From an optimization exercise on the open Yosys and OpenROAD flow, aimed at small area, a short achievable clock period and few clock cycles; shortcuts taken in it are not production practice. Function was checked by simulation only, so behaviour that the tests miss may differ from the original. The series may have gaps, and a smaller design here may also do less where the tests do not look.

Fig. 1: run 1, metal 3
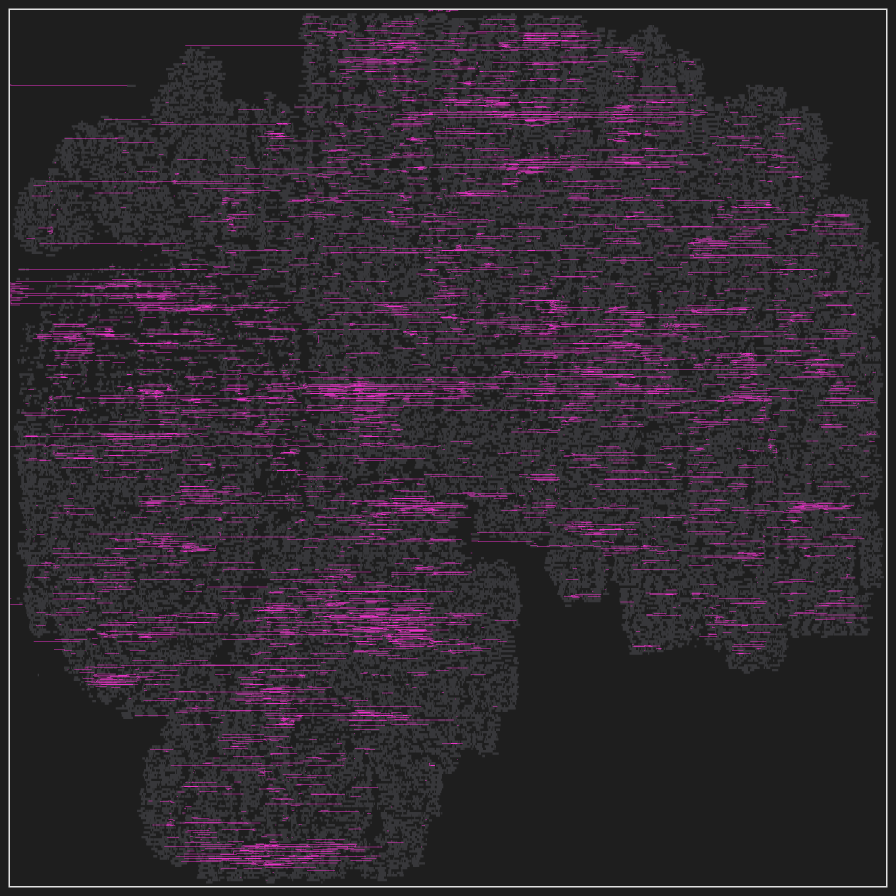
Fig. 2: run 1, register map, names as in the netlist
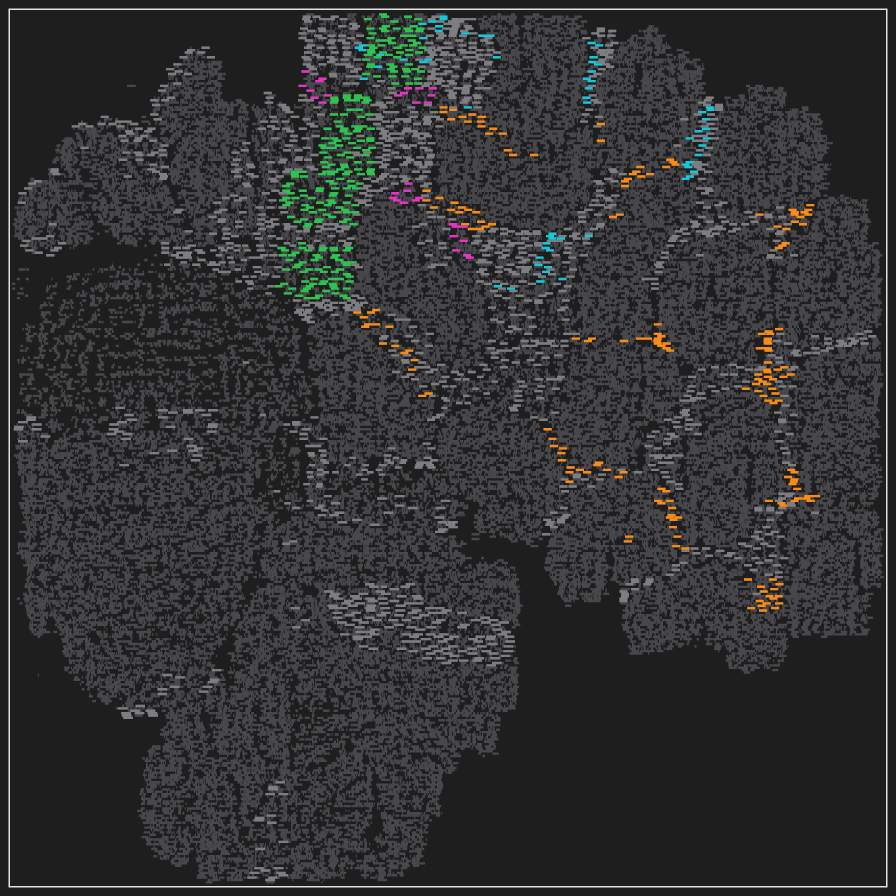
Fig. 3: run 1, top view of the die
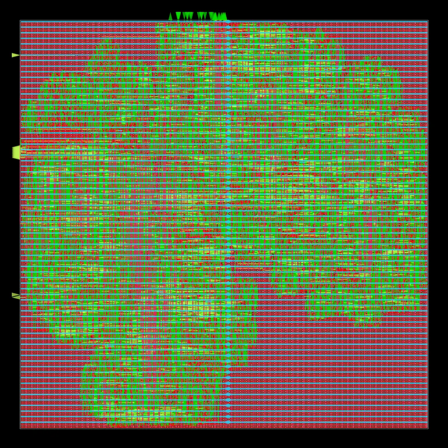
Fig. 4: run 1, cells coloured by class
Fill, decap, tap and diode cells in grey.
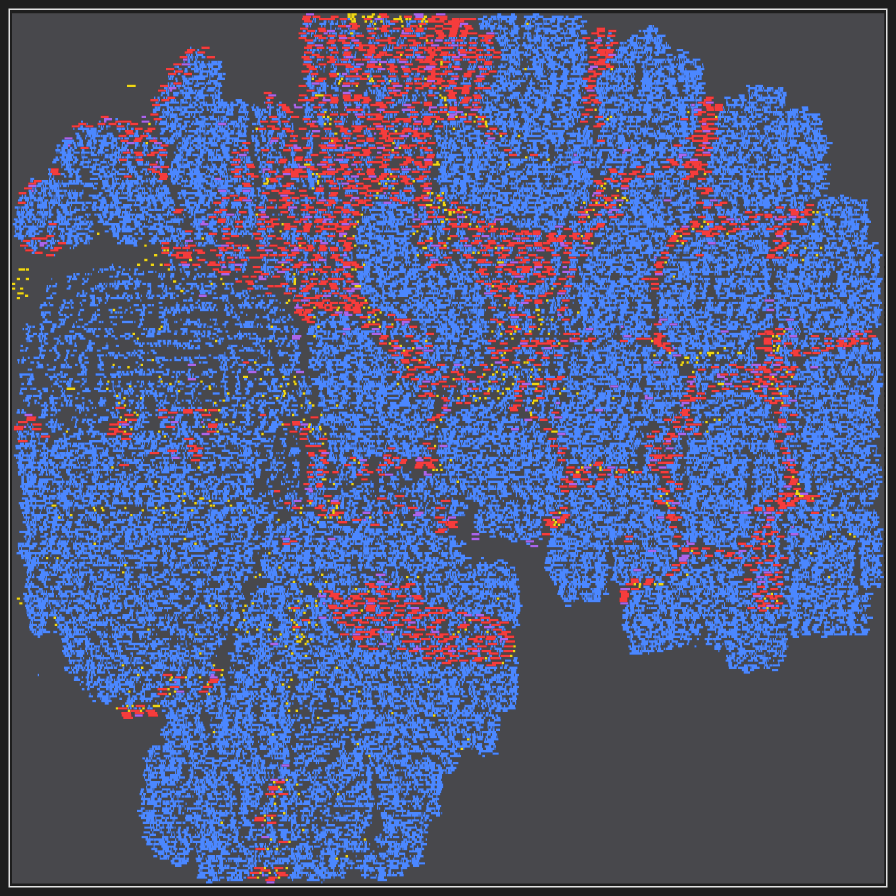
[flow/config.mk]
export PLATFORM = sky130hd
export DESIGN_NAME = cnn_accel
export DESIGN_NICKNAME = cnn_accel
export VERILOG_FILES = /design/flow/design.v
export SDC_FILE = /design/flow/constraint.sdc
export NUM_CORES = 4
export LEC_CHECK = 0
export CAP_MARGIN = 20
export CORE_MARGIN = 2
export CORE_UTILIZATION = 40
export SLEW_MARGIN = 20
[flow/constraint.sdc]
create_clock -name core_clock -period 20.0 [get_ports {clk}]
set_input_delay 4.0000 -clock core_clock [delete_from_list [all_inputs] [get_ports {clk}]]
set_output_delay 4.0000 -clock core_clock [all_outputs]
set_load 0.01 [all_outputs]
[flow/design.v]
module multiply(a,b,c);
parameter width=16;
parameter decimal=8;
input [width-1:0] a,b;
output [width-1:0] c;
wire[width*2-1:0] mul0,mul1,ones,ab;
assign ones=(~0);
assign mul0=a[width-1]?((ones<<width)|a):a;  
assign mul1=b[width-1]?((ones<<width)|b):b;
assign ab=mul0*mul1;
assign c=ab[width-1+decimal:decimal];
endmodule
module PE(clk,rst,ctl,i_in,i_w,i_out,o_in,o_w,o_out,buffer,mul);
parameter width=16;
parameter decimal=8;
input clk,rst;
input[1:0] ctl;
input[width-1:0] i_in,i_w;
input[width-1:0] i_out;
output reg[width-1:0] o_in,o_w;
output [width-1:0] o_out;
output reg[width-1:0] buffer;
output[width-1:0] mul;
multiply #(.width(width),.decimal(decimal)) m0(i_in,i_w,mul);
always@(posedge clk or negedge rst)begin
	if(!rst)begin
		o_in<=0;
		o_w<=0;
		buffer<=0;
	end
	else if(ctl == 0) begin  
        o_in<=i_in;
		o_w<=i_w;
		buffer<=0;
	end
	else if(ctl == 1) begin  
        buffer<=buffer+mul;
	    o_in<=i_in;
		o_w<=i_w;
	end
	else if(ctl == 2) begin  
	    buffer<=buffer+mul;
	    o_in<=i_in;
		o_w<=i_w;
	end
end
assign o_out = (ctl == 1)?buffer:(ctl == 2)?i_out:0;  
endmodule
module array(clk,rst,ctls,ins,ws,outs,buffer,d1,d2,d3,d4,d5,d6,d7,d8,d9,d10,d11,d12,d13,d14,d15,d16,row1_in_output
,mul1,mul2,mul3,mul4,mul5,mul6,mul7,mul8,mul9,mul10,mul11,mul12,mul13,mul14,mul15,mul16,checkpe01w,checkpe01in);
parameter width=16;
parameter decimal=8;
parameter rows=4;
parameter cols=4;
input clk,rst;
input[rows*cols*2-1:0] ctls;
input[cols*width-1:0] ins;
input[rows*width-1:0] ws;
output[cols*width-1:0] outs;
output[rows*cols*width-1:0] buffer;
output[width-1:0] d1;
output[width-1:0] d2;
output[width-1:0] d3;
output[width-1:0] d4;
output[width-1:0] d5;
output[width-1:0] d6;
output[width-1:0] d7;
output[width-1:0] d8;
output[width-1:0] d9;
output[width-1:0] d10;
output[width-1:0] d11;
output[width-1:0] d12;
output[width-1:0] d13;
output[width-1:0] d14;
output[width-1:0] d15;
output[width-1:0] d16;
output[cols*width-1:0] row1_in_output;
wire[rows*cols*width-1:0] muls;
output[width-1:0] mul1;
output[width-1:0] mul2;
output[width-1:0] mul3;
output[width-1:0] mul4;
output[width-1:0] mul5;
output[width-1:0] mul6;
output[width-1:0] mul7;
output[width-1:0] mul8;
output[width-1:0] mul9;
output[width-1:0] mul10;
output[width-1:0] mul11;
output[width-1:0] mul12;
output[width-1:0] mul13;
output[width-1:0] mul14;
output[width-1:0] mul15;
output[width-1:0] mul16;
assign mul1 = muls[width-1:0];
assign mul2 = muls[2*width-1:width];
assign mul3 = muls[3*width-1:2*width];
assign mul4 = muls[4*width-1:3*width];
assign mul5 = muls[5*width-1:4*width];
assign mul6 = muls[6*width-1:5*width];
assign mul7 = muls[7*width-1:6*width];
assign mul8 = muls[8*width-1:7*width];
assign mul9 = muls[9*width-1:8*width];
assign mul10 = muls[10*width-1:9*width];
assign mul11 = muls[11*width-1:10*width];
assign mul12 = muls[12*width-1:11*width];
assign mul13 = muls[13*width-1:12*width];
assign mul14 = muls[14*width-1:13*width];
assign mul15 = muls[15*width-1:14*width];
assign mul16 = muls[16*width-1:15*width];
assign d1 = buffer[width-1:0];
assign d2 = buffer[2*width-1:width];
assign d3 = buffer[3*width-1:2*width];
assign d4 = buffer[4*width-1:3*width];
assign d5 = buffer[5*width-1:4*width];
assign d6 = buffer[6*width-1:5*width];
assign d7 = buffer[7*width-1:6*width];
assign d8 = buffer[8*width-1:7*width];
assign d9 = buffer[9*width-1:8*width];
assign d10 = buffer[10*width-1:9*width];
assign d11 = buffer[11*width-1:10*width];
assign d12 = buffer[12*width-1:11*width];
assign d13 = buffer[13*width-1:12*width];
assign d14 = buffer[14*width-1:13*width];
assign d15 = buffer[15*width-1:14*width];
assign d16 = buffer[16*width-1:15*width];
output[width-1:0] checkpe01w;
output[width-1:0] checkpe01in;
wire [width-1:0] inwin[rows-1:0][cols-1:0];
wire [width-1:0] inwout[rows-1:0][cols-1:0];
wire [width-1:0] wwin[rows-1:0][cols-1:0];
wire [width-1:0] wwout[rows-1:0][cols-1:0];
wire [width-1:0] outwin[rows-1:0][cols-1:0];
wire [width-1:0] outwout[rows-1:0][cols-1:0];
assign checkpe01w = wwin[0][1];
assign checkpe01in = inwin[0][1];
genvar j;
generate
    for(j = 0; j<cols; j = j+1) begin: gentest
        assign row1_in_output[j*width+width-1:j*width] = inwin[1][j];
    end
endgenerate
genvar gr,gc;
generate
	for (gr=0; gr<rows; gr=gr+1) begin : genper
		for(gc=0;gc<cols;gc=gc+1)begin : genpec
			PE #(.width(width),.decimal(decimal)) PE_gi(clk,rst,ctls[2*((gc*rows)+gr)+1:2*((gc*rows)+gr)], 
			inwin[gr][gc],
			wwin[gr][gc],
			outwin[gr][gc],
			inwout[gr][gc],
			wwout[gr][gc],
			outwout[gr][gc],
			buffer[width*((gr*cols)+gc)+width-1:width*((gr*cols)+gc)],
			muls[width*((gr*cols)+gc)+width-1:width*((gr*cols)+gc)]
			);
		end
	end
endgenerate
reg[cols*width-1:0] ins_reg;
always@(posedge clk or negedge rst)
begin
    if(!rst) 
        ins_reg <= 0;
    else
        ins_reg <= ins;
end
reg[rows*width-1:0] ws_reg;
always@(posedge clk or negedge rst)
begin
    if(!rst)
        ws_reg <= 0;
    else
        ws_reg <= ws;
end
generate
	for (gr=0; gr<rows; gr=gr+1) begin : gencontr
		for(gc=0;gc<cols;gc=gc+1)begin : gencontc
			if(gr==0)begin
				assign inwin[gr][gc]=ins_reg[(gc+1)*width-1:(gc)*width];
			end
			else begin
				assign inwin[gr][gc]=inwout[gr-1][gc];
			end
			if(gr==0)begin
				assign outs[(gc+1)*width-1:(gc)*width]=outwout[gr][gc];
				assign outwin[gr][gc]=outwout[gr+1][gc];
			end
			else if(gr==rows-1)begin
				assign outwin[gr][gc]=0;
			end
			else begin
				assign outwin[gr][gc]=outwout[gr+1][gc];
			end
			if(gc==0)begin
				assign wwin[gr][gc]=ws_reg[(gr+1)*width-1:(gr)*width];
			end
			else begin
				assign wwin[gr][gc]=wwout[gr][gc-1];
			end
		end
	end
endgenerate
endmodule
module IB(clk,rst,ctl,in,out);
parameter width=16;
parameter vector=4;
input clk,rst;
input[1:0] ctl;
input[width-1:0] in;
output reg[width-1:0] out;
reg[width-1:0] buffer[vector-1:0];
reg[7:0] i;
reg[7:0] addr;
always@(posedge clk or negedge rst)begin
	if(!rst)begin
		for(i=0;i<vector;i=i+1)begin
			buffer[i]<=0;
		end
		out<=0;
		addr<=0;
	end
	else begin
	    if(ctl==3)begin
	       for(i=0;i<vector;i=i+1)begin
			buffer[i]<=0;
		   end
		   out<=0;
		   addr<=0;
	    end
		else if(ctl==0)begin 
			addr<=0;
			out<=0;
		end
		else if(ctl==1)begin 
			if(addr<vector)begin
				buffer[addr]<=in;
				addr<=addr+1;
			end		
			out<=0;
		end
		else if(ctl==2)begin 
			if(addr<vector)begin
				out<=buffer[addr];
                addr<=addr+1;
			end
			else begin
				out<=0; 
				addr <= 0;   
			end
		end
	end
end
endmodule
module systolic_array(clk,rst,ctlpe,ctlbw,ctlbin,w,in,buffer,ins_array,ws_array,d1,d2,d3,d4,d5,d6,d7,d8,d9,d10,d11,d12,d13,d14,d15,d16,row1_in_output,outs_array);
parameter width=16;
parameter decimal=8;
parameter rows=4;
parameter cols=4;
parameter vector=4;
input clk,rst;
input[rows*cols*2-1:0] ctlpe;
input[rows*2-1:0] ctlbw;
input[cols*2-1:0] ctlbin;
input[width-1:0] w,in;
output[rows*cols*width-1:0] buffer;
output[width-1:0] d1;
output[width-1:0] d2;
output[width-1:0] d3;
output[width-1:0] d4;
output[width-1:0] d5;
output[width-1:0] d6;
output[width-1:0] d7;
output[width-1:0] d8;
output[width-1:0] d9;
output[width-1:0] d10;
output[width-1:0] d11;
output[width-1:0] d12;
output[width-1:0] d13;
output[width-1:0] d14;
output[width-1:0] d15;
output[width-1:0] d16;
output[cols*width-1:0] row1_in_output;
assign d1 = buffer[width-1:0];
assign d2 = buffer[2*width-1:width];
assign d3 = buffer[3*width-1:2*width];
assign d4 = buffer[4*width-1:3*width];
assign d5 = buffer[5*width-1:4*width];
assign d6 = buffer[6*width-1:5*width];
assign d7 = buffer[7*width-1:6*width];
assign d8 = buffer[8*width-1:7*width];
assign d9 = buffer[9*width-1:8*width];
assign d10 = buffer[10*width-1:9*width];
assign d11 = buffer[11*width-1:10*width];
assign d12 = buffer[12*width-1:11*width];
assign d13 = buffer[13*width-1:12*width];
assign d14 = buffer[14*width-1:13*width];
assign d15 = buffer[15*width-1:14*width];
assign d16 = buffer[16*width-1:15*width];
output[cols*width-1:0] ins_array;  
output[rows*width-1:0] ws_array;  
output[cols*width-1:0] outs_array;  
array #(.width(width),.decimal(decimal),.rows(rows),.cols(cols)) a0(clk,rst,ctlpe,ins_array,ws_array,outs_array,buffer,d1,d2,d3,d4,d5,d6,d7,d8,d9,d10,d11,d12,d13,d14,d15,d16,row1_in_output);
wire [width-1:0] wbin[rows-1:0];  
wire [width-1:0] inbin[cols-1:0];  
wire [width-1:0] outbprev[cols-1:0];  
genvar gi;
generate
	for (gi=0; gi<rows; gi=gi+1) begin : genbr
		IB #(.width(width),.vector(vector)) ibw_gi(clk,rst,ctlbw[2*gi+1:2*gi],wbin[gi],ws_array[(gi+1)*width-1:gi*width]);
	end
	for (gi=0; gi<cols; gi=gi+1) begin : genbc
		IB #(.width(width),.vector(vector)) ibin_gi(clk,rst,ctlbin[2*gi+1:2*gi],inbin[gi],ins_array[(gi+1)*width-1:gi*width]);
	end
endgenerate
generate
	for (gi=0; gi<rows; gi=gi+1) begin : genw
		assign wbin[gi]=w;  
	end
	for (gi=0; gi<cols; gi=gi+1) begin : genin
		assign inbin[gi]=in;  
	end
endgenerate
endmodule
module max_pooling#(
parameter memaddrbit = 14,
parameter width=16
)
(
clk,rst,
enable,
step,
dkr,dkc,dr,dc,di,
dr_out,dc_out,di_out,
ikr,ikc,ir,ic,ii,
ir_out,ic_out,ii_out,
memaddr,inaddr,outaddr,
data_in,
max_pooling_out,
buffer,
state,
store_finish,picture_finish,
count_store,
wea,
checkram
    );
input clk,rst;
input enable;
output wea;
input [2:0] step;
input [memaddrbit-1:0] dkr,dkc,dr,dc,di; 
input [memaddrbit-1:0] dr_out,dc_out,di_out; 
output reg[memaddrbit-1:0] ikr,ikc,ir,ic,ii;   
output reg[memaddrbit-1:0] ir_out,ic_out,ii_out; 
output reg[memaddrbit-1:0] memaddr;
input [memaddrbit-1:0] inaddr,outaddr;
input[width-1:0] data_in;
output[width-1:0] max_pooling_out;
output reg[width-1:0] buffer;
output reg[2:0] state;
reg[2:0] next_state;
localparam IDLE = 0;
localparam STORE = 1; 
localparam OUT = 2; 
localparam CHECK = 3;
always@(posedge clk or negedge rst)
begin
    if(!rst)
        state <= 0;
    else
        state <= next_state;
end
output reg store_finish;
output reg picture_finish;
input checkram;
always@(*)
begin
    case(state)
        IDLE:begin
            if(enable)
                next_state = STORE;
            else
                next_state = IDLE;
        end
        STORE:begin
            if(store_finish)
                next_state = OUT;
            else
                next_state = STORE;
        end
        OUT:begin
            if(picture_finish)
                if(checkram)
                    next_state = CHECK;
                else
                    next_state = IDLE;
            else
                next_state = STORE;
        end
        CHECK:begin
            next_state = CHECK;
        end
        default:begin
            next_state = IDLE;
        end
    endcase
end
output reg[7:0] count_store;  
always@(posedge clk or negedge rst)
begin
    if(!rst) begin
        count_store <= 0;
    end
    else if(state == STORE) begin
        if(count_store == 6)
            count_store <= 7;
        else
            count_store <= count_store+1;
    end
    else begin
        count_store <= 0;
    end
end
always@(posedge clk or negedge rst)
begin
    if(!rst) begin
        ikr <= 0;
        ikc <= 0;
    end
    else if(state == STORE) begin
        if(count_store <= 3) begin
            if(ikc == dkc-1) begin
                ikc <= 0;
                if(ikr == dkr-1)
                    ikr <= 0;
                else
                    ikr <= ikr+1;
            end
            else begin
                ikc <= ikc+1;
            end
        end
        else begin
            ikr <= ikr;
            ikc <= ikc;
        end
    end
    else begin
        ikr <= 0;
        ikc <= 0;
    end
end
always@(posedge clk or negedge rst)
begin
    if(!rst)
        store_finish <= 0;
    else if(count_store == 6)
        store_finish <= 1;
    else
        store_finish <= 0;
end
always@(posedge clk or negedge rst)
begin
    if(!rst) begin
        ir <= 0;
        ic <= 0;
        ii <= 0;
        picture_finish <= 0;
    end
    else if(state == IDLE) begin
        ir <= 0;
        ic <= 0;
        ii <= 0;
        picture_finish <= 0;
    end
    else if(store_finish) begin
        if(ic == dc-2) begin  
            ic <= 0;
            if(ir == dr-2) begin  
                ir <= 0;
                if(ii == di-1) begin
                    ii <= 0;
                    picture_finish <= 1;
                end
                else begin
                    ii <= ii+1;
                end
            end
            else begin
                ir <= ir+step;
            end
        end
        else
            ic <= ic+step;
    end
    else begin
        ir <= ir;
        ic <= ic;
        ii <= ii;
        picture_finish <= picture_finish;
    end
end
always@(posedge clk or negedge rst)
begin
    if(!rst)
        memaddr <= 0;
    else if(state == STORE)
        if(count_store >= 7)
            memaddr <= outaddr+ii_out*dr_out*dc_out+ir_out*dc_out+ic_out;
        else
            memaddr <= inaddr+ii*dr*dc+(ir+ikr)*dc+ic+ikc;
    else
        memaddr <= 0;
end
always@(posedge clk or negedge rst)
begin
    if(!rst) begin
        buffer <= 0;
    end
    else if(state == STORE) begin
        if(count_store == 3)   
            buffer <= data_in;
        else if(count_store > 3&&count_store <= 6)
            if(data_in > buffer)
                buffer <= data_in;
            else
                buffer <= buffer;
        else
            buffer <= buffer; 
    end
end
assign max_pooling_out = (state == OUT)? buffer:0;
always@(posedge clk or negedge rst)
begin
    if(!rst) begin
        ir_out <= 0;
        ic_out <= 0;
        ii_out <= 0;
    end
    else if(state == OUT) begin
        if(ic_out == dc_out-1) begin
            ic_out <= 0;
            if(ir_out == dr_out-1) begin
                ir_out <= 0;
                if(ii_out == di_out-1)
                    ii_out <= 0;
                else
                    ii_out <= ii_out+1;
            end
            else begin
                ir_out <= ir_out+1;
            end
        end
        else begin
            ic_out <= ic_out+1;
        end
    end
    else begin
        ir_out <= ir_out;
        ic_out <= ic_out;
        ii_out <= ii_out;
    end
end
assign wea = (state == OUT)? 1:0;
endmodule
module controller(clk,rst,start,w,in,state,countin,countw,countcal,countpe,ctlpe,ctlbw,ctlbin,loadin_finish,loadw_finish,cal_finish,pixel_finish,picture_finish,output_finish,buffer,ins_array,ws_array,d1,d2,d3,d4,d5,d6,d7,d8,d9,d10,d11,d12,d13,d14,d15,d16,row1_in_output,outs_array,wea_w,memaddr,mem_out,mem_in,
dout_ch,di,dr,dc,dkc,dkr,io,ii,ir,ic,ikr,ikc,filter_size,
inaddr,waddr,outaddr,
checkbram,check_finish,countch,
ir_out,ic_out,io_out,
memaddr_check,memaddr_w,
di_out,dr_out,dc_out,
step,
relu,
filter_finish,
mp_step,
mp_dkr,mp_dkc,mp_dr,mp_dc,mp_di,
mp_dr_out,mp_dc_out,mp_di_out,
mp_inaddr,mp_outaddr,
mp_checkram,
maxpooling_or_not,  
mp_picture_finish,
mp_ikr,mp_ikc,mp_ir,mp_ic,mp_ii,
mp_ir_out,mp_ic_out,mp_ii_out,
mp_enable
);
parameter width=16;
parameter decimal=8;
parameter rows=4;
parameter cols=4;
parameter vector=4;
parameter memaddrbit = 17;
input [2:0] step;
input relu;
input clk,rst;
input start;
output[rows*cols*2-1:0] ctlpe;
output[rows*2-1:0] ctlbw;
output[cols*2-1:0] ctlbin;
output[width-1:0] w,in;
reg[1:0] ctlper[rows*cols-1:0];
reg[1:0] ctlbwr[rows-1:0];
reg[1:0] ctlbinr[cols-1:0];
genvar gr,gc;
generate
    for(gr=0; gr<rows; gr=gr+1) begin:genper
        for(gc=0; gc<cols; gc=gc+1) begin:genpec
            assign ctlpe[2*((gc*rows)+gr)+1:2*((gc*rows)+gr)] = ctlper[gc*rows+gr];
        end
    end
endgenerate
genvar gi;
generate 
    for(gi=0; gi<rows; gi=gi+1) begin:genr
        assign ctlbw[2*gi+1:2*gi] = ctlbwr[gi];
    end
    for(gi=0; gi<cols; gi=gi+1) begin:genc
        assign ctlbin[2*gi+1:2*gi] = ctlbinr[gi];
    end
endgenerate
output reg[7:0] state;
reg[7:0] next_state;
localparam IDLE = 0;localparam LOADW = 1;
localparam LOADIN = 2;
localparam CAL = 3;
localparam OUT = 4;
localparam TEST = 5;  
localparam MAXPOOLING = 6;  
input checkbram;
output reg check_finish;
always@(posedge clk or negedge rst)
begin
    if(!rst)
        state <= 0;
    else
        state <= next_state;
end
output reg loadin_finish;
output reg loadw_finish;
output reg cal_finish;
output reg pixel_finish;
output reg picture_finish;
output reg output_finish;
output mp_picture_finish; 
reg startd,startdd;
always@(posedge clk or negedge rst)
begin
    if(!rst) begin
        startd <= 0;
    end
    else begin
        startd <= start;
    end
end
always@(*)
begin
    case(state)
        IDLE:begin
            if(startd)
                next_state = LOADIN;
            else
                next_state = IDLE;
        end
        LOADIN:begin
            if(loadin_finish)
                next_state = LOADW;
            else
                next_state = LOADIN;
        end
        LOADW:begin
            if(loadw_finish)
                next_state = CAL;
            else
                next_state = LOADW; 
        end
        CAL:begin
            if(cal_finish) begin
                if(pixel_finish) 
                    next_state = OUT;
                else
                    next_state = LOADIN;
            end
            else begin
                next_state = CAL;
            end
        end
        OUT:begin
            if(output_finish) begin
                if(checkbram) begin
                    next_state = TEST;
                end
                else begin
                    if(picture_finish) begin
                        if(maxpooling_or_not)  
                            next_state = MAXPOOLING;
                        else
                            next_state = IDLE;
                    end
                    else begin
                        next_state = LOADIN;
                    end
                end
            end
            else begin
                next_state = OUT;
            end 
        end
        TEST:begin
            if(check_finish) 
                next_state = IDLE;
            else
                next_state = TEST;  
        end
        MAXPOOLING:begin
            if(mp_picture_finish)
                next_state = IDLE;
            else
                next_state = MAXPOOLING;
        end
        default:next_state = IDLE;
    endcase
end
output reg[15:0] countch;  
always@(posedge clk)
begin
    if(state == IDLE) begin
        countch <= 0;
    end
    else if(state == TEST) begin
        if(countch == 15) 
            countch <= 16;
        else
            countch <= countch+1;
    end
    else begin
        countch <= 0;
    end
end
always@(posedge clk or negedge rst)
begin
    if(!rst)
        check_finish <= 0;
    else if(countch == 15)
        check_finish <= 1;
    else
        check_finish <= 0;
end
output reg[15:0] countin;  
output reg[15:0] countw;  
always@(posedge clk)
begin
    if(state == IDLE) begin
        countin <= 0;
    end
    else if(state == LOADIN) begin
        if(countin == 19)
            countin <= 20;  
        else
            countin <= countin + 1;
    end
    else begin
        countin <= 0;
    end
end
always@(posedge clk)
begin
    if(state == IDLE) begin
        countw <= 0;
    end
    else if(state == LOADW) begin
        if(countw == 19)
            countw <= 20;  
        else
            countw <= countw + 1;
    end
    else begin
        countw <= 0;
    end
end
output reg[15:0] countcal;  
always@(posedge clk)
begin
    if(state == IDLE) begin
        countcal <= 0;
    end
    else if(state == CAL) begin
        if(countcal == 11)
            countcal <= 12;  
        else 
            countcal <= countcal + 1;
    end
    else begin
        countcal <= 0;
    end
end
always@(state,countin,countw,countcal) 
begin
    case(state)
        LOADIN: begin
            case(countin)
                16'd4:begin ctlbinr[0] = 1; ctlbinr[1] = 0; ctlbinr[2] = 0; ctlbinr[3] = 0; ctlbwr[0] = 0; ctlbwr[1] = 0; ctlbwr[2] = 0; ctlbwr[3] = 0; end
                16'd5:begin ctlbinr[0] = 1; ctlbinr[1] = 0; ctlbinr[2] = 0; ctlbinr[3] = 0; ctlbwr[0] = 0; ctlbwr[1] = 0; ctlbwr[2] = 0; ctlbwr[3] = 0; end
                16'd6:begin ctlbinr[0] = 1; ctlbinr[1] = 0; ctlbinr[2] = 0; ctlbinr[3] = 0; ctlbwr[0] = 0; ctlbwr[1] = 0; ctlbwr[2] = 0; ctlbwr[3] = 0; end
                16'd7:begin ctlbinr[0] = 1; ctlbinr[1] = 0; ctlbinr[2] = 0; ctlbinr[3] = 0; ctlbwr[0] = 0; ctlbwr[1] = 0; ctlbwr[2] = 0; ctlbwr[3] = 0; end
                16'd8:begin ctlbinr[0] = 0; ctlbinr[1] = 1; ctlbinr[2] = 0; ctlbinr[3] = 0; ctlbwr[0] = 0; ctlbwr[1] = 0; ctlbwr[2] = 0; ctlbwr[3] = 0; end
                16'd9:begin ctlbinr[0] = 0; ctlbinr[1] = 1; ctlbinr[2] = 0; ctlbinr[3] = 0; ctlbwr[0] = 0; ctlbwr[1] = 0; ctlbwr[2] = 0; ctlbwr[3] = 0; end
                16'd10:begin ctlbinr[0] = 0; ctlbinr[1] = 1; ctlbinr[2] = 0; ctlbinr[3] = 0; ctlbwr[0] = 0; ctlbwr[1] = 0; ctlbwr[2] = 0; ctlbwr[3] = 0; end
                16'd11:begin ctlbinr[0] = 0; ctlbinr[1] = 1; ctlbinr[2] = 0; ctlbinr[3] = 0; ctlbwr[0] = 0; ctlbwr[1] = 0; ctlbwr[2] = 0; ctlbwr[3] = 0; end
                16'd12:begin ctlbinr[0] = 0; ctlbinr[1] = 0; ctlbinr[2] = 1; ctlbinr[3] = 0; ctlbwr[0] = 0; ctlbwr[1] = 0; ctlbwr[2] = 0; ctlbwr[3] = 0; end
                16'd13:begin ctlbinr[0] = 0; ctlbinr[1] = 0; ctlbinr[2] = 1; ctlbinr[3] = 0; ctlbwr[0] = 0; ctlbwr[1] = 0; ctlbwr[2] = 0; ctlbwr[3] = 0; end
                16'd14:begin ctlbinr[0] = 0; ctlbinr[1] = 0; ctlbinr[2] = 1; ctlbinr[3] = 0; ctlbwr[0] = 0; ctlbwr[1] = 0; ctlbwr[2] = 0; ctlbwr[3] = 0; end
                16'd15:begin ctlbinr[0] = 0; ctlbinr[1] = 0; ctlbinr[2] = 1; ctlbinr[3] = 0; ctlbwr[0] = 0; ctlbwr[1] = 0; ctlbwr[2] = 0; ctlbwr[3] = 0; end
                16'd16:begin ctlbinr[0] = 0; ctlbinr[1] = 0; ctlbinr[2] = 0; ctlbinr[3] = 1; ctlbwr[0] = 0; ctlbwr[1] = 0; ctlbwr[2] = 0; ctlbwr[3] = 0; end
                16'd17:begin ctlbinr[0] = 0; ctlbinr[1] = 0; ctlbinr[2] = 0; ctlbinr[3] = 1; ctlbwr[0] = 0; ctlbwr[1] = 0; ctlbwr[2] = 0; ctlbwr[3] = 0; end
                16'd18:begin ctlbinr[0] = 0; ctlbinr[1] = 0; ctlbinr[2] = 0; ctlbinr[3] = 1; ctlbwr[0] = 0; ctlbwr[1] = 0; ctlbwr[2] = 0; ctlbwr[3] = 0; end
                16'd19:begin ctlbinr[0] = 0; ctlbinr[1] = 0; ctlbinr[2] = 0; ctlbinr[3] = 1; ctlbwr[0] = 0; ctlbwr[1] = 0; ctlbwr[2] = 0; ctlbwr[3] = 0; end  
                default:begin ctlbinr[0] = 0; ctlbinr[1] = 0; ctlbinr[2] = 0; ctlbinr[3] = 0; ctlbwr[0] = 0; ctlbwr[1] = 0; ctlbwr[2] = 0; ctlbwr[3] = 0; end
            endcase
        end
        LOADW: begin
            case(countw)
                16'd4:begin ctlbinr[0] = 0; ctlbinr[1] = 0; ctlbinr[2] = 0; ctlbinr[3] = 0; ctlbwr[0] = 1; ctlbwr[1] = 0; ctlbwr[2] = 0; ctlbwr[3] = 0; end
                16'd5:begin ctlbinr[0] = 0; ctlbinr[1] = 0; ctlbinr[2] = 0; ctlbinr[3] = 0; ctlbwr[0] = 1; ctlbwr[1] = 0; ctlbwr[2] = 0; ctlbwr[3] = 0; end
                16'd6:begin ctlbinr[0] = 0; ctlbinr[1] = 0; ctlbinr[2] = 0; ctlbinr[3] = 0; ctlbwr[0] = 1; ctlbwr[1] = 0; ctlbwr[2] = 0; ctlbwr[3] = 0; end
                16'd7:begin ctlbinr[0] = 0; ctlbinr[1] = 0; ctlbinr[2] = 0; ctlbinr[3] = 0; ctlbwr[0] = 1; ctlbwr[1] = 0; ctlbwr[2] = 0; ctlbwr[3] = 0; end
                16'd8:begin ctlbinr[0] = 0; ctlbinr[1] = 0; ctlbinr[2] = 0; ctlbinr[3] = 0; ctlbwr[0] = 0; ctlbwr[1] = 1; ctlbwr[2] = 0; ctlbwr[3] = 0; end
                16'd9:begin ctlbinr[0] = 0; ctlbinr[1] = 0; ctlbinr[2] = 0; ctlbinr[3] = 0; ctlbwr[0] = 0; ctlbwr[1] = 1; ctlbwr[2] = 0; ctlbwr[3] = 0; end
                16'd10:begin ctlbinr[0] = 0; ctlbinr[1] = 0; ctlbinr[2] = 0; ctlbinr[3] = 0; ctlbwr[0] = 0; ctlbwr[1] = 1; ctlbwr[2] = 0; ctlbwr[3] = 0; end
                16'd11:begin ctlbinr[0] = 0; ctlbinr[1] = 0; ctlbinr[2] = 0; ctlbinr[3] = 0; ctlbwr[0] = 0; ctlbwr[1] = 1; ctlbwr[2] = 0; ctlbwr[3] = 0; end
                16'd12:begin ctlbinr[0] = 0; ctlbinr[1] = 0; ctlbinr[2] = 0; ctlbinr[3] = 0; ctlbwr[0] = 0; ctlbwr[1] = 0; ctlbwr[2] = 1; ctlbwr[3] = 0; end
                16'd13:begin ctlbinr[0] = 0; ctlbinr[1] = 0; ctlbinr[2] = 0; ctlbinr[3] = 0; ctlbwr[0] = 0; ctlbwr[1] = 0; ctlbwr[2] = 1; ctlbwr[3] = 0; end
                16'd14:begin ctlbinr[0] = 0; ctlbinr[1] = 0; ctlbinr[2] = 0; ctlbinr[3] = 0; ctlbwr[0] = 0; ctlbwr[1] = 0; ctlbwr[2] = 1; ctlbwr[3] = 0; end
                16'd15:begin ctlbinr[0] = 0; ctlbinr[1] = 0; ctlbinr[2] = 0; ctlbinr[3] = 0; ctlbwr[0] = 0; ctlbwr[1] = 0; ctlbwr[2] = 1; ctlbwr[3] = 0; end
                16'd16:begin ctlbinr[0] = 0; ctlbinr[1] = 0; ctlbinr[2] = 0; ctlbinr[3] = 0; ctlbwr[0] = 0; ctlbwr[1] = 0; ctlbwr[2] = 0; ctlbwr[3] = 1; end
                16'd17:begin ctlbinr[0] = 0; ctlbinr[1] = 0; ctlbinr[2] = 0; ctlbinr[3] = 0; ctlbwr[0] = 0; ctlbwr[1] = 0; ctlbwr[2] = 0; ctlbwr[3] = 1; end
                16'd18:begin ctlbinr[0] = 0; ctlbinr[1] = 0; ctlbinr[2] = 0; ctlbinr[3] = 0; ctlbwr[0] = 0; ctlbwr[1] = 0; ctlbwr[2] = 0; ctlbwr[3] = 1; end
                16'd19:begin ctlbinr[0] = 0; ctlbinr[1] = 0; ctlbinr[2] = 0; ctlbinr[3] = 0; ctlbwr[0] = 0; ctlbwr[1] = 0; ctlbwr[2] = 0; ctlbwr[3] = 1; end
                default:begin ctlbinr[0] = 0; ctlbinr[1] = 0; ctlbinr[2] = 0; ctlbinr[3] = 0; ctlbwr[0] = 0; ctlbwr[1] = 0; ctlbwr[2] = 0; ctlbwr[3] = 0; end
            endcase
        end
        CAL: begin
            case(countcal)
                16'd0:begin ctlbinr[0] = 2; ctlbinr[1] = 0; ctlbinr[2] = 0; ctlbinr[3] = 0; ctlbwr[0] = 2; ctlbwr[1] = 0; ctlbwr[2] = 0; ctlbwr[3] = 0; end
                16'd1:begin ctlbinr[0] = 2; ctlbinr[1] = 2; ctlbinr[2] = 0; ctlbinr[3] = 0; ctlbwr[0] = 2; ctlbwr[1] = 2; ctlbwr[2] = 0; ctlbwr[3] = 0; end
                16'd2:begin ctlbinr[0] = 2; ctlbinr[1] = 2; ctlbinr[2] = 2; ctlbinr[3] = 0; ctlbwr[0] = 2; ctlbwr[1] = 2; ctlbwr[2] = 2; ctlbwr[3] = 0; end
                16'd3:begin ctlbinr[0] = 2; ctlbinr[1] = 2; ctlbinr[2] = 2; ctlbinr[3] = 2; ctlbwr[0] = 2; ctlbwr[1] = 2; ctlbwr[2] = 2; ctlbwr[3] = 2; end
                16'd4:begin ctlbinr[0] = 0; ctlbinr[1] = 2; ctlbinr[2] = 2; ctlbinr[3] = 2; ctlbwr[0] = 0; ctlbwr[1] = 2; ctlbwr[2] = 2; ctlbwr[3] = 2; end
                16'd5:begin ctlbinr[0] = 0; ctlbinr[1] = 0; ctlbinr[2] = 2; ctlbinr[3] = 2; ctlbwr[0] = 0; ctlbwr[1] = 0; ctlbwr[2] = 2; ctlbwr[3] = 2; end
                16'd6:begin ctlbinr[0] = 0; ctlbinr[1] = 0; ctlbinr[2] = 0; ctlbinr[3] = 2; ctlbwr[0] = 0; ctlbwr[1] = 0; ctlbwr[2] = 0; ctlbwr[3] = 2; end
                default:begin ctlbinr[0] = 0; ctlbinr[1] = 0; ctlbinr[2] = 0; ctlbinr[3] = 0; ctlbwr[0] = 0; ctlbwr[1] = 0; ctlbwr[2] = 0; ctlbwr[3] = 0; end
            endcase
        end
        OUT: begin
            ctlbinr[0] = 3; ctlbinr[1] = 3; ctlbinr[2] = 3; ctlbinr[3] = 3; ctlbwr[0] = 3; ctlbwr[1] = 3; ctlbwr[2] = 3; ctlbwr[3] = 3;
        end
        default:begin
            ctlbinr[0] = 0; ctlbinr[1] = 0; ctlbinr[2] = 0; ctlbinr[3] = 0; ctlbwr[0] = 0; ctlbwr[1] = 0; ctlbwr[2] = 0; ctlbwr[3] = 0;
        end
    endcase
end
output reg[15:0] countpe;  
always@(posedge clk)
begin
    if(state == IDLE) begin
        countpe <= 0;
    end
    else if(state == OUT) begin
        if(countpe == 16)
            countpe <= 17;  
        else 
            countpe <= countpe + 1;
    end
    else begin
        countpe <= 0;
    end
end
always@(state,countpe)
begin
    case(state)
        IDLE:begin
            ctlper[0] = 0; ctlper[1] = 0; ctlper[2] = 0; ctlper[3] = 0; 
            ctlper[4] = 0; ctlper[5] = 0; ctlper[6] = 0; ctlper[7] = 0; 
            ctlper[8] = 0; ctlper[9] = 0; ctlper[10] = 0; ctlper[11] = 0; 
            ctlper[12] = 0; ctlper[13] = 0; ctlper[14] = 0; ctlper[15] = 0;
        end
        CAL, LOADW, LOADIN:begin 
            ctlper[0] = 2; ctlper[1] = 2; ctlper[2] = 2; ctlper[3] = 2; 
            ctlper[4] = 2; ctlper[5] = 2; ctlper[6] = 2; ctlper[7] = 2; 
            ctlper[8] = 2; ctlper[9] = 2; ctlper[10] = 2; ctlper[11] = 2; 
            ctlper[12] = 2; ctlper[13] = 2; ctlper[14] = 2; ctlper[15] = 2;
        end
        OUT:begin
            case(countpe)
                16'd0:begin
                    ctlper[0] = 2; ctlper[1] = 2; ctlper[2] = 2; ctlper[3] = 2;  
                    ctlper[4] = 2; ctlper[5] = 2; ctlper[6] = 2; ctlper[7] = 2; 
                    ctlper[8] = 2; ctlper[9] = 2; ctlper[10] = 2; ctlper[11] = 2; 
                    ctlper[12] = 2; ctlper[13] = 2; ctlper[14] = 2; ctlper[15] = 2;
                end
                16'd1:begin
                    ctlper[0] = 1; ctlper[1] = 2; ctlper[2] = 2; ctlper[3] = 2;  
                    ctlper[4] = 2; ctlper[5] = 2; ctlper[6] = 2; ctlper[7] = 2; 
                    ctlper[8] = 2; ctlper[9] = 2; ctlper[10] = 2; ctlper[11] = 2; 
                    ctlper[12] = 2; ctlper[13] = 2; ctlper[14] = 2; ctlper[15] = 2;
                end
                16'd2:begin
                    ctlper[0] = 2; ctlper[1] = 1; ctlper[2] = 2; ctlper[3] = 2;  
                    ctlper[4] = 2; ctlper[5] = 2; ctlper[6] = 2; ctlper[7] = 2; 
                    ctlper[8] = 2; ctlper[9] = 2; ctlper[10] = 2; ctlper[11] = 2; 
                    ctlper[12] = 2; ctlper[13] = 2; ctlper[14] = 2; ctlper[15] = 2;
                end
                16'd3:begin
                    ctlper[0] = 2; ctlper[1] = 2; ctlper[2] = 1; ctlper[3] = 2;  
                    ctlper[4] = 2; ctlper[5] = 2; ctlper[6] = 2; ctlper[7] = 2; 
                    ctlper[8] = 2; ctlper[9] = 2; ctlper[10] = 2; ctlper[11] = 2; 
                    ctlper[12] = 2; ctlper[13] = 2; ctlper[14] = 2; ctlper[15] = 2;
                end
                16'd4:begin
                    ctlper[0] = 2; ctlper[1] = 2; ctlper[2] = 2; ctlper[3] = 1;  
                    ctlper[4] = 2; ctlper[5] = 2; ctlper[6] = 2; ctlper[7] = 2; 
                    ctlper[8] = 2; ctlper[9] = 2; ctlper[10] = 2; ctlper[11] = 2; 
                    ctlper[12] = 2; ctlper[13] = 2; ctlper[14] = 2; ctlper[15] = 2;
                end
                16'd5:begin
                    ctlper[0] = 0; ctlper[1] = 0; ctlper[2] = 0; ctlper[3] = 0;  
                    ctlper[4] = 1; ctlper[5] = 2; ctlper[6] = 2; ctlper[7] = 2;  
                    ctlper[8] = 2; ctlper[9] = 2; ctlper[10] = 2; ctlper[11] = 2; 
                    ctlper[12] = 2; ctlper[13] = 2; ctlper[14] = 2; ctlper[15] = 2;
                end
                16'd6:begin
                    ctlper[0] = 0; ctlper[1] = 0; ctlper[2] = 0; ctlper[3] = 0;  
                    ctlper[4] = 2; ctlper[5] = 1; ctlper[6] = 2; ctlper[7] = 2;  
                    ctlper[8] = 2; ctlper[9] = 2; ctlper[10] = 2; ctlper[11] = 2; 
                    ctlper[12] = 2; ctlper[13] = 2; ctlper[14] = 2; ctlper[15] = 2;
                end
                16'd7:begin
                    ctlper[0] = 0; ctlper[1] = 0; ctlper[2] = 0; ctlper[3] = 0;  
                    ctlper[4] = 2; ctlper[5] = 2; ctlper[6] = 1; ctlper[7] = 2;  
                    ctlper[8] = 2; ctlper[9] = 2; ctlper[10] = 2; ctlper[11] = 2; 
                    ctlper[12] = 2; ctlper[13] = 2; ctlper[14] = 2; ctlper[15] = 2;
                end
                16'd8:begin
                    ctlper[0] = 0; ctlper[1] = 0; ctlper[2] = 0; ctlper[3] = 0;  
                    ctlper[4] = 2; ctlper[5] = 2; ctlper[6] = 2; ctlper[7] = 1;  
                    ctlper[8] = 2; ctlper[9] = 2; ctlper[10] = 2; ctlper[11] = 2; 
                    ctlper[12] = 2; ctlper[13] = 2; ctlper[14] = 2; ctlper[15] = 2;
                end
                16'd9:begin
                    ctlper[0] = 0; ctlper[1] = 0; ctlper[2] = 0; ctlper[3] = 0;  
                    ctlper[4] = 0; ctlper[5] = 0; ctlper[6] = 0; ctlper[7] = 0;  
                    ctlper[8] = 1; ctlper[9] = 2; ctlper[10] = 2; ctlper[11] = 2;  
                    ctlper[12] = 2; ctlper[13] = 2; ctlper[14] = 2; ctlper[15] = 2;
                end
                16'd10:begin
                    ctlper[0] = 0; ctlper[1] = 0; ctlper[2] = 0; ctlper[3] = 0;  
                    ctlper[4] = 0; ctlper[5] = 0; ctlper[6] = 0; ctlper[7] = 0;  
                    ctlper[8] = 2; ctlper[9] = 1; ctlper[10] = 2; ctlper[11] = 2;  
                    ctlper[12] = 2; ctlper[13] = 2; ctlper[14] = 2; ctlper[15] = 2;
                end
                16'd11:begin
                    ctlper[0] = 0; ctlper[1] = 0; ctlper[2] = 0; ctlper[3] = 0;  
                    ctlper[4] = 0; ctlper[5] = 0; ctlper[6] = 0; ctlper[7] = 0;  
                    ctlper[8] = 2; ctlper[9] = 2; ctlper[10] = 1; ctlper[11] = 2;  
                    ctlper[12] = 2; ctlper[13] = 2; ctlper[14] = 2; ctlper[15] = 2;
                end
                16'd12:begin
                    ctlper[0] = 0; ctlper[1] = 0; ctlper[2] = 0; ctlper[3] = 0;  
                    ctlper[4] = 0; ctlper[5] = 0; ctlper[6] = 0; ctlper[7] = 0;  
                    ctlper[8] = 2; ctlper[9] = 2; ctlper[10] = 2; ctlper[11] = 1;  
                    ctlper[12] = 2; ctlper[13] = 2; ctlper[14] = 2; ctlper[15] = 2;
                end
                16'd13:begin
                    ctlper[0] = 0; ctlper[1] = 0; ctlper[2] = 0; ctlper[3] = 0;  
                    ctlper[4] = 0; ctlper[5] = 0; ctlper[6] = 0; ctlper[7] = 0;  
                    ctlper[8] = 0; ctlper[9] = 0; ctlper[10] = 0; ctlper[11] = 0;  
                    ctlper[12] = 1; ctlper[13] = 2; ctlper[14] = 2; ctlper[15] = 2;  
                end
                16'd14:begin
                    ctlper[0] = 0; ctlper[1] = 0; ctlper[2] = 0; ctlper[3] = 0;  
                    ctlper[4] = 0; ctlper[5] = 0; ctlper[6] = 0; ctlper[7] = 0;  
                    ctlper[8] = 0; ctlper[9] = 0; ctlper[10] = 0; ctlper[11] = 0;  
                    ctlper[12] = 2; ctlper[13] = 1; ctlper[14] = 2; ctlper[15] = 2;  
                end
                16'd15:begin
                    ctlper[0] = 0; ctlper[1] = 0; ctlper[2] = 0; ctlper[3] = 0;  
                    ctlper[4] = 0; ctlper[5] = 0; ctlper[6] = 0; ctlper[7] = 0;  
                    ctlper[8] = 0; ctlper[9] = 0; ctlper[10] = 0; ctlper[11] = 0;  
                    ctlper[12] = 2; ctlper[13] = 2; ctlper[14] = 1; ctlper[15] = 2;  
                end
                16'd16:begin
                    ctlper[0] = 0; ctlper[1] = 0; ctlper[2] = 0; ctlper[3] = 0;  
                    ctlper[4] = 0; ctlper[5] = 0; ctlper[6] = 0; ctlper[7] = 0;  
                    ctlper[8] = 0; ctlper[9] = 0; ctlper[10] = 0; ctlper[11] = 0;  
                    ctlper[12] = 2; ctlper[13] = 2; ctlper[14] = 2; ctlper[15] = 1;  
                end
                default:begin
                    ctlper[0] = 0; ctlper[1] = 0; ctlper[2] = 0; ctlper[3] = 0; 
                    ctlper[4] = 0; ctlper[5] = 0; ctlper[6] = 0; ctlper[7] = 0; 
                    ctlper[8] = 0; ctlper[9] = 0; ctlper[10] = 0; ctlper[11] = 0; 
                    ctlper[12] = 0; ctlper[13] = 0; ctlper[14] = 0; ctlper[15] = 0;
                end
            endcase
        end
        default:begin
            ctlper[0] = 0; ctlper[1] = 0; ctlper[2] = 0; ctlper[3] = 0; 
            ctlper[4] = 0; ctlper[5] = 0; ctlper[6] = 0; ctlper[7] = 0; 
            ctlper[8] = 0; ctlper[9] = 0; ctlper[10] = 0; ctlper[11] = 0; 
            ctlper[12] = 0; ctlper[13] = 0; ctlper[14] = 0; ctlper[15] = 0;
        end
    endcase
end
always@(posedge clk or negedge rst)
begin
    if(!rst) 
        loadin_finish <= 0;
    else if(countin == 19) 
        loadin_finish <= 1;
    else
        loadin_finish <= 0;
end
always@(posedge clk or negedge rst)
begin
    if(!rst) 
        loadw_finish <= 0;
    else if(countw == 19) 
        loadw_finish <= 1;
    else
        loadw_finish <= 0;
end
always@(posedge clk or negedge rst)
begin
    if(!rst)
        cal_finish <= 0;
    else if(countcal == 11)
        cal_finish <= 1;
    else
        cal_finish <= 0;
end
always@(posedge clk or negedge rst)
begin
    if(!rst)
        output_finish <= 0;
    else if(countpe == 16)
        output_finish <= 1;
    else 
        output_finish <= 0;
end
output[rows*cols*width-1:0] buffer;
output[width-1:0] d1;
output[width-1:0] d2;
output[width-1:0] d3;
output[width-1:0] d4;
output[width-1:0] d5;
output[width-1:0] d6;
output[width-1:0] d7;
output[width-1:0] d8;
output[width-1:0] d9;
output[width-1:0] d10;
output[width-1:0] d11;
output[width-1:0] d12;
output[width-1:0] d13;
output[width-1:0] d14;
output[width-1:0] d15;
output[width-1:0] d16;
output[cols*width-1:0] row1_in_output;
output[cols*width-1:0] ins_array;  
output[rows*width-1:0] ws_array;  
output[cols*width-1:0] outs_array;  
systolic_array #(.width(width),.decimal(decimal),.rows(rows),.cols(cols),.vector(vector)) s0(clk,rst,ctlpe,ctlbw,ctlbin,w,in,buffer,ins_array,ws_array,d1,d2,d3,d4,d5,d6,d7,d8,d9,d10,d11,d12,d13,d14,d15,d16,row1_in_output,outs_array);
reg wea;
output reg[memaddrbit-1:0] memaddr;
input[memaddrbit-1:0] memaddr_check;
output[memaddrbit-1:0] memaddr_w;
wire[memaddrbit-1:0] mp_memaddr; 
assign memaddr_w = (state == MAXPOOLING)? mp_memaddr:((state == TEST)? memaddr_check:memaddr);
input[width-1:0] mem_out;  
output[width-1:0] mem_in;
wire[width-1:0] mem_in_relu; 
assign mem_in_relu = (ctlpe[1:0] == 2'b01 || ctlpe[3:2] == 2'b01 || ctlpe[5:4] == 2'b01 || ctlpe[7:6] == 2'b01)? outs_array[width-1:0]:(ctlpe[9:8] == 2'b01 || ctlpe[11:10] == 2'b01 || ctlpe[13:12] == 2'b01 || ctlpe[15:14] == 2'b01)? outs_array[2*width-1:width]:(ctlpe[17:16] == 2'b01 || ctlpe[19:18] == 2'b01 || ctlpe[21:20] == 2'b01 || ctlpe[23:22] == 2'b01)? outs_array[3*width-1:2*width]:(ctlpe[25:24] == 2'b01 || ctlpe[27:26] == 2'b01 || ctlpe[29:28] == 2'b01 || ctlpe[31:30] == 2'b01)? outs_array[4*width-1:3*width]:0;
wire[width-1:0] max_pooling_out;  
assign mem_in = (state == MAXPOOLING)?max_pooling_out:((relu)? ((mem_in_relu[width-1])? 0:mem_in_relu):mem_in_relu);
assign in = (state == LOADIN)? mem_out:0;
assign w = (state == LOADW)? mem_out:0;
output wea_w;
wire mp_wea; 
assign wea_w = (state == MAXPOOLING)?mp_wea:wea;
input[memaddrbit-1:0] dout_ch,di,dr,dc,dkc,dkr;
output reg[memaddrbit-1:0] io,ii,ir,ic,ikr,ikc;
reg[memaddrbit-1:0] po,pi,pr,pc,pkr,pkc;
input[7:0] filter_size;
output reg filter_finish;
wire filter_finish_wire;
assign filter_finish_wire = (state == LOADIN || state == LOADW)? ((ii == di-1 && ikr == dkr-1 && ikc == dkc-1)?1:0):0;
always@(posedge clk or negedge rst)
begin
    if(!rst)
        filter_finish <= 0;
    else
        filter_finish <= filter_finish_wire;
end
always@(posedge clk)
begin
    case(state)
        IDLE:begin
            ii <= 0;
            ikr<=0;
            ikc<=0;
            pi<=0;
            pkr<=0;
            pkc<=0;
        end
        LOADIN:begin
            case(countin)
                16'd0,16'd4,16'd8,16'd12:begin
                    pkc<=pkc; pkr<=pkr; pi<=pi;  
                    ikc<=pkc; ikr<=pkr; ii<=pi; 
                end
                16'd1,16'd2,16'd3,16'd5,16'd6,16'd7,16'd9,16'd10,16'd11,16'd13,16'd14,16'd15:begin 
                    if(ikc == dkc-1) begin
                        ikc<=0;
                        if(ikr == dkr-1) begin
                            ikr<=0;
                            if(ii == di-1) begin
                                ii<=0;
                            end
                            else begin
                                ii<=ii+1;
                            end
                        end
                        else begin
                            ikr<=ikr+1;
                        end
                    end
                    else begin
                        ikc<=ikc+1;
                    end
                    pi<=pi; pkr<=pkr; pkc<=pkc;  
                end
                default:begin
                    ii<=ii; ikr<=ikr; ikc<=ikc;  
                    pi<=pi; pkr<=pkr; pkc<=pkc;  
                end
            endcase
        end
        LOADW:begin
           case(countw)
                16'd0,16'd4,16'd8,16'd12:begin
                    pkc<=pkc; pkr<=pkr; pi<=pi;  
                    ikc<=pkc; ikr<=pkr; ii<=pi; 
                end
                16'd1,16'd2,16'd3,16'd5,16'd6,16'd7,16'd9,16'd10,16'd11,16'd13,16'd14,16'd15:begin  
                    if(ikc == dkc-1) begin
                        ikc<=0;
                        if(ikr == dkr-1) begin
                            ikr<=0;
                            if(ii == di-1) begin
                                ii<=0;
                            end
                            else begin
                                ii<=ii+1;
                            end
                        end
                        else begin
                            ikr<=ikr+1;
                        end
                    end
                    else begin
                        ikc<=ikc+1;
                    end
                    pi<=pi; pkr<=pkr; pkc<=pkc;  
                end
                16'd16:begin
                    if(filter_finish) begin
                        ii<=0; ikr<=0; ikc<=0;  
                    end
                    else begin
                        if(ikc == dkc-1) begin
                            ikc<=0;
                            if(ikr == dkr-1) begin
                                ikr<=0;
                                if(ii == di-1) begin
                                    ii<=0;
                                end
                                else begin
                                    ii<=ii+1;
                                end
                            end
                            else begin
                                ikr<=ikr+1;
                            end
                        end
                        else begin
                            ikc<=ikc+1;
                        end
                    end
                    pi<=ii; pkr<=ikr; pkc<=ikc;  
                end
                default:begin
                    ii<=ii; ikr<=ikr; ikc<=ikc;  
                    pi<=ii; pkr<=ikr; pkc<=ikc;  
                end
            endcase
        end
        default:begin
            ii<=ii;
            ikr<=ikr;
            ikc<=ikc;
            pi<=pi;
            pkr<=pkr;
            pkc<=pkc;
        end
    endcase
end
always@(posedge clk or negedge rst)
begin
    if(!rst) begin
        pixel_finish <= 0;
    end
    else if(state == LOADIN) begin
        if(ikc == dkc-1 && ikr == dkr-1 && ii == di-1)
            pixel_finish <= 1;
        else
            pixel_finish <= pixel_finish;
    end
    else if(state == OUT) begin
        pixel_finish <= 0;  
    end
    else begin
        pixel_finish <= pixel_finish;
    end
end
reg pixel_finish_d;
always@(posedge clk or negedge rst)
begin
    if(!rst)
        pixel_finish_d <= 0;
    else
        pixel_finish_d <= pixel_finish;
end
always@(posedge clk)
begin
    case(state) 
        IDLE:begin
            ir <= 0;
        end
        OUT:begin
            if(~pixel_finish&pixel_finish_d)  
            begin
                if(ir == dr-filter_size)  
                    ir <= 0;  
                else
                    ir <= ir+step; 
            end
            else 
            begin
                ir <= ir;
            end
        end
        default:begin
            ir <= ir;
        end
    endcase
end
always@(posedge clk)
begin
    case(state)
        IDLE:begin
            io <= 0;
            ic <= 0;
            picture_finish <= 0;
        end
        OUT:begin
            if(~pixel_finish&pixel_finish_d) begin
                if(ir == dr-filter_size) begin
                    if(ic+4 > dc-filter_size) begin  
                        ic <= 0;
                        if(io+4 > dout_ch-1) begin
                            io <= 0;
                            picture_finish <= 1;
                        end
                        else begin
                            io <= io+4;  
                        end
                    end
                    else begin
                        ic <= ic+4*step;
                    end
                end
                else begin
                    ic <= ic;
                end
            end
            else begin
                ic <= ic;
            end
        end
        default:begin
            io <= io;
            ic <= ic;
            picture_finish <= 0;
        end
    endcase
end
input[memaddrbit-1:0] di_out,dr_out,dc_out; 
output reg[memaddrbit-1:0] ir_out,ic_out,io_out; 
always@(posedge clk)
begin
    case(state)
        IDLE:begin
            ir_out <= 0;
            ic_out <= 0;
            io_out <= 0;
        end
        OUT:begin
            if(countpe == 17) begin
                if(ir_out == dr_out-1) begin
                    ir_out <= 0;
                    if(ic_out+4 > dc_out-1) begin
                        ic_out <= 0;
                        if(io_out+4 > di_out-1) 
                            io_out <= 0;
                        else 
                            io_out <= io_out+4;
                    end
                    else begin
                        ic_out <= ic_out+4;
                    end
                end
                else begin
                    ir_out <= ir_out+1;
                end
            end
            else begin
                ir_out <= ir_out;
                ic_out <= ic_out;
                io_out <= io_out;
            end
        end
        default:begin
            ir_out <= ir_out;
            ic_out <= ic_out;
            io_out <= io_out;
        end
    endcase
end
input[memaddrbit-1:0] inaddr,waddr;
input[memaddrbit-1:0] outaddr;
always@(posedge clk)
begin
    case(state)
        IDLE:begin
            memaddr <= 0;  
        end
        LOADIN:begin
            case(countin) 
                16'd1,16'd2,16'd3,16'd4:begin
                    if(filter_finish) begin
                        memaddr <= 0;
                    end
                    else begin
                        if(ic > dc-filter_size)
                            memaddr <= 0;
                        else
                            memaddr <= inaddr+ii*dr*dc+(ir+ikr)*dc+ic+ikc;  
                    end
                end
                16'd5,16'd6,16'd7,16'd8:begin
                    if(filter_finish) begin
                        memaddr <= 0;
                    end
                    else begin
                        if(ic+step > dc-filter_size)
                            memaddr <= 0;
                        else
                            memaddr <= inaddr+ii*dr*dc+(ir+ikr)*dc+ic+ikc+step;  
                    end
                end
                16'd9,16'd10,16'd11,16'd12:begin
                    if(filter_finish) begin
                        memaddr <= 0;
                    end
                    else begin
                        if(ic+2*step > dc-filter_size)
                            memaddr <= 0;
                        else
                            memaddr <= inaddr+ii*dr*dc+(ir+ikr)*dc+ic+ikc+2*step;  
                    end
                end
                16'd13,16'd14,16'd15,16'd16:begin
                    if(filter_finish) begin
                        memaddr <= 0;
                    end
                    else begin
                        if(ic+3*step > dc-filter_size)
                            memaddr <= 0;
                        else
                            memaddr <= inaddr+ii*dr*dc+(ir+ikr)*dc+ic+ikc+3*step;  
                    end
                end
                default:begin
                    memaddr <= 0;
                end
            endcase
        end
        LOADW:begin
            case(countw)
                16'd1,16'd2,16'd3,16'd4:begin
                    if(filter_finish) begin
                        memaddr <= 0;
                    end
                    else begin
                        if(io > dout_ch-1)
                            memaddr <= 0;
                        else
                            memaddr <= waddr+io*di*dkr*dkc+ii*dkr*dkc+ikr*dkc+ikc;  
                    end
                end
                16'd5,16'd6,16'd7,16'd8:begin
                    if(filter_finish) begin
                        memaddr <= 0;
                    end
                    else begin
                        if(io > dout_ch-2)
                            memaddr <= 0;
                        else
                            memaddr <= waddr+(io+1)*di*dkr*dkc+ii*dkr*dkc+ikr*dkc+ikc;  
                    end
                end
                16'd9,16'd10,16'd11,16'd12:begin
                    if(filter_finish) begin
                        memaddr <= 0;
                    end
                    else begin
                        if(io > dout_ch-3)
                            memaddr <= 0;
                        else
                            memaddr <= waddr+(io+2)*di*dkr*dkc+ii*dkr*dkc+ikr*dkc+ikc;  
                    end
                end
                16'd13,16'd14,16'd15,16'd16:begin
                    if(filter_finish) begin
                        memaddr <= 0;
                    end
                    else begin
                        if(io > dout_ch-4)
                            memaddr <= 0;
                        else
                            memaddr <= waddr+(io+3)*di*dkr*dkc+ii*dkr*dkc+ikr*dkc+ikc;  
                    end
                end
                default:begin
                    memaddr <= 0;
                end
            endcase
        end
        OUT:begin
            case(countpe)
                16'd0:begin 
                    if(ic_out+1 > dc_out || io_out+1 > di_out)
                        memaddr <= 1;
                    else 
                        memaddr <= outaddr+io_out*dr_out*dc_out+ir_out*dc_out+ic_out; end
                16'd1:begin  
                    if(ic_out+1 > dc_out || io_out+2 > di_out)
                        memaddr <= 1;
                    else
                        memaddr <= outaddr+(io_out+1)*dr_out*dc_out+ir_out*dc_out+ic_out; end
                16'd2:begin  
                    if(ic_out+1 > dc_out || io_out+3 > di_out)
                        memaddr <= 1;
                    else
                        memaddr <= outaddr+(io_out+2)*dr_out*dc_out+ir_out*dc_out+ic_out; end
                16'd3:begin  
                    if(ic_out+1 > dc_out || io_out+4 > di_out)
                        memaddr <= 1;
                    else
                        memaddr <= outaddr+(io_out+3)*dr_out*dc_out+ir_out*dc_out+ic_out; end
                16'd4:begin  
                    if(ic_out+2 > dc_out || io_out+1 > di_out)
                        memaddr <= 1;
                    else
                        memaddr <= outaddr+io_out*dr_out*dc_out+ir_out*dc_out+(ic_out+1); end
                16'd5:begin   
                    if(ic_out+2 > dc_out || io_out+2 > di_out)
                        memaddr <= 1;
                    else
                        memaddr <= outaddr+(io_out+1)*dr_out*dc_out+ir_out*dc_out+(ic_out+1); end
                16'd6:begin   
                    if(ic_out+2 > dc_out || io_out+3 > di_out)
                        memaddr <= 1;
                    else
                        memaddr <= outaddr+(io_out+2)*dr_out*dc_out+ir_out*dc_out+(ic_out+1); end
                16'd7:begin   
                    if(ic_out+2 > dc_out || io_out+4 > di_out)
                        memaddr <= 1;
                    else
                        memaddr <= outaddr+(io_out+3)*dr_out*dc_out+ir_out*dc_out+(ic_out+1); end
                16'd8:begin   
                    if(ic_out+3 > dc_out || io_out+1 > di_out)
                        memaddr <= 1;
                    else
                        memaddr <= outaddr+io_out*dr_out*dc_out+ir_out*dc_out+(ic_out+2); end
                16'd9:begin    
                    if(ic_out+3 > dc_out || io_out+2 > di_out)
                        memaddr <= 1;
                    else
                        memaddr <= outaddr+(io_out+1)*dr_out*dc_out+ir_out*dc_out+(ic_out+2); end
                16'd10:begin    
                    if(ic_out+3 > dc_out || io_out+3 > di_out)
                        memaddr <= 1;
                    else
                        memaddr <= outaddr+(io_out+2)*dr_out*dc_out+ir_out*dc_out+(ic_out+2); end
                16'd11:begin    
                    if(ic_out+3 > dc_out || io_out+4 > di_out)
                        memaddr <= 1;
                    else
                        memaddr <= outaddr+(io_out+3)*dr_out*dc_out+ir_out*dc_out+(ic_out+2); end
                16'd12:begin    
                    if(ic_out+4 > dc_out || io_out+1 > di_out)
                        memaddr <= 1;
                    else
                        memaddr <= outaddr+io_out*dr_out*dc_out+ir_out*dc_out+(ic_out+3); end
                16'd13:begin     
                    if(ic_out+4 > dc_out || io_out+2 > di_out)
                        memaddr <= 1;
                    else
                        memaddr <= outaddr+(io_out+1)*dr_out*dc_out+ir_out*dc_out+(ic_out+3); end
                16'd14:begin     
                    if(ic_out+4 > dc_out || io_out+3 > di_out)
                        memaddr <= 1;
                    else
                        memaddr <= outaddr+(io_out+2)*dr_out*dc_out+ir_out*dc_out+(ic_out+3); end
                16'd15:begin     
                    if(ic_out+4 > dc_out || io_out+4 > di_out)
                        memaddr <= 1;
                    else
                        memaddr <= outaddr+(io_out+3)*dr_out*dc_out+ir_out*dc_out+(ic_out+3); end
                default:begin
                    memaddr <= 1;
                end
            endcase
        end
        default:begin
            memaddr <= 0;
        end
    endcase
end
always@(state)
begin
    case(state)
        OUT:begin
            wea = 1;
        end
        default:begin
            wea = 0;
        end
    endcase
end
input maxpooling_or_not;
output mp_enable;
input [2:0] mp_step;
input [memaddrbit-1:0] mp_dkr,mp_dkc,mp_dr,mp_dc,mp_di; 
input [memaddrbit-1:0] mp_dr_out,mp_dc_out,mp_di_out; 
output[memaddrbit-1:0] mp_ikr,mp_ikc,mp_ir,mp_ic,mp_ii;   
output[memaddrbit-1:0] mp_ir_out,mp_ic_out,mp_ii_out; 
input [memaddrbit-1:0] mp_inaddr,mp_outaddr;
wire[width-1:0] max_pooling_in;
assign max_pooling_in = (state == MAXPOOLING)? mem_out:0;
wire[width-1:0] mp_buffer;
wire[2:0] mp_state;
wire mp_store_finish;
wire[7:0] mp_count_store;
input mp_checkram;
max_pooling#(
.memaddrbit(memaddrbit),
.width(width)
)
mp(
clk,rst,
mp_enable,
mp_step,
mp_dkr,mp_dkc,mp_dr,mp_dc,mp_di,
mp_dr_out,mp_dc_out,mp_di_out,
mp_ikr,mp_ikc,mp_ir,mp_ic,mp_ii,
mp_ir_out,mp_ic_out,mp_ii_out,
mp_memaddr,mp_inaddr,mp_outaddr,
max_pooling_in,
max_pooling_out,
mp_buffer,
mp_state,
mp_store_finish,mp_picture_finish,
mp_count_store,
mp_wea,
mp_checkram
    );
reg picture_finish_d,picture_finish_dd;
always@(posedge clk or negedge rst)
begin
    if(!rst) begin
        picture_finish_d <= 0;
        picture_finish_dd <= 0;
    end
    else begin
        picture_finish_d <= picture_finish;
        picture_finish_dd <= picture_finish_d;
    end
end
assign mp_enable = (state == MAXPOOLING)? (!picture_finish_d&picture_finish_dd):0;
endmodule
module top#(
parameter width=16,
parameter decimal=12,
parameter rows=4,
parameter cols=4,
parameter vector=4,
parameter memaddrbit = 20,
parameter do1=16,
parameter di1=3,
parameter dr1=32,
parameter dc1=32,
parameter dkc1=3,
parameter dkr1=3,
parameter di_out1=16,
parameter dr_out1=30,
parameter dc_out1=30,
parameter filter_size1 = 3,
parameter step1 = 1,
parameter inaddr1 = 2,
parameter waddr1 = 3074,
parameter outaddr1 = 3506,
parameter mp_di1=16,
parameter mp_dr1=30,
parameter mp_dc1=30,
parameter mp_dkc1=2,
parameter mp_dkr1=2,
parameter mp_di_out1=16,
parameter mp_dr_out1=15,
parameter mp_dc_out1=15,
parameter mp_step1 = 2,
parameter mp_inaddr1 = 3506,
parameter mp_outaddr1 = 17906,
parameter do2=32,
parameter di2=16,
parameter dr2=15,
parameter dc2=15,
parameter dkc2=4,
parameter dkr2=4,
parameter di_out2=32,
parameter dr_out2=12,
parameter dc_out2=12,
parameter filter_size2 = 4,
parameter step2 = 1,
parameter inaddr2 = 17906,
parameter waddr2 = 21506, 
parameter outaddr2 = 29698, 
parameter mp_di2=32,
parameter mp_dr2=12,
parameter mp_dc2=12,
parameter mp_dkc2=2,
parameter mp_dkr2=2,
parameter mp_di_out2=32,
parameter mp_dr_out2=6,
parameter mp_dc_out2=6,
parameter mp_step2 = 2,
parameter mp_inaddr2 = 29698,
parameter mp_outaddr2 = 34306,
parameter do3=64,
parameter di3=32,
parameter dr3=6,
parameter dc3=6,
parameter dkc3=3,
parameter dkr3=3,
parameter di_out3=64,
parameter dr_out3=4,
parameter dc_out3=4,
parameter filter_size3 = 3,
parameter step3 = 1,
parameter inaddr3 = 34306,
parameter waddr3 = 35458, 
parameter outaddr3 = 53890, 
parameter do4=500,
parameter di4=64,
parameter dr4=4,
parameter dc4=4,
parameter dkc4=4,
parameter dkr4=4,
parameter di_out4=500,
parameter dr_out4=1,
parameter dc_out4=1,
parameter filter_size4 = 4,
parameter step4 = 1,
parameter inaddr4 = 53890,
parameter waddr4 = 54914, 
parameter outaddr4 = 566914, 
parameter do5=10,
parameter di5=500,
parameter dr5=1,
parameter dc5=1,
parameter dkc5=1,
parameter dkr5=1,
parameter di_out5=10,
parameter dr_out5=1,
parameter dc_out5=1,
parameter filter_size5 = 1,
parameter step5 = 1,
parameter inaddr5 = 566914,
parameter waddr5 = 567414, 
parameter outaddr5 = 572414
)
(
clk,rst,start,w,in,state,countin,countw,countcal,countpe,ctlpe,ctlbw,ctlbin,loadin_finish,loadw_finish,cal_finish,pixel_finish,picture_finish,output_finish,buffer,ins_array,ws_array,d1,d2,d3,d4,d5,d6,d7,d8,d9,d10,d11,d12,d13,d14,d15,d16,row1_in_output,outs_array,wea_w,memaddr,mem_out,mem_in,
dout_ch,di,dr,dc,dkc,dkr,io,ii,ir,ic,ikr,ikc,filter_size,
inaddr,waddr,outaddr,
checkbram,check_finish,countch,
ir_out,ic_out,io_out,
memaddr_check,memaddr_w,
di_out,dr_out,dc_out,
step,
relu,
filter_finish,
mp_step,
mp_dkr,mp_dkc,mp_dr,mp_dc,mp_di,
mp_dr_out,mp_dc_out,mp_di_out,
mp_inaddr,mp_outaddr,
mp_checkram,
maxpooling_or_not,  
mp_picture_finish,
mp_ikr,mp_ikc,mp_ir,mp_ic,mp_ii,
mp_ir_out,mp_ic_out,mp_ii_out,
mp_enable,
cnn_start,cnn_state,cnn_finish
);
input clk,rst;
output start;
output [2:0] step;
output relu;
output filter_finish;
output[width-1:0] w,in;
output [7:0] state;
output [15:0] countin;  
output [15:0] countw;  
output [15:0] countcal;  
output [15:0] countpe;  
output[rows*cols*2-1:0] ctlpe;
output[rows*2-1:0] ctlbw;
output[cols*2-1:0] ctlbin;
output loadin_finish;
output loadw_finish;
output cal_finish;
output pixel_finish;
output picture_finish;
output output_finish;
output[rows*cols*width-1:0] buffer;
output[width-1:0] d1;
output[width-1:0] d2;
output[width-1:0] d3;
output[width-1:0] d4;
output[width-1:0] d5;
output[width-1:0] d6;
output[width-1:0] d7;
output[width-1:0] d8;
output[width-1:0] d9;
output[width-1:0] d10;
output[width-1:0] d11;
output[width-1:0] d12;
output[width-1:0] d13;
output[width-1:0] d14;
output[width-1:0] d15;
output[width-1:0] d16;
output[cols*width-1:0] row1_in_output;
output[cols*width-1:0] ins_array;  
output[rows*width-1:0] ws_array;  
output[cols*width-1:0] outs_array;  
output wea_w;
output [memaddrbit-1:0] memaddr;
input[width-1:0] mem_out;
output[width-1:0] mem_in;
output [memaddrbit-1:0] dout_ch,di,dr,dc,dkc,dkr;
output [memaddrbit-1:0] io,ii,ir,ic,ikr,ikc;
output[7:0] filter_size;
output [memaddrbit-1:0] inaddr,waddr;
output [memaddrbit-1:0] outaddr;
output [memaddrbit-1:0] ir_out,ic_out,io_out; 
output [memaddrbit-1:0] di_out,dr_out,dc_out; 
input checkbram;
output check_finish;
output [15:0] countch;  
input [memaddrbit-1:0] memaddr_check;
output [memaddrbit-1:0] memaddr_w;
output maxpooling_or_not;
output mp_enable;
output [2:0] mp_step;
output [memaddrbit-1:0] mp_dkr,mp_dkc,mp_dr,mp_dc,mp_di; 
output [memaddrbit-1:0] mp_dr_out,mp_dc_out,mp_di_out; 
output[memaddrbit-1:0] mp_ikr,mp_ikc,mp_ir,mp_ic,mp_ii;   
output[memaddrbit-1:0] mp_ir_out,mp_ic_out,mp_ii_out; 
output [memaddrbit-1:0] mp_inaddr,mp_outaddr;
input mp_checkram;
output mp_picture_finish; 
controller #(.width(width),
.decimal(decimal),
.rows(rows),
.cols(cols),
.vector(vector),
.memaddrbit(memaddrbit))
u1(clk,rst,start,w,in,state,countin,countw,countcal,countpe,ctlpe,ctlbw,ctlbin,loadin_finish,loadw_finish,cal_finish,pixel_finish,picture_finish,output_finish,buffer,ins_array,ws_array,d1,d2,d3,d4,d5,d6,d7,d8,d9,d10,d11,d12,d13,d14,d15,d16,row1_in_output,outs_array,wea_w,memaddr,mem_out,mem_in,
dout_ch,di,dr,dc,dkc,dkr,io,ii,ir,ic,ikr,ikc,filter_size,
inaddr,waddr,outaddr,
checkbram,check_finish,countch,
ir_out,ic_out,io_out,
memaddr_check,memaddr_w,
di_out,dr_out,dc_out,
step,
relu,
filter_finish,
mp_step,
mp_dkr,mp_dkc,mp_dr,mp_dc,mp_di,
mp_dr_out,mp_dc_out,mp_di_out,
mp_inaddr,mp_outaddr,
mp_checkram,
maxpooling_or_not,  
mp_picture_finish,
mp_ikr,mp_ikc,mp_ir,mp_ic,mp_ii,
mp_ir_out,mp_ic_out,mp_ii_out,
mp_enable
);
input cnn_start;
output reg[7:0] cnn_state;
reg[7:0] next_cnn_state;
output cnn_finish;
localparam IDLE = 0;
localparam CONV1 = 1;
localparam CONV2 = 2;
localparam CONV3 = 3;
localparam FC1 = 4;
localparam FC2 = 5;
always@(posedge clk or negedge rst)
begin
    if(!rst)
        cnn_state <= 0;
    else
        cnn_state <= next_cnn_state;
end
reg mp_picture_finish_d,mp_picture_finish_dd;
always@(posedge clk or negedge rst)
begin
    if(!rst) begin
        mp_picture_finish_d <= 0;
        mp_picture_finish_dd <= 0;
    end
    else begin
        mp_picture_finish_d <= mp_picture_finish;
        mp_picture_finish_dd <= mp_picture_finish_d;
    end
end
reg picture_finish_d,picture_finish_dd;
always@(posedge clk or negedge rst)
begin
    if(!rst) begin
        picture_finish_d <= 0;
        picture_finish_dd <= 0;
    end
    else begin
        picture_finish_d <= picture_finish;
        picture_finish_dd <= picture_finish_d;
    end
end
always@(*)
begin
    case(cnn_state)
        IDLE:begin
            if(cnn_start)
                next_cnn_state = CONV1;
            else
                next_cnn_state = IDLE;
        end
        CONV1:begin
            if(!mp_picture_finish&mp_picture_finish_d)
                next_cnn_state = CONV2;
            else
                next_cnn_state = CONV1;
        end
        CONV2:begin
            if(!mp_picture_finish&mp_picture_finish_d)
                next_cnn_state = CONV3;
            else
                next_cnn_state = CONV2;
        end
        CONV3:begin
            if(!picture_finish&picture_finish_d)
                next_cnn_state = FC1;
            else
                next_cnn_state = CONV3;
        end
        FC1:begin
            if(!picture_finish&picture_finish_d)
                next_cnn_state = FC2;
            else
                next_cnn_state = FC1;
        end
        FC2:begin
            if(!picture_finish&picture_finish_d)
                next_cnn_state = IDLE;
            else
                next_cnn_state = FC2;
        end
        default:begin
            next_cnn_state = IDLE;
        end
    endcase
end
assign cnn_finish = (cnn_state == FC2)? (!picture_finish&picture_finish_d)? 1:0:0;
reg cnn_start_d,cnn_start_dd;
always@(posedge clk or negedge rst)
begin
    if(!rst) begin
        cnn_start_d <= 0;
        cnn_start_dd <= 0;
    end
    else begin
        cnn_start_d <= cnn_start;
        cnn_start_dd <= cnn_start_d;
    end
end
assign start = (cnn_state == CONV1)? cnn_start_dd:(cnn_state == CONV2||cnn_state == CONV3)? (!mp_picture_finish_d&mp_picture_finish_dd):(cnn_state == FC1||cnn_state == FC2)? (!picture_finish_d&picture_finish_dd):0;
assign dout_ch = (cnn_state == CONV1)? do1:(cnn_state == CONV2)? do2:(cnn_state == CONV3)? do3:(cnn_state == FC1)? do4:(cnn_state == FC2)? do5:0;
assign di = (cnn_state == CONV1)? di1:(cnn_state == CONV2)? di2:(cnn_state == CONV3)? di3:(cnn_state == FC1)? di4:(cnn_state == FC2)? di5:0;
assign dr = (cnn_state == CONV1)? dr1:(cnn_state == CONV2)? dr2:(cnn_state == CONV3)? dr3:(cnn_state == FC1)? dr4:(cnn_state == FC2)? dr5:0;
assign dc = (cnn_state == CONV1)? dc1:(cnn_state == CONV2)? dc2:(cnn_state == CONV3)? dc3:(cnn_state == FC1)? dc4:(cnn_state == FC2)? dc5:0;
assign dkr = (cnn_state == CONV1)? dkr1:(cnn_state == CONV2)? dkr2:(cnn_state == CONV3)? dkr3:(cnn_state == FC1)? dkr4:(cnn_state == FC2)? dkr5:0;
assign dkc = (cnn_state == CONV1)? dkc1:(cnn_state == CONV2)? dkc2:(cnn_state == CONV3)? dkc3:(cnn_state == FC1)? dkc4:(cnn_state == FC2)? dkc5:0;
assign di_out = (cnn_state == CONV1)? di_out1:(cnn_state == CONV2)? di_out2:(cnn_state == CONV3)? di_out3:(cnn_state == FC1)? di_out4:(cnn_state == FC2)? di_out5:0;
assign dr_out = (cnn_state == CONV1)? dr_out1:(cnn_state == CONV2)? dr_out2:(cnn_state == CONV3)? dr_out3:(cnn_state == FC1)? dr_out4:(cnn_state == FC2)? dr_out5:0;
assign dc_out = (cnn_state == CONV1)? dc_out1:(cnn_state == CONV2)? dc_out2:(cnn_state == CONV3)? dc_out3:(cnn_state == FC1)? dc_out4:(cnn_state == FC2)? dc_out5:0;
assign filter_size = (cnn_state == CONV1)? filter_size1:(cnn_state == CONV2)? filter_size2:(cnn_state == CONV3)? filter_size3:(cnn_state == FC1)? filter_size4:(cnn_state == FC2)? filter_size5:0;
assign step = (cnn_state == CONV1)? step1:(cnn_state == CONV2)? step2:(cnn_state == CONV3)? step3:(cnn_state == FC1)? step4:(cnn_state == FC2)? step5:0;
assign inaddr = (cnn_state == CONV1)? inaddr1:(cnn_state == CONV2)? inaddr2:(cnn_state == CONV3)? inaddr3:(cnn_state == FC1)? inaddr4:(cnn_state == FC2)? inaddr5:0;
assign waddr = (cnn_state == CONV1)? waddr1:(cnn_state == CONV2)? waddr2:(cnn_state == CONV3)? waddr3:(cnn_state == FC1)? waddr4:(cnn_state == FC2)? waddr5:0;
assign outaddr = (cnn_state == CONV1)? outaddr1:(cnn_state == CONV2)? outaddr2:(cnn_state == CONV3)? outaddr3:(cnn_state == FC1)? outaddr4:(cnn_state == FC2)? outaddr5:0;
assign maxpooling_or_not = (cnn_state == CONV1||cnn_state == CONV2)? 1:0;
assign mp_di=(cnn_state == CONV1)?mp_di1:(cnn_state == CONV2)?mp_di2:0;
assign mp_dr=(cnn_state == CONV1)?mp_dr1:(cnn_state == CONV2)?mp_dr2:0;
assign mp_dc=(cnn_state == CONV1)?mp_dc1:(cnn_state == CONV2)?mp_dc2:0;
assign mp_dkc=(cnn_state == CONV1)?mp_dkc1:(cnn_state == CONV2)?mp_dkc2:0;
assign mp_dkr=(cnn_state == CONV1)?mp_dkr1:(cnn_state == CONV2)?mp_dkr2:0;
assign mp_di_out=(cnn_state == CONV1)?mp_di_out1:(cnn_state == CONV2)?mp_di_out2:0;
assign mp_dr_out=(cnn_state == CONV1)?mp_dr_out1:(cnn_state == CONV2)?mp_dr_out2:0;
assign mp_dc_out=(cnn_state == CONV1)?mp_dc_out1:(cnn_state == CONV2)?mp_dc_out2:0;
assign mp_step = 2;
assign mp_inaddr = (cnn_state == CONV1)?mp_inaddr1:(cnn_state == CONV2)?mp_inaddr2:0;
assign mp_outaddr = (cnn_state == CONV1)?mp_outaddr1:(cnn_state == CONV2)?mp_outaddr2:0;
assign relu = (cnn_state == FC2)?0:1;
endmodule
module cnn_accel (
    input         clk,
    input         rst_n,       
    input         cnn_start,   
    output        cnn_finish,  
    output        mem_we,
    output [19:0] mem_addr,
    output [15:0] mem_wdata,
    input  [15:0] mem_rdata
);
top u_top (
    .clk(clk),
    .rst(rst_n),
    .wea_w(mem_we),
    .memaddr_w(mem_addr),
    .mem_out(mem_rdata),
    .mem_in(mem_wdata),
    .checkbram(1'b0),
    .memaddr_check(20'd0),
    .mp_checkram(1'b0),
    .cnn_start(cnn_start),
    .cnn_finish(cnn_finish)
);
endmodule
[flow/run.sh]
#!/bin/bash
# synth_recipe.tcl (not shown) runs the flow's synth.tcl, then flattens the netlist and writes it again
# the make line also repeats each setting of config.mk as NAME=value (left out here)
make -C /OpenROAD-flow-scripts/flow DESIGN_CONFIG=/design/flow/config.mk WORK_HOME=/design/flow/orfs CLKGATE_MAP_FILE= SYNTH_SCRIPT=/design/flow/synth_recipe.tcl finish
==> notes.md, run 1 <==
Run status:
- The run finished with no timing, DRC or antenna violations.

Hold path:
- In this run the most critical hold path is launched from u_top.u1.s0.genbr[3].ibw_gi.out[3].
- The hold-critical path endpoint is u_top.u1.s0.a0.ws_reg[51].
- The path class of the tightest hold or removal check is flop to flop.
- The cell depth of the worst min-delay path is 0.

Setup path:
- STA puts the critical path data required time at 20.88 ns.
- At the worst endpoint, the arrival time is 17.98 ns.
- Of all nets on the critical path, the largest fanout is 48.
- Counting cells, the worst reg-to-reg path comes to 63.
- The critical path is of the flop to flop type.
- Counting stages on the worst path, the most repeated cell is sky130_fd_sc_hd__ha_1.
- The startpoint of the most critical register-to-register path is u_top.cnn_state[1].
- STA classifies the critical path startpoint as a flop.
- The worst register-to-register path has a setup slack of 2.90 ns.
- STA classifies the critical path endpoint as a flop.
- The slowest stage of the critical path is the sky130_fd_sc_hd__dfrtp_1 cell.
- On the worst path, the slowest cell contributes a delay of 1.02 ns.
- The worst flop-to-flop path endpoint is u_top.u1.memaddr[19].

Logic synthesis:
- The sequential share of the synthesized area is 0.131.
- The adder-cell share of the synthesized area is 0.491.
- Yosys printed 11 warnings.
- A synthesized cell averages 8.93 sq um.
- The cell type with the highest aggregate area in the netlist is sky130_fd_sc_hd__fa_1.
- The proportion of synthesized area in mux cells is 0.00593.
- Of the total synthesized cell area, the portion taken by AND, OR, NAND and NOR gates is 0.134.
- The async set-or-reset flop fraction in the synthesized netlist is 0.833.
- The count of mapped cells out of synthesis is 44300.
- After synthesis, the largest family of logic cells by area is adder cells.
- The post-synthesis compound-gate area fraction was 0.0731.
- The cell area after technology mapping is 396000 sq um.
- The leading cell type by number of instances after synthesis is sky130_fd_sc_hd__inv_1.
- By area the synthesized netlist is led by sky130_fd_sc_hd__fa_1, sky130_fd_sc_hd__ha_1, sky130_fd_sc_hd__dfrtp_1.
- The number of enable flip-flop cells after synthesis is 240.
- The synthesized netlist contains 111 unique library cells.
- The most used flip-flop cell after synthesis is sky130_fd_sc_hd__dfrtp_1.
- In the synthesized netlist, the cells that appear most often are sky130_fd_sc_hd__inv_1, sky130_fd_sc_hd__fa_1, sky130_fd_sc_hd__nand2_1.
- After synthesis the netlist holds a flip-flop and latch count of 2040.
- The share of the synthesized area in the top cell type is 0.319.
- Of the total synthesized cell area, the portion taken by XOR and XNOR cells is 0.0572.

Cells and area:
- In the final layout, the share of cells above drive strength 1 is 0.0370.
- The top cell types in the final layout, fill and taps aside, are sky130_fd_sc_hd__inv_1, sky130_fd_sc_hd__fa_1, sky130_fd_sc_hd__nand2_1.
- From synthesis to final layout, the design area changed by 6.49%.
- The number of nets in the layout is 55400.
- In the final layout, the registers with the most flip-flops are u_top.u1.s0.a0.genper.genpec.PE_gi.buffer: 256 flops, u_top.u1.s0.genbc.ibin_gi.buffer: 256 flops, u_top.u1.s0.genbr.ibw_gi.buffer: 256 flops.
- Leaving out fill and tap cells, the most frequent cell in the layout is sky130_fd_sc_hd__inv_1.

Global routing:
- The number of antenna violations at the first check in global routing was 84.
- Entering global routing, the biggest net connects 182 pins.
- Global routing finished with a remaining overflow of 0.
- The via count of the first global-routing pass is 318000.
- The first global-routing pass estimated 1910000 um of wire.
- The total routing resource utilization after global routing is 0.248.

Die:
- The initial utilization of the core area, before any placement, comes to 0.401.
- The boundary pin count is 57.
- The horizontal extent of the die is 999 um.
- In this run the standard cell core region covers 987000 sq um.
- The die height is 999 um.
- The floorplan has 365 rows.

Run:
- The max-cap check violation count is 0.

Timing:
- The total count of hold-check failures in the final report came to 0.
- Static timing analysis puts the maximum clock frequency at 58.5 MHz.
- The setup-violating endpoint count in the final report is 0.
- On the final layout, the worst clock skew is 0.136 ns.
- The smallest clock period supported by the final layout is computed as 17.10 ns.
- At the pin with the least slew margin, the transition time is 1.30 ns.
- Setup repair after global routing left no endpoint under its margin.
- The worst pin sits at a relative slew slack of 0.129.
- The setup TNS is 0 ns.
- The final-report max-slew violation count is 0.
- The fraction of the cycle the final worst path needs is 0.855.

CTS:
- The longest clock path from root to sink contains 5 buffers.
- Clock tree synthesis selected as its root buffer the cell sky130_fd_sc_hd__clkbuf_16.
- The number of buffers inserted by post-CTS setup repair is 0.
- The number of CTS-inserted buffers is 281.
- Hold repair after CTS inserted 0 buffers.
- For the worst-skew pair, the clock arrives at the later sink with an insertion delay of 1.04 ns.
- The total of cells resized after clock tree synthesis is 0.
- TritonCTS built the clock tree.
- The clock tree synthesis step divided the H-tree into 5 levels.
- CTS saw 2040 sinks.
- After clock tree synthesis, the clock-pin slew on the worst setup and hold paths is 0.09 ns.

Routing:
- The detail-routed via count per cell is 5.22.
- In this run the remaining antenna-violating nets after routing total 0.
- The pre-antenna-repair detailed-routing pass consisted of 14 iterations.
- The DRC violation total after the first TritonRoute iteration is 22800.
- After detailed routing, the average wire length per cell comes to 21.5 um.
- For this run, design rule violations remaining after detail routing come to 0.

Place:
- Once placement finished, the instance area stood at 412000 sq um.
- Summed over all nets, the half-perimeter wirelength after detailed placement is 1000000 um.
- Port buffering added 56 buffers.
- The weighted congestion at the end of routability-driven global placement is 0.974.
Testbench counts for the RTL of run 1, summed over its fixed seeds: cycles 10,458,423.
Notes on Fig. 1 above:
The longest straight run is 330 um. The layer holds 6.5% of the routed length. The layer carries 80.1 mm of wire. 2732 nets have wire on it.
Total Routed Length: 1230000 um
via count: 298000

Notes on Fig. 2 above:
u_top.u1.s0.a0.genper.genpec.PE_gi.o_in: shown in orange, placed flops 192. u_top.u1.s0.genbc.ibin_gi.addr: shown in magenta, placed flops 32, where top middle. u_top.u1.s0.genbc.ibin_gi.out: shown in cyan, placed flops 64. u_top.u1.s0.genbr.ibw_gi.buffer: shown in green, placed flops 256.
post-layout util: 0.427
sequential fraction of total cell area: 0.123
area of all sequential standard cells: 51800 sq um

Notes on Fig. 3 above:
die area: 998000 sq um
Final Instance Count excl. Fillers: 57100
final design instance area without fill: 422000 sq um

Notes on Fig. 4 above:
flip-flops: shown in red, cells 2040. clock drivers and dummy loads: shown in purple, cells 481. all other logic: shown in blue, cells 40547. other buffers and delay cells: shown in yellow, cells 732.

==> run 1: how the worst max path moves through the flow <==
stage / to / slack [ns] / startpoint / depth (start not counted)
after floorplan: u_top.u1.memaddr[19] / 4.80 / u_top.cnn_state[1] / 63
after global placement: u_top.u1.memaddr[17] / 1.99 / u_top.cnn_state[1] / 49
after detailed placement: u_top.u1.memaddr[19] / 3.14 / u_top.cnn_state[1] / 63
after CTS: u_top.u1.memaddr[19] / 3.04 / u_top.cnn_state[1] / 64
after global routing: u_top.u1.memaddr[19] / 1.96 / u_top.cnn_state[1] / 61
final: u_top.u1.memaddr[19] / 2.90 / u_top.cnn_state[1] / 63
==> run 1: area by class of cell <==
type	count	area [sq um]
fillers	97000	566000
flip-flops and latches	2040	51800
repair buffers	732	5740
multi-input cells	30900	302000
inverters	9638	36200
clock inverters	119	1340
diodes	87	218
well taps	13200	16500
clock buffers	362	7840
==> run 1: per-stage QoR <==
step / worst slack, ns / util / cells / hold slack, ns
2_1_floorplan: 4.80 / - / 44400 / 0.331
3_3_place_gp: 1.99 / 0.417 / 56500 / 0.332
3_5_place_dp: 3.14 / 0.418 / 56500 / 0.335
4_1_cts: 3.04 / 0.427 / 57000 / 0.326
5_1_grt: 1.96 / 0.427 / 57000 / 0.329
6_report: 2.90 / 0.427 / 57100 / 0.328
==> run 1: worst max-delay path, delay by kind of cell (launching register included) <==
family	cells	cell delay [ns]
buf+inv	12	1.83
compound gates	9	2.01
fa+ha+maj	22	7.63
flops	1	1.02
simple gates	9	2.00
xor+xnor	11	2.42
==> run 1: kinds of logic (layout without fill, tap and decap cells) <==
family | Yosys count | in the layout
adder cells (fa/ha/maj) | 11800 | 11800
other | 2 | 114
multiplexers | 210 | 210
AND/OR/NAND/NOR | 11800 | 11800
XOR/XNOR | 2554 | 2554
flip-flops | 2040 | 2040
buffers and inverters | 11400 | 10900
AO/OA/AOI/OAI | 4590 | 4590
==> run 1: metal layers <==
metal  GRT usage  share of wire
met4      0.0961          0.046
met3      0.0361          0.065
met2       0.404           0.46
met5           0        0.00013
met1       0.335           0.43
Fig. 5: run 1, clock distribution
Scale bar: 200 um.
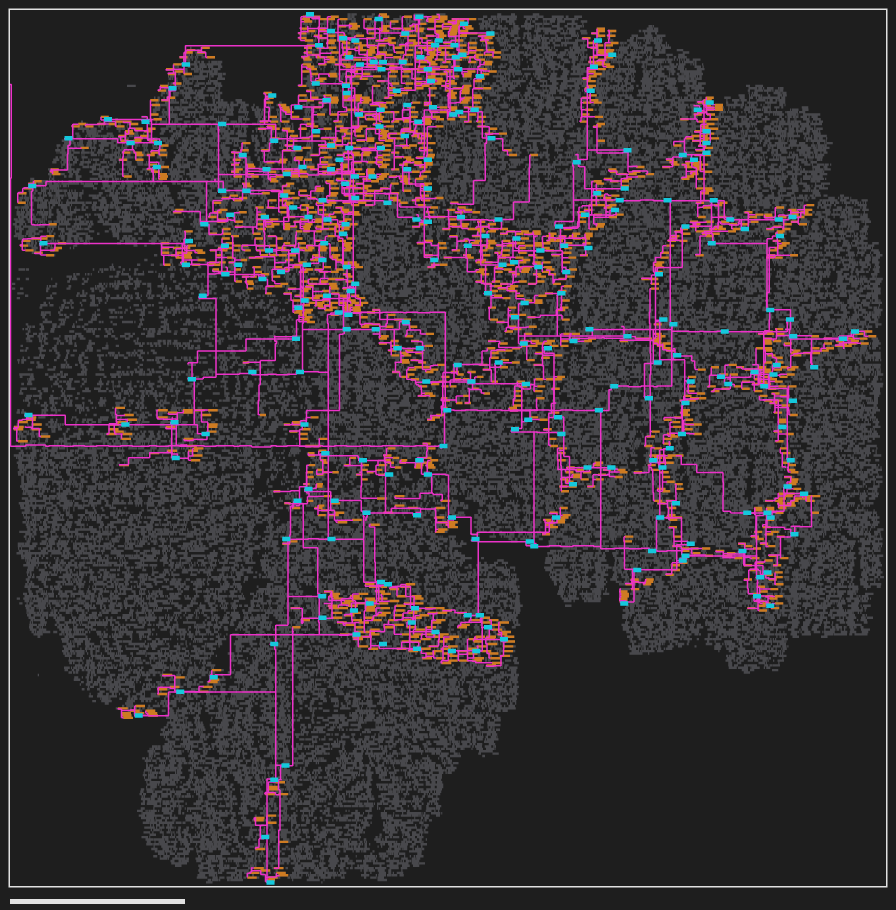

## Run 2: files that changed since run 1, shown whole
==> flow/design.v <==
module cnn_accel (
    input         clk,
    input         rst_n,       
    input         cnn_start,   
    output        cnn_finish,  
    output        mem_we,
    output [19:0] mem_addr,
    output [15:0] mem_wdata,
    input  [15:0] mem_rdata
);
localparam P = 8;            
localparam S_IDLE  = 3'd0;
localparam S_INIT  = 3'd1;   
localparam S_X     = 3'd2;   
localparam S_W     = 3'd3;   
localparam S_DRAIN = 3'd4;   
localparam S_WR    = 3'd5;   
localparam S_PR    = 3'd6;   
localparam S_PD    = 3'd7;   
localparam K_NONE = 2'd0;
localparam K_X    = 2'd1;
localparam K_W    = 2'd2;
localparam K_P    = 2'd3;
reg [2:0]  st;
reg        fin_q;
reg        we_q;
reg [19:0] addr_q;
reg [15:0] wdata_q;
assign cnn_finish = fin_q;
assign mem_we     = we_q;
assign mem_addr   = addr_q;
assign mem_wdata  = wdata_q;
reg [2:0]  layer;       
reg [19:0] c_in, c_w, c_out;
reg [10:0] c_n;         
reg [1:0]  c_kmax;      
reg [4:0]  c_ohmax;     
reg [5:0]  c_gmax;      
reg [2:0]  c_orem;      
reg        c_skip;      
reg        c_relu;
reg [19:0] c_xrow;      
reg [19:0] c_xch;       
reg [19:0] c_ohsq;      
reg [19:0] c_wgrp;      
reg [19:0] c_wagrp;     
reg [19:0] c_wapos;     
reg [19:0] c_xgrp, c_xpos, c_xrowend;  
reg [19:0] c_pin, c_pout;
reg [19:0] c_pdown;     
reg [19:0] c_pup;       
reg [3:0]  c_pomax;     
reg [11:0] c_pwin;      
always @(*) begin
    case (layer)
    3'd0: begin
        c_wgrp = 20'd189; c_wagrp = 20'd7200; c_wapos = 20'd1041377; c_xgrp = 20'd1045504; c_xpos = 20'd1045505; c_xrowend = 20'd1045507;
        c_in = 20'd2;      c_w = 20'd3074;   c_out = 20'd3506;   c_n = 11'd27;
        c_kmax = 2'd2; c_ohmax = 5'd29; c_gmax = 6'd1;  c_orem = 3'd0; c_skip = 1'b0; c_relu = 1'b1;
        c_xrow = 20'd30;  c_xch = 20'd958; c_ohsq = 20'd900;
    end
    3'd1: begin
        c_wgrp = 20'd1792; c_wagrp = 20'd1152; c_wapos = 20'd1045121; c_xgrp = 20'd1044976; c_xpos = 20'd1044977; c_xrowend = 20'd1044980;
        c_in = 20'd17906;  c_w = 20'd21506;  c_out = 20'd29698;  c_n = 11'd256;
        c_kmax = 2'd3; c_ohmax = 5'd11; c_gmax = 6'd3;  c_orem = 3'd0; c_skip = 1'b1; c_relu = 1'b1;
        c_xrow = 20'd12;  c_xch = 20'd177; c_ohsq = 20'd144;
    end
    3'd2: begin
        c_wgrp = 20'd2016; c_wagrp = 20'd128; c_wapos = 20'd1047681; c_xgrp = 20'd1047424; c_xpos = 20'd1047425; c_xrowend = 20'd1047427;
        c_in = 20'd34306;  c_w = 20'd35458;  c_out = 20'd53890;  c_n = 11'd288;
        c_kmax = 2'd2; c_ohmax = 5'd3;  c_gmax = 6'd7;  c_orem = 3'd0; c_skip = 1'b1; c_relu = 1'b1;
        c_xrow = 20'd4;   c_xch = 20'd22;  c_ohsq = 20'd16;
    end
    3'd3: begin
        c_wgrp = 20'd7168; c_wagrp = 20'd8; c_wapos = 20'd1048081; c_xgrp = 20'd1047552; c_xpos = 20'd1047553; c_xrowend = 20'd1047556;
        c_in = 20'd53890;  c_w = 20'd54914;  c_out = 20'd566914; c_n = 11'd1024;
        c_kmax = 2'd3; c_ohmax = 5'd0;  c_gmax = 6'd62; c_orem = 3'd4; c_skip = 1'b1; c_relu = 1'b1;
        c_xrow = 20'd1;   c_xch = 20'd1;   c_ohsq = 20'd1;
    end
    default: begin
        c_wgrp = 20'd3500; c_wagrp = 20'd8; c_wapos = 20'd1048569; c_xgrp = 20'd1048076; c_xpos = 20'd1048077; c_xrowend = 20'd1048077;
        c_in = 20'd566914; c_w = 20'd567414; c_out = 20'd572414; c_n = 11'd500;
        c_kmax = 2'd0; c_ohmax = 5'd0;  c_gmax = 6'd1;  c_orem = 3'd2; c_skip = 1'b1; c_relu = 1'b0;
        c_xrow = 20'd1;   c_xch = 20'd1;   c_ohsq = 20'd1;
    end
    endcase
    if (layer == 3'd0) begin
        c_pin = 20'd3506;  c_pout = 20'd17906; c_pdown = 20'd29; c_pup = 20'd1048547; c_pomax = 4'd14; c_pwin = 12'd3600;
    end else begin
        c_pin = 20'd29698; c_pout = 20'd34306; c_pdown = 20'd11; c_pup = 20'd1048565; c_pomax = 4'd5;  c_pwin = 12'd1152;
    end
end
reg [19:0] xa;          
reg [19:0] wt;          
reg [19:0] wa;          
reg [11:0] tr;          
reg [1:0]  kc, kr;      
reg [3:0]  k;           
reg [5:0]  og;          
reg [4:0]  oc, orow;    
reg        ft;          
reg        pv;          
reg [1:0]  i_kind;      
reg        i_f;         
wire last_term  = (tr == 12'd1);
wire skip_term  = c_skip && (tr == 12'd4);
wire last_group = (og == c_gmax);
wire last_oc    = (oc == c_ohmax);
wire last_pos   = last_oc && (orow == c_ohmax);
wire last_k     = (k == P - 1);
wire p_rowend   = (oc[3:0] == c_pomax);
wire [19:0] addr_add = addr_q + ((st == S_W) ? {9'd0, c_n} : c_ohsq);
reg  [19:0] xa_inc;
always @(*) begin
    if (st == S_X)
        xa_inc = (kc != c_kmax) ? 20'd1 : (kr != c_kmax) ? c_xrow : c_xch;
    else if (st == S_WR)
        xa_inc = (!last_group) ? c_xgrp : last_oc ? c_xrowend : c_xpos;
    else if (k == 4'd1)
        xa_inc = c_pdown;
    else if (k == 4'd4)
        xa_inc = p_rowend ? 20'd1 : c_pup;
    else
        xa_inc = 20'd1;
end
wire [19:0] xa_add = xa + xa_inc;
wire [19:0] wt_add = wt + ((st == S_W) ? 20'd1 : c_wgrp);
wire [19:0] wa_add = wa + ((st != S_WR) ? 20'd1 :
                           (!last_group) ? c_wagrp : c_wapos);
always @(posedge clk or negedge rst_n) begin
    if (!rst_n) begin
        st    <= S_IDLE;
        fin_q <= 1'b0;
        we_q  <= 1'b0;
    end else begin
        fin_q <= 1'b0;
        we_q  <= 1'b0;
        case (st)
        S_IDLE:  if (cnn_start) st <= S_INIT;
        S_INIT:  st <= S_X;
        S_X:     st <= S_W;
        S_W:     if (last_k) st <= last_term ? S_DRAIN : S_X;
        S_DRAIN: if (k == 4'd5) st <= S_WR;
        S_WR: begin
            we_q <= !(last_group && c_orem != 3'd0 && k >= c_orem);
            if (last_k) begin
                if (!last_group || !last_pos) st <= S_X;
                else if (layer <= 3'd1)       st <= S_PR;
                else if (layer == 3'd4) begin fin_q <= 1'b1; st <= S_IDLE; end
                else                          st <= S_INIT;
            end
        end
        S_PR: begin
            if (k == 4'd3) we_q <= pv;
            if (k == 4'd4 && last_term) st <= S_PD;
        end
        S_PD: begin
            if (k == 4'd3) begin
                we_q <= 1'b1;
                st   <= S_INIT;
            end
        end
        endcase
    end
end
always @(posedge clk) begin
    i_kind <= K_NONE;
    i_f    <= 1'b0;
    addr_q <= addr_add;
    case (st)
    S_IDLE: begin
        layer <= 3'd0;
    end
    S_INIT: begin
        xa <= c_in; wt <= c_w; wa <= c_out; tr <= {1'b0, c_n};
        kc <= 2'd0; kr <= 2'd0; og <= 6'd0; oc <= 5'd0; orow <= 5'd0; ft <= 1'b1;
    end
    S_X: begin
        addr_q <= xa;
        i_kind <= K_X;
        xa <= xa_add;
        kc <= (kc == c_kmax) ? 2'd0 : kc + 2'd1;
        if (kc == c_kmax) kr <= (kr == c_kmax) ? 2'd0 : kr + 2'd1;
        k  <= 4'd0;
    end
    S_W: begin
        if (k == 4'd0) begin
            addr_q <= wt;
            wt <= wt_add;
        end
        i_kind <= skip_term ? K_NONE : K_W;
        i_f <= ft;
        k <= k + 4'd1;
        if (last_k) begin
            ft <= 1'b0;
            tr <= tr - 12'd1;
            k  <= 4'd0;
        end
    end
    S_DRAIN: begin
        k <= (k == 4'd5) ? 4'd0 : k + 4'd1;
    end
    S_WR: begin
        if (k == 4'd0) addr_q <= wa;
        k <= k + 4'd1;
        if (last_k) begin
            k  <= 4'd0;
            tr <= {1'b0, c_n};
            ft <= 1'b1;
            kc <= 2'd0; kr <= 2'd0;
            xa <= xa_add;
            wa <= wa_add;
            if (!last_group) begin
                og <= og + 6'd1;
                wt <= wt_add;
            end else if (!last_pos) begin
                og <= 6'd0;
                wt <= c_w;
                oc <= last_oc ? 5'd0 : oc + 5'd1;
                if (last_oc) orow <= orow + 5'd1;
            end else if (layer <= 3'd1) begin
                xa <= c_pin; wa <= c_pout; tr <= c_pwin; oc <= 5'd0; pv <= 1'b0;
            end else begin
                layer <= layer + 3'd1;
            end
        end
    end
    S_PR: begin
        addr_q <= xa;
        if (k != 4'd3) begin
            i_kind <= K_P;
            xa <= xa_add;
        end else begin
            addr_q <= wa;
            if (pv) wa <= wa_add;
            pv <= 1'b1;
        end
        i_f <= (k == 4'd0);
        k <= k + 4'd1;
        if (k == 4'd4) begin
            k  <= 4'd0;
            oc <= p_rowend ? 5'd0 : oc + 5'd1;
            tr <= tr - 12'd1;
        end
    end
    S_PD: begin
        addr_q <= wa;
        k <= k + 4'd1;
        if (k == 4'd3) begin
            k     <= 4'd0;
            layer <= layer + 3'd1;
        end
    end
    endcase
end
reg [1:0] d1_kind, d2_kind, d3_kind;
reg       d1_f, d2_f, d3_f;
always @(posedge clk) begin
    d1_kind <= i_kind;  d1_f <= i_f;
    d2_kind <= d1_kind; d2_f <= d1_f;
    d3_kind <= d2_kind; d3_f <= d2_f;
end
reg [15:0] rd_q;        
reg [15:0] xr;          
reg [19:0] ph;          
reg [23:0] pl;          
reg        e_v, e_f;    
reg [15:0] ring [0:P];
wire signed [15:0] xs  = xr;
wire signed [7:0]  wsh = rd_q[15:8];
wire signed [8:0]  wsl = {1'b0, rd_q[7:0]};
wire signed [23:0] ph_full = xs * wsh;
wire signed [24:0] pl_full = xs * wsl;
wire [27:0] psum = {ph, 8'd0} + {{4{pl[23]}}, pl};
wire [15:0] prod = e_v ? psum[27:12] : 16'd0;
integer j;
always @(posedge clk) begin
    rd_q <= mem_rdata;
    if (d3_kind == K_X) xr <= rd_q;
    ph  <= ph_full[19:0];
    pl  <= pl_full[23:0];
    e_v <= (d3_kind == K_W);
    e_f <= d3_f;
    ring[0] <= (e_f ? 16'd0 : ring[P]) + prod;
    for (j = 1; j <= P; j = j + 1) ring[j] <= ring[j-1];
    if (d3_kind == K_P) begin
        if (d3_f || rd_q > wdata_q) wdata_q <= rd_q;
    end else if (st == S_WR) begin
        wdata_q <= (c_relu && ring[P][15]) ? 16'd0 : ring[P];
    end
end
endmodule
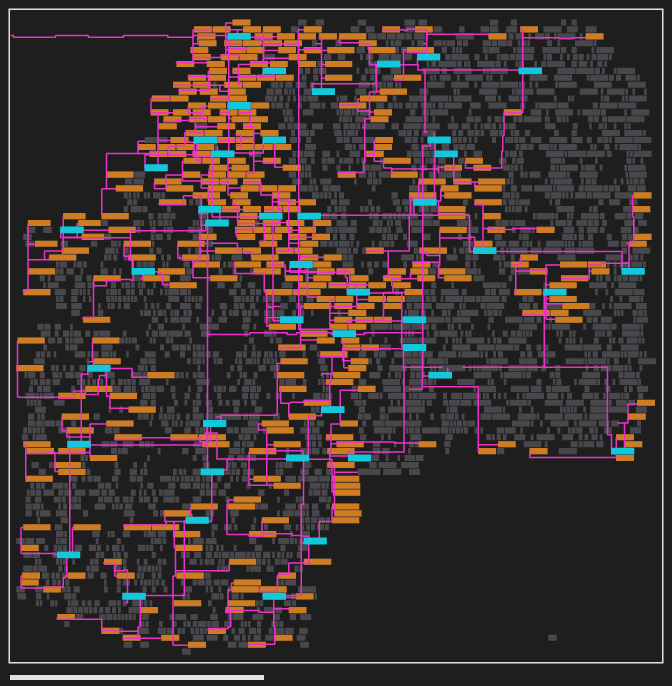
Fig. 6. Clock distribution (run 2).
Scale bar: 100 um.
clock wires: shown in magenta, length 5410 um. flip-flops: shown in orange, count 368. cells driving clock nets: shown in cyan, count 43.
There are 44 routed clock nets.

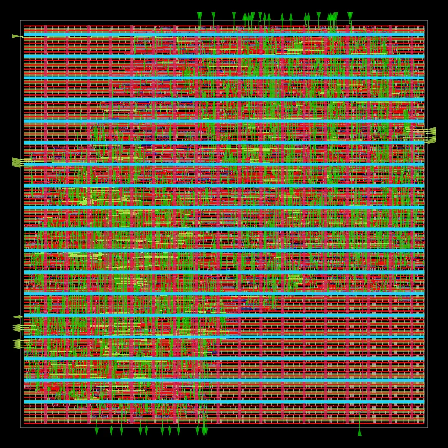
Fig. 7. Top view of the die (run 2).
Total Routed Length: 67700 um
final design instance area without fill: 28400 sq um

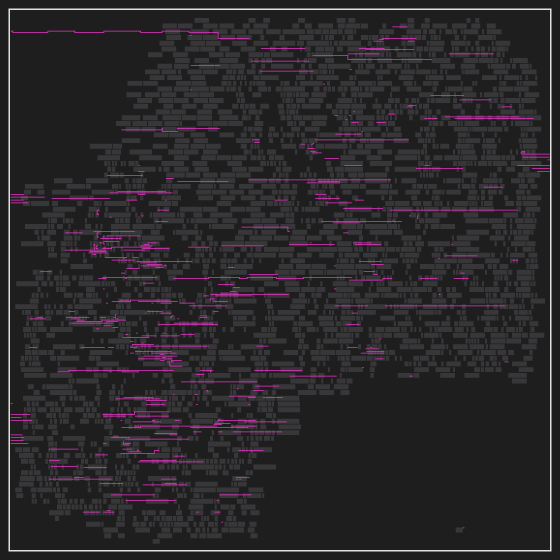
Fig. 8. Metal 3 (run 2).
The longest straight run is 67.4 um. The layer holds 4.9% of the routed length. The layer carries 3310 um of wire. The wires run mostly horizontal.
via count: 19200
met3 track demand over resource: 0.0254

==> notes.md, run 2 <==
Run status:
- Result of the run: finished clean (unchanged).

CTS:
- The clock-pin transition on the worst setup and hold timing paths came to 0.06 ns (was 0.09 ns).
- The TritonCTS sink count is 368 (was 2040).
- The cell chosen for the clock root is sky130_fd_sc_hd__clkbuf_16 (unchanged).
- The count of hold-fix buffers inserted at cts was 0 (unchanged).
- The CTS tree is built (unchanged).
- The clock insertion delay at the later pin of the skew report was 0.59 ns (was 1.04 ns).
- The maximum clock insertion buffer count is 3 (was 5).
- The total of cells resized after clock tree synthesis was 0 (unchanged).
- The total number of H-tree levels is 2 (was 5).
- The number of buffers inserted by post-CTS setup repair is 0 (unchanged).
- The number of CTS-inserted buffers is 43 (was 281).

Logic synthesis:
- Cells taking the most area after synthesis: sky130_fd_sc_hd__dfxtp_1, sky130_fd_sc_hd__edfxtp_1, sky130_fd_sc_hd__fa_1 (was sky130_fd_sc_hd__fa_1, sky130_fd_sc_hd__ha_1, sky130_fd_sc_hd__dfrtp_1).
- The total of warnings raised by yosys is 2 (was 11).
- The most used flip-flop cell after synthesis is sky130_fd_sc_hd__dfxtp_1 (was sky130_fd_sc_hd__dfrtp_1).
- The sequential share of the synthesized area is 0.342 (was 0.131).
- Most instantiated cells after synthesis: sky130_fd_sc_hd__inv_1, sky130_fd_sc_hd__dfxtp_1, sky130_fd_sc_hd__ha_1 (was sky130_fd_sc_hd__inv_1, sky130_fd_sc_hd__fa_1, sky130_fd_sc_hd__nand2_1).
- The cell type with the highest aggregate area in the netlist is sky130_fd_sc_hd__dfxtp_1 (was sky130_fd_sc_hd__fa_1).
- The distinct cell type count after synthesis is 86 (was 111).
- The post-synthesis area per instance is 9.55 sq um (was 8.93 sq um).
- The post-synthesis register bit count is 368 (was 2040).
- The share of the synthesized area in the top cell type is 0.181 (was 0.319).
- The number of enable flip-flop cells after synthesis is 133 (was 240).
- The async set-or-reset flop fraction in the synthesized netlist is 0.0136 (was 0.833).
- The cell area after technology mapping came to 25500 sq um (was 396000 sq um).
- The leading cell type by number of instances after synthesis is sky130_fd_sc_hd__inv_1 (unchanged).
- The count of mapped cells out of synthesis is 2672 (was 44300).

Die:
- The number of placement rows is 92 (was 365).
- The area of the core was 63100 sq um (was 987000 sq um).
- The initial core utilization is 0.404 (was 0.401).
- The die height is 257 um (was 999 um).
- The boundary pin count is 57 (unchanged).
- The die area came to 65800 sq um (was 998000 sq um).
- The horizontal extent of the die came to 257 um (was 999 um).

Routing:
- The post-detailed-route count of antenna-violating nets is 0 (unchanged).
- The total DRC errors in the routed layout was 0 (unchanged).
- The detail-routed via count per cell is 5.38 (was 5.22).
- The DRC violation total after the first TritonRoute iteration was 1485 (was 22800).
- The routed length per placed instance was 18.9 um (was 21.5 um).
- The number of iterations in the first detailed-routing pass was 7 (was 14).

Global routing:
- The pin count of the biggest net entering global routing is 41 (was 182).
- The number of antenna violations at the first check in global routing is 0 (was 84).
- The wire length of the first global-routing pass came to 109000 um (was 1910000 um).
- The via count of the first global-routing pass is 19500 (was 318000).
- The total routing resource utilization after global routing is 0.207 (was 0.248).
- The aggregate global routing overflow is 0 (unchanged).

Timing:
- The normalized max-slew margin is 0.270 (was 0.129).
- The total count of hold-check failures in the final report was 0 (unchanged).
- The transition time at the pin with the least slew margin is 1.10 ns (was 1.30 ns).
- The worst-case clock skew came to 0.0275 ns (was 0.136 ns).
- The clock period minus final worst setup slack is 5.77 ns (was 17.10 ns).
- RSZ-0062 raised after global routing: false (unchanged).
- The fraction of the cycle the final worst path needs is 0.289 (was 0.855).
- The setup TNS is 0 ns (unchanged).
- The setup-violating endpoint count in the final report is 0 (unchanged).
- The maximum clock frequency was 173 MHz (was 58.5 MHz).
- The final-report max-slew violation count is 0 (unchanged).

Hold path:
- The class of the tightest hold or removal check is flop to flop (unchanged).
- The critical hold path startpoint is ring[0][1] (was u_top.u1.s0.genbr[3].ibw_gi.out[3]).
- The cell depth of the worst min-delay path is 0 (unchanged).
- The hold-critical path endpoint was ring[1][1] (was u_top.u1.s0.a0.ws_reg[51]).

Cells and area:
- The leading cell type in the layout, fill and taps excluded is sky130_fd_sc_hd__inv_1 (unchanged).
- The area added between synthesis and finish is 11.4% (was 6.49%).
- The register with the most flip-flops is ring.
- The share of post-route cells with drive strength above 1 was 0.0446 (was 0.0370).
- The number of nets in the layout is 3114 (was 55400).
- The count of fill cells added during filler insertion came to 6058 (was 97000).
- The area taken by flip-flops and latches is 8720 sq um (was 51800 sq um).
- Commonest non-fill, non-tap cells in the layout: sky130_fd_sc_hd__inv_1, sky130_fd_sc_hd__dfxtp_1, sky130_fd_sc_hd__ha_1 (was sky130_fd_sc_hd__inv_1, sky130_fd_sc_hd__fa_1, sky130_fd_sc_hd__nand2_1).
- The multi-input gate area in the final layout came to 15300 sq um (was 302000 sq um).
- The register with the most flip-flops in the layout has 144 of them.
- The antenna diode count was 0 (was 87).

Setup path:
- The category of the worst setup path launch point was a flop (unchanged).
- The maximum cell stage delay along the critical path is 0.67 ns (was 1.02 ns).
- The depth of the worst register-to-register path was 18 (was 63).
- The endpoint class of the critical path is a flop (unchanged).
- The critical path's most frequent cell is sky130_fd_sc_hd__o21ai_0 (was sky130_fd_sc_hd__ha_1).
- The maximum fanout along the worst path is 19 (was 48).
- The top cell family by delay on the critical path was compound AO/OA/AOI/OAI gates (was adder cells).
- The required time at the worst-slack endpoint was 20.32 ns (was 20.88 ns).
- The kind of critical path is flop to flop (unchanged).
- The startpoint of the most critical register-to-register path is layer[1] (was u_top.cnn_state[1]).
- The cell at the slowest stage of the critical path was sky130_fd_sc_hd__edfxtp_1 (was sky130_fd_sc_hd__dfrtp_1).
- The arrival time of the worst setup path came to 6.09 ns (was 17.98 ns).
- The worst path buffer plus inverter count is 1 (was 12).
- The worst flop-to-flop path endpoint is xa[14] (was u_top.u1.memaddr[19]).
- The minimum setup slack among reg-to-reg paths is 14.23 ns (was 2.90 ns).
- Traced cell by cell, the critical path runs through inv_1 -> ha_1 -> nor2b_1 -> and4b_1 -> o21ai_0 -> nand3_1 -> a21oi_1 -> o21ai_0 -> o32ai_1 -> ha_1 -> nor2b_1 -> o21ai_0 -> a21oi_1 -> o21ai_0 -> a211oi_1 -> or3_1 -> a21oi_1 -> o21ai_0.

Place:
- The count of buffers inserted at the top-level ports came to 56 (unchanged).
- The half-perimeter wire length of the detailed placement result came to 51200 um (was 1000000 um).
- The weighted congestion at the end of routability-driven global placement is 0.963 (was 0.974).
- The post-placement cell area is 26900 sq um (was 412000 sq um).

Run:
- The max-cap check violation count was 0 (unchanged).
Testbench counts for the RTL of run 2, summed over its fixed seeds: cycles 8,236,887.
-- run 2: worst max path at each step --
stage / from / to / slack [ns] / cells after the start
global placement: layer[1] / addr_q[19] / 14.60 / 13
global route: layer[1] / xa[18] / 13.76 / 18
detailed placement: layer[1] / xa[16] / 14.40 / 18
finish: layer[1] / xa[14] / 14.23 / 18
CTS: addr_q[11] / mem_addr[11] / 14.28 / 1
floorplan: rd_q[1] / pl[23] / 15.03 / 17
-- run 2: final cells by class --
type,count,area share
inverter,306,0.0404
multi-input combinational,1904,0.538
timing repair buffer,75,0.0248
sequential,368,0.307
clock inverter,20,0.00709
clock buffer,60,0.0453
tap,846,0.0373
-- run 2: routing by layer --
| metal | vias up | wire length (um) | GRT usage |
|---|---|---|---|
| li1 | 9102 | - | - |
| met1 | 9431 | 29500 | 0.272 |
| met2 | 565 | 32000 | 0.340 |
| met3 | 149 | 3310 | 0.0254 |
| met4 | 0 | 2870 | 0.0909 |
| met5 | - | 0 | 0 |
-- run 2: through the flow --
stage	setup slack (ns)	cells	util	hold slack (ns)
after CTS	14.28	3579	0.450	0.323
final	14.23	3579	0.450	0.312
after detailed placement	14.40	3499	0.427	0.312
after global placement	14.60	3499	0.427	0.310
after global routing	13.76	3579	0.450	0.325
after floorplan	15.03	2672	-	0.310
-- run 2: kinds of logic (layout without fill, tap and decap cells) --
family	count (synthesis)	in the layout	share of synthesized area
and+or+nand+nor	837	837	0.164
AOI/OAI and AO/OA	513	513	0.130
DFF	368	368	0.342
adders and majority gates	397	397	0.250
xor gates and xnor gates	153	153	0.0525
muxes	4	4	0.00167
buffers and inverters	400	461	0.0597
==> run 3: a larger rewrite; changed files in full <==
==> flow/design.v <==
module booth_enc (
    input  [15:0] x,
    output [7:0]  one,
    output [7:0]  two,
    output [7:0]  neg
);
wire [16:0] xe = {x, 1'b0};
genvar k;
generate
    for (k = 0; k < 8; k = k + 1) begin : g_d
        assign one[k] = xe[2*k+1] ^ xe[2*k];
        assign two[k] = (xe[2*k+2] & ~xe[2*k+1] & ~xe[2*k]) | (~xe[2*k+2] & xe[2*k+1] & xe[2*k]);
        assign neg[k] = xe[2*k+2];
    end
endgenerate
endmodule
module mul_cs (
    input  [7:0]  one,
    input  [7:0]  two,
    input  [7:0]  neg,
    input  [15:0] w,
    output [15:0] s,
    output [15:0] c,
    output        c12
);
wire [15:0] wg = w;
wire pp_0_0 = ((one[0] & wg[0])) ^ neg[0];
wire pp_0_1 = ((one[0] & wg[1]) | (two[0] & wg[0])) ^ neg[0];
wire pp_0_2 = ((one[0] & wg[2]) | (two[0] & wg[1])) ^ neg[0];
wire pp_0_3 = ((one[0] & wg[3]) | (two[0] & wg[2])) ^ neg[0];
wire pp_0_4 = ((one[0] & wg[4]) | (two[0] & wg[3])) ^ neg[0];
wire pp_0_5 = ((one[0] & wg[5]) | (two[0] & wg[4])) ^ neg[0];
wire pp_0_6 = ((one[0] & wg[6]) | (two[0] & wg[5])) ^ neg[0];
wire pp_0_7 = ((one[0] & wg[7]) | (two[0] & wg[6])) ^ neg[0];
wire pp_0_8 = ((one[0] & wg[8]) | (two[0] & wg[7])) ^ neg[0];
wire pp_0_9 = ((one[0] & wg[9]) | (two[0] & wg[8])) ^ neg[0];
wire pp_0_10 = ((one[0] & wg[10]) | (two[0] & wg[9])) ^ neg[0];
wire pp_0_11 = ((one[0] & wg[11]) | (two[0] & wg[10])) ^ neg[0];
wire pp_0_12 = ((one[0] & wg[12]) | (two[0] & wg[11])) ^ neg[0];
wire pp_0_13 = ((one[0] & wg[13]) | (two[0] & wg[12])) ^ neg[0];
wire pp_0_14 = ((one[0] & wg[14]) | (two[0] & wg[13])) ^ neg[0];
wire pp_0_15 = ((one[0] & wg[15]) | (two[0] & wg[14])) ^ neg[0];
wire pp_0_16 = ~(((one[0] & wg[15]) | (two[0] & wg[15])) ^ neg[0]);
wire pp_1_0 = ((one[1] & wg[0])) ^ neg[1];
wire pp_1_1 = ((one[1] & wg[1]) | (two[1] & wg[0])) ^ neg[1];
wire pp_1_2 = ((one[1] & wg[2]) | (two[1] & wg[1])) ^ neg[1];
wire pp_1_3 = ((one[1] & wg[3]) | (two[1] & wg[2])) ^ neg[1];
wire pp_1_4 = ((one[1] & wg[4]) | (two[1] & wg[3])) ^ neg[1];
wire pp_1_5 = ((one[1] & wg[5]) | (two[1] & wg[4])) ^ neg[1];
wire pp_1_6 = ((one[1] & wg[6]) | (two[1] & wg[5])) ^ neg[1];
wire pp_1_7 = ((one[1] & wg[7]) | (two[1] & wg[6])) ^ neg[1];
wire pp_1_8 = ((one[1] & wg[8]) | (two[1] & wg[7])) ^ neg[1];
wire pp_1_9 = ((one[1] & wg[9]) | (two[1] & wg[8])) ^ neg[1];
wire pp_1_10 = ((one[1] & wg[10]) | (two[1] & wg[9])) ^ neg[1];
wire pp_1_11 = ((one[1] & wg[11]) | (two[1] & wg[10])) ^ neg[1];
wire pp_1_12 = ((one[1] & wg[12]) | (two[1] & wg[11])) ^ neg[1];
wire pp_1_13 = ((one[1] & wg[13]) | (two[1] & wg[12])) ^ neg[1];
wire pp_1_14 = ((one[1] & wg[14]) | (two[1] & wg[13])) ^ neg[1];
wire pp_1_15 = ((one[1] & wg[15]) | (two[1] & wg[14])) ^ neg[1];
wire pp_1_16 = ~(((one[1] & wg[15]) | (two[1] & wg[15])) ^ neg[1]);
wire pp_2_0 = ((one[2] & wg[0])) ^ neg[2];
wire pp_2_1 = ((one[2] & wg[1]) | (two[2] & wg[0])) ^ neg[2];
wire pp_2_2 = ((one[2] & wg[2]) | (two[2] & wg[1])) ^ neg[2];
wire pp_2_3 = ((one[2] & wg[3]) | (two[2] & wg[2])) ^ neg[2];
wire pp_2_4 = ((one[2] & wg[4]) | (two[2] & wg[3])) ^ neg[2];
wire pp_2_5 = ((one[2] & wg[5]) | (two[2] & wg[4])) ^ neg[2];
wire pp_2_6 = ((one[2] & wg[6]) | (two[2] & wg[5])) ^ neg[2];
wire pp_2_7 = ((one[2] & wg[7]) | (two[2] & wg[6])) ^ neg[2];
wire pp_2_8 = ((one[2] & wg[8]) | (two[2] & wg[7])) ^ neg[2];
wire pp_2_9 = ((one[2] & wg[9]) | (two[2] & wg[8])) ^ neg[2];
wire pp_2_10 = ((one[2] & wg[10]) | (two[2] & wg[9])) ^ neg[2];
wire pp_2_11 = ((one[2] & wg[11]) | (two[2] & wg[10])) ^ neg[2];
wire pp_2_12 = ((one[2] & wg[12]) | (two[2] & wg[11])) ^ neg[2];
wire pp_2_13 = ((one[2] & wg[13]) | (two[2] & wg[12])) ^ neg[2];
wire pp_2_14 = ((one[2] & wg[14]) | (two[2] & wg[13])) ^ neg[2];
wire pp_2_15 = ((one[2] & wg[15]) | (two[2] & wg[14])) ^ neg[2];
wire pp_2_16 = ~(((one[2] & wg[15]) | (two[2] & wg[15])) ^ neg[2]);
wire pp_3_0 = ((one[3] & wg[0])) ^ neg[3];
wire pp_3_1 = ((one[3] & wg[1]) | (two[3] & wg[0])) ^ neg[3];
wire pp_3_2 = ((one[3] & wg[2]) | (two[3] & wg[1])) ^ neg[3];
wire pp_3_3 = ((one[3] & wg[3]) | (two[3] & wg[2])) ^ neg[3];
wire pp_3_4 = ((one[3] & wg[4]) | (two[3] & wg[3])) ^ neg[3];
wire pp_3_5 = ((one[3] & wg[5]) | (two[3] & wg[4])) ^ neg[3];
wire pp_3_6 = ((one[3] & wg[6]) | (two[3] & wg[5])) ^ neg[3];
wire pp_3_7 = ((one[3] & wg[7]) | (two[3] & wg[6])) ^ neg[3];
wire pp_3_8 = ((one[3] & wg[8]) | (two[3] & wg[7])) ^ neg[3];
wire pp_3_9 = ((one[3] & wg[9]) | (two[3] & wg[8])) ^ neg[3];
wire pp_3_10 = ((one[3] & wg[10]) | (two[3] & wg[9])) ^ neg[3];
wire pp_3_11 = ((one[3] & wg[11]) | (two[3] & wg[10])) ^ neg[3];
wire pp_3_12 = ((one[3] & wg[12]) | (two[3] & wg[11])) ^ neg[3];
wire pp_3_13 = ((one[3] & wg[13]) | (two[3] & wg[12])) ^ neg[3];
wire pp_3_14 = ((one[3] & wg[14]) | (two[3] & wg[13])) ^ neg[3];
wire pp_3_15 = ((one[3] & wg[15]) | (two[3] & wg[14])) ^ neg[3];
wire pp_3_16 = ~(((one[3] & wg[15]) | (two[3] & wg[15])) ^ neg[3]);
wire pp_4_0 = ((one[4] & wg[0])) ^ neg[4];
wire pp_4_1 = ((one[4] & wg[1]) | (two[4] & wg[0])) ^ neg[4];
wire pp_4_2 = ((one[4] & wg[2]) | (two[4] & wg[1])) ^ neg[4];
wire pp_4_3 = ((one[4] & wg[3]) | (two[4] & wg[2])) ^ neg[4];
wire pp_4_4 = ((one[4] & wg[4]) | (two[4] & wg[3])) ^ neg[4];
wire pp_4_5 = ((one[4] & wg[5]) | (two[4] & wg[4])) ^ neg[4];
wire pp_4_6 = ((one[4] & wg[6]) | (two[4] & wg[5])) ^ neg[4];
wire pp_4_7 = ((one[4] & wg[7]) | (two[4] & wg[6])) ^ neg[4];
wire pp_4_8 = ((one[4] & wg[8]) | (two[4] & wg[7])) ^ neg[4];
wire pp_4_9 = ((one[4] & wg[9]) | (two[4] & wg[8])) ^ neg[4];
wire pp_4_10 = ((one[4] & wg[10]) | (two[4] & wg[9])) ^ neg[4];
wire pp_4_11 = ((one[4] & wg[11]) | (two[4] & wg[10])) ^ neg[4];
wire pp_4_12 = ((one[4] & wg[12]) | (two[4] & wg[11])) ^ neg[4];
wire pp_4_13 = ((one[4] & wg[13]) | (two[4] & wg[12])) ^ neg[4];
wire pp_4_14 = ((one[4] & wg[14]) | (two[4] & wg[13])) ^ neg[4];
wire pp_4_15 = ((one[4] & wg[15]) | (two[4] & wg[14])) ^ neg[4];
wire pp_4_16 = ~(((one[4] & wg[15]) | (two[4] & wg[15])) ^ neg[4]);
wire pp_5_0 = ((one[5] & wg[0])) ^ neg[5];
wire pp_5_1 = ((one[5] & wg[1]) | (two[5] & wg[0])) ^ neg[5];
wire pp_5_2 = ((one[5] & wg[2]) | (two[5] & wg[1])) ^ neg[5];
wire pp_5_3 = ((one[5] & wg[3]) | (two[5] & wg[2])) ^ neg[5];
wire pp_5_4 = ((one[5] & wg[4]) | (two[5] & wg[3])) ^ neg[5];
wire pp_5_5 = ((one[5] & wg[5]) | (two[5] & wg[4])) ^ neg[5];
wire pp_5_6 = ((one[5] & wg[6]) | (two[5] & wg[5])) ^ neg[5];
wire pp_5_7 = ((one[5] & wg[7]) | (two[5] & wg[6])) ^ neg[5];
wire pp_5_8 = ((one[5] & wg[8]) | (two[5] & wg[7])) ^ neg[5];
wire pp_5_9 = ((one[5] & wg[9]) | (two[5] & wg[8])) ^ neg[5];
wire pp_5_10 = ((one[5] & wg[10]) | (two[5] & wg[9])) ^ neg[5];
wire pp_5_11 = ((one[5] & wg[11]) | (two[5] & wg[10])) ^ neg[5];
wire pp_5_12 = ((one[5] & wg[12]) | (two[5] & wg[11])) ^ neg[5];
wire pp_5_13 = ((one[5] & wg[13]) | (two[5] & wg[12])) ^ neg[5];
wire pp_5_14 = ((one[5] & wg[14]) | (two[5] & wg[13])) ^ neg[5];
wire pp_5_15 = ((one[5] & wg[15]) | (two[5] & wg[14])) ^ neg[5];
wire pp_5_16 = ~(((one[5] & wg[15]) | (two[5] & wg[15])) ^ neg[5]);
wire pp_6_0 = ((one[6] & wg[0])) ^ neg[6];
wire pp_6_1 = ((one[6] & wg[1]) | (two[6] & wg[0])) ^ neg[6];
wire pp_6_2 = ((one[6] & wg[2]) | (two[6] & wg[1])) ^ neg[6];
wire pp_6_3 = ((one[6] & wg[3]) | (two[6] & wg[2])) ^ neg[6];
wire pp_6_4 = ((one[6] & wg[4]) | (two[6] & wg[3])) ^ neg[6];
wire pp_6_5 = ((one[6] & wg[5]) | (two[6] & wg[4])) ^ neg[6];
wire pp_6_6 = ((one[6] & wg[6]) | (two[6] & wg[5])) ^ neg[6];
wire pp_6_7 = ((one[6] & wg[7]) | (two[6] & wg[6])) ^ neg[6];
wire pp_6_8 = ((one[6] & wg[8]) | (two[6] & wg[7])) ^ neg[6];
wire pp_6_9 = ((one[6] & wg[9]) | (two[6] & wg[8])) ^ neg[6];
wire pp_6_10 = ((one[6] & wg[10]) | (two[6] & wg[9])) ^ neg[6];
wire pp_6_11 = ((one[6] & wg[11]) | (two[6] & wg[10])) ^ neg[6];
wire pp_6_12 = ((one[6] & wg[12]) | (two[6] & wg[11])) ^ neg[6];
wire pp_6_13 = ((one[6] & wg[13]) | (two[6] & wg[12])) ^ neg[6];
wire pp_6_14 = ((one[6] & wg[14]) | (two[6] & wg[13])) ^ neg[6];
wire pp_6_15 = ((one[6] & wg[15]) | (two[6] & wg[14])) ^ neg[6];
wire pp_7_0 = ((one[7] & wg[0])) ^ neg[7];
wire pp_7_1 = ((one[7] & wg[1]) | (two[7] & wg[0])) ^ neg[7];
wire pp_7_2 = ((one[7] & wg[2]) | (two[7] & wg[1])) ^ neg[7];
wire pp_7_3 = ((one[7] & wg[3]) | (two[7] & wg[2])) ^ neg[7];
wire pp_7_4 = ((one[7] & wg[4]) | (two[7] & wg[3])) ^ neg[7];
wire pp_7_5 = ((one[7] & wg[5]) | (two[7] & wg[4])) ^ neg[7];
wire pp_7_6 = ((one[7] & wg[6]) | (two[7] & wg[5])) ^ neg[7];
wire pp_7_7 = ((one[7] & wg[7]) | (two[7] & wg[6])) ^ neg[7];
wire pp_7_8 = ((one[7] & wg[8]) | (two[7] & wg[7])) ^ neg[7];
wire pp_7_9 = ((one[7] & wg[9]) | (two[7] & wg[8])) ^ neg[7];
wire pp_7_10 = ((one[7] & wg[10]) | (two[7] & wg[9])) ^ neg[7];
wire pp_7_11 = ((one[7] & wg[11]) | (two[7] & wg[10])) ^ neg[7];
wire pp_7_12 = ((one[7] & wg[12]) | (two[7] & wg[11])) ^ neg[7];
wire pp_7_13 = ((one[7] & wg[13]) | (two[7] & wg[12])) ^ neg[7];
wire hs0 = pp_0_10 ^ pp_1_8;
wire hc0 = pp_0_10 & pp_1_8;
wire hs1 = pp_0_11 ^ pp_1_9;
wire hc1 = pp_0_11 & pp_1_9;
wire tfs0 = pp_0_12 ^ pp_1_10;
wire fs0 = tfs0 ^ pp_2_8;
wire fc0 = (pp_0_12 & pp_1_10) | (tfs0 & pp_2_8);
wire hs2 = pp_3_6 ^ pp_4_4;
wire hc2 = pp_3_6 & pp_4_4;
wire tfs1 = pp_0_13 ^ pp_1_11;
wire fs1 = tfs1 ^ pp_2_9;
wire fc1 = (pp_0_13 & pp_1_11) | (tfs1 & pp_2_9);
wire hs3 = pp_3_7 ^ pp_4_5;
wire hc3 = pp_3_7 & pp_4_5;
wire tfs2 = pp_0_14 ^ pp_1_12;
wire fs2 = tfs2 ^ pp_2_10;
wire fc2 = (pp_0_14 & pp_1_12) | (tfs2 & pp_2_10);
wire tfs3 = pp_3_8 ^ pp_4_6;
wire fs3 = tfs3 ^ pp_5_4;
wire fc3 = (pp_3_8 & pp_4_6) | (tfs3 & pp_5_4);
wire hs4 = pp_6_2 ^ pp_7_0;
wire hc4 = pp_6_2 & pp_7_0;
wire tfs4 = pp_0_15 ^ pp_1_13;
wire fs4 = tfs4 ^ pp_2_11;
wire fc4 = (pp_0_15 & pp_1_13) | (tfs4 & pp_2_11);
wire tfs5 = pp_3_9 ^ pp_4_7;
wire fs5 = tfs5 ^ pp_5_5;
wire fc5 = (pp_3_9 & pp_4_7) | (tfs5 & pp_5_5);
wire hs5 = pp_6_3 ^ pp_7_1;
wire hc5 = pp_6_3 & pp_7_1;
wire tfs6 = pp_0_16 ^ pp_1_14;
wire fs6 = tfs6 ^ pp_2_12;
wire fc6 = (pp_0_16 & pp_1_14) | (tfs6 & pp_2_12);
wire tfs7 = pp_3_10 ^ pp_4_8;
wire fs7 = tfs7 ^ pp_5_6;
wire fc7 = (pp_3_10 & pp_4_8) | (tfs7 & pp_5_6);
wire tfs8 = pp_6_4 ^ pp_7_2;
wire fs8 = tfs8 ^ 1'b1;
wire fc8 = (pp_6_4 & pp_7_2) | (tfs8 & 1'b1);
wire tfs9 = pp_1_15 ^ pp_2_13;
wire fs9 = tfs9 ^ pp_3_11;
wire fc9 = (pp_1_15 & pp_2_13) | (tfs9 & pp_3_11);
wire tfs10 = pp_4_9 ^ pp_5_7;
wire fs10 = tfs10 ^ pp_6_5;
wire fc10 = (pp_4_9 & pp_5_7) | (tfs10 & pp_6_5);
wire hs6 = pp_7_3 ^ 1'b1;
wire hc6 = pp_7_3 & 1'b1;
wire tfs11 = pp_1_16 ^ pp_2_14;
wire fs11 = tfs11 ^ pp_3_12;
wire fc11 = (pp_1_16 & pp_2_14) | (tfs11 & pp_3_12);
wire tfs12 = pp_4_10 ^ pp_5_8;
wire fs12 = tfs12 ^ pp_6_6;
wire fc12 = (pp_4_10 & pp_5_8) | (tfs12 & pp_6_6);
wire tfs13 = pp_2_15 ^ pp_3_13;
wire fs13 = tfs13 ^ pp_4_11;
wire fc13 = (pp_2_15 & pp_3_13) | (tfs13 & pp_4_11);
wire hs7 = pp_5_9 ^ pp_6_7;
wire hc7 = pp_5_9 & pp_6_7;
wire tfs14 = pp_2_16 ^ pp_3_14;
wire fs14 = tfs14 ^ pp_4_12;
wire fc14 = (pp_2_16 & pp_3_14) | (tfs14 & pp_4_12);
wire hs8 = pp_3_15 ^ pp_4_13;
wire hc8 = pp_3_15 & pp_4_13;
wire hs9 = pp_0_6 ^ pp_1_4;
wire hc9 = pp_0_6 & pp_1_4;
wire hs10 = pp_0_7 ^ pp_1_5;
wire hc10 = pp_0_7 & pp_1_5;
wire tfs15 = pp_0_8 ^ pp_1_6;
wire fs15 = tfs15 ^ pp_2_4;
wire fc15 = (pp_0_8 & pp_1_6) | (tfs15 & pp_2_4);
wire hs11 = pp_3_2 ^ pp_4_0;
wire hc11 = pp_3_2 & pp_4_0;
wire tfs16 = pp_0_9 ^ pp_1_7;
wire fs16 = tfs16 ^ pp_2_5;
wire fc16 = (pp_0_9 & pp_1_7) | (tfs16 & pp_2_5);
wire hs12 = pp_3_3 ^ pp_4_1;
wire hc12 = pp_3_3 & pp_4_1;
wire tfs17 = hs0 ^ pp_2_6;
wire fs17 = tfs17 ^ pp_3_4;
wire fc17 = (hs0 & pp_2_6) | (tfs17 & pp_3_4);
wire tfs18 = pp_4_2 ^ pp_5_0;
wire fs18 = tfs18 ^ neg[5];
wire fc18 = (pp_4_2 & pp_5_0) | (tfs18 & neg[5]);
wire tfs19 = hc0 ^ hs1;
wire fs19 = tfs19 ^ pp_2_7;
wire fc19 = (hc0 & hs1) | (tfs19 & pp_2_7);
wire tfs20 = pp_3_5 ^ pp_4_3;
wire fs20 = tfs20 ^ pp_5_1;
wire fc20 = (pp_3_5 & pp_4_3) | (tfs20 & pp_5_1);
wire tfs21 = hc1 ^ fs0;
wire fs21 = tfs21 ^ hs2;
wire fc21 = (hc1 & fs0) | (tfs21 & hs2);
wire tfs22 = pp_5_2 ^ pp_6_0;
wire fs22 = tfs22 ^ neg[6];
wire fc22 = (pp_5_2 & pp_6_0) | (tfs22 & neg[6]);
wire tfs23 = fc0 ^ hc2;
wire fs23 = tfs23 ^ fs1;
wire fc23 = (fc0 & hc2) | (tfs23 & fs1);
wire tfs24 = hs3 ^ pp_5_3;
wire fs24 = tfs24 ^ pp_6_1;
wire fc24 = (hs3 & pp_5_3) | (tfs24 & pp_6_1);
wire tfs25 = fc1 ^ hc3;
wire fs25 = tfs25 ^ fs2;
wire fc25 = (fc1 & hc3) | (tfs25 & fs2);
wire tfs26 = fs3 ^ hs4;
wire fs26 = tfs26 ^ neg[7];
wire fc26 = (fs3 & hs4) | (tfs26 & neg[7]);
wire tfs27 = fc2 ^ fc3;
wire fs27 = tfs27 ^ hc4;
wire fc27 = (fc2 & fc3) | (tfs27 & hc4);
wire tfs28 = fs4 ^ fs5;
wire fs28 = tfs28 ^ hs5;
wire fc28 = (fs4 & fs5) | (tfs28 & hs5);
wire tfs29 = fc4 ^ fc5;
wire fs29 = tfs29 ^ hc5;
wire fc29 = (fc4 & fc5) | (tfs29 & hc5);
wire tfs30 = fs6 ^ fs7;
wire fs30 = tfs30 ^ fs8;
wire fc30 = (fs6 & fs7) | (tfs30 & fs8);
wire tfs31 = fc6 ^ fc7;
wire fs31 = tfs31 ^ fc8;
wire fc31 = (fc6 & fc7) | (tfs31 & fc8);
wire tfs32 = fs9 ^ fs10;
wire fs32 = tfs32 ^ hs6;
wire fc32 = (fs9 & fs10) | (tfs32 & hs6);
wire tfs33 = fc9 ^ fc10;
wire fs33 = tfs33 ^ hc6;
wire fc33 = (fc9 & fc10) | (tfs33 & hc6);
wire tfs34 = fs11 ^ fs12;
wire fs34 = tfs34 ^ pp_7_4;
wire fc34 = (fs11 & fs12) | (tfs34 & pp_7_4);
wire tfs35 = fc11 ^ fc12;
wire fs35 = tfs35 ^ fs13;
wire fc35 = (fc11 & fc12) | (tfs35 & fs13);
wire tfs36 = hs7 ^ pp_7_5;
wire fs36 = tfs36 ^ 1'b1;
wire fc36 = (hs7 & pp_7_5) | (tfs36 & 1'b1);
wire tfs37 = fc13 ^ hc7;
wire fs37 = tfs37 ^ fs14;
wire fc37 = (fc13 & hc7) | (tfs37 & fs14);
wire tfs38 = pp_5_10 ^ pp_6_8;
wire fs38 = tfs38 ^ pp_7_6;
wire fc38 = (pp_5_10 & pp_6_8) | (tfs38 & pp_7_6);
wire tfs39 = fc14 ^ hs8;
wire fs39 = tfs39 ^ pp_5_11;
wire fc39 = (fc14 & hs8) | (tfs39 & pp_5_11);
wire tfs40 = pp_6_9 ^ pp_7_7;
wire fs40 = tfs40 ^ 1'b1;
wire fc40 = (pp_6_9 & pp_7_7) | (tfs40 & 1'b1);
wire tfs41 = hc8 ^ pp_3_16;
wire fs41 = tfs41 ^ pp_4_14;
wire fc41 = (hc8 & pp_3_16) | (tfs41 & pp_4_14);
wire tfs42 = pp_5_12 ^ pp_6_10;
wire fs42 = tfs42 ^ pp_7_8;
wire fc42 = (pp_5_12 & pp_6_10) | (tfs42 & pp_7_8);
wire tfs43 = pp_4_15 ^ pp_5_13;
wire fs43 = tfs43 ^ pp_6_11;
wire fc43 = (pp_4_15 & pp_5_13) | (tfs43 & pp_6_11);
wire hs13 = pp_7_9 ^ 1'b1;
wire hc13 = pp_7_9 & 1'b1;
wire tfs44 = pp_4_16 ^ pp_5_14;
wire fs44 = tfs44 ^ pp_6_12;
wire fc44 = (pp_4_16 & pp_5_14) | (tfs44 & pp_6_12);
wire hs14 = pp_5_15 ^ pp_6_13;
wire hc14 = pp_5_15 & pp_6_13;
wire hs15 = pp_0_4 ^ pp_1_2;
wire hc15 = pp_0_4 & pp_1_2;
wire hs16 = pp_0_5 ^ pp_1_3;
wire hc16 = pp_0_5 & pp_1_3;
wire tfs45 = hs9 ^ pp_2_2;
wire fs45 = tfs45 ^ pp_3_0;
wire fc45 = (hs9 & pp_2_2) | (tfs45 & pp_3_0);
wire tfs46 = hc9 ^ hs10;
wire fs46 = tfs46 ^ pp_2_3;
wire fc46 = (hc9 & hs10) | (tfs46 & pp_2_3);
wire tfs47 = hc10 ^ fs15;
wire fs47 = tfs47 ^ hs11;
wire fc47 = (hc10 & fs15) | (tfs47 & hs11);
wire tfs48 = fc15 ^ hc11;
wire fs48 = tfs48 ^ fs16;
wire fc48 = (fc15 & hc11) | (tfs48 & fs16);
wire tfs49 = fc16 ^ hc12;
wire fs49 = tfs49 ^ fs17;
wire fc49 = (fc16 & hc12) | (tfs49 & fs17);
wire tfs50 = fc17 ^ fc18;
wire fs50 = tfs50 ^ fs19;
wire fc50 = (fc17 & fc18) | (tfs50 & fs19);
wire tfs51 = fc19 ^ fc20;
wire fs51 = tfs51 ^ fs21;
wire fc51 = (fc19 & fc20) | (tfs51 & fs21);
wire tfs52 = fc21 ^ fc22;
wire fs52 = tfs52 ^ fs23;
wire fc52 = (fc21 & fc22) | (tfs52 & fs23);
wire tfs53 = fc23 ^ fc24;
wire fs53 = tfs53 ^ fs25;
wire fc53 = (fc23 & fc24) | (tfs53 & fs25);
wire tfs54 = fc25 ^ fc26;
wire fs54 = tfs54 ^ fs27;
wire fc54 = (fc25 & fc26) | (tfs54 & fs27);
wire tfs55 = fc27 ^ fc28;
wire fs55 = tfs55 ^ fs29;
wire fc55 = (fc27 & fc28) | (tfs55 & fs29);
wire tfs56 = fc29 ^ fc30;
wire fs56 = tfs56 ^ fs31;
wire fc56 = (fc29 & fc30) | (tfs56 & fs31);
wire tfs57 = fc31 ^ fc32;
wire fs57 = tfs57 ^ fs33;
wire fc57 = (fc31 & fc32) | (tfs57 & fs33);
wire tfs58 = fc33 ^ fc34;
wire fs58 = tfs58 ^ fs35;
wire fc58 = (fc33 & fc34) | (tfs58 & fs35);
wire tfs59 = fc35 ^ fc36;
wire fs59 = tfs59 ^ fs37;
wire fc59 = (fc35 & fc36) | (tfs59 & fs37);
wire tfs60 = fc37 ^ fc38;
wire fs60 = tfs60 ^ fs39;
wire fc60 = (fc37 & fc38) | (tfs60 & fs39);
wire tfs61 = fc39 ^ fc40;
wire fs61 = tfs61 ^ fs41;
wire fc61 = (fc39 & fc40) | (tfs61 & fs41);
wire tfs62 = fc41 ^ fc42;
wire fs62 = tfs62 ^ fs43;
wire fc62 = (fc41 & fc42) | (tfs62 & fs43);
wire tfs63 = fc43 ^ hc13;
wire fs63 = tfs63 ^ fs44;
wire fc63 = (fc43 & hc13) | (tfs63 & fs44);
wire tfs64 = fc44 ^ hs14;
wire fs64 = tfs64 ^ pp_7_11;
wire fc64 = (fc44 & hs14) | (tfs64 & pp_7_11);
wire tfs65 = hc14 ^ pp_5_16;
wire fs65 = tfs65 ^ pp_6_14;
wire fc65 = (hc14 & pp_5_16) | (tfs65 & pp_6_14);
wire hs17 = pp_6_15 ^ pp_7_13;
wire hc17 = pp_6_15 & pp_7_13;
wire hs18 = pp_0_2 ^ pp_1_0;
wire hc18 = pp_0_2 & pp_1_0;
wire hs19 = pp_0_3 ^ pp_1_1;
wire hc19 = pp_0_3 & pp_1_1;
wire tfs66 = hs15 ^ pp_2_0;
wire fs66 = tfs66 ^ neg[2];
wire fc66 = (hs15 & pp_2_0) | (tfs66 & neg[2]);
wire tfs67 = hc15 ^ hs16;
wire fs67 = tfs67 ^ pp_2_1;
wire fc67 = (hc15 & hs16) | (tfs67 & pp_2_1);
wire tfs68 = hc16 ^ fs45;
wire fs68 = tfs68 ^ neg[3];
wire fc68 = (hc16 & fs45) | (tfs68 & neg[3]);
wire tfs69 = fc45 ^ fs46;
wire fs69 = tfs69 ^ pp_3_1;
wire fc69 = (fc45 & fs46) | (tfs69 & pp_3_1);
wire tfs70 = fc46 ^ fs47;
wire fs70 = tfs70 ^ neg[4];
wire fc70 = (fc46 & fs47) | (tfs70 & neg[4]);
wire tfs71 = fc47 ^ fs48;
wire fs71 = tfs71 ^ hs12;
wire fc71 = (fc47 & fs48) | (tfs71 & hs12);
wire tfs72 = fc48 ^ fs49;
wire fs72 = tfs72 ^ fs18;
wire fc72 = (fc48 & fs49) | (tfs72 & fs18);
wire tfs73 = fc49 ^ fs50;
wire fs73 = tfs73 ^ fs20;
wire fc73 = (fc49 & fs50) | (tfs73 & fs20);
wire tfs74 = fc50 ^ fs51;
wire fs74 = tfs74 ^ fs22;
wire fc74 = (fc50 & fs51) | (tfs74 & fs22);
wire tfs75 = fc51 ^ fs52;
wire fs75 = tfs75 ^ fs24;
wire fc75 = (fc51 & fs52) | (tfs75 & fs24);
wire tfs76 = fc52 ^ fs53;
wire fs76 = tfs76 ^ fs26;
wire fc76 = (fc52 & fs53) | (tfs76 & fs26);
wire tfs77 = fc53 ^ fs54;
wire fs77 = tfs77 ^ fs28;
wire fc77 = (fc53 & fs54) | (tfs77 & fs28);
wire tfs78 = fc54 ^ fs55;
wire fs78 = tfs78 ^ fs30;
wire fc78 = (fc54 & fs55) | (tfs78 & fs30);
wire tfs79 = fc55 ^ fs56;
wire fs79 = tfs79 ^ fs32;
wire fc79 = (fc55 & fs56) | (tfs79 & fs32);
wire tfs80 = fc56 ^ fs57;
wire fs80 = tfs80 ^ fs34;
wire fc80 = (fc56 & fs57) | (tfs80 & fs34);
wire tfs81 = fc57 ^ fs58;
wire fs81 = tfs81 ^ fs36;
wire fc81 = (fc57 & fs58) | (tfs81 & fs36);
wire tfs82 = fc58 ^ fs59;
wire fs82 = tfs82 ^ fs38;
wire fc82 = (fc58 & fs59) | (tfs82 & fs38);
wire tfs83 = fc59 ^ fs60;
wire fs83 = tfs83 ^ fs40;
wire fc83 = (fc59 & fs60) | (tfs83 & fs40);
wire tfs84 = fc60 ^ fs61;
wire fs84 = tfs84 ^ fs42;
wire fc84 = (fc60 & fs61) | (tfs84 & fs42);
wire tfs85 = fc61 ^ fs62;
wire fs85 = tfs85 ^ hs13;
wire fc85 = (fc61 & fs62) | (tfs85 & hs13);
wire tfs86 = fc62 ^ fs63;
wire fs86 = tfs86 ^ pp_7_10;
wire fc86 = (fc62 & fs63) | (tfs86 & pp_7_10);
wire tfs87 = fc63 ^ fs64;
wire fs87 = tfs87 ^ 1'b1;
wire fc87 = (fc63 & fs64) | (tfs87 & 1'b1);
wire tfs88 = fc64 ^ fs65;
wire fs88 = tfs88 ^ pp_7_12;
wire fc88 = (fc64 & fs65) | (tfs88 & pp_7_12);
wire tfs89 = fc65 ^ hs17;
wire fs89 = tfs89 ^ 1'b1;
wire fc89 = (fc65 & hs17) | (tfs89 & 1'b1);
wire [27:0] ra = {fc88, fc87, fc86, fc85, fc84, fc83, fc82, fc81, fc80, fc79, fc78, fc77, fc76, fc75, fc74, fc73, fc72, fc71, fc70, fc69, fc68, fc67, fc66, hc19, hc18, hs18, pp_0_1, pp_0_0};
wire [27:0] rb = {fs89, fs88, fs87, fs86, fs85, fs84, fs83, fs82, fs81, fs80, fs79, fs78, fs77, fs76, fs75, fs74, fs73, fs72, fs71, fs70, fs69, fs68, fs67, fs66, hs19, neg[1], 1'b0, neg[0]};
wire [12:0] lo = {1'b0, ra[11:0]} + {1'b0, rb[11:0]};
assign s = ra[27:12];
assign c = rb[27:12];
assign c12 = lo[12];
endmodule
module cnn_accel (
    input         clk,
    input         rst_n,       
    input         cnn_start,   
    output        cnn_finish,  
    output        mem_we,
    output [19:0] mem_addr,
    output [15:0] mem_wdata,
    input  [15:0] mem_rdata
);
localparam P = 8;            
localparam S_IDLE  = 3'd0;
localparam S_INIT  = 3'd1;   
localparam S_X     = 3'd2;   
localparam S_W     = 3'd3;   
localparam S_DRAIN = 3'd4;   
localparam S_WR    = 3'd5;   
localparam S_PR    = 3'd6;   
localparam S_PD    = 3'd7;   
localparam K_NONE = 2'd0;
localparam K_X    = 2'd1;
localparam K_W    = 2'd2;
localparam K_P    = 2'd3;
reg [2:0]  st;
reg        fin_q;
reg        we_q;
reg [19:0] addr_q;
reg [15:0] wdata_q;
assign cnn_finish = fin_q;
assign mem_we     = we_q;
assign mem_addr   = addr_q;
assign mem_wdata  = wdata_q;
reg [4:0] lay;
wire [19:0] c_in      = ({20{lay[0]}} & 20'd2) | ({20{lay[1]}} & 20'd17906) | ({20{lay[2]}} & 20'd34306) | ({20{lay[3]}} & 20'd53890) | ({20{lay[4]}} & 20'd566914);  
wire [19:0] c_w       = ({20{lay[0]}} & 20'd3074) | ({20{lay[1]}} & 20'd21506) | ({20{lay[2]}} & 20'd35458) | ({20{lay[3]}} & 20'd54914) | ({20{lay[4]}} & 20'd567414);  
wire [19:0] c_out     = ({20{lay[0]}} & 20'd3506) | ({20{lay[1]}} & 20'd29698) | ({20{lay[2]}} & 20'd53890) | ({20{lay[3]}} & 20'd566914) | ({20{lay[4]}} & 20'd572414);  
wire [10:0] c_n       = ({11{lay[0]}} & 11'd27) | ({11{lay[1]}} & 11'd256) | ({11{lay[2]}} & 11'd288) | ({11{lay[3]}} & 11'd1024) | ({11{lay[4]}} & 11'd500);  
wire [1:0] c_kmax    = ({2{lay[0]}} & 2'd2) | ({2{lay[1]}} & 2'd3) | ({2{lay[2]}} & 2'd2) | ({2{lay[3]}} & 2'd3);  
wire [4:0] c_ohmax   = ({5{lay[0]}} & 5'd29) | ({5{lay[1]}} & 5'd11) | ({5{lay[2]}} & 5'd3);  
wire [5:0] c_gmax    = ({6{lay[0]}} & 6'd1) | ({6{lay[1]}} & 6'd3) | ({6{lay[2]}} & 6'd7) | ({6{lay[3]}} & 6'd62) | ({6{lay[4]}} & 6'd1);  
wire [2:0] c_orem    = ({3{lay[3]}} & 3'd4) | ({3{lay[4]}} & 3'd2);  
wire c_skip    = (lay[1] & 1'b1) | (lay[2] & 1'b1) | (lay[3] & 1'b1) | (lay[4] & 1'b1);  
wire [19:0] c_xrow    = ({20{lay[0]}} & 20'd30) | ({20{lay[1]}} & 20'd12) | ({20{lay[2]}} & 20'd4) | ({20{lay[3]}} & 20'd1) | ({20{lay[4]}} & 20'd1);  
wire [19:0] c_xch     = ({20{lay[0]}} & 20'd958) | ({20{lay[1]}} & 20'd177) | ({20{lay[2]}} & 20'd22) | ({20{lay[3]}} & 20'd1) | ({20{lay[4]}} & 20'd1);  
wire [19:0] c_ohsq    = ({20{lay[0]}} & 20'd900) | ({20{lay[1]}} & 20'd144) | ({20{lay[2]}} & 20'd16) | ({20{lay[3]}} & 20'd1) | ({20{lay[4]}} & 20'd1);  
wire [19:0] c_wgrp    = ({20{lay[0]}} & 20'd189) | ({20{lay[1]}} & 20'd1792) | ({20{lay[2]}} & 20'd2016) | ({20{lay[3]}} & 20'd7168) | ({20{lay[4]}} & 20'd3500);  
wire [19:0] c_wagrp   = ({20{lay[0]}} & 20'd7200) | ({20{lay[1]}} & 20'd1152) | ({20{lay[2]}} & 20'd128) | ({20{lay[3]}} & 20'd8) | ({20{lay[4]}} & 20'd8);  
wire [19:0] c_wapos   = ({20{lay[0]}} & 20'd1041377) | ({20{lay[1]}} & 20'd1045121) | ({20{lay[2]}} & 20'd1047681) | ({20{lay[3]}} & 20'd1048081) | ({20{lay[4]}} & 20'd1048569);  
wire [19:0] c_xgrp    = ({20{lay[0]}} & 20'd1045504) | ({20{lay[1]}} & 20'd1044976) | ({20{lay[2]}} & 20'd1047424) | ({20{lay[3]}} & 20'd1047552) | ({20{lay[4]}} & 20'd1048076);  
wire [19:0] c_xpos    = ({20{lay[0]}} & 20'd1045505) | ({20{lay[1]}} & 20'd1044977) | ({20{lay[2]}} & 20'd1047425) | ({20{lay[3]}} & 20'd1047553) | ({20{lay[4]}} & 20'd1048077);  
wire [19:0] c_xrowend = ({20{lay[0]}} & 20'd1045507) | ({20{lay[1]}} & 20'd1044980) | ({20{lay[2]}} & 20'd1047427) | ({20{lay[3]}} & 20'd1047556) | ({20{lay[4]}} & 20'd1048077);  
wire [19:0] c_pin     = lay[0] ? 20'd3506 : 20'd29698;  
wire [19:0] c_pout    = lay[0] ? 20'd17906 : 20'd34306;  
wire [19:0] c_pdown   = lay[0] ? 20'd29 : 20'd11;  
wire [19:0] c_pup     = lay[0] ? 20'd1048547 : 20'd1048565;  
wire [3:0] c_pomax   = lay[0] ? 4'd14 : 4'd5;  
wire [11:0] c_pwin    = lay[0] ? 12'd3600 : 12'd1152;  
wire c_relu = ~lay[4];
reg [19:0] xa;          
reg [19:0] wt;          
reg [19:0] wa;          
reg [11:0] tr;          
reg [1:0]  kc, kr;      
reg [3:0]  k;           
reg [5:0]  og;          
reg [4:0]  oc, orow;    
reg        ft;          
reg        pv;          
reg f_tr1, f_skip, f_kc, f_kr, f_lg, f_loc, f_lpos, f_prow;
always @(posedge clk) begin
    f_tr1  <= (tr == 12'd1);
    f_skip <= c_skip && (tr == 12'd4);
    f_kc   <= (kc == c_kmax);
    f_kr   <= (kr == c_kmax);
    f_lg   <= (og == c_gmax);
    f_loc  <= (oc == c_ohmax);
    f_lpos <= (oc == c_ohmax) && (orow == c_ohmax);
    f_prow <= (oc[3:0] == c_pomax);
end
wire last_k = (k == P - 1);
reg [1:0]  i_kind;      
reg        i_f;         
wire [19:0] addr_add = addr_q + ((st == S_W) ? {9'd0, c_n} : c_ohsq);
reg  [19:0] xa_inc;
always @(*) begin
    if (st == S_X)
        xa_inc = !f_kc ? 20'd1 : !f_kr ? c_xrow : c_xch;
    else if (st == S_WR)
        xa_inc = !f_lg ? c_xgrp : f_loc ? c_xrowend : c_xpos;
    else if (k == 4'd1)
        xa_inc = c_pdown;
    else if (k == 4'd4)
        xa_inc = f_prow ? 20'd1 : c_pup;
    else
        xa_inc = 20'd1;
end
wire [19:0] xa_add = xa + xa_inc;
wire [19:0] wt_add = wt + ((st == S_W) ? 20'd1 : c_wgrp);
wire [19:0] wa_add = wa + ((st != S_WR) ? 20'd1 : !f_lg ? c_wagrp : c_wapos);
always @(posedge clk or negedge rst_n) begin
    if (!rst_n) begin
        st    <= S_IDLE;
        fin_q <= 1'b0;
        we_q  <= 1'b0;
    end else begin
        fin_q <= 1'b0;
        we_q  <= 1'b0;
        case (st)
        S_IDLE:  if (cnn_start) st <= S_INIT;
        S_INIT:  st <= S_X;
        S_X:     st <= S_W;
        S_W:     if (last_k) st <= f_tr1 ? S_DRAIN : S_X;
        S_DRAIN: if (k == 4'd5) st <= S_WR;
        S_WR: begin
            we_q <= !(f_lg && c_orem != 3'd0 && k >= c_orem);
            if (last_k) begin
                if (!f_lg || !f_lpos)     st <= S_X;
                else if (lay[0] | lay[1]) st <= S_PR;
                else if (lay[4]) begin fin_q <= 1'b1; st <= S_IDLE; end
                else                      st <= S_INIT;
            end
        end
        S_PR: begin
            if (k == 4'd3) we_q <= pv;
            if (k == 4'd4 && f_tr1) st <= S_PD;
        end
        S_PD: begin
            if (k == 4'd3) begin
                we_q <= 1'b1;
                st   <= S_INIT;
            end
        end
        endcase
    end
end
always @(posedge clk) begin
    i_kind <= K_NONE;
    i_f    <= 1'b0;
    addr_q <= addr_add;
    case (st)
    S_IDLE: begin
        lay <= 5'b00001;
        kc  <= 2'd0;
        kr  <= 2'd0;
    end
    S_INIT: begin
        xa <= c_in; wt <= c_w; wa <= c_out; tr <= {1'b0, c_n};
        og <= 6'd0; oc <= 5'd0; orow <= 5'd0; ft <= 1'b1;
    end
    S_X: begin
        addr_q <= xa;
        i_kind <= K_X;
        xa <= xa_add;
        kc <= f_kc ? 2'd0 : kc + 2'd1;
        if (f_kc) kr <= f_kr ? 2'd0 : kr + 2'd1;
        k  <= 4'd0;
    end
    S_W: begin
        if (k == 4'd0) begin
            addr_q <= wt;
            wt <= wt_add;
        end
        i_kind <= f_skip ? K_NONE : K_W;
        i_f <= ft;
        k <= k + 4'd1;
        if (last_k) begin
            ft <= 1'b0;
            tr <= tr - 12'd1;
            k  <= 4'd0;
        end
    end
    S_DRAIN: begin
        k <= (k == 4'd5) ? 4'd0 : k + 4'd1;
    end
    S_WR: begin
        if (k == 4'd0) addr_q <= wa;
        k <= k + 4'd1;
        if (last_k) begin
            k  <= 4'd0;
            tr <= {1'b0, c_n};
            ft <= 1'b1;
            xa <= xa_add;
            wa <= wa_add;
            if (!f_lg) begin
                og <= og + 6'd1;
                wt <= wt_add;
            end else if (!f_lpos) begin
                og <= 6'd0;
                wt <= c_w;
                oc <= f_loc ? 5'd0 : oc + 5'd1;
                if (f_loc) orow <= orow + 5'd1;
            end else if (lay[0] | lay[1]) begin
                xa <= c_pin; wa <= c_pout; tr <= c_pwin; oc <= 5'd0; pv <= 1'b0;
            end else begin
                lay <= {lay[3:0], 1'b0};
            end
        end
    end
    S_PR: begin
        addr_q <= xa;
        if (k != 4'd3) begin
            i_kind <= K_P;
            xa <= xa_add;
        end else begin
            addr_q <= wa;
            if (pv) wa <= wa_add;
            pv <= 1'b1;
        end
        i_f <= (k == 4'd0);
        k <= k + 4'd1;
        if (k == 4'd4) begin
            k  <= 4'd0;
            oc <= f_prow ? 5'd0 : oc + 5'd1;
            tr <= tr - 12'd1;
        end
    end
    S_PD: begin
        addr_q <= wa;
        k <= k + 4'd1;
        if (k == 4'd3) begin
            k   <= 4'd0;
            lay <= {lay[3:0], 1'b0};
        end
    end
    endcase
end
reg [1:0] d1_kind, d2_kind, d3_kind;
reg       d1_f, d2_f, d3_f, d3_w;
always @(posedge clk) begin
    d1_kind <= i_kind;  d1_f <= i_f;
    d2_kind <= d1_kind; d2_f <= d1_f;
    d3_kind <= d2_kind; d3_f <= d2_f;
    d3_w    <= (d2_kind == K_W);
end
reg [15:0] rd_q;        
reg [7:0]  x_one, x_two, x_neg;   
reg [15:0] ps, pc;      
reg        pc12;        
reg        e_v;         
reg        e_f;         
reg [15:0] ring [0:P];
wire [7:0] b_one, b_two, b_neg;
booth_enc u_enc (.x(rd_q), .one(b_one), .two(b_two), .neg(b_neg));
wire [15:0] ms, mc;
wire        mc12;
mul_cs u_mul (.one(x_one), .two(x_two), .neg(x_neg), .w(rd_q),
              .s(ms), .c(mc), .c12(mc12));
wire [15:0] base = e_f ? 16'd0 : ring[P];
wire [15:0] qs   = e_v ? ps : 16'd0;
wire [15:0] qc   = e_v ? pc : 16'd0;
wire [15:0] as   = base ^ qs ^ qc;
wire [15:0] ac   = (base & qs) | (base & qc) | (qs & qc);
wire [15:0] acc  = as + {ac[14:0], e_v & pc12};
integer j;
always @(posedge clk) begin
    rd_q <= mem_rdata;
    if (d3_kind == K_X) begin
        x_one <= b_one;
        x_two <= b_two;
        x_neg <= b_neg;
    end
    ps   <= ms;
    pc   <= mc;
    pc12 <= mc12;
    e_v  <= d3_w;
    e_f  <= d3_f;
    ring[0] <= acc;
    for (j = 1; j <= P; j = j + 1) ring[j] <= ring[j-1];
    if (d3_kind == K_P) begin
        if (d3_f || rd_q > wdata_q) wdata_q <= rd_q;
    end else if (st == S_WR) begin
        wdata_q <= (c_relu && ring[P][15]) ? 16'd0 : ring[P];
    end
end
endmodule
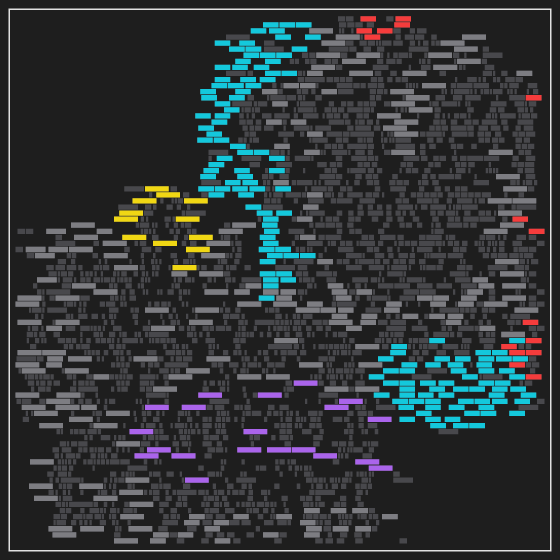
Fig. 9. Register map, names as in the netlist (run 3).
rd_q: shown in red, placed flops 16. ring: shown in cyan, placed flops 144. wa: shown in purple, placed flops 20, where bottom middle. tr: shown in yellow, placed flops 12.
Another 192 sequential cells are not coloured.
post-layout util: 0.454
sequential fraction of total cell area: 0.358

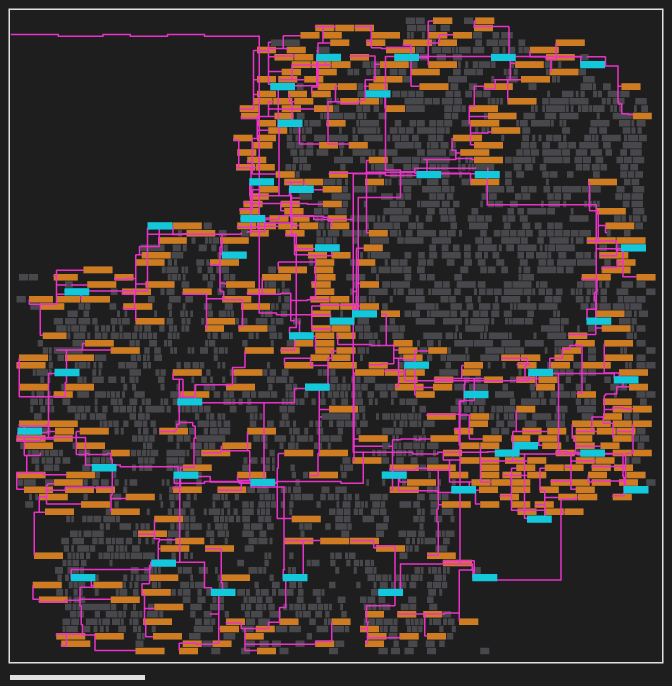
Fig. 10. Clock distribution (run 3).
Scale bar: 50 um.
cells driving clock nets: shown in cyan, count 45. flip-flops: shown in orange, count 384. clock wires: shown in magenta, length 5510 um.
Position of the flops: spread over the die.

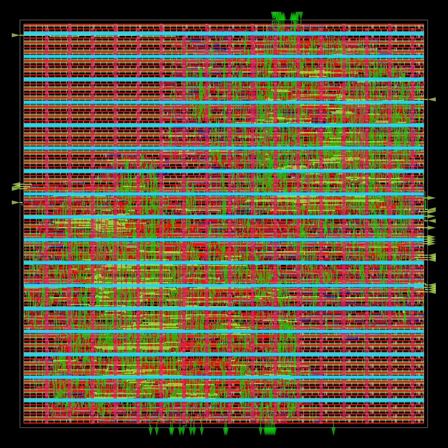
Fig. 11. Top view of the die (run 3).
Final Instance Count excl. Fillers: 3077
die area: 58500 sq um
vertical die dimension: 242 um
Total Routed Length: 62500 um

==> notes.md, run 3 <==
Die:
- The initial core utilization is 0.403 (was 0.404).
- The boundary pin count is 57 (unchanged).
- The area of the core is 56200 sq um (was 63100 sq um).
- The horizontal extent of the die was 242 um (was 257 um).
- The number of placement rows is 87 (was 92).

CTS:
- The total number of H-tree levels is 2 (unchanged).
- The number of buffers inserted by post-CTS setup repair is 0 (unchanged).
- The count of hold-fix buffers inserted at cts is 0 (unchanged).
- The number of CTS-inserted buffers is 45 (was 43).
- The cell chosen for the clock root is sky130_fd_sc_hd__clkbuf_16 (unchanged).
- The CTS tree is built (unchanged).
- The clock insertion delay at the later pin of the skew report is 0.60 ns (was 0.59 ns).
- The TritonCTS sink count came to 384 (was 368).
- The maximum clock insertion buffer count is 3 (unchanged).
- The clock-pin transition on the worst setup and hold timing paths is 0.06 ns (about the same).
- The total of cells resized after clock tree synthesis is 0 (unchanged).

Routing:
- The detail-routed via count per cell came to 5.65 (was 5.38).
- The post-detailed-route count of antenna-violating nets is 0 (unchanged).
- The total DRC errors in the routed layout is 0 (unchanged).
- The DRC violation total after the first TritonRoute iteration is 1662 (was 1485).
- The via total after detailed routing was 17400 (was 19200).
- The routed length per placed instance is 20.3 um (was 18.9 um).
- The number of iterations in the first detailed-routing pass is 6 (was 7).

Logic synthesis:
- The xor and xnor area share after synthesis is 0.0878 (was 0.0525).
- The async set-or-reset flop fraction in the synthesized netlist is 0.0130 (was 0.0136).
- The share of the synthesized area in the top cell type is 0.209 (was 0.181).
- The cell area after technology mapping is 22600 sq um (was 25500 sq um).
- Cells taking the most area after synthesis: sky130_fd_sc_hd__dfxtp_1, sky130_fd_sc_hd__edfxtp_1, sky130_fd_sc_hd__fa_1 (unchanged).
- The post-synthesis share of cell area spent on and, or, nand and nor gates is 0.118 (was 0.164).
- The total of warnings raised by yosys is 2 (unchanged).
- The number of enable flip-flop cells after synthesis was 143 (was 133).
- The most used flip-flop cell after synthesis is sky130_fd_sc_hd__dfxtp_1 (unchanged).
- The post-synthesis register bit count is 384 (was 368).
- The post-synthesis area per instance is 9.96 sq um (was 9.55 sq um).
- The sequential share of the synthesized area is 0.404 (was 0.342).
- The leading cell type by number of instances after synthesis is sky130_fd_sc_hd__dfxtp_1 (was sky130_fd_sc_hd__inv_1).
- The cell type with the highest aggregate area in the netlist is sky130_fd_sc_hd__dfxtp_1 (unchanged).
- The adder-cell share of the synthesized area was 0.165 (was 0.250).
- The post-synthesis compound-gate area fraction is 0.175 (was 0.130).
- The count of mapped cells out of synthesis was 2273 (was 2672).
- The combinational family with the most area after synthesis is compound AO/OA/AOI/OAI gates (was adder cells).
- Most instantiated cells after synthesis: sky130_fd_sc_hd__dfxtp_1, sky130_fd_sc_hd__inv_1, sky130_fd_sc_hd__nor2_1 (was sky130_fd_sc_hd__inv_1, sky130_fd_sc_hd__dfxtp_1, sky130_fd_sc_hd__ha_1).
- The distinct cell type count after synthesis is 77 (was 86).
- The proportion of synthesized area in mux cells is 0.00420 (was 0.00167).

Setup path:
- The cell at the slowest stage of the critical path is sky130_fd_sc_hd__clkdlybuf4s50_1 (was sky130_fd_sc_hd__edfxtp_1).
- The number of cells on the critical path came to 1 (was 18).
- The startpoint of the most critical register-to-register path is st[0] (was layer[1]).
- The kind of critical path is flop to output port (was flop to flop).
- The required time at the worst-slack endpoint is 16.00 ns (was 20.32 ns).
- The maximum fanout along the worst path was 6 (was 19).
- The worst path buffer plus inverter count was 1 (unchanged).
- The depth of the worst register-to-register path was 16 (was 18).
- The arrival time of the worst setup path was 1.59 ns (was 6.09 ns).
- The worst flop-to-flop path endpoint is xa[18] (was xa[14]).
- The maximum cell stage delay along the critical path is 0.58 ns (was 0.67 ns).
- The minimum setup slack among reg-to-reg paths is 15.46 ns (was 14.23 ns).
- The endpoint class of the critical path is an output port (was flop).
- The origin of the worst setup path is addr_q[16] (was layer[1]).
- The top cell family by delay on the critical path is buffers and inverters (was compound AO/OA/AOI/OAI gates).
- The end point of the critical path is mem_addr[16] (was xa[14]).
- The category of the worst setup path launch point is a flop (unchanged).
- Cells traversed along the worst timing path: clkdlybuf4s50_1 (was inv_1 -> ha_1 -> nor2b_1 -> and4b_1 -> o21ai_0 -> nand3_1 -> a21oi_1 -> o21ai_0 -> o32ai_1 -> ha_1 -> nor2b_1 -> o21ai_0 -> a21oi_1 -> o21ai_0 -> a211oi_1 -> or3_1 -> a21oi_1 -> o21ai_0).

Global routing:
- The wire length of the first global-routing pass is 98300 um (was 109000 um).
- The aggregate global routing overflow is 0 (unchanged).
- The pin count of the biggest net entering global routing is 34 (was 41).
- The number of antenna violations at the first check in global routing is 1 (was 0).
- The total routing resource utilization after global routing is 0.213 (was 0.207).
- The via count of the first global-routing pass is 17200 (was 19500).

Timing:
- The setup-violating endpoint count in the final report came to 0 (unchanged).
- The final-report max-slew violation count is 0 (unchanged).
- The fraction of the cycle the final worst path needs was 0.280 (was 0.289).
- The total count of hold-check failures in the final report is 0 (unchanged).
- RSZ-0062 raised after global routing: false (unchanged).
- The transition time at the pin with the least slew margin is 1.18 ns (was 1.10 ns).
- The clock period minus final worst setup slack is 5.59 ns (was 5.77 ns).
- The normalized max-slew margin is 0.208 (was 0.270).
- The setup TNS is 0 ns (unchanged).
- The maximum clock frequency is 179 MHz (was 173 MHz).
- The worst-case clock skew came to 0.0371 ns (was 0.0275 ns).

Run:
- The max-cap check violation count is 0 (unchanged).

Cells and area:
- The register with the most flip-flops is ring (unchanged).
- The area added between synthesis and finish is 12.6% (was 11.4%).
- The leading cell type in the layout, fill and taps excluded is sky130_fd_sc_hd__dfxtp_1 (was sky130_fd_sc_hd__inv_1).
- The share of post-route cells with drive strength above 1 was 0.0616 (was 0.0446).
- The antenna diode count came to 0 (unchanged).
- Commonest non-fill, non-tap cells in the layout: sky130_fd_sc_hd__dfxtp_1, sky130_fd_sc_hd__inv_1, sky130_fd_sc_hd__nor2_1 (was sky130_fd_sc_hd__inv_1, sky130_fd_sc_hd__dfxtp_1, sky130_fd_sc_hd__ha_1).
- The flip-flop count of the largest register after layout is 144 (unchanged).
- The number of nets in the layout was 2542 (was 3114).

Place:
- The total instance count after detailed placement was 2994 (was 3499).
- The count of buffers inserted at the top-level ports was 56 (unchanged).
- The weighted congestion at the end of routability-driven global placement is 0.951 (was 0.963).
- The half-perimeter wire length of the detailed placement result was 44400 um (was 51200 um).

Hold path:
- The hold-critical path endpoint is ring[8][11] (was ring[1][1]).
- The class of the tightest hold or removal check is flop to flop (unchanged).
- The critical hold path startpoint is ring[7][11] (was ring[0][1]).
- The cell depth of the worst min-delay path was 0 (unchanged).

Run status:
- Result of the run: finished clean (unchanged).
Testbench counts for the RTL of run 3, summed over its fixed seeds: cycles 8,236,887.
[run 3: changes by cell type in the layout (fill, tap and decap cells not counted), moves of 72 or more]
cell,delta
sky130_fd_sc_hd__inv_1,-153
sky130_fd_sc_hd__and2_1,-121
sky130_fd_sc_hd__a22oi_1,+117
sky130_fd_sc_hd__fa_1,-87
sky130_fd_sc_hd__ha_1,-72
sky130_fd_sc_hd__xor2_1,+72
[run 3: cell type report]
class	count	area, sq um
clock inverter	30	355
fill	5408	30700
clock buffer	53	1200
sequential	384	9140
tap	756	946
multi-input combinational	1612	12500
inverter	152	571
timing repair buffer	90	816
[run 3: layer usage]
metal,share of wire,vias up,global-route usage
met5,0,-,0
met4,0.036,0,0.0784
met3,0.069,140,0.0386
met2,0.46,641,0.337
met1,0.44,8514,0.290
li1,-,8082,-
[run 3: worst register-to-register path, cell delays in order, from the launching register on]
cell	delay, ns
sky130_fd_sc_hd__dfrtp_1	0.40
sky130_fd_sc_hd__inv_1	0.11
sky130_fd_sc_hd__ha_1	0.57
sky130_fd_sc_hd__inv_1	0.32
sky130_fd_sc_hd__nor2_1	0.37
sky130_fd_sc_hd__nand2_1	0.18
sky130_fd_sc_hd__a211o_1	0.29
sky130_fd_sc_hd__and3_1	0.16
sky130_fd_sc_hd__ha_1	0.21
sky130_fd_sc_hd__inv_1	0.07
sky130_fd_sc_hd__fa_1	0.19
sky130_fd_sc_hd__nor2b_1	0.08
sky130_fd_sc_hd__o31a_1	0.30
sky130_fd_sc_hd__o31ai_1	0.52
sky130_fd_sc_hd__a311oi_1	0.26
sky130_fd_sc_hd__o21a_1	0.23
sky130_fd_sc_hd__nor3_1	0.13
[run 3: stage by stage]
stage / utilization / instance area, sq um / hold WS, ns / setup WS [ns]
floorplan: - / 22600 / 0.310 / 15.33
global placement: 0.426 / 24000 / 0.310 / 14.88
detailed placement: 0.427 / 24000 / 0.312 / 14.84
CTS: 0.454 / 25500 / 0.304 / 14.36
global route: 0.454 / 25500 / 0.309 / 14.31
finish: 0.454 / 25500 / 0.295 / 14.41
[run 3: kinds of logic (layout without fill, tap and decap cells)]
family                     Yosys count  in the layout
AOI/OAI and AO/OA                  589            589
and+or+nand+nor                    549            549
DFF                                384            384
buffers and inverters              277            325
adders and majority gates          238            238
xor gates and xnor gates           227            227
muxes                                9              9
==> run 3 -> run 4 <==
--- a/flow/design.v
+++ b/flow/design.v
@@ -489,8 +489,7 @@
 localparam S_X     = 3'd2;   
 localparam S_W     = 3'd3;   
-localparam S_DRAIN = 3'd4;   
-localparam S_WR    = 3'd5;   
-localparam S_PR    = 3'd6;   
-localparam S_PD    = 3'd7;   
+localparam S_WR    = 3'd4;   
+localparam S_PR    = 3'd5;   
+localparam S_PD    = 3'd6;   
 localparam K_NONE = 2'd0;
 localparam K_X    = 2'd1;
@@ -519,10 +518,9 @@
 wire [19:0] c_xch     = ({20{lay[0]}} & 20'd958) | ({20{lay[1]}} & 20'd177) | ({20{lay[2]}} & 20'd22) | ({20{lay[3]}} & 20'd1) | ({20{lay[4]}} & 20'd1);  
 wire [19:0] c_ohsq    = ({20{lay[0]}} & 20'd900) | ({20{lay[1]}} & 20'd144) | ({20{lay[2]}} & 20'd16) | ({20{lay[3]}} & 20'd1) | ({20{lay[4]}} & 20'd1);  
-wire [19:0] c_wgrp    = ({20{lay[0]}} & 20'd189) | ({20{lay[1]}} & 20'd1792) | ({20{lay[2]}} & 20'd2016) | ({20{lay[3]}} & 20'd7168) | ({20{lay[4]}} & 20'd3500);  
-wire [19:0] c_wagrp   = ({20{lay[0]}} & 20'd7200) | ({20{lay[1]}} & 20'd1152) | ({20{lay[2]}} & 20'd128) | ({20{lay[3]}} & 20'd8) | ({20{lay[4]}} & 20'd8);  
-wire [19:0] c_wapos   = ({20{lay[0]}} & 20'd1041377) | ({20{lay[1]}} & 20'd1045121) | ({20{lay[2]}} & 20'd1047681) | ({20{lay[3]}} & 20'd1048081) | ({20{lay[4]}} & 20'd1048569);  
-wire [19:0] c_xgrp    = ({20{lay[0]}} & 20'd1045504) | ({20{lay[1]}} & 20'd1044976) | ({20{lay[2]}} & 20'd1047424) | ({20{lay[3]}} & 20'd1047552) | ({20{lay[4]}} & 20'd1048076);  
-wire [19:0] c_xpos    = ({20{lay[0]}} & 20'd1045505) | ({20{lay[1]}} & 20'd1044977) | ({20{lay[2]}} & 20'd1047425) | ({20{lay[3]}} & 20'd1047553) | ({20{lay[4]}} & 20'd1048077);  
-wire [19:0] c_xrowend = ({20{lay[0]}} & 20'd1045507) | ({20{lay[1]}} & 20'd1044980) | ({20{lay[2]}} & 20'd1047427) | ({20{lay[3]}} & 20'd1047556) | ({20{lay[4]}} & 20'd1048077);  
+wire [19:0] c_wnext   = ({20{lay[0]}} & 20'd1048388) | ({20{lay[1]}} & 20'd1046785) | ({20{lay[2]}} & 20'd1046561) | ({20{lay[3]}} & 20'd1041409) | ({20{lay[4]}} & 20'd1045077);  
+wire [19:0] c_wapos7  = ({20{lay[0]}} & 20'd1035077) | ({20{lay[1]}} & 20'd1044113) | ({20{lay[2]}} & 20'd1047569) | ({20{lay[3]}} & 20'd1048074) | ({20{lay[4]}} & 20'd1048562);  
+wire [19:0] c_xlg     = ({20{lay[0]}} & 20'd1046462) | ({20{lay[1]}} & 20'd1045153) | ({20{lay[2]}} & 20'd1047446) | ({20{lay[3]}} & 20'd1047553) | ({20{lay[4]}} & 20'd1048077);  
+wire [19:0] c_xlp     = ({20{lay[0]}} & 20'd1046463) | ({20{lay[1]}} & 20'd1045154) | ({20{lay[2]}} & 20'd1047447) | ({20{lay[3]}} & 20'd1047554) | ({20{lay[4]}} & 20'd1048078);  
+wire [19:0] c_xlr     = ({20{lay[0]}} & 20'd1046465) | ({20{lay[1]}} & 20'd1045157) | ({20{lay[2]}} & 20'd1047449) | ({20{lay[3]}} & 20'd1047557) | ({20{lay[4]}} & 20'd1048078);  
 wire [19:0] c_pin     = lay[0] ? 20'd3506 : 20'd29698;  
 wire [19:0] c_pout    = lay[0] ? 20'd17906 : 20'd34306;  
@@ -542,4 +540,5 @@
 reg        ft;          
 reg        pv;          
+reg [1:0]  wsel;        
 reg f_tr1, f_skip, f_kc, f_kr, f_lg, f_loc, f_lpos, f_prow;
 always @(posedge clk) begin
@@ -556,21 +555,17 @@
 reg [1:0]  i_kind;      
 reg        i_f;         
-wire [19:0] addr_add = addr_q + ((st == S_W) ? {9'd0, c_n} : c_ohsq);
-reg  [19:0] xa_inc;
+reg  [19:0] ainc;
 always @(*) begin
-    if (st == S_X)
-        xa_inc = !f_kc ? 20'd1 : !f_kr ? c_xrow : c_xch;
-    else if (st == S_WR)
-        xa_inc = !f_lg ? c_xgrp : f_loc ? c_xrowend : c_xpos;
-    else if (k == 4'd1)
-        xa_inc = c_pdown;
-    else if (k == 4'd4)
-        xa_inc = f_prow ? 20'd1 : c_pup;
-    else
-        xa_inc = 20'd1;
+    case (st)
+    S_X:     ainc = wsel[1] ? c_wapos7 : ft ? c_ohsq : c_wnext;
+    S_W:     ainc = (k != 4'd0) ? {9'd0, c_n} :
+                    f_tr1 ? (!f_lg ? c_xlg : f_loc ? c_xlr : c_xlp) :
+                    !f_kc ? 20'd1 : !f_kr ? c_xrow : c_xch;
+    S_WR:    ainc = (k != 4'd0) ? c_ohsq : 20'd1;
+    default: ainc = (k == 4'd0) ? (f_prow ? 20'd1 : c_pup) :
+                    (k == 4'd2) ? c_pdown : 20'd1;
+    endcase
 end
-wire [19:0] xa_add = xa + xa_inc;
-wire [19:0] wt_add = wt + ((st == S_W) ? 20'd1 : c_wgrp);
-wire [19:0] wa_add = wa + ((st != S_WR) ? 20'd1 : !f_lg ? c_wagrp : c_wapos);
+wire [19:0] a_add = addr_q + ainc;
 always @(posedge clk or negedge rst_n) begin
     if (!rst_n) begin
@@ -585,6 +580,5 @@
         S_INIT:  st <= S_X;
         S_X:     st <= S_W;
-        S_W:     if (last_k) st <= f_tr1 ? S_DRAIN : S_X;
-        S_DRAIN: if (k == 4'd5) st <= S_WR;
+        S_W:     if (last_k) st <= f_tr1 ? S_WR : S_X;
         S_WR: begin
             we_q <= !(f_lg && c_orem != 3'd0 && k >= c_orem);
@@ -606,4 +600,5 @@
             end
         end
+        default: st <= S_IDLE;
         endcase
     end
@@ -612,5 +607,5 @@
     i_kind <= K_NONE;
     i_f    <= 1'b0;
-    addr_q <= addr_add;
+    addr_q <= a_add;
     case (st)
     S_IDLE: begin
@@ -621,10 +616,12 @@
     S_INIT: begin
         xa <= c_in; wt <= c_w; wa <= c_out; tr <= {1'b0, c_n};
-        og <= 6'd0; oc <= 5'd0; orow <= 5'd0; ft <= 1'b1;
+        og <= 6'd0; oc <= 5'd0; orow <= 5'd0; ft <= 1'b1; wsel <= 2'b00;
     end
     S_X: begin
         addr_q <= xa;
         i_kind <= K_X;
-        xa <= xa_add;
+        if (!ft) wt <= a_add;
+        if (wsel != 2'b00) wa <= a_add;
+        wsel <= 2'b00;
         kc <= f_kc ? 2'd0 : kc + 2'd1;
         if (f_kc) kr <= f_kr ? 2'd0 : kr + 2'd1;
@@ -634,5 +631,5 @@
         if (k == 4'd0) begin
             addr_q <= wt;
-            wt <= wt_add;
+            xa <= a_add;
         end
         i_kind <= f_skip ? K_NONE : K_W;
@@ -645,9 +642,9 @@
         end
     end
-    S_DRAIN: begin
-        k <= (k == 4'd5) ? 4'd0 : k + 4'd1;
-    end
     S_WR: begin
-        if (k == 4'd0) addr_q <= wa;
+        if (k == 4'd0) begin
+            addr_q <= wa;
+            wt <= f_lg ? c_w : a_add;
+        end
         k <= k + 4'd1;
         if (last_k) begin
@@ -655,12 +652,9 @@
             tr <= {1'b0, c_n};
             ft <= 1'b1;
-            xa <= xa_add;
-            wa <= wa_add;
+            wsel <= {f_lg, ~f_lg};
             if (!f_lg) begin
                 og <= og + 6'd1;
-                wt <= wt_add;
             end else if (!f_lpos) begin
                 og <= 6'd0;
-                wt <= c_w;
                 oc <= f_loc ? 5'd0 : oc + 5'd1;
                 if (f_loc) orow <= orow + 5'd1;
@@ -673,20 +667,20 @@
     end
     S_PR: begin
-        addr_q <= xa;
-        if (k != 4'd3) begin
-            i_kind <= K_P;
-            xa <= xa_add;
-        end else begin
-            addr_q <= wa;
-            if (pv) wa <= wa_add;
-            pv <= 1'b1;
-        end
+        if (k != 4'd3) i_kind <= K_P;
         i_f <= (k == 4'd0);
         k <= k + 4'd1;
-        if (k == 4'd4) begin
+        case (k)
+        4'd0: if (!pv) addr_q <= xa;   
+        4'd3: begin addr_q <= wa; xa <= a_add; end
+        4'd4: begin
+            addr_q <= xa;
+            if (pv) wa <= a_add;
+            pv <= 1'b1;
             k  <= 4'd0;
             oc <= f_prow ? 5'd0 : oc + 5'd1;
             tr <= tr - 12'd1;
         end
+        default: ;
+        endcase
     end
     S_PD: begin
@@ -698,4 +692,5 @@
         end
     end
+    default: ;
     endcase
 end
@@ -745,5 +740,5 @@
         if (d3_f || rd_q > wdata_q) wdata_q <= rd_q;
     end else if (st == S_WR) begin
-        wdata_q <= (c_relu && ring[P][15]) ? 16'd0 : ring[P];
+        wdata_q <= (c_relu && ring[2][15]) ? 16'd0 : ring[2];
     end
 end
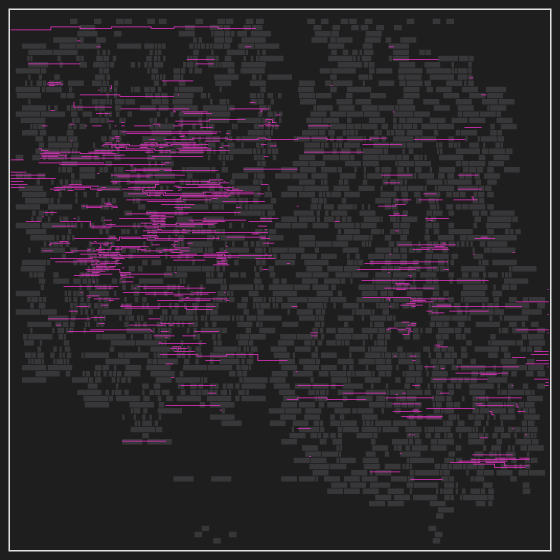
Fig. 12. Metal 3 (run 4).
225 nets have wire on it. The layer holds 7.3% of the routed length. The longest straight run is 55.7 um. The wires run mostly horizontal.

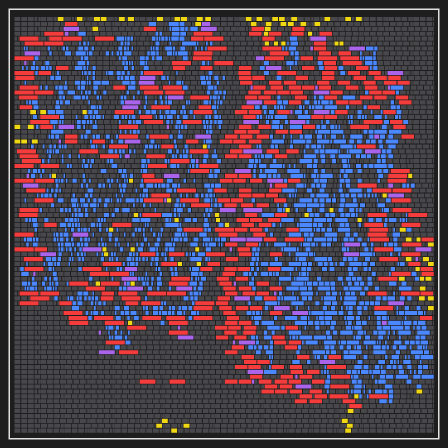
Fig. 13. Cells coloured by class (run 4).
Fill, decap, tap and diode cells in grey.
other buffers and delay cells: shown in yellow, cells 93. flip-flops: shown in red, cells 386. all other logic: shown in blue, cells 1659. clock drivers and dummy loads: shown in purple, cells 81.

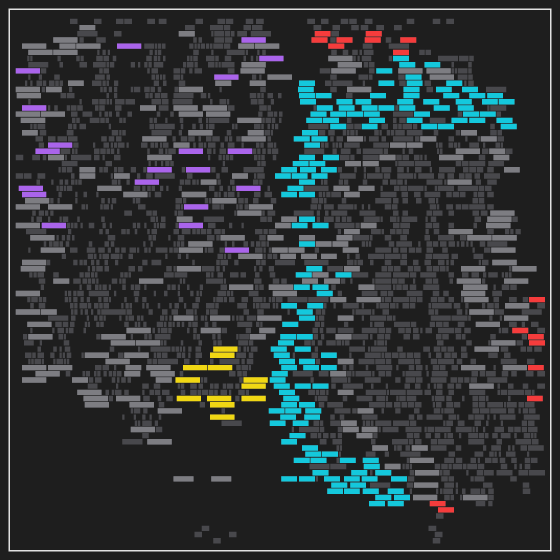
Fig. 14. Register map, names as in the netlist (run 4).
rd_q: shown in red, placed flops 16. ring: shown in cyan, placed flops 144. wa: shown in purple, placed flops 20. tr: shown in yellow, placed flops 12.
Another 194 sequential cells are not coloured.
post-layout util: 0.453

==> notes.md, run 4 <==
Routing:
- The routed length on met3 is 4750 um (was 4300 um).
- The DRC violation total after the first TritonRoute iteration is 1820 (was 1662).
- The detail-routed via count per cell came to 5.85 (was 5.65).
- The sum of met2 wire segment lengths after detailed routing came to 30900 um (was 28500 um).
- The post-detailed-route count of antenna-violating nets is 0 (unchanged).

Cells and area:
- The fraction of area in multi-input gates is 0.469 (was 0.489).
- The count of multi-input combinational gates is 1498 (was 1612).
- The clock-cell share of area came to 0.0595 (was 0.0609).
- The multi-input gate area in the final layout was 11400 sq um (was 12500 sq um).
- The number of non-clock buffers in the layout was 93 (was 90).
- The count of fill cells added during filler insertion is 5048 (was 5408).
- The register share of the cell area came to 0.377 (was 0.358).
- The area added between synthesis and finish is 11.8% (was 12.6%).
- The register with the most flip-flops is ring (unchanged).
- The count of inverters not on the clock network in the layout is 161 (was 152).
- The number of sequential cells is 386 (was 384).
- The clock buffer count came to 62 (was 53).
- The share of post-route cells with drive strength above 1 was 0.0662 (was 0.0616).

Place:
- The count of buffers inserted at the top-level ports was 56 (unchanged).
- The half-perimeter wire length of the detailed placement result is 44600 um (was 44400 um).

Global routing:
- The aggregate global routing overflow came to 0 (unchanged).
- The global routing met1 resource utilization is 0.288 (was 0.290).
- The met3 usage in global routing is 0.0372 (was 0.0386).

Logic synthesis:
- The share of the synthesized area in the top cell type is 0.216 (was 0.209).
- The post-synthesis register bit count was 386 (was 384).
- The post-synthesis compound-gate area fraction came to 0.185 (was 0.175).
- The number of enable flip-flop cells after synthesis is 145 (was 143).
- The post-synthesis area per instance is 9.89 sq um (was 9.96 sq um).
- The async set-or-reset flop fraction in the synthesized netlist came to 0.0130 (about the same).
- The leading cell type by number of instances after synthesis is sky130_fd_sc_hd__dfxtp_1 (unchanged).
- The distinct cell type count after synthesis is 88 (was 77).
- The post-synthesis share of cell area spent on and, or, nand and nor gates is 0.105 (was 0.118).
- The xor and xnor area share after synthesis is 0.0806 (was 0.0878).

Timing:
- The clock period minus final worst setup slack was 5.74 ns (was 5.59 ns).
- The worst-case clock skew was 0.0252 ns (was 0.0371 ns).
- The fraction of the cycle the final worst path needs is 0.287 (was 0.280).
- The setup-violating endpoint count in the final report is 0 (unchanged).
- The worst hold slack is 0.318 ns (was 0.295 ns).
- The final-report max-slew violation count is 0 (unchanged).
- The total count of hold-check failures in the final report is 0 (unchanged).

CTS:
- The cell chosen for the clock root is sky130_fd_sc_hd__clkbuf_16 (unchanged).
- The number of CTS-inserted buffers is 44 (was 45).
- The TritonCTS sink count came to 386 (was 384).
- The total number of H-tree levels is 2 (unchanged).
- The maximum clock insertion buffer count came to 3 (unchanged).
- The clock insertion delay at the later pin of the skew report is 0.59 ns (was 0.60 ns).

Setup path:
- The kind of critical path is flop to output port (unchanged).
- The minimum setup slack among reg-to-reg paths is 14.79 ns (was 15.46 ns).
- The required time at the worst-slack endpoint came to 16.00 ns (about the same).
- The maximum fanout along the worst path is 2 (was 6).
- The worst flop-to-flop path endpoint is wa[12] (was xa[18]).
- The worst path buffer plus inverter count is 1 (unchanged).
- The maximum cell stage delay along the critical path is 0.62 ns (was 0.58 ns).
- The category of the worst setup path launch point is a flop (unchanged).
- The top cell family by delay on the critical path is buffers and inverters (unchanged).
- The depth of the worst register-to-register path is 18 (was 16).
- The end point of the critical path is mem_addr[6] (was mem_addr[16]).

Run status:
- Result of the run: finished clean (unchanged).

Die:
- The die area is 56400 sq um (was 58500 sq um).
- The area of the core is 53900 sq um (was 56200 sq um).
- The horizontal extent of the die is 238 um (was 242 um).
- The die height is 238 um (was 242 um).
- The number of tap cells inserted is 696 (was 756).

Hold path:
- The cell depth of the worst min-delay path is 0 (unchanged).
Testbench counts for the RTL of run 4, summed over its fixed seeds: cycles 8,190,645.
## run 4: cell count changes in the layout (fill, tap and decap cells not counted), moves of 11 or more
cell and delta:
sky130_fd_sc_hd__a21o_1 -11, sky130_fd_sc_hd__a21oi_1 +35, sky130_fd_sc_hd__a22oi_1 +20, sky130_fd_sc_hd__ha_1 -46, sky130_fd_sc_hd__nand2_1 -11, sky130_fd_sc_hd__nor3_1 -13, sky130_fd_sc_hd__o21a_1 -22, sky130_fd_sc_hd__o21ai_0 +17
sky130_fd_sc_hd__o22ai_1 +16, sky130_fd_sc_hd__xor2_1 -18
## run 4: per-stage QoR
stage	cell area, sq um	worst slack, ns	std cells
after CTS	24400	14.25	2915
after floorplan	21800	15.32	2207
after global placement	22900	14.63	2834
after detailed placement	22900	14.61	2834
final	24400	14.26	2915
after global routing	24400	14.23	2915
## run 4: worst reg2reg max path, cell delays in order, from the launching register on
cell and delay, ns:
sky130_fd_sc_hd__edfxtp_1 0.74, sky130_fd_sc_hd__buf_4 0.48, sky130_fd_sc_hd__or2_2 0.33, sky130_fd_sc_hd__nor2_1 0.14, sky130_fd_sc_hd__o211a_1 0.22, sky130_fd_sc_hd__o21ai_0 0.13, sky130_fd_sc_hd__o221ai_1 0.23, sky130_fd_sc_hd__o211ai_1 0.18
sky130_fd_sc_hd__o21a_1 0.18, sky130_fd_sc_hd__inv_1 0.06, sky130_fd_sc_hd__fa_1 0.44, sky130_fd_sc_hd__nor2b_1 0.16, sky130_fd_sc_hd__o31a_1 0.21, sky130_fd_sc_hd__o41ai_2 0.12, sky130_fd_sc_hd__o21ai_1 0.25, sky130_fd_sc_hd__nand2_1 0.13
sky130_fd_sc_hd__xnor2_1 0.62, sky130_fd_sc_hd__a21oi_1 0.18, sky130_fd_sc_hd__a21oi_1 0.24
## run 4: cell families (layout without fill, tap and decap cells)
kind of cell,after synthesis,in the layout
AOI/OAI and AO/OA,614,614
xor gates and xnor gates,200,200
adders and majority gates,191,191
buffers and inverters,323,335
DFF,386,386
muxes,15,15
and+or+nand+nor,478,478
==> run 4 -> run 5 <==
==> flow/flow/run.sh (new file) <==
#!/bin/bash
# The standard layout (standard.sh: ORFS with the standard synthesis,
# floorplan, power grid and tap cells), with one change: every input and
# output port is still given its own buffer, but a plain sky130 buffer
# (buf_2) instead of the delay cell (clkdlybuf4s50_1) buffer_ports picks by
# default, which adds about 0.6 ns to every path into or out of the design.
set -euo pipefail
export BUFFER_PORTS_ARGS="-buffer_cell sky130_fd_sc_hd__buf_2"
bash standard.sh > standard_make.log 2>&1
==> flow/standard.sh (new file) <==
#!/bin/bash
# synth_recipe.tcl (not shown) runs the flow's synth.tcl, then flattens the netlist and writes it again
# the make line also repeats each setting of config.mk as NAME=value (left out here)
make -C /OpenROAD-flow-scripts/flow DESIGN_CONFIG=/design/flow/config.mk WORK_HOME=/design/flow/orfs CLKGATE_MAP_FILE= SYNTH_SCRIPT=/design/flow/synth_recipe.tcl "${@:-finish}"
removed: flow/run.sh
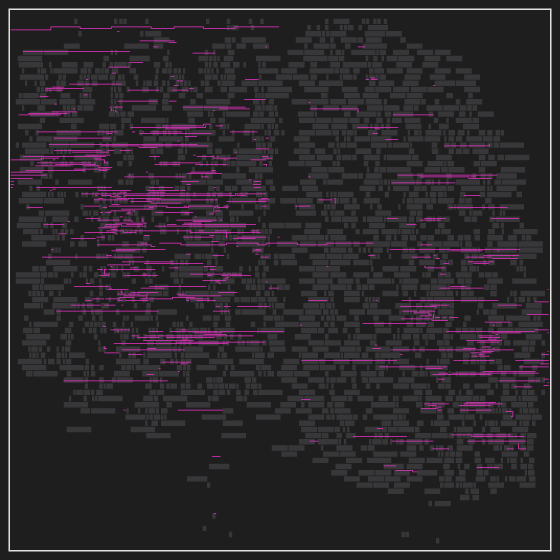
Fig. 15. Metal 3 (run 5).
218 nets have wire on it. The layer holds 7.1% of the routed length. The layer carries 4490 um of wire.
Total Routed Length: 63000 um
via count: 16800
met3 track demand over resource: 0.0412

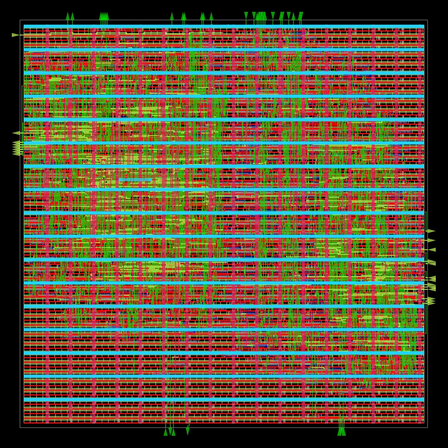
Fig. 16. Top view of the die (run 5).
total I/O pin count: 57
Final Instance Count excl. Fillers: 2909
Die Width: 238 um
final design instance area without fill: 24100 sq um
vertical die dimension: 238 um

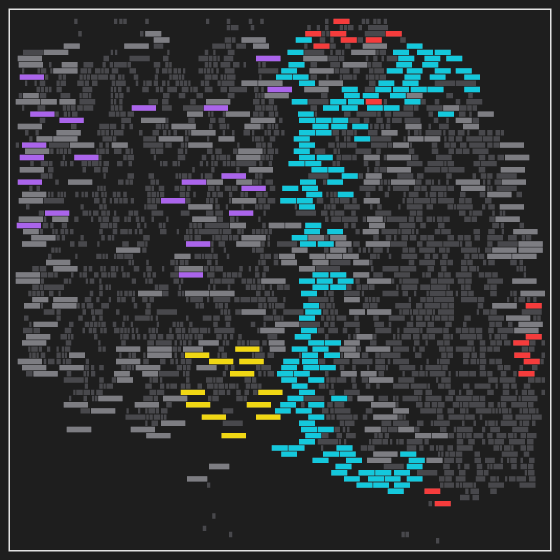
Fig. 17. Register map, names as in the netlist (run 5).
wa: shown in purple, placed flops 20. tr: shown in yellow, placed flops 12. rd_q: shown in red, placed flops 16. ring: shown in cyan, placed flops 144, where a column down the middle.
Another 194 sequential cells are not coloured.

==> notes.md, run 5 <==
Run status:
- Result of the run: finished clean (unchanged).

Cells and area:
- Commonest non-fill, non-tap cells in the layout: sky130_fd_sc_hd__dfxtp_1, sky130_fd_sc_hd__inv_1, sky130_fd_sc_hd__nor2_1, sky130_fd_sc_hd__edfxtp_1, sky130_fd_sc_hd__a22oi_1 (was sky130_fd_sc_hd__dfxtp_1, sky130_fd_sc_hd__inv_1, sky130_fd_sc_hd__nor2_1).
- The count of fill cells added during filler insertion was 5104 (was 5048).
- The multi-input gate area in the final layout is 11400 sq um (about the same).
- The share of the core filled with cells in the final layout came to 0.446 (was 0.453).
- The antenna diode count came to 0 (unchanged).
- The register with the most flip-flops is ring (unchanged).
- The number of nets in the layout is 2390 (was 2394).
- The flip-flop count of the largest register after layout was 144 (unchanged).
- The leading cell type in the layout, fill and taps excluded is sky130_fd_sc_hd__dfxtp_1 (unchanged).
- The share of post-route cells with drive strength above 1 is 0.0913 (was 0.0662).
- The area added between synthesis and finish is 10.2% (was 11.8%).
- The area taken by flip-flops and latches came to 9200 sq um (unchanged).

CTS:
- The clock insertion delay at the later pin of the skew report is 0.58 ns (was 0.59 ns).
- The cell chosen for the clock root is sky130_fd_sc_hd__clkbuf_16 (unchanged).
- The total number of H-tree levels is 2 (unchanged).
- The TritonCTS sink count was 386 (unchanged).
- The CTS tree is built (unchanged).
- The count of hold-fix buffers inserted at cts came to 0 (unchanged).
- The clock-pin transition on the worst setup and hold timing paths came to 0.06 ns (about the same).
- The number of CTS-inserted buffers is 42 (was 44).
- The maximum clock insertion buffer count is 3 (unchanged).
- The number of buffers inserted by post-CTS setup repair is 0 (unchanged).
- The total of cells resized after clock tree synthesis is 0 (unchanged).

Die:
- The initial core utilization is 0.405 (unchanged).
- The number of placement rows was 85 (unchanged).
- The area of the core is 53900 sq um (unchanged).
- The die area is 56400 sq um (unchanged).

Logic synthesis:
- Most instantiated cells after synthesis: sky130_fd_sc_hd__dfxtp_1, sky130_fd_sc_hd__inv_1, sky130_fd_sc_hd__nor2_1 (unchanged).
- The post-synthesis compound-gate area fraction is 0.185 (unchanged).
- The share of the synthesized area in the top cell type is 0.216 (unchanged).
- The number of enable flip-flop cells after synthesis is 145 (unchanged).
- The leading cell type by number of instances after synthesis is sky130_fd_sc_hd__dfxtp_1 (unchanged).
- The post-synthesis share of cell area spent on and, or, nand and nor gates is 0.105 (unchanged).
- The post-synthesis register bit count is 386 (unchanged).
- The proportion of synthesized area in mux cells was 0.00762 (unchanged).
- Cells taking the most area after synthesis: sky130_fd_sc_hd__dfxtp_1, sky130_fd_sc_hd__edfxtp_1, sky130_fd_sc_hd__fa_1 (unchanged).
- The count of mapped cells out of synthesis is 2207 (unchanged).
- The cell area after technology mapping is 21800 sq um (unchanged).
- The post-synthesis area per instance is 9.89 sq um (unchanged).
- The distinct cell type count after synthesis came to 88 (unchanged).
- The cell type with the highest aggregate area in the netlist is sky130_fd_sc_hd__dfxtp_1 (unchanged).
- The sequential share of the synthesized area is 0.422 (unchanged).
- The total of warnings raised by yosys was 2 (unchanged).
- The xor and xnor area share after synthesis is 0.0806 (unchanged).
- The async set-or-reset flop fraction in the synthesized netlist is 0.0130 (unchanged).
- The adder-cell share of the synthesized area was 0.144 (unchanged).
- The combinational family with the most area after synthesis is compound AO/OA/AOI/OAI gates (unchanged).
- The most used flip-flop cell after synthesis is sky130_fd_sc_hd__dfxtp_1 (unchanged).

Setup path:
- Cells traversed along the worst timing path: buf_4 -> inv_2 -> nand2_4 -> inv_2 -> nand2_1 -> a211oi_1 -> a2111o_1 -> ha_1 -> inv_1 -> fa_1 -> nor2b_1 -> o31a_1 -> o41ai_2 -> o21ai_0 -> xor2_1 -> a222oi_1 -> o22ai_1 -> o21a_1 (was clkdlybuf4s50_1).
- The worst path buffer plus inverter count came to 4 (was 1).
- The depth of the worst register-to-register path is 18 (unchanged).
- The top cell family by delay on the critical path is compound AO/OA/AOI/OAI gates (was buffers and inverters).
- The origin of the worst setup path is st[2] (was addr_q[6]).
- The maximum fanout along the worst path is 46 (was 2).
- The kind of critical path is flop to flop (was flop to output port).
- The cell at the slowest stage of the critical path was sky130_fd_sc_hd__xor2_1 (was sky130_fd_sc_hd__clkdlybuf4s50_1).
- The required time at the worst-slack endpoint is 20.52 ns (was 16.00 ns).
- The arrival time of the worst setup path is 5.91 ns (was 1.74 ns).
- The worst flop-to-flop path endpoint is addr_q[10] (was wa[12]).
- The endpoint class of the critical path was a flop (was output port).
- The maximum cell stage delay along the critical path is 0.64 ns (was 0.62 ns).
- The startpoint of the most critical register-to-register path is st[2] (was lay[0]).
- The number of cells on the critical path is 18 (was 1).
- In this design, the critical path's most frequently occurring cell is sky130_fd_sc_hd__inv_2.
- The minimum setup slack among reg-to-reg paths is 14.61 ns (was 14.79 ns).
- The category of the worst setup path launch point is a flop (unchanged).

Run:
- The max-cap check violation count was 0 (unchanged).

Timing:
- The setup-violating endpoint count in the final report is 0 (unchanged).
- The worst-case clock skew is 0.0236 ns (was 0.0252 ns).
- The setup TNS was 0 ns (unchanged).
- The total count of hold-check failures in the final report is 0 (unchanged).
- The normalized max-slew margin is 0.261 (was 0.234).
- The fraction of the cycle the final worst path needs is 0.269 (was 0.287).
- The transition time at the pin with the least slew margin was 1.11 ns (was 1.15 ns).
- The maximum clock frequency is 186 MHz (was 174 MHz).
- The clock period minus final worst setup slack is 5.39 ns (was 5.74 ns).
- The final-report max-slew violation count came to 0 (unchanged).
- RSZ-0062 raised after global routing: false (unchanged).

Hold path:
- The cell depth of the worst min-delay path is 0 (unchanged).
- The class of the tightest hold or removal check is flop to flop (unchanged).
- The critical hold path startpoint is ring[5][4] (was ring[5][3]).
- The hold-critical path endpoint is ring[6][4] (was ring[6][3]).

Place:
- The half-perimeter wire length of the detailed placement result is 43800 um (was 44600 um).
- The weighted congestion at the end of routability-driven global placement is 0.956 (was 0.981).
- The count of buffers inserted at the top-level ports is 56 (unchanged).

Routing:
- The DRC violation total after the first TritonRoute iteration is 1779 (was 1820).
- The total DRC errors in the routed layout is 0 (unchanged).
- The number of iterations in the first detailed-routing pass is 5 (was 6).
- The routed length per placed instance came to 21.6 um (was 22.2 um).
- The detail-routed via count per cell is 5.77 (was 5.85).
- The post-detailed-route count of antenna-violating nets came to 0 (unchanged).

Global routing:
- The number of antenna violations at the first check in global routing is 1 (was 0).
- The aggregate global routing overflow was 0 (unchanged).
- The via count of the first global-routing pass is 17200 (was 17500).
- The total routing resource utilization after global routing is 0.224 (was 0.230).
- The pin count of the biggest net entering global routing is 56 (unchanged).
- The wire length of the first global-routing pass is 98400 um (was 101000 um).
run 5: cell types whose count changed in the layout (fill, tap and decap cells not counted), sizes merged:
cell           change
buf               +54
bufinv             -1
clkbuf             -5
clkdlybuf4s50     -56
clkinv             -1
clkinvlp           +1
inv                +2
run 5: metrics by stage:
step | hold slack (ns) | cells | instance area [sq um] | setup slack [ns]
3_5_place_dp | 0.312 | 2832 | 22700 | 14.76
4_1_cts | 0.313 | 2909 | 24100 | 14.73
2_1_floorplan | 0.310 | 2207 | 21800 | 15.32
6_report | 0.322 | 2909 | 24100 | 14.61
5_1_grt | 0.327 | 2909 | 24100 | 14.43
3_3_place_gp | 0.310 | 2832 | 22700 | 14.78
run 5: worst max-delay path by stage:
stage                   end  slack (ns)
6_report         addr_q[10]       14.61
2_1_floorplan         st[2]       15.32
5_1_grt          addr_q[10]       14.43
4_1_cts        mem_addr[10]       14.73
3_3_place_gp         wa[19]       14.78
3_5_place_dp         wa[19]       14.76
run 5: cells by family after synthesis:
logic type / Yosys count
AOI/OAI and AO/OA: 614
xor gates and xnor gates: 200
adders and majority gates: 191
buffers and inverters: 323
DFF: 386
muxes: 15
and+or+nand+nor: 478
run 5: area by class of cell:
type | count | share of cell area
inverter | 161 | 0.0251
multi-input combinational | 1498 | 0.475
clock inverter | 20 | 0.00837
tap | 696 | 0.0362
sequential | 386 | 0.383
timing repair buffer | 91 | 0.0226
clock buffer | 57 | 0.0499
run 5: layer usage:
| layer | vias to the layer above | wire length [um] | track usage |
|---|---|---|---|
| met5 | - | 17 | 0 |
| met4 | 2 | 3130 | 0.114 |
| met3 | 197 | 4490 | 0.0412 |
| met2 | 751 | 30200 | 0.376 |
| met1 | 8138 | 25200 | 0.277 |
| li1 | 7705 | - | - |
Fig. 18: run 5, clock distribution
Scale bar: 50 um.
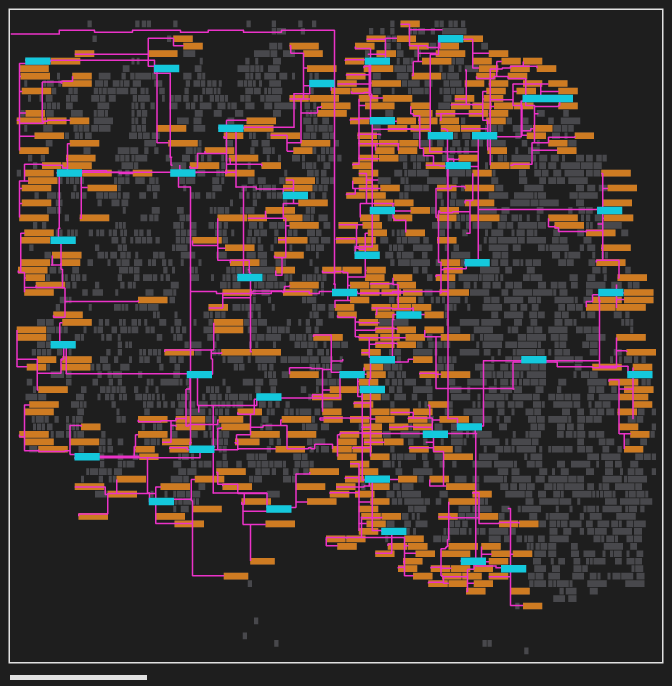

==> run 5 -> run 6 <==
--- a/flow/design.v
+++ b/flow/design.v
@@ -497,4 +497,5 @@
 localparam K_P    = 2'd3;
 reg [2:0]  st;
+reg        start_q;     
 reg        fin_q;
 reg        we_q;
@@ -541,14 +542,20 @@
 reg        pv;          
 reg [1:0]  wsel;        
+wire n_tr1  = (tr == 12'd1);
+wire n_kc   = (kc == c_kmax);
+wire n_kr   = (kr == c_kmax);
+wire n_lg   = (og == c_gmax);
+wire n_loc  = (oc == c_ohmax);
+wire n_prow = (oc[3:0] == c_pomax);
 reg f_tr1, f_skip, f_kc, f_kr, f_lg, f_loc, f_lpos, f_prow;
 always @(posedge clk) begin
-    f_tr1  <= (tr == 12'd1);
+    f_tr1  <= n_tr1;
     f_skip <= c_skip && (tr == 12'd4);
-    f_kc   <= (kc == c_kmax);
-    f_kr   <= (kr == c_kmax);
-    f_lg   <= (og == c_gmax);
-    f_loc  <= (oc == c_ohmax);
-    f_lpos <= (oc == c_ohmax) && (orow == c_ohmax);
-    f_prow <= (oc[3:0] == c_pomax);
+    f_kc   <= n_kc;
+    f_kr   <= n_kr;
+    f_lg   <= n_lg;
+    f_loc  <= n_loc;
+    f_lpos <= n_loc && (orow == c_ohmax);
+    f_prow <= n_prow;
 end
 wire last_k = (k == P - 1);
@@ -556,13 +563,12 @@
 reg        i_f;         
 reg  [19:0] ainc;
-always @(*) begin
+always @(posedge clk) begin
     case (st)
-    S_X:     ainc = wsel[1] ? c_wapos7 : ft ? c_ohsq : c_wnext;
-    S_W:     ainc = (k != 4'd0) ? {9'd0, c_n} :
-                    f_tr1 ? (!f_lg ? c_xlg : f_loc ? c_xlr : c_xlp) :
-                    !f_kc ? 20'd1 : !f_kr ? c_xrow : c_xch;
-    S_WR:    ainc = (k != 4'd0) ? c_ohsq : 20'd1;
-    default: ainc = (k == 4'd0) ? (f_prow ? 20'd1 : c_pup) :
-                    (k == 4'd2) ? c_pdown : 20'd1;
+    S_X:     ainc <= n_tr1 ? (!n_lg ? c_xlg : n_loc ? c_xlr : c_xlp) :
+                     !n_kc ? 20'd1 : !n_kr ? c_xrow : c_xch;
+    S_W:     ainc <= !last_k ? {9'd0, c_n} : f_tr1 ? 20'd1 : c_wnext;
+    S_WR:    ainc <= !last_k ? c_ohsq : f_lg ? c_wapos7 : c_ohsq;
+    default: ainc <= (k == 4'd4) ? (n_prow ? 20'd1 : c_pup) :
+                     (k == 4'd1) ? c_pdown : 20'd1;
     endcase
 end
@@ -570,12 +576,14 @@
 always @(posedge clk or negedge rst_n) begin
     if (!rst_n) begin
-        st    <= S_IDLE;
-        fin_q <= 1'b0;
-        we_q  <= 1'b0;
+        st      <= S_IDLE;
+        start_q <= 1'b0;
+        fin_q   <= 1'b0;
+        we_q    <= 1'b0;
     end else begin
-        fin_q <= 1'b0;
-        we_q  <= 1'b0;
+        start_q <= cnn_start;
+        fin_q   <= 1'b0;
+        we_q    <= 1'b0;
         case (st)
-        S_IDLE:  if (cnn_start) st <= S_INIT;
+        S_IDLE:  if (start_q) st <= S_INIT;
         S_INIT:  st <= S_X;
         S_X:     st <= S_W;
--- a/flow/config.mk
+++ b/flow/config.mk
@@ -9,3 +9,4 @@
 export CORE_MARGIN = 2
 export CORE_UTILIZATION = 40
+export CTS_BUF_LIST = sky130_fd_sc_hd__clkbuf_8
 export SLEW_MARGIN = 20
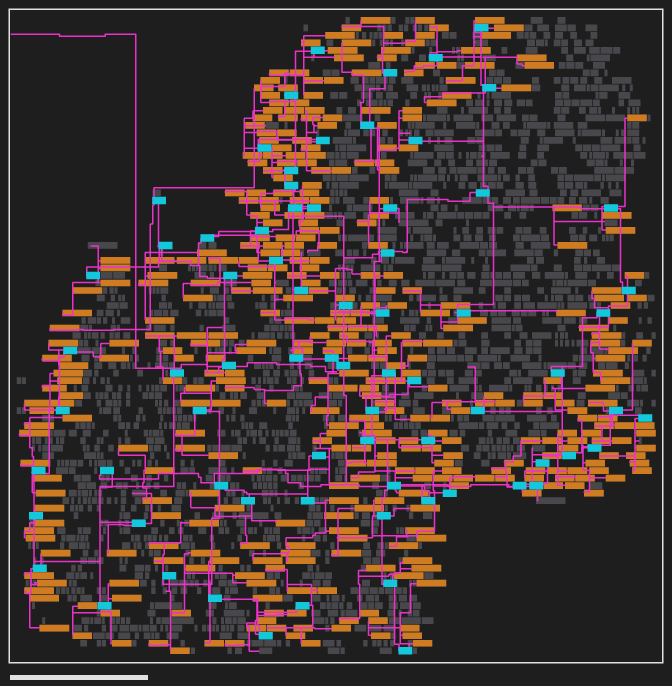
Fig. 19. Clock distribution (run 6).
Scale bar: 50 um.
flip-flops: shown in orange, count 402. clock wires: shown in magenta, length 6020 um. cells driving clock nets: shown in cyan, count 73.
Position of the flops: spread over the die.

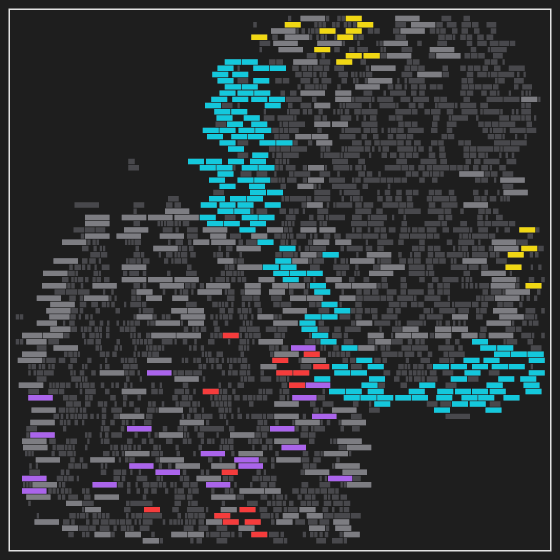
Fig. 20. Register map, names as in the netlist (run 6).
rd_q: shown in yellow, placed flops 16. ring: shown in cyan, placed flops 144. wa: shown in purple, placed flops 20. ainc: shown in red, placed flops 15.

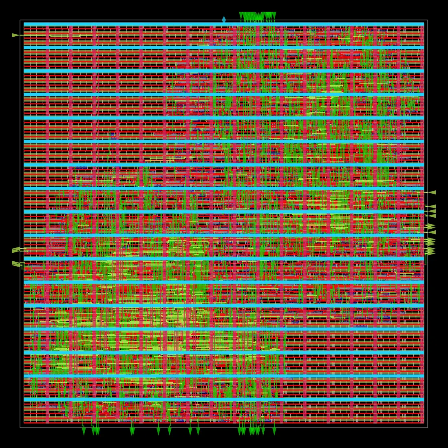
Fig. 21. Top view of the die (run 6).
final design instance area without fill: 24100 sq um
die area: 55800 sq um
Final Instance Count excl. Fillers: 2891
Total Routed Length: 59300 um
post-layout util: 0.449

==> notes.md, run 6 <==
Logic synthesis:
- The async set-or-reset flop fraction in the synthesized netlist is 0.0149 (was 0.0130).
- Most instantiated cells after synthesis: sky130_fd_sc_hd__dfxtp_1, sky130_fd_sc_hd__inv_1, sky130_fd_sc_hd__edfxtp_1 (was sky130_fd_sc_hd__dfxtp_1, sky130_fd_sc_hd__inv_1, sky130_fd_sc_hd__nor2_1).
- The leading cell type by number of instances after synthesis is sky130_fd_sc_hd__dfxtp_1 (unchanged).
- The most used flip-flop cell after synthesis is sky130_fd_sc_hd__dfxtp_1 (unchanged).
- The cell area after technology mapping came to 21600 sq um (was 21800 sq um).
- The cell type with the highest aggregate area in the netlist was sky130_fd_sc_hd__dfxtp_1 (unchanged).
- The number of enable flip-flop cells after synthesis came to 145 (unchanged).
- Cells taking the most area after synthesis: sky130_fd_sc_hd__dfxtp_1, sky130_fd_sc_hd__edfxtp_1, sky130_fd_sc_hd__fa_1 (unchanged).
- The total of warnings raised by yosys is 2 (unchanged).
- The sequential share of the synthesized area is 0.442 (was 0.422).
- The post-synthesis area per instance came to 10.3 sq um (was 9.89 sq um).
- The count of mapped cells out of synthesis was 2105 (was 2207).
- The share of the synthesized area in the top cell type is 0.233 (was 0.216).
- The post-synthesis register bit count came to 402 (was 386).
- The distinct cell type count after synthesis is 81 (was 88).

Setup path:
- The endpoint class of the critical path is an output port (was flop).
- The number of cells on the critical path is 1 (was 18).
- The kind of critical path is flop to output port (was flop to flop).
- The cell at the slowest stage of the critical path is sky130_fd_sc_hd__edfxtp_1 (was sky130_fd_sc_hd__xor2_1).
- The maximum fanout along the worst path came to 2 (was 46).
- The category of the worst setup path launch point is a flop (unchanged).
- The minimum setup slack among reg-to-reg paths is 16.01 ns (was 14.61 ns).
- The required time at the worst-slack endpoint came to 16.00 ns (was 20.52 ns).
- The top cell family by delay on the critical path is flip-flops (was compound AO/OA/AOI/OAI gates).
- The arrival time of the worst setup path is 1.20 ns (was 5.91 ns).
- The depth of the worst register-to-register path is 12 (was 18).
- Cells traversed along the worst timing path: buf_2 (was buf_4 -> inv_2 -> nand2_4 -> inv_2 -> nand2_1 -> a211oi_1 -> a2111o_1 -> ha_1 -> inv_1 -> fa_1 -> nor2b_1 -> o31a_1 -> o41ai_2 -> o21ai_0 -> xor2_1 -> a222oi_1 -> o22ai_1 -> o21a_1).
- The worst path buffer plus inverter count is 1 (was 4).
- The maximum cell stage delay along the critical path is 0.41 ns (was 0.64 ns).

Cells and area:
- The share of post-route cells with drive strength above 1 was 0.111 (was 0.0913).
- The leading cell type in the layout, fill and taps excluded is sky130_fd_sc_hd__dfxtp_1 (unchanged).
- The register with the most flip-flops is ring (unchanged).
- The area added between synthesis and finish is 11.5% (was 10.2%).
- The area taken by flip-flops and latches was 9530 sq um (was 9200 sq um).
- The flip-flop count of the largest register after layout is 144 (unchanged).
- The multi-input gate area in the final layout came to 10900 sq um (was 11400 sq um).
- The number of nets in the layout came to 2343 (was 2390).
- Commonest non-fill, non-tap cells in the layout: sky130_fd_sc_hd__dfxtp_1, sky130_fd_sc_hd__inv_1, sky130_fd_sc_hd__edfxtp_1 (was sky130_fd_sc_hd__dfxtp_1, sky130_fd_sc_hd__inv_1, sky130_fd_sc_hd__nor2_1, sky130_fd_sc_hd__edfxtp_1, sky130_fd_sc_hd__a22oi_1).
- The count of fill cells added during filler insertion is 5049 (was 5104).

Place:
- The weighted congestion at the end of routability-driven global placement is 0.914 (was 0.956).
- The post-placement cell area is 22500 sq um (was 22700 sq um).
- The count of buffers inserted at the top-level ports is 56 (unchanged).
- The total instance count after detailed placement is 2754 (was 2832).
- The half-perimeter wire length of the detailed placement result came to 40300 um (was 43800 um).

Global routing:
- The pin count of the biggest net entering global routing is 50 (was 56).
- The total routing resource utilization after global routing is 0.212 (was 0.224).
- The number of antenna violations at the first check in global routing was 3 (was 1).
- The via count of the first global-routing pass is 16200 (was 17200).
- The aggregate global routing overflow is 0 (unchanged).
- The wire length of the first global-routing pass is 92800 um (was 98400 um).

Timing:
- The maximum clock frequency is 192 MHz (was 186 MHz).
- The worst-case clock skew is 0.0453 ns (was 0.0236 ns).
- RSZ-0062 raised after global routing: false (unchanged).
- The clock period minus final worst setup slack came to 5.20 ns (was 5.39 ns).
- The fraction of the cycle the final worst path needs is 0.260 (was 0.269).
- The setup TNS is 0 ns (unchanged).
- The final-report max-slew violation count came to 0 (unchanged).
- The total count of hold-check failures in the final report is 0 (unchanged).
- The transition time at the pin with the least slew margin is 1.14 ns (was 1.11 ns).
- The normalized max-slew margin is 0.240 (was 0.261).
- The setup-violating endpoint count in the final report is 0 (unchanged).

Run:
- The max-cap check violation count is 0 (unchanged).

Routing:
- The DRC violation total after the first TritonRoute iteration is 1772 (was 1779).
- The total DRC errors in the routed layout was 0 (unchanged).
- The post-detailed-route count of antenna-violating nets is 0 (unchanged).
- The routed length per placed instance is 20.5 um (was 21.6 um).
- The via total after detailed routing is 16200 (was 16800).
- The detail-routed via count per cell is 5.62 (was 5.77).
- The number of iterations in the first detailed-routing pass is 6 (was 5).

Hold path:
- The class of the tightest hold or removal check was flop to flop (unchanged).
- The cell depth of the worst min-delay path is 0 (unchanged).

Die:
- The die height is 236 um (was 238 um).
- The area of the core is 53600 sq um (was 53900 sq um).
- The number of placement rows is 85 (unchanged).
- The initial core utilization is 0.403 (was 0.405).
- The boundary pin count is 57 (unchanged).
- The horizontal extent of the die is 236 um (was 238 um).

CTS:
- The clock insertion delay at the later pin of the skew report is 0.66 ns (was 0.58 ns).
- The TritonCTS sink count is 402 (was 386).
- The count of hold-fix buffers inserted at cts was 0 (unchanged).
- The number of buffers inserted by post-CTS setup repair is 0 (unchanged).
- The maximum clock insertion buffer count is 3 (unchanged).
- The total number of H-tree levels is 3 (was 2).
- The clock-pin transition on the worst setup and hold timing paths came to 0.06 ns (about the same).
- The CTS tree is built (unchanged).
- The total of cells resized after clock tree synthesis is 0 (unchanged).
- The cell chosen for the clock root was sky130_fd_sc_hd__clkbuf_8 (was sky130_fd_sc_hd__clkbuf_16).
- The number of CTS-inserted buffers is 73 (was 42).

Run status:
- Result of the run: finished clean (unchanged).
Testbench counts for the RTL of run 6, summed over its fixed seeds: cycles 8,190,648.
[run 6: layer usage]
layer / part of all wire / vias to the layer above / GRT usage
met5: 0 / - / 0
met4: 0.034 / 0 / 0.0802
met3: 0.084 / 158 / 0.0492
met2: 0.46 / 770 / 0.333
met1: 0.42 / 7867 / 0.283
li1: - / 7454 / -
[run 6: area by class of cell]
| type | count | area share |
|---|---|---|
| antenna | 1 | 0.000104 |
| clock buffer | 92 | 0.0526 |
| clock inverter | 44 | 0.0128 |
| inverter | 165 | 0.0257 |
| multi-input combinational | 1403 | 0.455 |
| sequential | 402 | 0.396 |
| tap | 696 | 0.0362 |
| timing repair buffer | 88 | 0.0216 |
[run 6: worst paths after layout]
path | start | endpoint
max | wdata_q[0] | mem_wdata[0]
min | d3_w | e_v
max reg2reg | rd_q[6] | pc12
min reg2reg | d3_w | e_v
max in group asynchronous | rst_n | we_q
min in group asynchronous | rst_n | st[2]
[run 6: kinds of logic after synthesis]
kind of cell | Yosys count | synth area share
multiplexers | 13 | 0.00620
flip-flops | 402 | 0.442
buffers and inverters | 300 | 0.0523
AO/OA/AOI/OAI | 564 | 0.177
adder cells (fa/ha/maj) | 191 | 0.145
AND/OR/NAND/NOR | 434 | 0.0960
XOR/XNOR | 201 | 0.0816
[run 6: stage by stage]
stage          utilization  hold WS (ns)  setup slack, ns
3_3_place_gp         0.420         0.310            15.48
4_1_cts              0.449         0.319            14.77
6_report             0.449         0.318            14.80
5_1_grt              0.449         0.323            14.74
3_5_place_dp         0.420         0.312            15.46
2_1_floorplan            -         0.310            15.59
==> run 6 -> run 7 <==
--- a/flow/config.mk
+++ b/flow/config.mk
@@ -9,4 +9,3 @@
 export CORE_MARGIN = 2
 export CORE_UTILIZATION = 40
-export CTS_BUF_LIST = sky130_fd_sc_hd__clkbuf_8
 export SLEW_MARGIN = 20
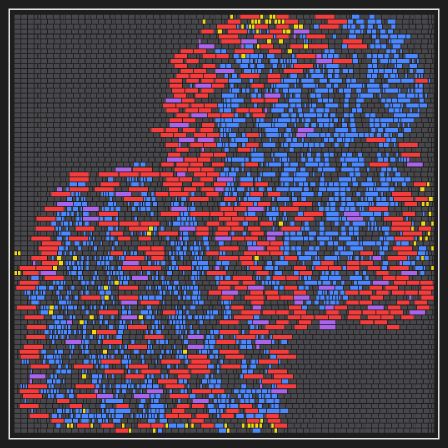
Fig. 22. Cells coloured by class (run 7).
Fill, decap, tap and diode cells in grey.
all other logic: shown in blue, cells 1568. other buffers and delay cells: shown in yellow, cells 88. clock drivers and dummy loads: shown in purple, cells 82. flip-flops: shown in red, cells 402.

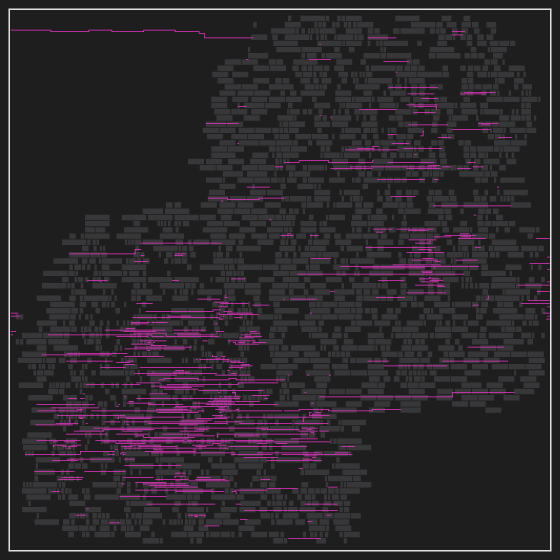
Fig. 23. Metal 3 (run 7).
The layer holds 8.2% of the routed length. The wires run mostly horizontal.
met3 track demand over resource: 0.0408
via count: 16100
Total Routed Length: 58500 um

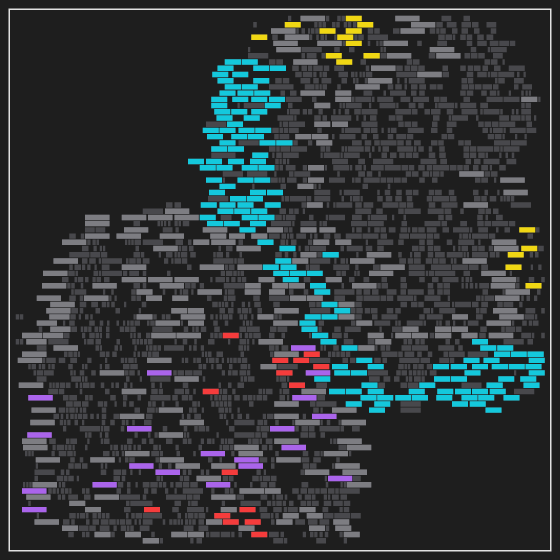
Fig. 24. Register map, names as in the netlist (run 7).
wa: shown in purple, placed flops 20. ring: shown in cyan, placed flops 144. ainc: shown in red, placed flops 15. rd_q: shown in yellow, placed flops 16.
Another 207 sequential cells are not coloured.

==> notes.md, run 7 <==
Run status:
- Result of the run: finished clean (unchanged).

Logic synthesis:
- The share of the synthesized area in the top cell type is 0.233 (unchanged).
- The distinct cell type count after synthesis was 81 (unchanged).
- The cell type with the highest aggregate area in the netlist is sky130_fd_sc_hd__dfxtp_1 (unchanged).
- Cells taking the most area after synthesis: sky130_fd_sc_hd__dfxtp_1, sky130_fd_sc_hd__edfxtp_1, sky130_fd_sc_hd__fa_1 (unchanged).
- The cell area after technology mapping is 21600 sq um (unchanged).
- The sequential share of the synthesized area came to 0.442 (unchanged).
- The proportion of synthesized area in mux cells came to 0.00620 (unchanged).
- The count of mapped cells out of synthesis is 2105 (unchanged).
- The post-synthesis compound-gate area fraction is 0.177 (unchanged).
- The post-synthesis area per instance came to 10.3 sq um (unchanged).
- The combinational family with the most area after synthesis is compound AO/OA/AOI/OAI gates (unchanged).
- The post-synthesis share of cell area spent on and, or, nand and nor gates is 0.0960 (unchanged).
- The total of warnings raised by yosys was 2 (unchanged).
- The post-synthesis register bit count came to 402 (unchanged).
- The async set-or-reset flop fraction in the synthesized netlist came to 0.0149 (unchanged).
- The most used flip-flop cell after synthesis is sky130_fd_sc_hd__dfxtp_1 (unchanged).
- The adder-cell share of the synthesized area is 0.145 (unchanged).
- The xor and xnor area share after synthesis is 0.0816 (unchanged).
- Most instantiated cells after synthesis: sky130_fd_sc_hd__dfxtp_1, sky130_fd_sc_hd__inv_1, sky130_fd_sc_hd__edfxtp_1 (unchanged).
- The leading cell type by number of instances after synthesis is sky130_fd_sc_hd__dfxtp_1 (unchanged).
- The number of enable flip-flop cells after synthesis was 145 (unchanged).

Timing:
- The maximum clock frequency is 194 MHz (was 192 MHz).
- The normalized max-slew margin is 0.264 (was 0.240).
- The total count of hold-check failures in the final report is 0 (unchanged).
- The setup TNS came to 0 ns (unchanged).
- The setup-violating endpoint count in the final report is 0 (unchanged).
- RSZ-0062 raised after global routing: false (unchanged).
- The fraction of the cycle the final worst path needs is 0.257 (was 0.260).
- The clock period minus final worst setup slack is 5.15 ns (was 5.20 ns).
- The worst-case clock skew is 0.0474 ns (was 0.0453 ns).
- The final-report max-slew violation count was 0 (unchanged).
- The transition time at the pin with the least slew margin was 1.10 ns (was 1.14 ns).

Die:
- The initial core utilization was 0.403 (unchanged).
- The die height is 236 um (unchanged).
- The horizontal extent of the die is 236 um (unchanged).
- The area of the core came to 53600 sq um (unchanged).
- The boundary pin count was 57 (unchanged).
- The number of placement rows came to 85 (unchanged).
- The die area is 55800 sq um (unchanged).

Routing:
- The post-detailed-route count of antenna-violating nets is 0 (unchanged).
- The total DRC errors in the routed layout is 0 (unchanged).
- The number of iterations in the first detailed-routing pass was 7 (was 6).
- The detail-routed via count per cell is 5.66 (was 5.62).
- The DRC violation total after the first TritonRoute iteration came to 1812 (was 1772).
- The routed length per placed instance is 20.6 um (was 20.5 um).

Setup path:
- The arrival time of the worst setup path is 1.15 ns (was 1.20 ns).
- Cells traversed along the worst timing path: buf_2 (unchanged).
- The kind of critical path is flop to output port (unchanged).
- The category of the worst setup path launch point was a flop (unchanged).
- The maximum cell stage delay along the critical path was 0.41 ns (about the same).
- The cell at the slowest stage of the critical path is sky130_fd_sc_hd__edfxtp_1 (unchanged).
- The number of cells on the critical path came to 1 (unchanged).
- The top cell family by delay on the critical path is flip-flops (unchanged).
- The minimum setup slack among reg-to-reg paths came to 16.02 ns (was 16.01 ns).
- The maximum fanout along the worst path came to 2 (unchanged).
- The required time at the worst-slack endpoint is 16.00 ns (about the same).
- The endpoint class of the critical path is an output port (unchanged).
- The worst path buffer plus inverter count is 1 (unchanged).
- The depth of the worst register-to-register path came to 12 (unchanged).

CTS:
- The CTS tree is built (unchanged).
- The cell chosen for the clock root is sky130_fd_sc_hd__clkbuf_16 (was sky130_fd_sc_hd__clkbuf_8).
- The clock insertion delay at the later pin of the skew report was 0.59 ns (was 0.66 ns).
- The TritonCTS sink count came to 402 (unchanged).
- The total of cells resized after clock tree synthesis came to 0 (unchanged).
- The clock-pin transition on the worst setup and hold timing paths was 0.06 ns (about the same).
- The number of buffers inserted by post-CTS setup repair is 0 (unchanged).
- The maximum clock insertion buffer count is 3 (unchanged).
- The total number of H-tree levels is 2 (was 3).
- The count of hold-fix buffers inserted at cts is 0 (unchanged).
- The number of CTS-inserted buffers is 44 (was 73).

Global routing:
- The pin count of the biggest net entering global routing was 50 (unchanged).
- The wire length of the first global-routing pass came to 91700 um (was 92800 um).
- The aggregate global routing overflow is 0 (unchanged).
- The number of antenna violations at the first check in global routing is 2 (was 3).
- The via count of the first global-routing pass is 15900 (was 16200).
- The total routing resource utilization after global routing came to 0.209 (was 0.212).

Cells and area:
- Commonest non-fill, non-tap cells in the layout: sky130_fd_sc_hd__dfxtp_1, sky130_fd_sc_hd__inv_1, sky130_fd_sc_hd__edfxtp_1 (unchanged).
- The leading cell type in the layout, fill and taps excluded is sky130_fd_sc_hd__dfxtp_1 (unchanged).
- The area added between synthesis and finish is 11.6% (was 11.5%).
- The count of fill cells added during filler insertion is 5011 (was 5049).
- The antenna diode count came to 0 (was 1).
- The share of post-route cells with drive strength above 1 is 0.0977 (was 0.111).
- The register with the most flip-flops is ring (unchanged).
- The number of nets in the layout is 2314 (was 2343).
- The flip-flop count of the largest register after layout is 144 (unchanged).

Hold path:
- The class of the tightest hold or removal check is flop to flop (unchanged).
- The cell depth of the worst min-delay path was 0 (unchanged).

Run:
- The max-cap check violation count is 0 (unchanged).

Place:
- The half-perimeter wire length of the detailed placement result is 40300 um (unchanged).
- The count of buffers inserted at the top-level ports was 56 (unchanged).
- The weighted congestion at the end of routability-driven global placement is 0.914 (unchanged).
==> run 7: final cells by class <==
cell class	instances	area (sq um)	area share
Timing Repair Buffer	88	520	0.0216
Clock inverter	15	153	0.00634
Sequential cell	402	9530	0.396
Inverter	165	619	0.0257
Multi-Input combinational cell	1403	10900	0.455
Tap cell	696	871	0.0361
Clock buffer	67	1450	0.0601
==> run 7: final timing paths <==
kind / startpoint / to
min reg2reg: d1_kind[1] / d2_kind[1]
max in group asynchronous: rst_n / st[1]
min: d1_kind[1] / d2_kind[1]
max: wdata_q[0] / mem_wdata[0]
min in group asynchronous: rst_n / fin_q
max reg2reg: rd_q[6] / pc12
==> run 7: metrics by stage <==
step                      worst slack [ns]  cells  area (sq um)   util  hold slack, ns
after floorplan                      15.59   2105         21600      -           0.310
after global placement               15.48   2754         22500  0.420           0.310
after detailed placement             15.46   2754         22500  0.420           0.312
after CTS                            14.84   2836         24100  0.449           0.306
after global routing                 14.80   2836         24100  0.449           0.322
final                                14.85   2836         24100  0.449           0.298
==> run 7: logic make-up after synthesis <==
kind of cell               Yosys count
and+or+nand+nor                    434
xor gates and xnor gates           201
adders and majority gates          191
AOI/OAI and AO/OA                  564
buffers and inverters              300
DFF                                402
muxes                               13
==> run 7: metal layers <==
layer | part of all wire | global-route usage | vias to the layer above
li1 | - | - | 7380
met1 | 0.43 | 0.285 | 7822
met2 | 0.46 | 0.329 | 736
met3 | 0.082 | 0.0408 | 125
met4 | 0.031 | 0.0748 | 0
met5 | 0 | 0 | -
==> run 7 -> run 8 <==
--- a/flow/config.mk
+++ b/flow/config.mk
@@ -9,3 +9,5 @@
 export CORE_MARGIN = 2
 export CORE_UTILIZATION = 40
+export CTS_CLUSTER_DIAMETER = 100
+export CTS_CLUSTER_SIZE = 30
 export SLEW_MARGIN = 20
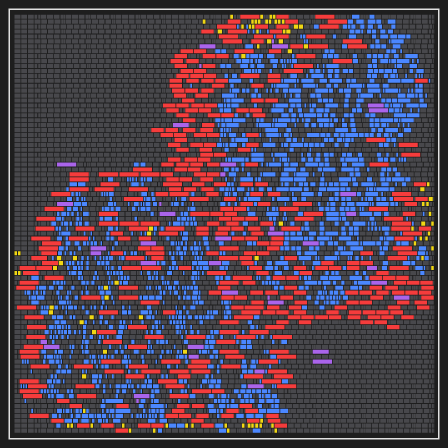
Fig. 25. Cells coloured by class (run 8).
Fill, decap, tap and diode cells in grey.
flip-flops: shown in red, cells 402. clock drivers and dummy loads: shown in purple, cells 40. all other logic: shown in blue, cells 1568. other buffers and delay cells: shown in yellow, cells 88.
row count: 85
Core Footprint: 53600 sq um
post-layout util: 0.435
final design instance area without fill: 23300 sq um
sequential fraction of total cell area: 0.409

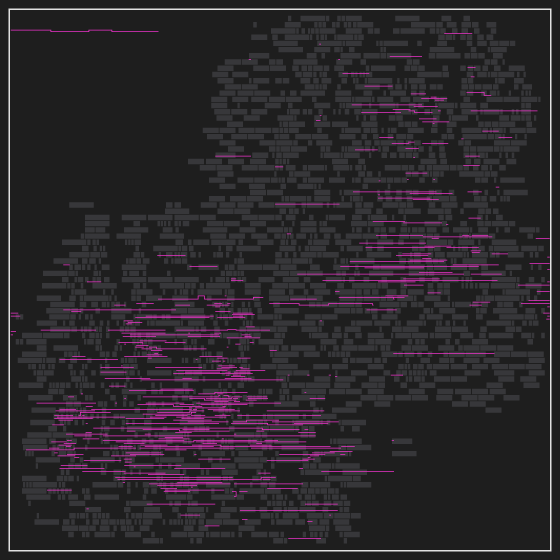
Fig. 26. Metal 3 (run 8).
The wires run mostly horizontal. The layer carries 4680 um of wire. The longest straight run is 92.9 um. 207 nets have wire on it. The layer holds 8.1% of the routed length.
Total Routed Length: 58000 um
via count: 15800
met3 track demand over resource: 0.0367

==> notes.md, run 8 <==
Run status:
- Result of the run: finished clean (unchanged).

Logic synthesis:
- The async set-or-reset flop fraction in the synthesized netlist is 0.0149 (unchanged).
- The number of enable flip-flop cells after synthesis is 145 (unchanged).
- The post-synthesis area per instance was 10.3 sq um (unchanged).
- Most instantiated cells after synthesis: sky130_fd_sc_hd__dfxtp_1, sky130_fd_sc_hd__inv_1, sky130_fd_sc_hd__edfxtp_1 (unchanged).
- The most used flip-flop cell after synthesis is sky130_fd_sc_hd__dfxtp_1 (unchanged).
- The count of mapped cells out of synthesis came to 2105 (unchanged).
- The distinct cell type count after synthesis came to 81 (unchanged).
- The post-synthesis register bit count is 402 (unchanged).
- The cell type with the highest aggregate area in the netlist was sky130_fd_sc_hd__dfxtp_1 (unchanged).
- Cells taking the most area after synthesis: sky130_fd_sc_hd__dfxtp_1, sky130_fd_sc_hd__edfxtp_1, sky130_fd_sc_hd__fa_1 (unchanged).
- The cell area after technology mapping was 21600 sq um (unchanged).
- The sequential share of the synthesized area was 0.442 (unchanged).
- The share of the synthesized area in the top cell type came to 0.233 (unchanged).
- The leading cell type by number of instances after synthesis is sky130_fd_sc_hd__dfxtp_1 (unchanged).
- The total of warnings raised by yosys came to 2 (unchanged).

Hold path:
- The class of the tightest hold or removal check is flop to flop (unchanged).

CTS:
- The total of cells resized after clock tree synthesis is 0 (unchanged).
- The cell chosen for the clock root is sky130_fd_sc_hd__clkbuf_16 (unchanged).
- The number of CTS-inserted buffers is 22 (was 44).
- The number of buffers inserted by post-CTS setup repair is 0 (unchanged).
- The clock-pin transition on the worst setup and hold timing paths was 0.11 ns (was 0.06 ns).
- The count of hold-fix buffers inserted at cts came to 0 (unchanged).
- The clock insertion delay at the later pin of the skew report is 0.59 ns (about the same).
- The CTS tree is built (unchanged).
- The TritonCTS sink count is 402 (unchanged).
- The maximum clock insertion buffer count is 3 (unchanged).
- The total number of H-tree levels is 1 (was 2).

Die:
- The die area is 55800 sq um (unchanged).
- The initial core utilization is 0.403 (unchanged).
- The boundary pin count was 57 (unchanged).

Routing:
- The routed length per placed instance is 20.8 um (was 20.6 um).
- The post-detailed-route count of antenna-violating nets is 0 (unchanged).
- The DRC violation total after the first TritonRoute iteration is 1608 (was 1812).
- The number of iterations in the first detailed-routing pass was 8 (was 7).
- The detail-routed via count per cell is 5.67 (was 5.66).
- The total DRC errors in the routed layout is 0 (unchanged).
- The routed length on met3 is 4680 um (was 4770 um).
- The sum of met2 wire segment lengths after detailed routing is 26300 um (was 26800 um).
- The topmost layer with routed signal wires is met4 (unchanged).
- The routed metal-1 wirelength is 25000 um (was 25200 um).

Setup path:
- Cells traversed along the worst timing path: buf_2 (unchanged).
- The arrival time of the worst setup path was 1.17 ns (was 1.15 ns).
- The minimum setup slack among reg-to-reg paths was 15.96 ns (was 16.02 ns).
- The cell at the slowest stage of the critical path is sky130_fd_sc_hd__edfxtp_1 (unchanged).
- The maximum cell stage delay along the critical path is 0.43 ns (was 0.41 ns).
- The required time at the worst-slack endpoint was 16.00 ns (about the same).
- The number of cells on the critical path is 1 (unchanged).
- The maximum fanout along the worst path is 2 (unchanged).
- The top cell family by delay on the critical path is flip-flops (unchanged).
- The endpoint class of the critical path is an output port (unchanged).
- The origin of the worst setup path is wdata_q[0] (unchanged).
- The startpoint of the most critical register-to-register path is rd_q[6] (unchanged).
- The worst path buffer plus inverter count is 1 (unchanged).
- The end point of the critical path is mem_wdata[0] (unchanged).
- The depth of the worst register-to-register path was 12 (unchanged).
- The category of the worst setup path launch point is a flop (unchanged).
- The kind of critical path is flop to output port (unchanged).
- The worst flop-to-flop path endpoint is pc12 (unchanged).

Global routing:
- The most used routing layer in global routing is met2 (unchanged).
- The via count of the first global-routing pass came to 15700 (was 15900).
- The global routing met1 resource utilization is 0.282 (was 0.285).
- The pin count of the biggest net entering global routing is 50 (unchanged).
- The total routing resource utilization after global routing came to 0.205 (was 0.209).
- The aggregate global routing overflow came to 0 (unchanged).
- The met2 global-route usage came to 0.327 (was 0.329).
- The number of antenna violations at the first check in global routing was 2 (unchanged).
- The wire length of the first global-routing pass is 90800 um (was 91700 um).

Cells and area:
- The share of post-route cells with drive strength above 1 is 0.0810 (was 0.0977).
- The antenna diode count is 0 (unchanged).
- The number of nets in the layout came to 2292 (was 2314).
- The flip-flop count of the largest register after layout is 144 (unchanged).
- The leading cell type in the layout, fill and taps excluded is sky130_fd_sc_hd__dfxtp_1 (unchanged).
- The register with the most flip-flops is ring (unchanged).
- The count of fill cells added during filler insertion is 5088 (was 5011).
- The area added between synthesis and finish is 7.98% (was 11.6%).
- Commonest non-fill, non-tap cells in the layout: sky130_fd_sc_hd__dfxtp_1, sky130_fd_sc_hd__inv_1, sky130_fd_sc_hd__edfxtp_1 (unchanged).

Timing:
- The clock period minus final worst setup slack came to 5.17 ns (was 5.15 ns).
- The setup TNS is 0 ns (unchanged).
- The worst-case clock skew is 0.0357 ns (was 0.0474 ns).
- RSZ-0062 raised after global routing: false (unchanged).
- The fraction of the cycle the final worst path needs is 0.259 (was 0.257).
- The total count of hold-check failures in the final report is 0 (unchanged).
- The normalized max-slew margin is 0.260 (was 0.264).
- The final-report max-slew violation count is 0 (unchanged).
- The transition time at the pin with the least slew margin was 1.11 ns (was 1.10 ns).
- The setup-violating endpoint count in the final report was 0 (unchanged).
- The maximum clock frequency is 193 MHz (was 194 MHz).

Place:
- The half-perimeter wire length of the detailed placement result was 40300 um (unchanged).
- The count of buffers inserted at the top-level ports was 56 (unchanged).
- The weighted congestion at the end of routability-driven global placement is 0.914 (unchanged).

Run:
- The max-cap check violation count is 0 (unchanged).
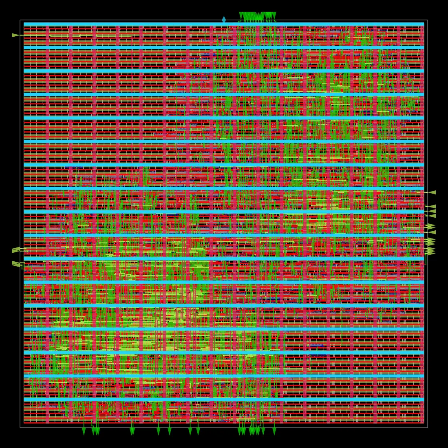
Fig. 27. Top view of the die (run 8).
vertical die dimension: 236 um
Final Instance Count excl. Fillers: 2794
Die Width: 236 um

-- run 8: cell count changes in the layout (fill, tap and decap cells not counted), sizes merged --
cell	previous run	this run
bufinv	2	1
clkinvlp	1	0
clkinv	11	8
inv	166	169
clkbuf	67	27
-- run 8: final cells by class --
| type | count | area (sq um) | area share |
|---|---|---|---|
| multi-input cells | 1403 | 10900 | 0.470 |
| flip-flops and latches | 402 | 9530 | 0.409 |
| well taps | 696 | 871 | 0.0374 |
| inverters | 165 | 619 | 0.0266 |
| clock buffers | 27 | 592 | 0.0254 |
| repair buffers | 88 | 520 | 0.0223 |
| clock inverters | 13 | 225 | 0.00966 |
-- run 8: stage by stage --
| step | cell area (sq um) | hold slack, ns | worst slack, ns | instances |
|---|---|---|---|---|
| 6_report | 23300 | 0.308 | 14.83 | 2794 |
| 5_1_grt | 23300 | 0.316 | 14.76 | 2794 |
| 4_1_cts | 23300 | 0.312 | 14.81 | 2794 |
| 3_5_place_dp | 22500 | 0.312 | 15.46 | 2754 |
| 3_3_place_gp | 22500 | 0.310 | 15.48 | 2754 |
| 2_1_floorplan | 21600 | 0.310 | 15.59 | 2105 |
-- run 8: worst min path at each step --
| stage | cells after the start | endpoint | slack, ns | start |
|---|---|---|---|---|
| 6_report | 0 | ring[2][11] | 0.31 | ring[1][11] |
| 4_1_cts | 0 | ring[2][11] | 0.31 | ring[1][11] |
| 3_5_place_dp | 0 | ring[1][15] | 0.31 | ring[0][15] |
| 2_1_floorplan | 0 | d1_f | 0.31 | i_f |
| 5_1_grt | 0 | ring[2][13] | 0.32 | ring[1][13] |
| 3_3_place_gp | 0 | ring[6][6] | 0.31 | ring[5][6] |
-- run 8: logic make-up (layout without fill, tap and decap cells) --
logic type	count (synthesis)	in the layout	share of synthesized area
AOI/OAI and AO/OA	564	564	0.177
xor gates and xnor gates	201	201	0.0816
adders and majority gates	191	191	0.145
buffers and inverters	300	293	0.0523
DFF	402	402	0.442
muxes	13	13	0.00620
and+or+nand+nor	434	434	0.0960
==> run 8 -> run 9 <==
--- a/flow/config.mk
+++ b/flow/config.mk
@@ -8,6 +8,6 @@
 export CAP_MARGIN = 20
 export CORE_MARGIN = 2
-export CORE_UTILIZATION = 40
-export CTS_CLUSTER_DIAMETER = 100
-export CTS_CLUSTER_SIZE = 30
+export CORE_UTILIZATION = 65
+export CTS_CLUSTER_DIAMETER = 60
+export CTS_CLUSTER_SIZE = 28
 export SLEW_MARGIN = 20
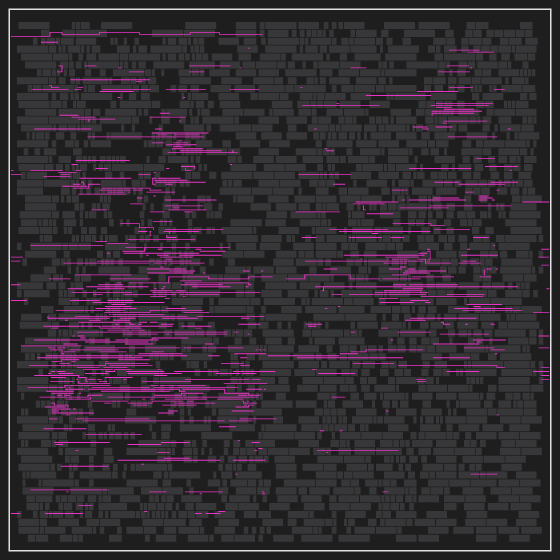
Fig. 28. Metal 3 (run 9).
The wires run mostly horizontal. The layer carries 4860 um of wire.
Total Routed Length: 58600 um
met3 track demand over resource: 0.0590
via count: 16300

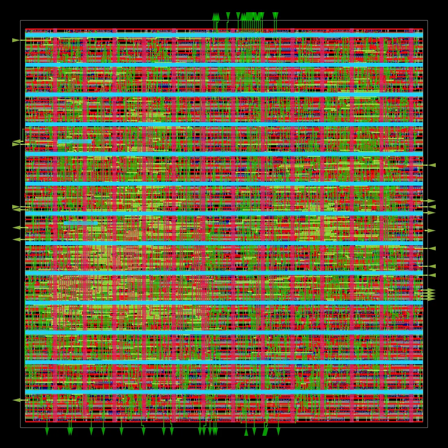
Fig. 29. Top view of the die (run 9).
row count: 66
final design instance area without fill: 23400 sq um

==> notes.md, run 9 <==
Run status:
- Result of the run: finished clean (unchanged).

Setup path:
- The maximum fanout along the worst path is 3 (was 2).
- The maximum cell stage delay along the critical path is 0.42 ns (was 0.43 ns).
- The minimum setup slack among reg-to-reg paths is 15.83 ns (was 15.96 ns).
- The kind of critical path is flop to output port (unchanged).
- The top cell family by delay on the critical path is flip-flops (unchanged).
- The cell at the slowest stage of the critical path is sky130_fd_sc_hd__dfxtp_1 (was sky130_fd_sc_hd__edfxtp_1).
- The required time at the worst-slack endpoint is 16.00 ns (about the same).
- The category of the worst setup path launch point is a flop (unchanged).
- Cells traversed along the worst timing path: buf_2 (unchanged).
- The startpoint of the most critical register-to-register path is e_v (was rd_q[6]).
- The arrival time of the worst setup path came to 1.17 ns (about the same).
- The endpoint class of the critical path is an output port (unchanged).
- The depth of the worst register-to-register path is 12 (unchanged).
- The worst path buffer plus inverter count is 1 (unchanged).

CTS:
- The maximum clock insertion buffer count is 3 (unchanged).
- The total number of H-tree levels is 1 (unchanged).
- The clock insertion delay at the later pin of the skew report is 0.61 ns (was 0.59 ns).
- The clock-pin transition on the worst setup and hold timing paths is 0.09 ns (was 0.11 ns).
- The total of cells resized after clock tree synthesis is 0 (unchanged).
- The TritonCTS sink count is 402 (unchanged).
- The number of CTS-inserted buffers is 30 (was 22).
- The count of hold-fix buffers inserted at cts is 0 (unchanged).
- The number of buffers inserted by post-CTS setup repair is 0 (unchanged).
- The cell chosen for the clock root was sky130_fd_sc_hd__clkbuf_16 (unchanged).
- The CTS tree is built (unchanged).

Logic synthesis:
- Most instantiated cells after synthesis: sky130_fd_sc_hd__dfxtp_1, sky130_fd_sc_hd__inv_1, sky130_fd_sc_hd__edfxtp_1 (unchanged).
- The post-synthesis share of cell area spent on and, or, nand and nor gates came to 0.0960 (unchanged).
- The adder-cell share of the synthesized area is 0.145 (unchanged).
- The post-synthesis register bit count came to 402 (unchanged).
- The cell area after technology mapping came to 21600 sq um (unchanged).
- The proportion of synthesized area in mux cells came to 0.00620 (unchanged).
- The total of warnings raised by yosys is 2 (unchanged).
- The distinct cell type count after synthesis is 81 (unchanged).
- The most used flip-flop cell after synthesis was sky130_fd_sc_hd__dfxtp_1 (unchanged).
- The cell type with the highest aggregate area in the netlist is sky130_fd_sc_hd__dfxtp_1 (unchanged).
- The share of the synthesized area in the top cell type is 0.233 (unchanged).
- The leading cell type by number of instances after synthesis is sky130_fd_sc_hd__dfxtp_1 (unchanged).
- The xor and xnor area share after synthesis is 0.0816 (unchanged).
- The count of mapped cells out of synthesis is 2105 (unchanged).
- The post-synthesis area per instance was 10.3 sq um (unchanged).
- The async set-or-reset flop fraction in the synthesized netlist is 0.0149 (unchanged).
- The number of enable flip-flop cells after synthesis is 145 (unchanged).
- The post-synthesis compound-gate area fraction is 0.177 (unchanged).
- The combinational family with the most area after synthesis is compound AO/OA/AOI/OAI gates (unchanged).
- The sequential share of the synthesized area is 0.442 (unchanged).

Timing:
- The transition time at the pin with the least slew margin is 1.15 ns (was 1.11 ns).
- The total count of hold-check failures in the final report is 0 (unchanged).
- The setup-violating endpoint count in the final report is 0 (unchanged).
- The normalized max-slew margin was 0.235 (was 0.260).
- The fraction of the cycle the final worst path needs is 0.259 (about the same).
- The final-report max-slew violation count was 0 (unchanged).
- The setup TNS is 0 ns (unchanged).
- The maximum clock frequency is 193 MHz (about the same).
- The worst-case clock skew is 0.0157 ns (was 0.0357 ns).
- The clock period minus final worst setup slack is 5.17 ns (about the same).

Global routing:
- The wire length of the first global-routing pass is 90800 um (about the same).
- The pin count of the biggest net entering global routing is 43 (was 50).
- The aggregate global routing overflow is 0 (unchanged).
- The via count of the first global-routing pass is 16200 (was 15700).
- The total routing resource utilization after global routing is 0.344 (was 0.205).

Hold path:
- The hold-critical path endpoint is ring[5][15] (was ring[2][11]).
- The cell depth of the worst min-delay path came to 0 (unchanged).
- The class of the tightest hold or removal check is flop to flop (unchanged).
- The critical hold path startpoint is ring[4][15] (was ring[1][11]).

Cells and area:
- The leading cell type in the layout, fill and taps excluded is sky130_fd_sc_hd__dfxtp_1 (unchanged).
- The area added between synthesis and finish is 8.43% (was 7.98%).
- The share of the core filled with cells in the final layout is 0.717 (was 0.435).
- The register with the most flip-flops is ring (unchanged).
- The antenna diode count came to 0 (unchanged).
- Commonest non-fill, non-tap cells in the layout: sky130_fd_sc_hd__dfxtp_1, sky130_fd_sc_hd__inv_1, sky130_fd_sc_hd__edfxtp_1 (unchanged).
- The number of nets in the layout is 2302 (was 2292).

Place:
- The half-perimeter wire length of the detailed placement result is 41000 um (was 40300 um).
- The count of buffers inserted at the top-level ports is 56 (unchanged).
- The weighted congestion at the end of routability-driven global placement came to 0.975 (was 0.914).
- The post-placement cell area came to 22200 sq um (was 22500 sq um).

Routing:
- The number of iterations in the first detailed-routing pass is 6 (was 8).
- The total DRC errors in the routed layout is 0 (unchanged).
- The detail-routed via count per cell is 6.38 (was 5.67).
- The post-detailed-route count of antenna-violating nets came to 0 (unchanged).
- The routed length per placed instance is 22.9 um (was 20.8 um).

Die:
- The die height is 186 um (was 236 um).
- The die area was 34700 sq um (was 55800 sq um).
- The area of the core is 32600 sq um (was 53600 sq um).
- The initial core utilization is 0.662 (was 0.403).
- The horizontal extent of the die is 186 um (was 236 um).
- The boundary pin count is 57 (unchanged).

Run:
- The max-cap check violation count is 0 (unchanged).
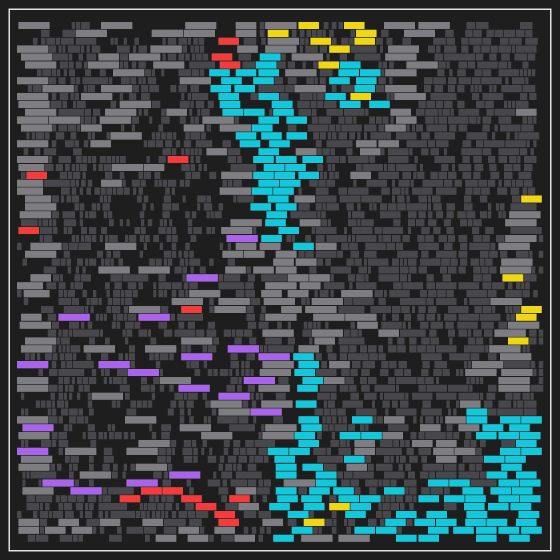
Fig. 30. Register map, names as in the netlist (run 9).
wa: shown in purple, placed flops 20. ring: shown in cyan, placed flops 144. ainc: shown in red, placed flops 15. rd_q: shown in yellow, placed flops 16.
Another 207 sequential cells are not coloured.

==> run 9: cell counts after synthesis <==
No cell type changed its count.
==> run 9: kinds of logic after synthesis <==
group,count (synthesis)
compound gates,564
simple gates,434
flops,402
buf+inv,300
xor+xnor,201
fa+ha+maj,191
mux,13
==> run 9: metal layers <==
layer  wire length [um]  vias up  global-route usage  part of all wire
li1                   -     7345                   -                 -
met1              22000     7830               0.428              0.38
met2              27800      873               0.570              0.47
met3               4860      265              0.0590             0.083
met4               3920        4               0.193             0.067
met5                 27        -                   0           0.00046
==> run 9: per-stage QoR <==
stage / setup WS, ns / hold slack [ns] / std cells
after floorplan: 15.59 / 0.310 / 2105
after global placement: 15.48 / 0.310 / 2502
after detailed placement: 15.47 / 0.312 / 2502
after CTS: 14.81 / 0.314 / 2558
after global routing: 14.78 / 0.325 / 2558
final: 14.83 / 0.322 / 2558
==> run 9: area by class of cell <==
class                           instances  area [sq um]
Multi-Input combinational cell       1403         10900
Sequential cell                       402          9530
Fill cell                            2416          9220
Clock buffer                           33           815
Inverter                              165           619
Tap cell                              442           553
Timing Repair Buffer                   90           536
Clock inverter                         23           403
==> run 9: worst max path at each step <==
stage                 from             to  depth (start not counted)
6_report         addr_q[1]    mem_addr[1]                          1
5_1_grt         wdata_q[0]   mem_wdata[0]                          1
4_1_cts        wdata_q[14]  mem_wdata[14]                          1
3_5_place_dp    wdata_q[1]   mem_wdata[1]                          1
3_3_place_gp    wdata_q[0]   mem_wdata[0]                          1
2_1_floorplan   wdata_q[0]   mem_wdata[0]                          0
==> run 9 -> run 10 <==
--- a/flow/config.mk
+++ b/flow/config.mk
@@ -9,5 +9,5 @@
 export CORE_MARGIN = 2
 export CORE_UTILIZATION = 65
-export CTS_CLUSTER_DIAMETER = 60
-export CTS_CLUSTER_SIZE = 28
+export CTS_CLUSTER_DIAMETER = 80
+export CTS_CLUSTER_SIZE = 24
 export SLEW_MARGIN = 20
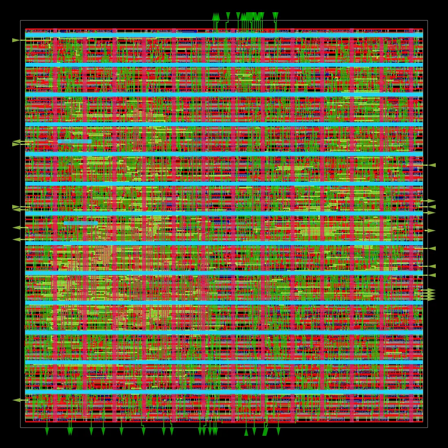
Fig. 31. Top view of the die (run 10).
post-layout util: 0.701
final design instance area without fill: 22900 sq um
Die Width: 186 um

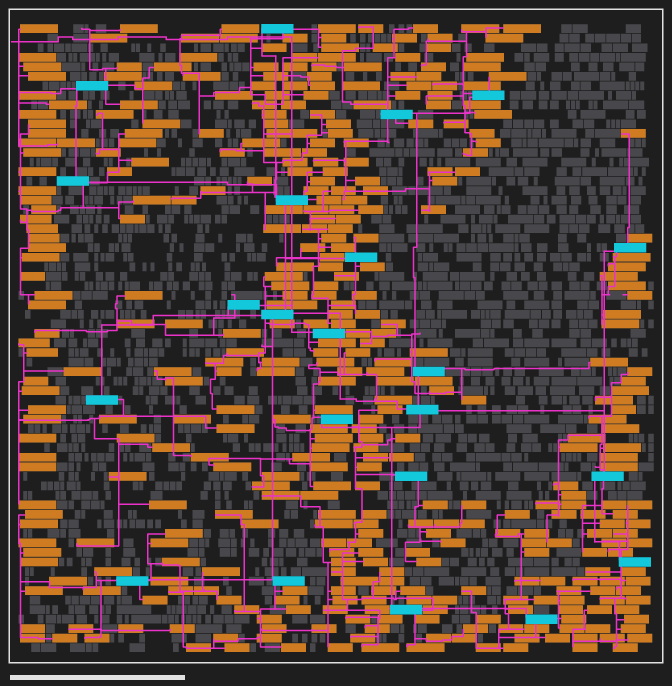
Fig. 32. Clock distribution (run 10).
Scale bar: 50 um.
clock wires: shown in magenta, length 4220 um. cells driving clock nets: shown in cyan, count 22. flip-flops: shown in orange, count 402.
Position of the flops: spread over the die.

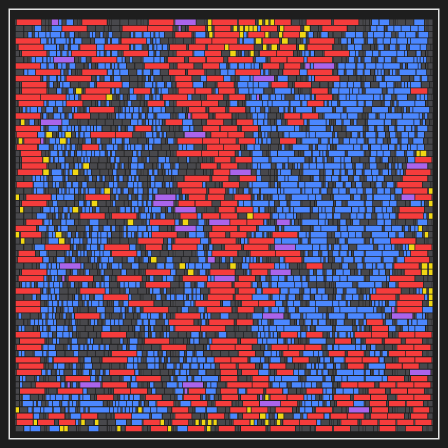
Fig. 33. Cells coloured by class (run 10).
Fill, decap, tap and diode cells in grey.
clock drivers and dummy loads: shown in purple, cells 38. other buffers and delay cells: shown in yellow, cells 90. flip-flops: shown in red, cells 402. all other logic: shown in blue, cells 1568.

==> notes.md, run 10 <==
Die:
- The die area is 34700 sq um (unchanged).
- The number of placement rows is 66 (unchanged).
- The initial core utilization came to 0.662 (unchanged).
- The area of the core is 32600 sq um (unchanged).
- The boundary pin count is 57 (unchanged).

Routing:
- The via total after detailed routing came to 16200 (was 16300).
- The detail-routed via count per cell was 6.36 (was 6.38).
- The total DRC errors in the routed layout is 0 (unchanged).
- The DRC violation total after the first TritonRoute iteration came to 1693 (was 1726).
- The number of iterations in the first detailed-routing pass is 7 (was 6).

Logic synthesis:
- The post-synthesis register bit count is 402 (unchanged).
- The cell area after technology mapping is 21600 sq um (unchanged).
- Most instantiated cells after synthesis: sky130_fd_sc_hd__dfxtp_1, sky130_fd_sc_hd__inv_1, sky130_fd_sc_hd__edfxtp_1 (unchanged).
- The distinct cell type count after synthesis is 81 (unchanged).
- The most used flip-flop cell after synthesis is sky130_fd_sc_hd__dfxtp_1 (unchanged).
- The cell type with the highest aggregate area in the netlist was sky130_fd_sc_hd__dfxtp_1 (unchanged).
- The number of enable flip-flop cells after synthesis is 145 (unchanged).
- The sequential share of the synthesized area is 0.442 (unchanged).
- The async set-or-reset flop fraction in the synthesized netlist is 0.0149 (unchanged).
- The leading cell type by number of instances after synthesis is sky130_fd_sc_hd__dfxtp_1 (unchanged).
- The post-synthesis area per instance came to 10.3 sq um (unchanged).
- The total of warnings raised by yosys is 2 (unchanged).
- Cells taking the most area after synthesis: sky130_fd_sc_hd__dfxtp_1, sky130_fd_sc_hd__edfxtp_1, sky130_fd_sc_hd__fa_1 (unchanged).
- The count of mapped cells out of synthesis came to 2105 (unchanged).
- The share of the synthesized area in the top cell type is 0.233 (unchanged).

Timing:
- The setup slack after layout is 14.89 ns (was 14.83 ns).
- The setup-violating endpoint count in the final report is 0 (unchanged).
- The maximum clock frequency is 196 MHz (was 193 MHz).
- The setup TNS was 0 ns (unchanged).
- The worst-case clock skew is 0.0252 ns (was 0.0157 ns).
- RSZ-0062 raised after global routing: false (unchanged).
- The final-report max-slew violation count came to 0 (unchanged).
- The fraction of the cycle the final worst path needs is 0.256 (was 0.259).
- The clock period minus final worst setup slack came to 5.11 ns (was 5.17 ns).
- The transition time at the pin with the least slew margin is 1.12 ns (was 1.15 ns).
- The normalized max-slew margin was 0.250 (was 0.235).
- The total count of hold-check failures in the final report is 0 (unchanged).

Global routing:
- The via count of the first global-routing pass is 15900 (was 16200).
- The number of antenna violations at the first check in global routing is 2 (unchanged).
- The met2 global-route usage came to 0.577 (was 0.570).
- The wire length of the first global-routing pass is 89900 um (was 90800 um).
- The global routing met1 resource utilization is 0.424 (was 0.428).
- The aggregate global routing overflow is 0 (unchanged).
- The most used routing layer in global routing is met2 (unchanged).
- The met3 usage in global routing is 0.0567 (was 0.0590).
- The total routing resource utilization after global routing was 0.340 (was 0.344).
- The pin count of the biggest net entering global routing is 43 (unchanged).

Setup path:
- The maximum fanout along the worst path is 2 (was 3).
- The kind of critical path is flop to output port (unchanged).
- The endpoint class of the critical path is an output port (unchanged).
- The maximum cell stage delay along the critical path is 0.40 ns (was 0.42 ns).
- The worst path buffer plus inverter count was 1 (unchanged).
- The category of the worst setup path launch point was a flop (unchanged).
- The origin of the worst setup path is wdata_q[1] (was addr_q[1]).
- The required time at the worst-slack endpoint is 16.00 ns (about the same).
- The arrival time of the worst setup path came to 1.11 ns (was 1.17 ns).
- The cell at the slowest stage of the critical path is sky130_fd_sc_hd__edfxtp_1 (was sky130_fd_sc_hd__dfxtp_1).
- Cells traversed along the worst timing path: buf_2 (unchanged).
- The top cell family by delay on the critical path is flip-flops (unchanged).

CTS:
- The CTS tree was built (unchanged).
- The maximum clock insertion buffer count is 3 (unchanged).
- The clock-pin transition on the worst setup and hold timing paths is 0.10 ns (was 0.09 ns).
- The TritonCTS sink count is 402 (unchanged).
- The total of cells resized after clock tree synthesis is 0 (unchanged).
- The clock insertion delay at the later pin of the skew report is 0.56 ns (was 0.61 ns).
- The count of hold-fix buffers inserted at cts is 0 (unchanged).
- The number of buffers inserted by post-CTS setup repair is 0 (unchanged).
- The number of CTS-inserted buffers came to 22 (was 30).

Place:
- The total instance count after detailed placement is 2502 (unchanged).
- The weighted congestion at the end of routability-driven global placement is 0.975 (unchanged).
- The half-perimeter wire length of the detailed placement result is 41000 um (unchanged).
- The post-placement cell area came to 22200 sq um (unchanged).
- The worst-case setup slack after placement came to 15.47 ns (unchanged).
- The count of buffers inserted at the top-level ports is 56 (unchanged).

Cells and area:
- The number of standard cells in the layout, taps in and fillers out is 2540 (was 2558).
- The area added between synthesis and finish is 5.99% (was 8.43%).
- The register with the most flip-flops was ring (unchanged).
- The leading cell type in the layout, fill and taps excluded was sky130_fd_sc_hd__dfxtp_1 (unchanged).
- Commonest non-fill, non-tap cells in the layout: sky130_fd_sc_hd__dfxtp_1, sky130_fd_sc_hd__inv_1, sky130_fd_sc_hd__edfxtp_1 (unchanged).
- The count of fill cells added during filler insertion is 2497 (was 2416).
- The flip-flop count of the largest register after layout was 144 (unchanged).
- The antenna diode count came to 0 (unchanged).
- The share of post-route cells with drive strength above 1 was 0.0791 (was 0.0907).
- The number of nets in the layout is 2294 (was 2302).

Run status:
- Result of the run: finished clean (unchanged).

Hold path:
- The class of the tightest hold or removal check is flop to flop (unchanged).

Run:
- The max-cap check violation count came to 0 (unchanged).
[run 10: cell counts after synthesis]
No cell type changed its count.
[run 10: worst reg2reg max path: stages (launching register included)]
cell	delay (ns)
sky130_fd_sc_hd__dfxtp_1	0.93
sky130_fd_sc_hd__and2_1	0.27
sky130_fd_sc_hd__fa_1	0.43
sky130_fd_sc_hd__ha_1	0.23
sky130_fd_sc_hd__inv_1	0.07
sky130_fd_sc_hd__fa_1	0.20
sky130_fd_sc_hd__nor2b_1	0.06
sky130_fd_sc_hd__o21ai_0	0.20
sky130_fd_sc_hd__a21boi_0	0.17
sky130_fd_sc_hd__o21ai_0	0.52
sky130_fd_sc_hd__a211oi_1	0.24
sky130_fd_sc_hd__o31ai_1	0.50
sky130_fd_sc_hd__o211ai_1	0.16
[run 10: layer usage]
metal / vias to the layer above / part of all wire
met5: - / 0.00047
met4: 4 / 0.056
met3: 215 / 0.079
met2: 849 / 0.48
met1: 7768 / 0.38
li1: 7314 / -
[run 10: cell type report]
type / instances / area (sq um) / area share
flip-flops and latches: 402 / 9530 / 0.417
repair buffers: 90 / 536 / 0.0234
well taps: 442 / 553 / 0.0242
clock inverters: 6 / 60.1 / 0.00263
multi-input cells: 1403 / 10900 / 0.479
clock buffers: 32 / 631 / 0.0276
inverters: 165 / 619 / 0.0271
[run 10: worst paths after layout]
| check | depth (start not counted) | slack (ns) | to |
|---|---|---|---|
| hold / removal | 0 | 0.32 | ring[8][3] |
| min in group asynchronous | 1 | 3.24 | we_q |
| hold reg to reg | 0 | 0.32 | ring[8][3] |
| max in group asynchronous | 1 | 16.60 | st[2] |
| setup / recovery | 1 | 14.89 | mem_wdata[1] |
| setup reg to reg | 12 | 15.88 | ring[0][14] |
[run 10: cells by family after synthesis]
group,Yosys count,synth area share
AO/OA/AOI/OAI,564,0.177
flip-flops,402,0.442
AND/OR/NAND/NOR,434,0.0960
multiplexers,13,0.00620
buffers and inverters,300,0.0523
XOR/XNOR,201,0.0816
adder cells (fa/ha/maj),191,0.145

==> what the ideal ports hide <==
How much do the figures lean on ideal ports? The routed layouts below were timed once more, with nothing changed but the port constraints. Step 1 sets driving cells, clkbuf_16 on the clock port and buf_2 on the other inputs (assumed; they add their load-dependent delay and slew). Step 2 also shifts input and output timing later by t, the mid clock arrival at the registers, as if the neighbouring blocks saw the same clock. Three values: no drivers, after step 1, after step 2; two values: the first two.
run | t (ns) | setup slack, ns | slew at the worst register clock pin (ns) | worst slew at a driven data input, ns
run 1 | 1.101 | 2.905 / 2.905 / 2.905 | 0.09 / 0.09 | 0.15
run 2 | 0.639 | 14.227 / 14.227 / 14.227 | 0.07 / 0.07 | 0.05
run 3 | 0.637 | 14.408 / 14.354 / 14.824 | 0.06 / 0.06 | 0.04
run 4 | 0.632 | 14.256 / 14.199 / 14.634 | 0.06 / 0.06 | 0.04
run 5 | 0.626 | 14.611 / 14.611 / 14.611 | 0.07 / 0.07 | 0.03
run 6 | 0.694 | 14.803 / 14.744 / 15.438 | 0.08 / 0.08 | 0.05
run 7 | 0.623 | 14.852 / 14.797 / 15.420 | 0.07 / 0.07 | 0.04
run 8 | 0.627 | 14.827 / 14.769 / 15.396 | 0.12 / 0.12 | 0.04
run 9 | 0.651 | 14.827 / 14.775 / 15.426 | 0.10 / 0.10 | 0.03
run 10 | 0.597 | 14.887 / 14.835 / 15.431 | 0.10 / 0.10 | 0.04
After both steps every run listed still meets setup and hold.
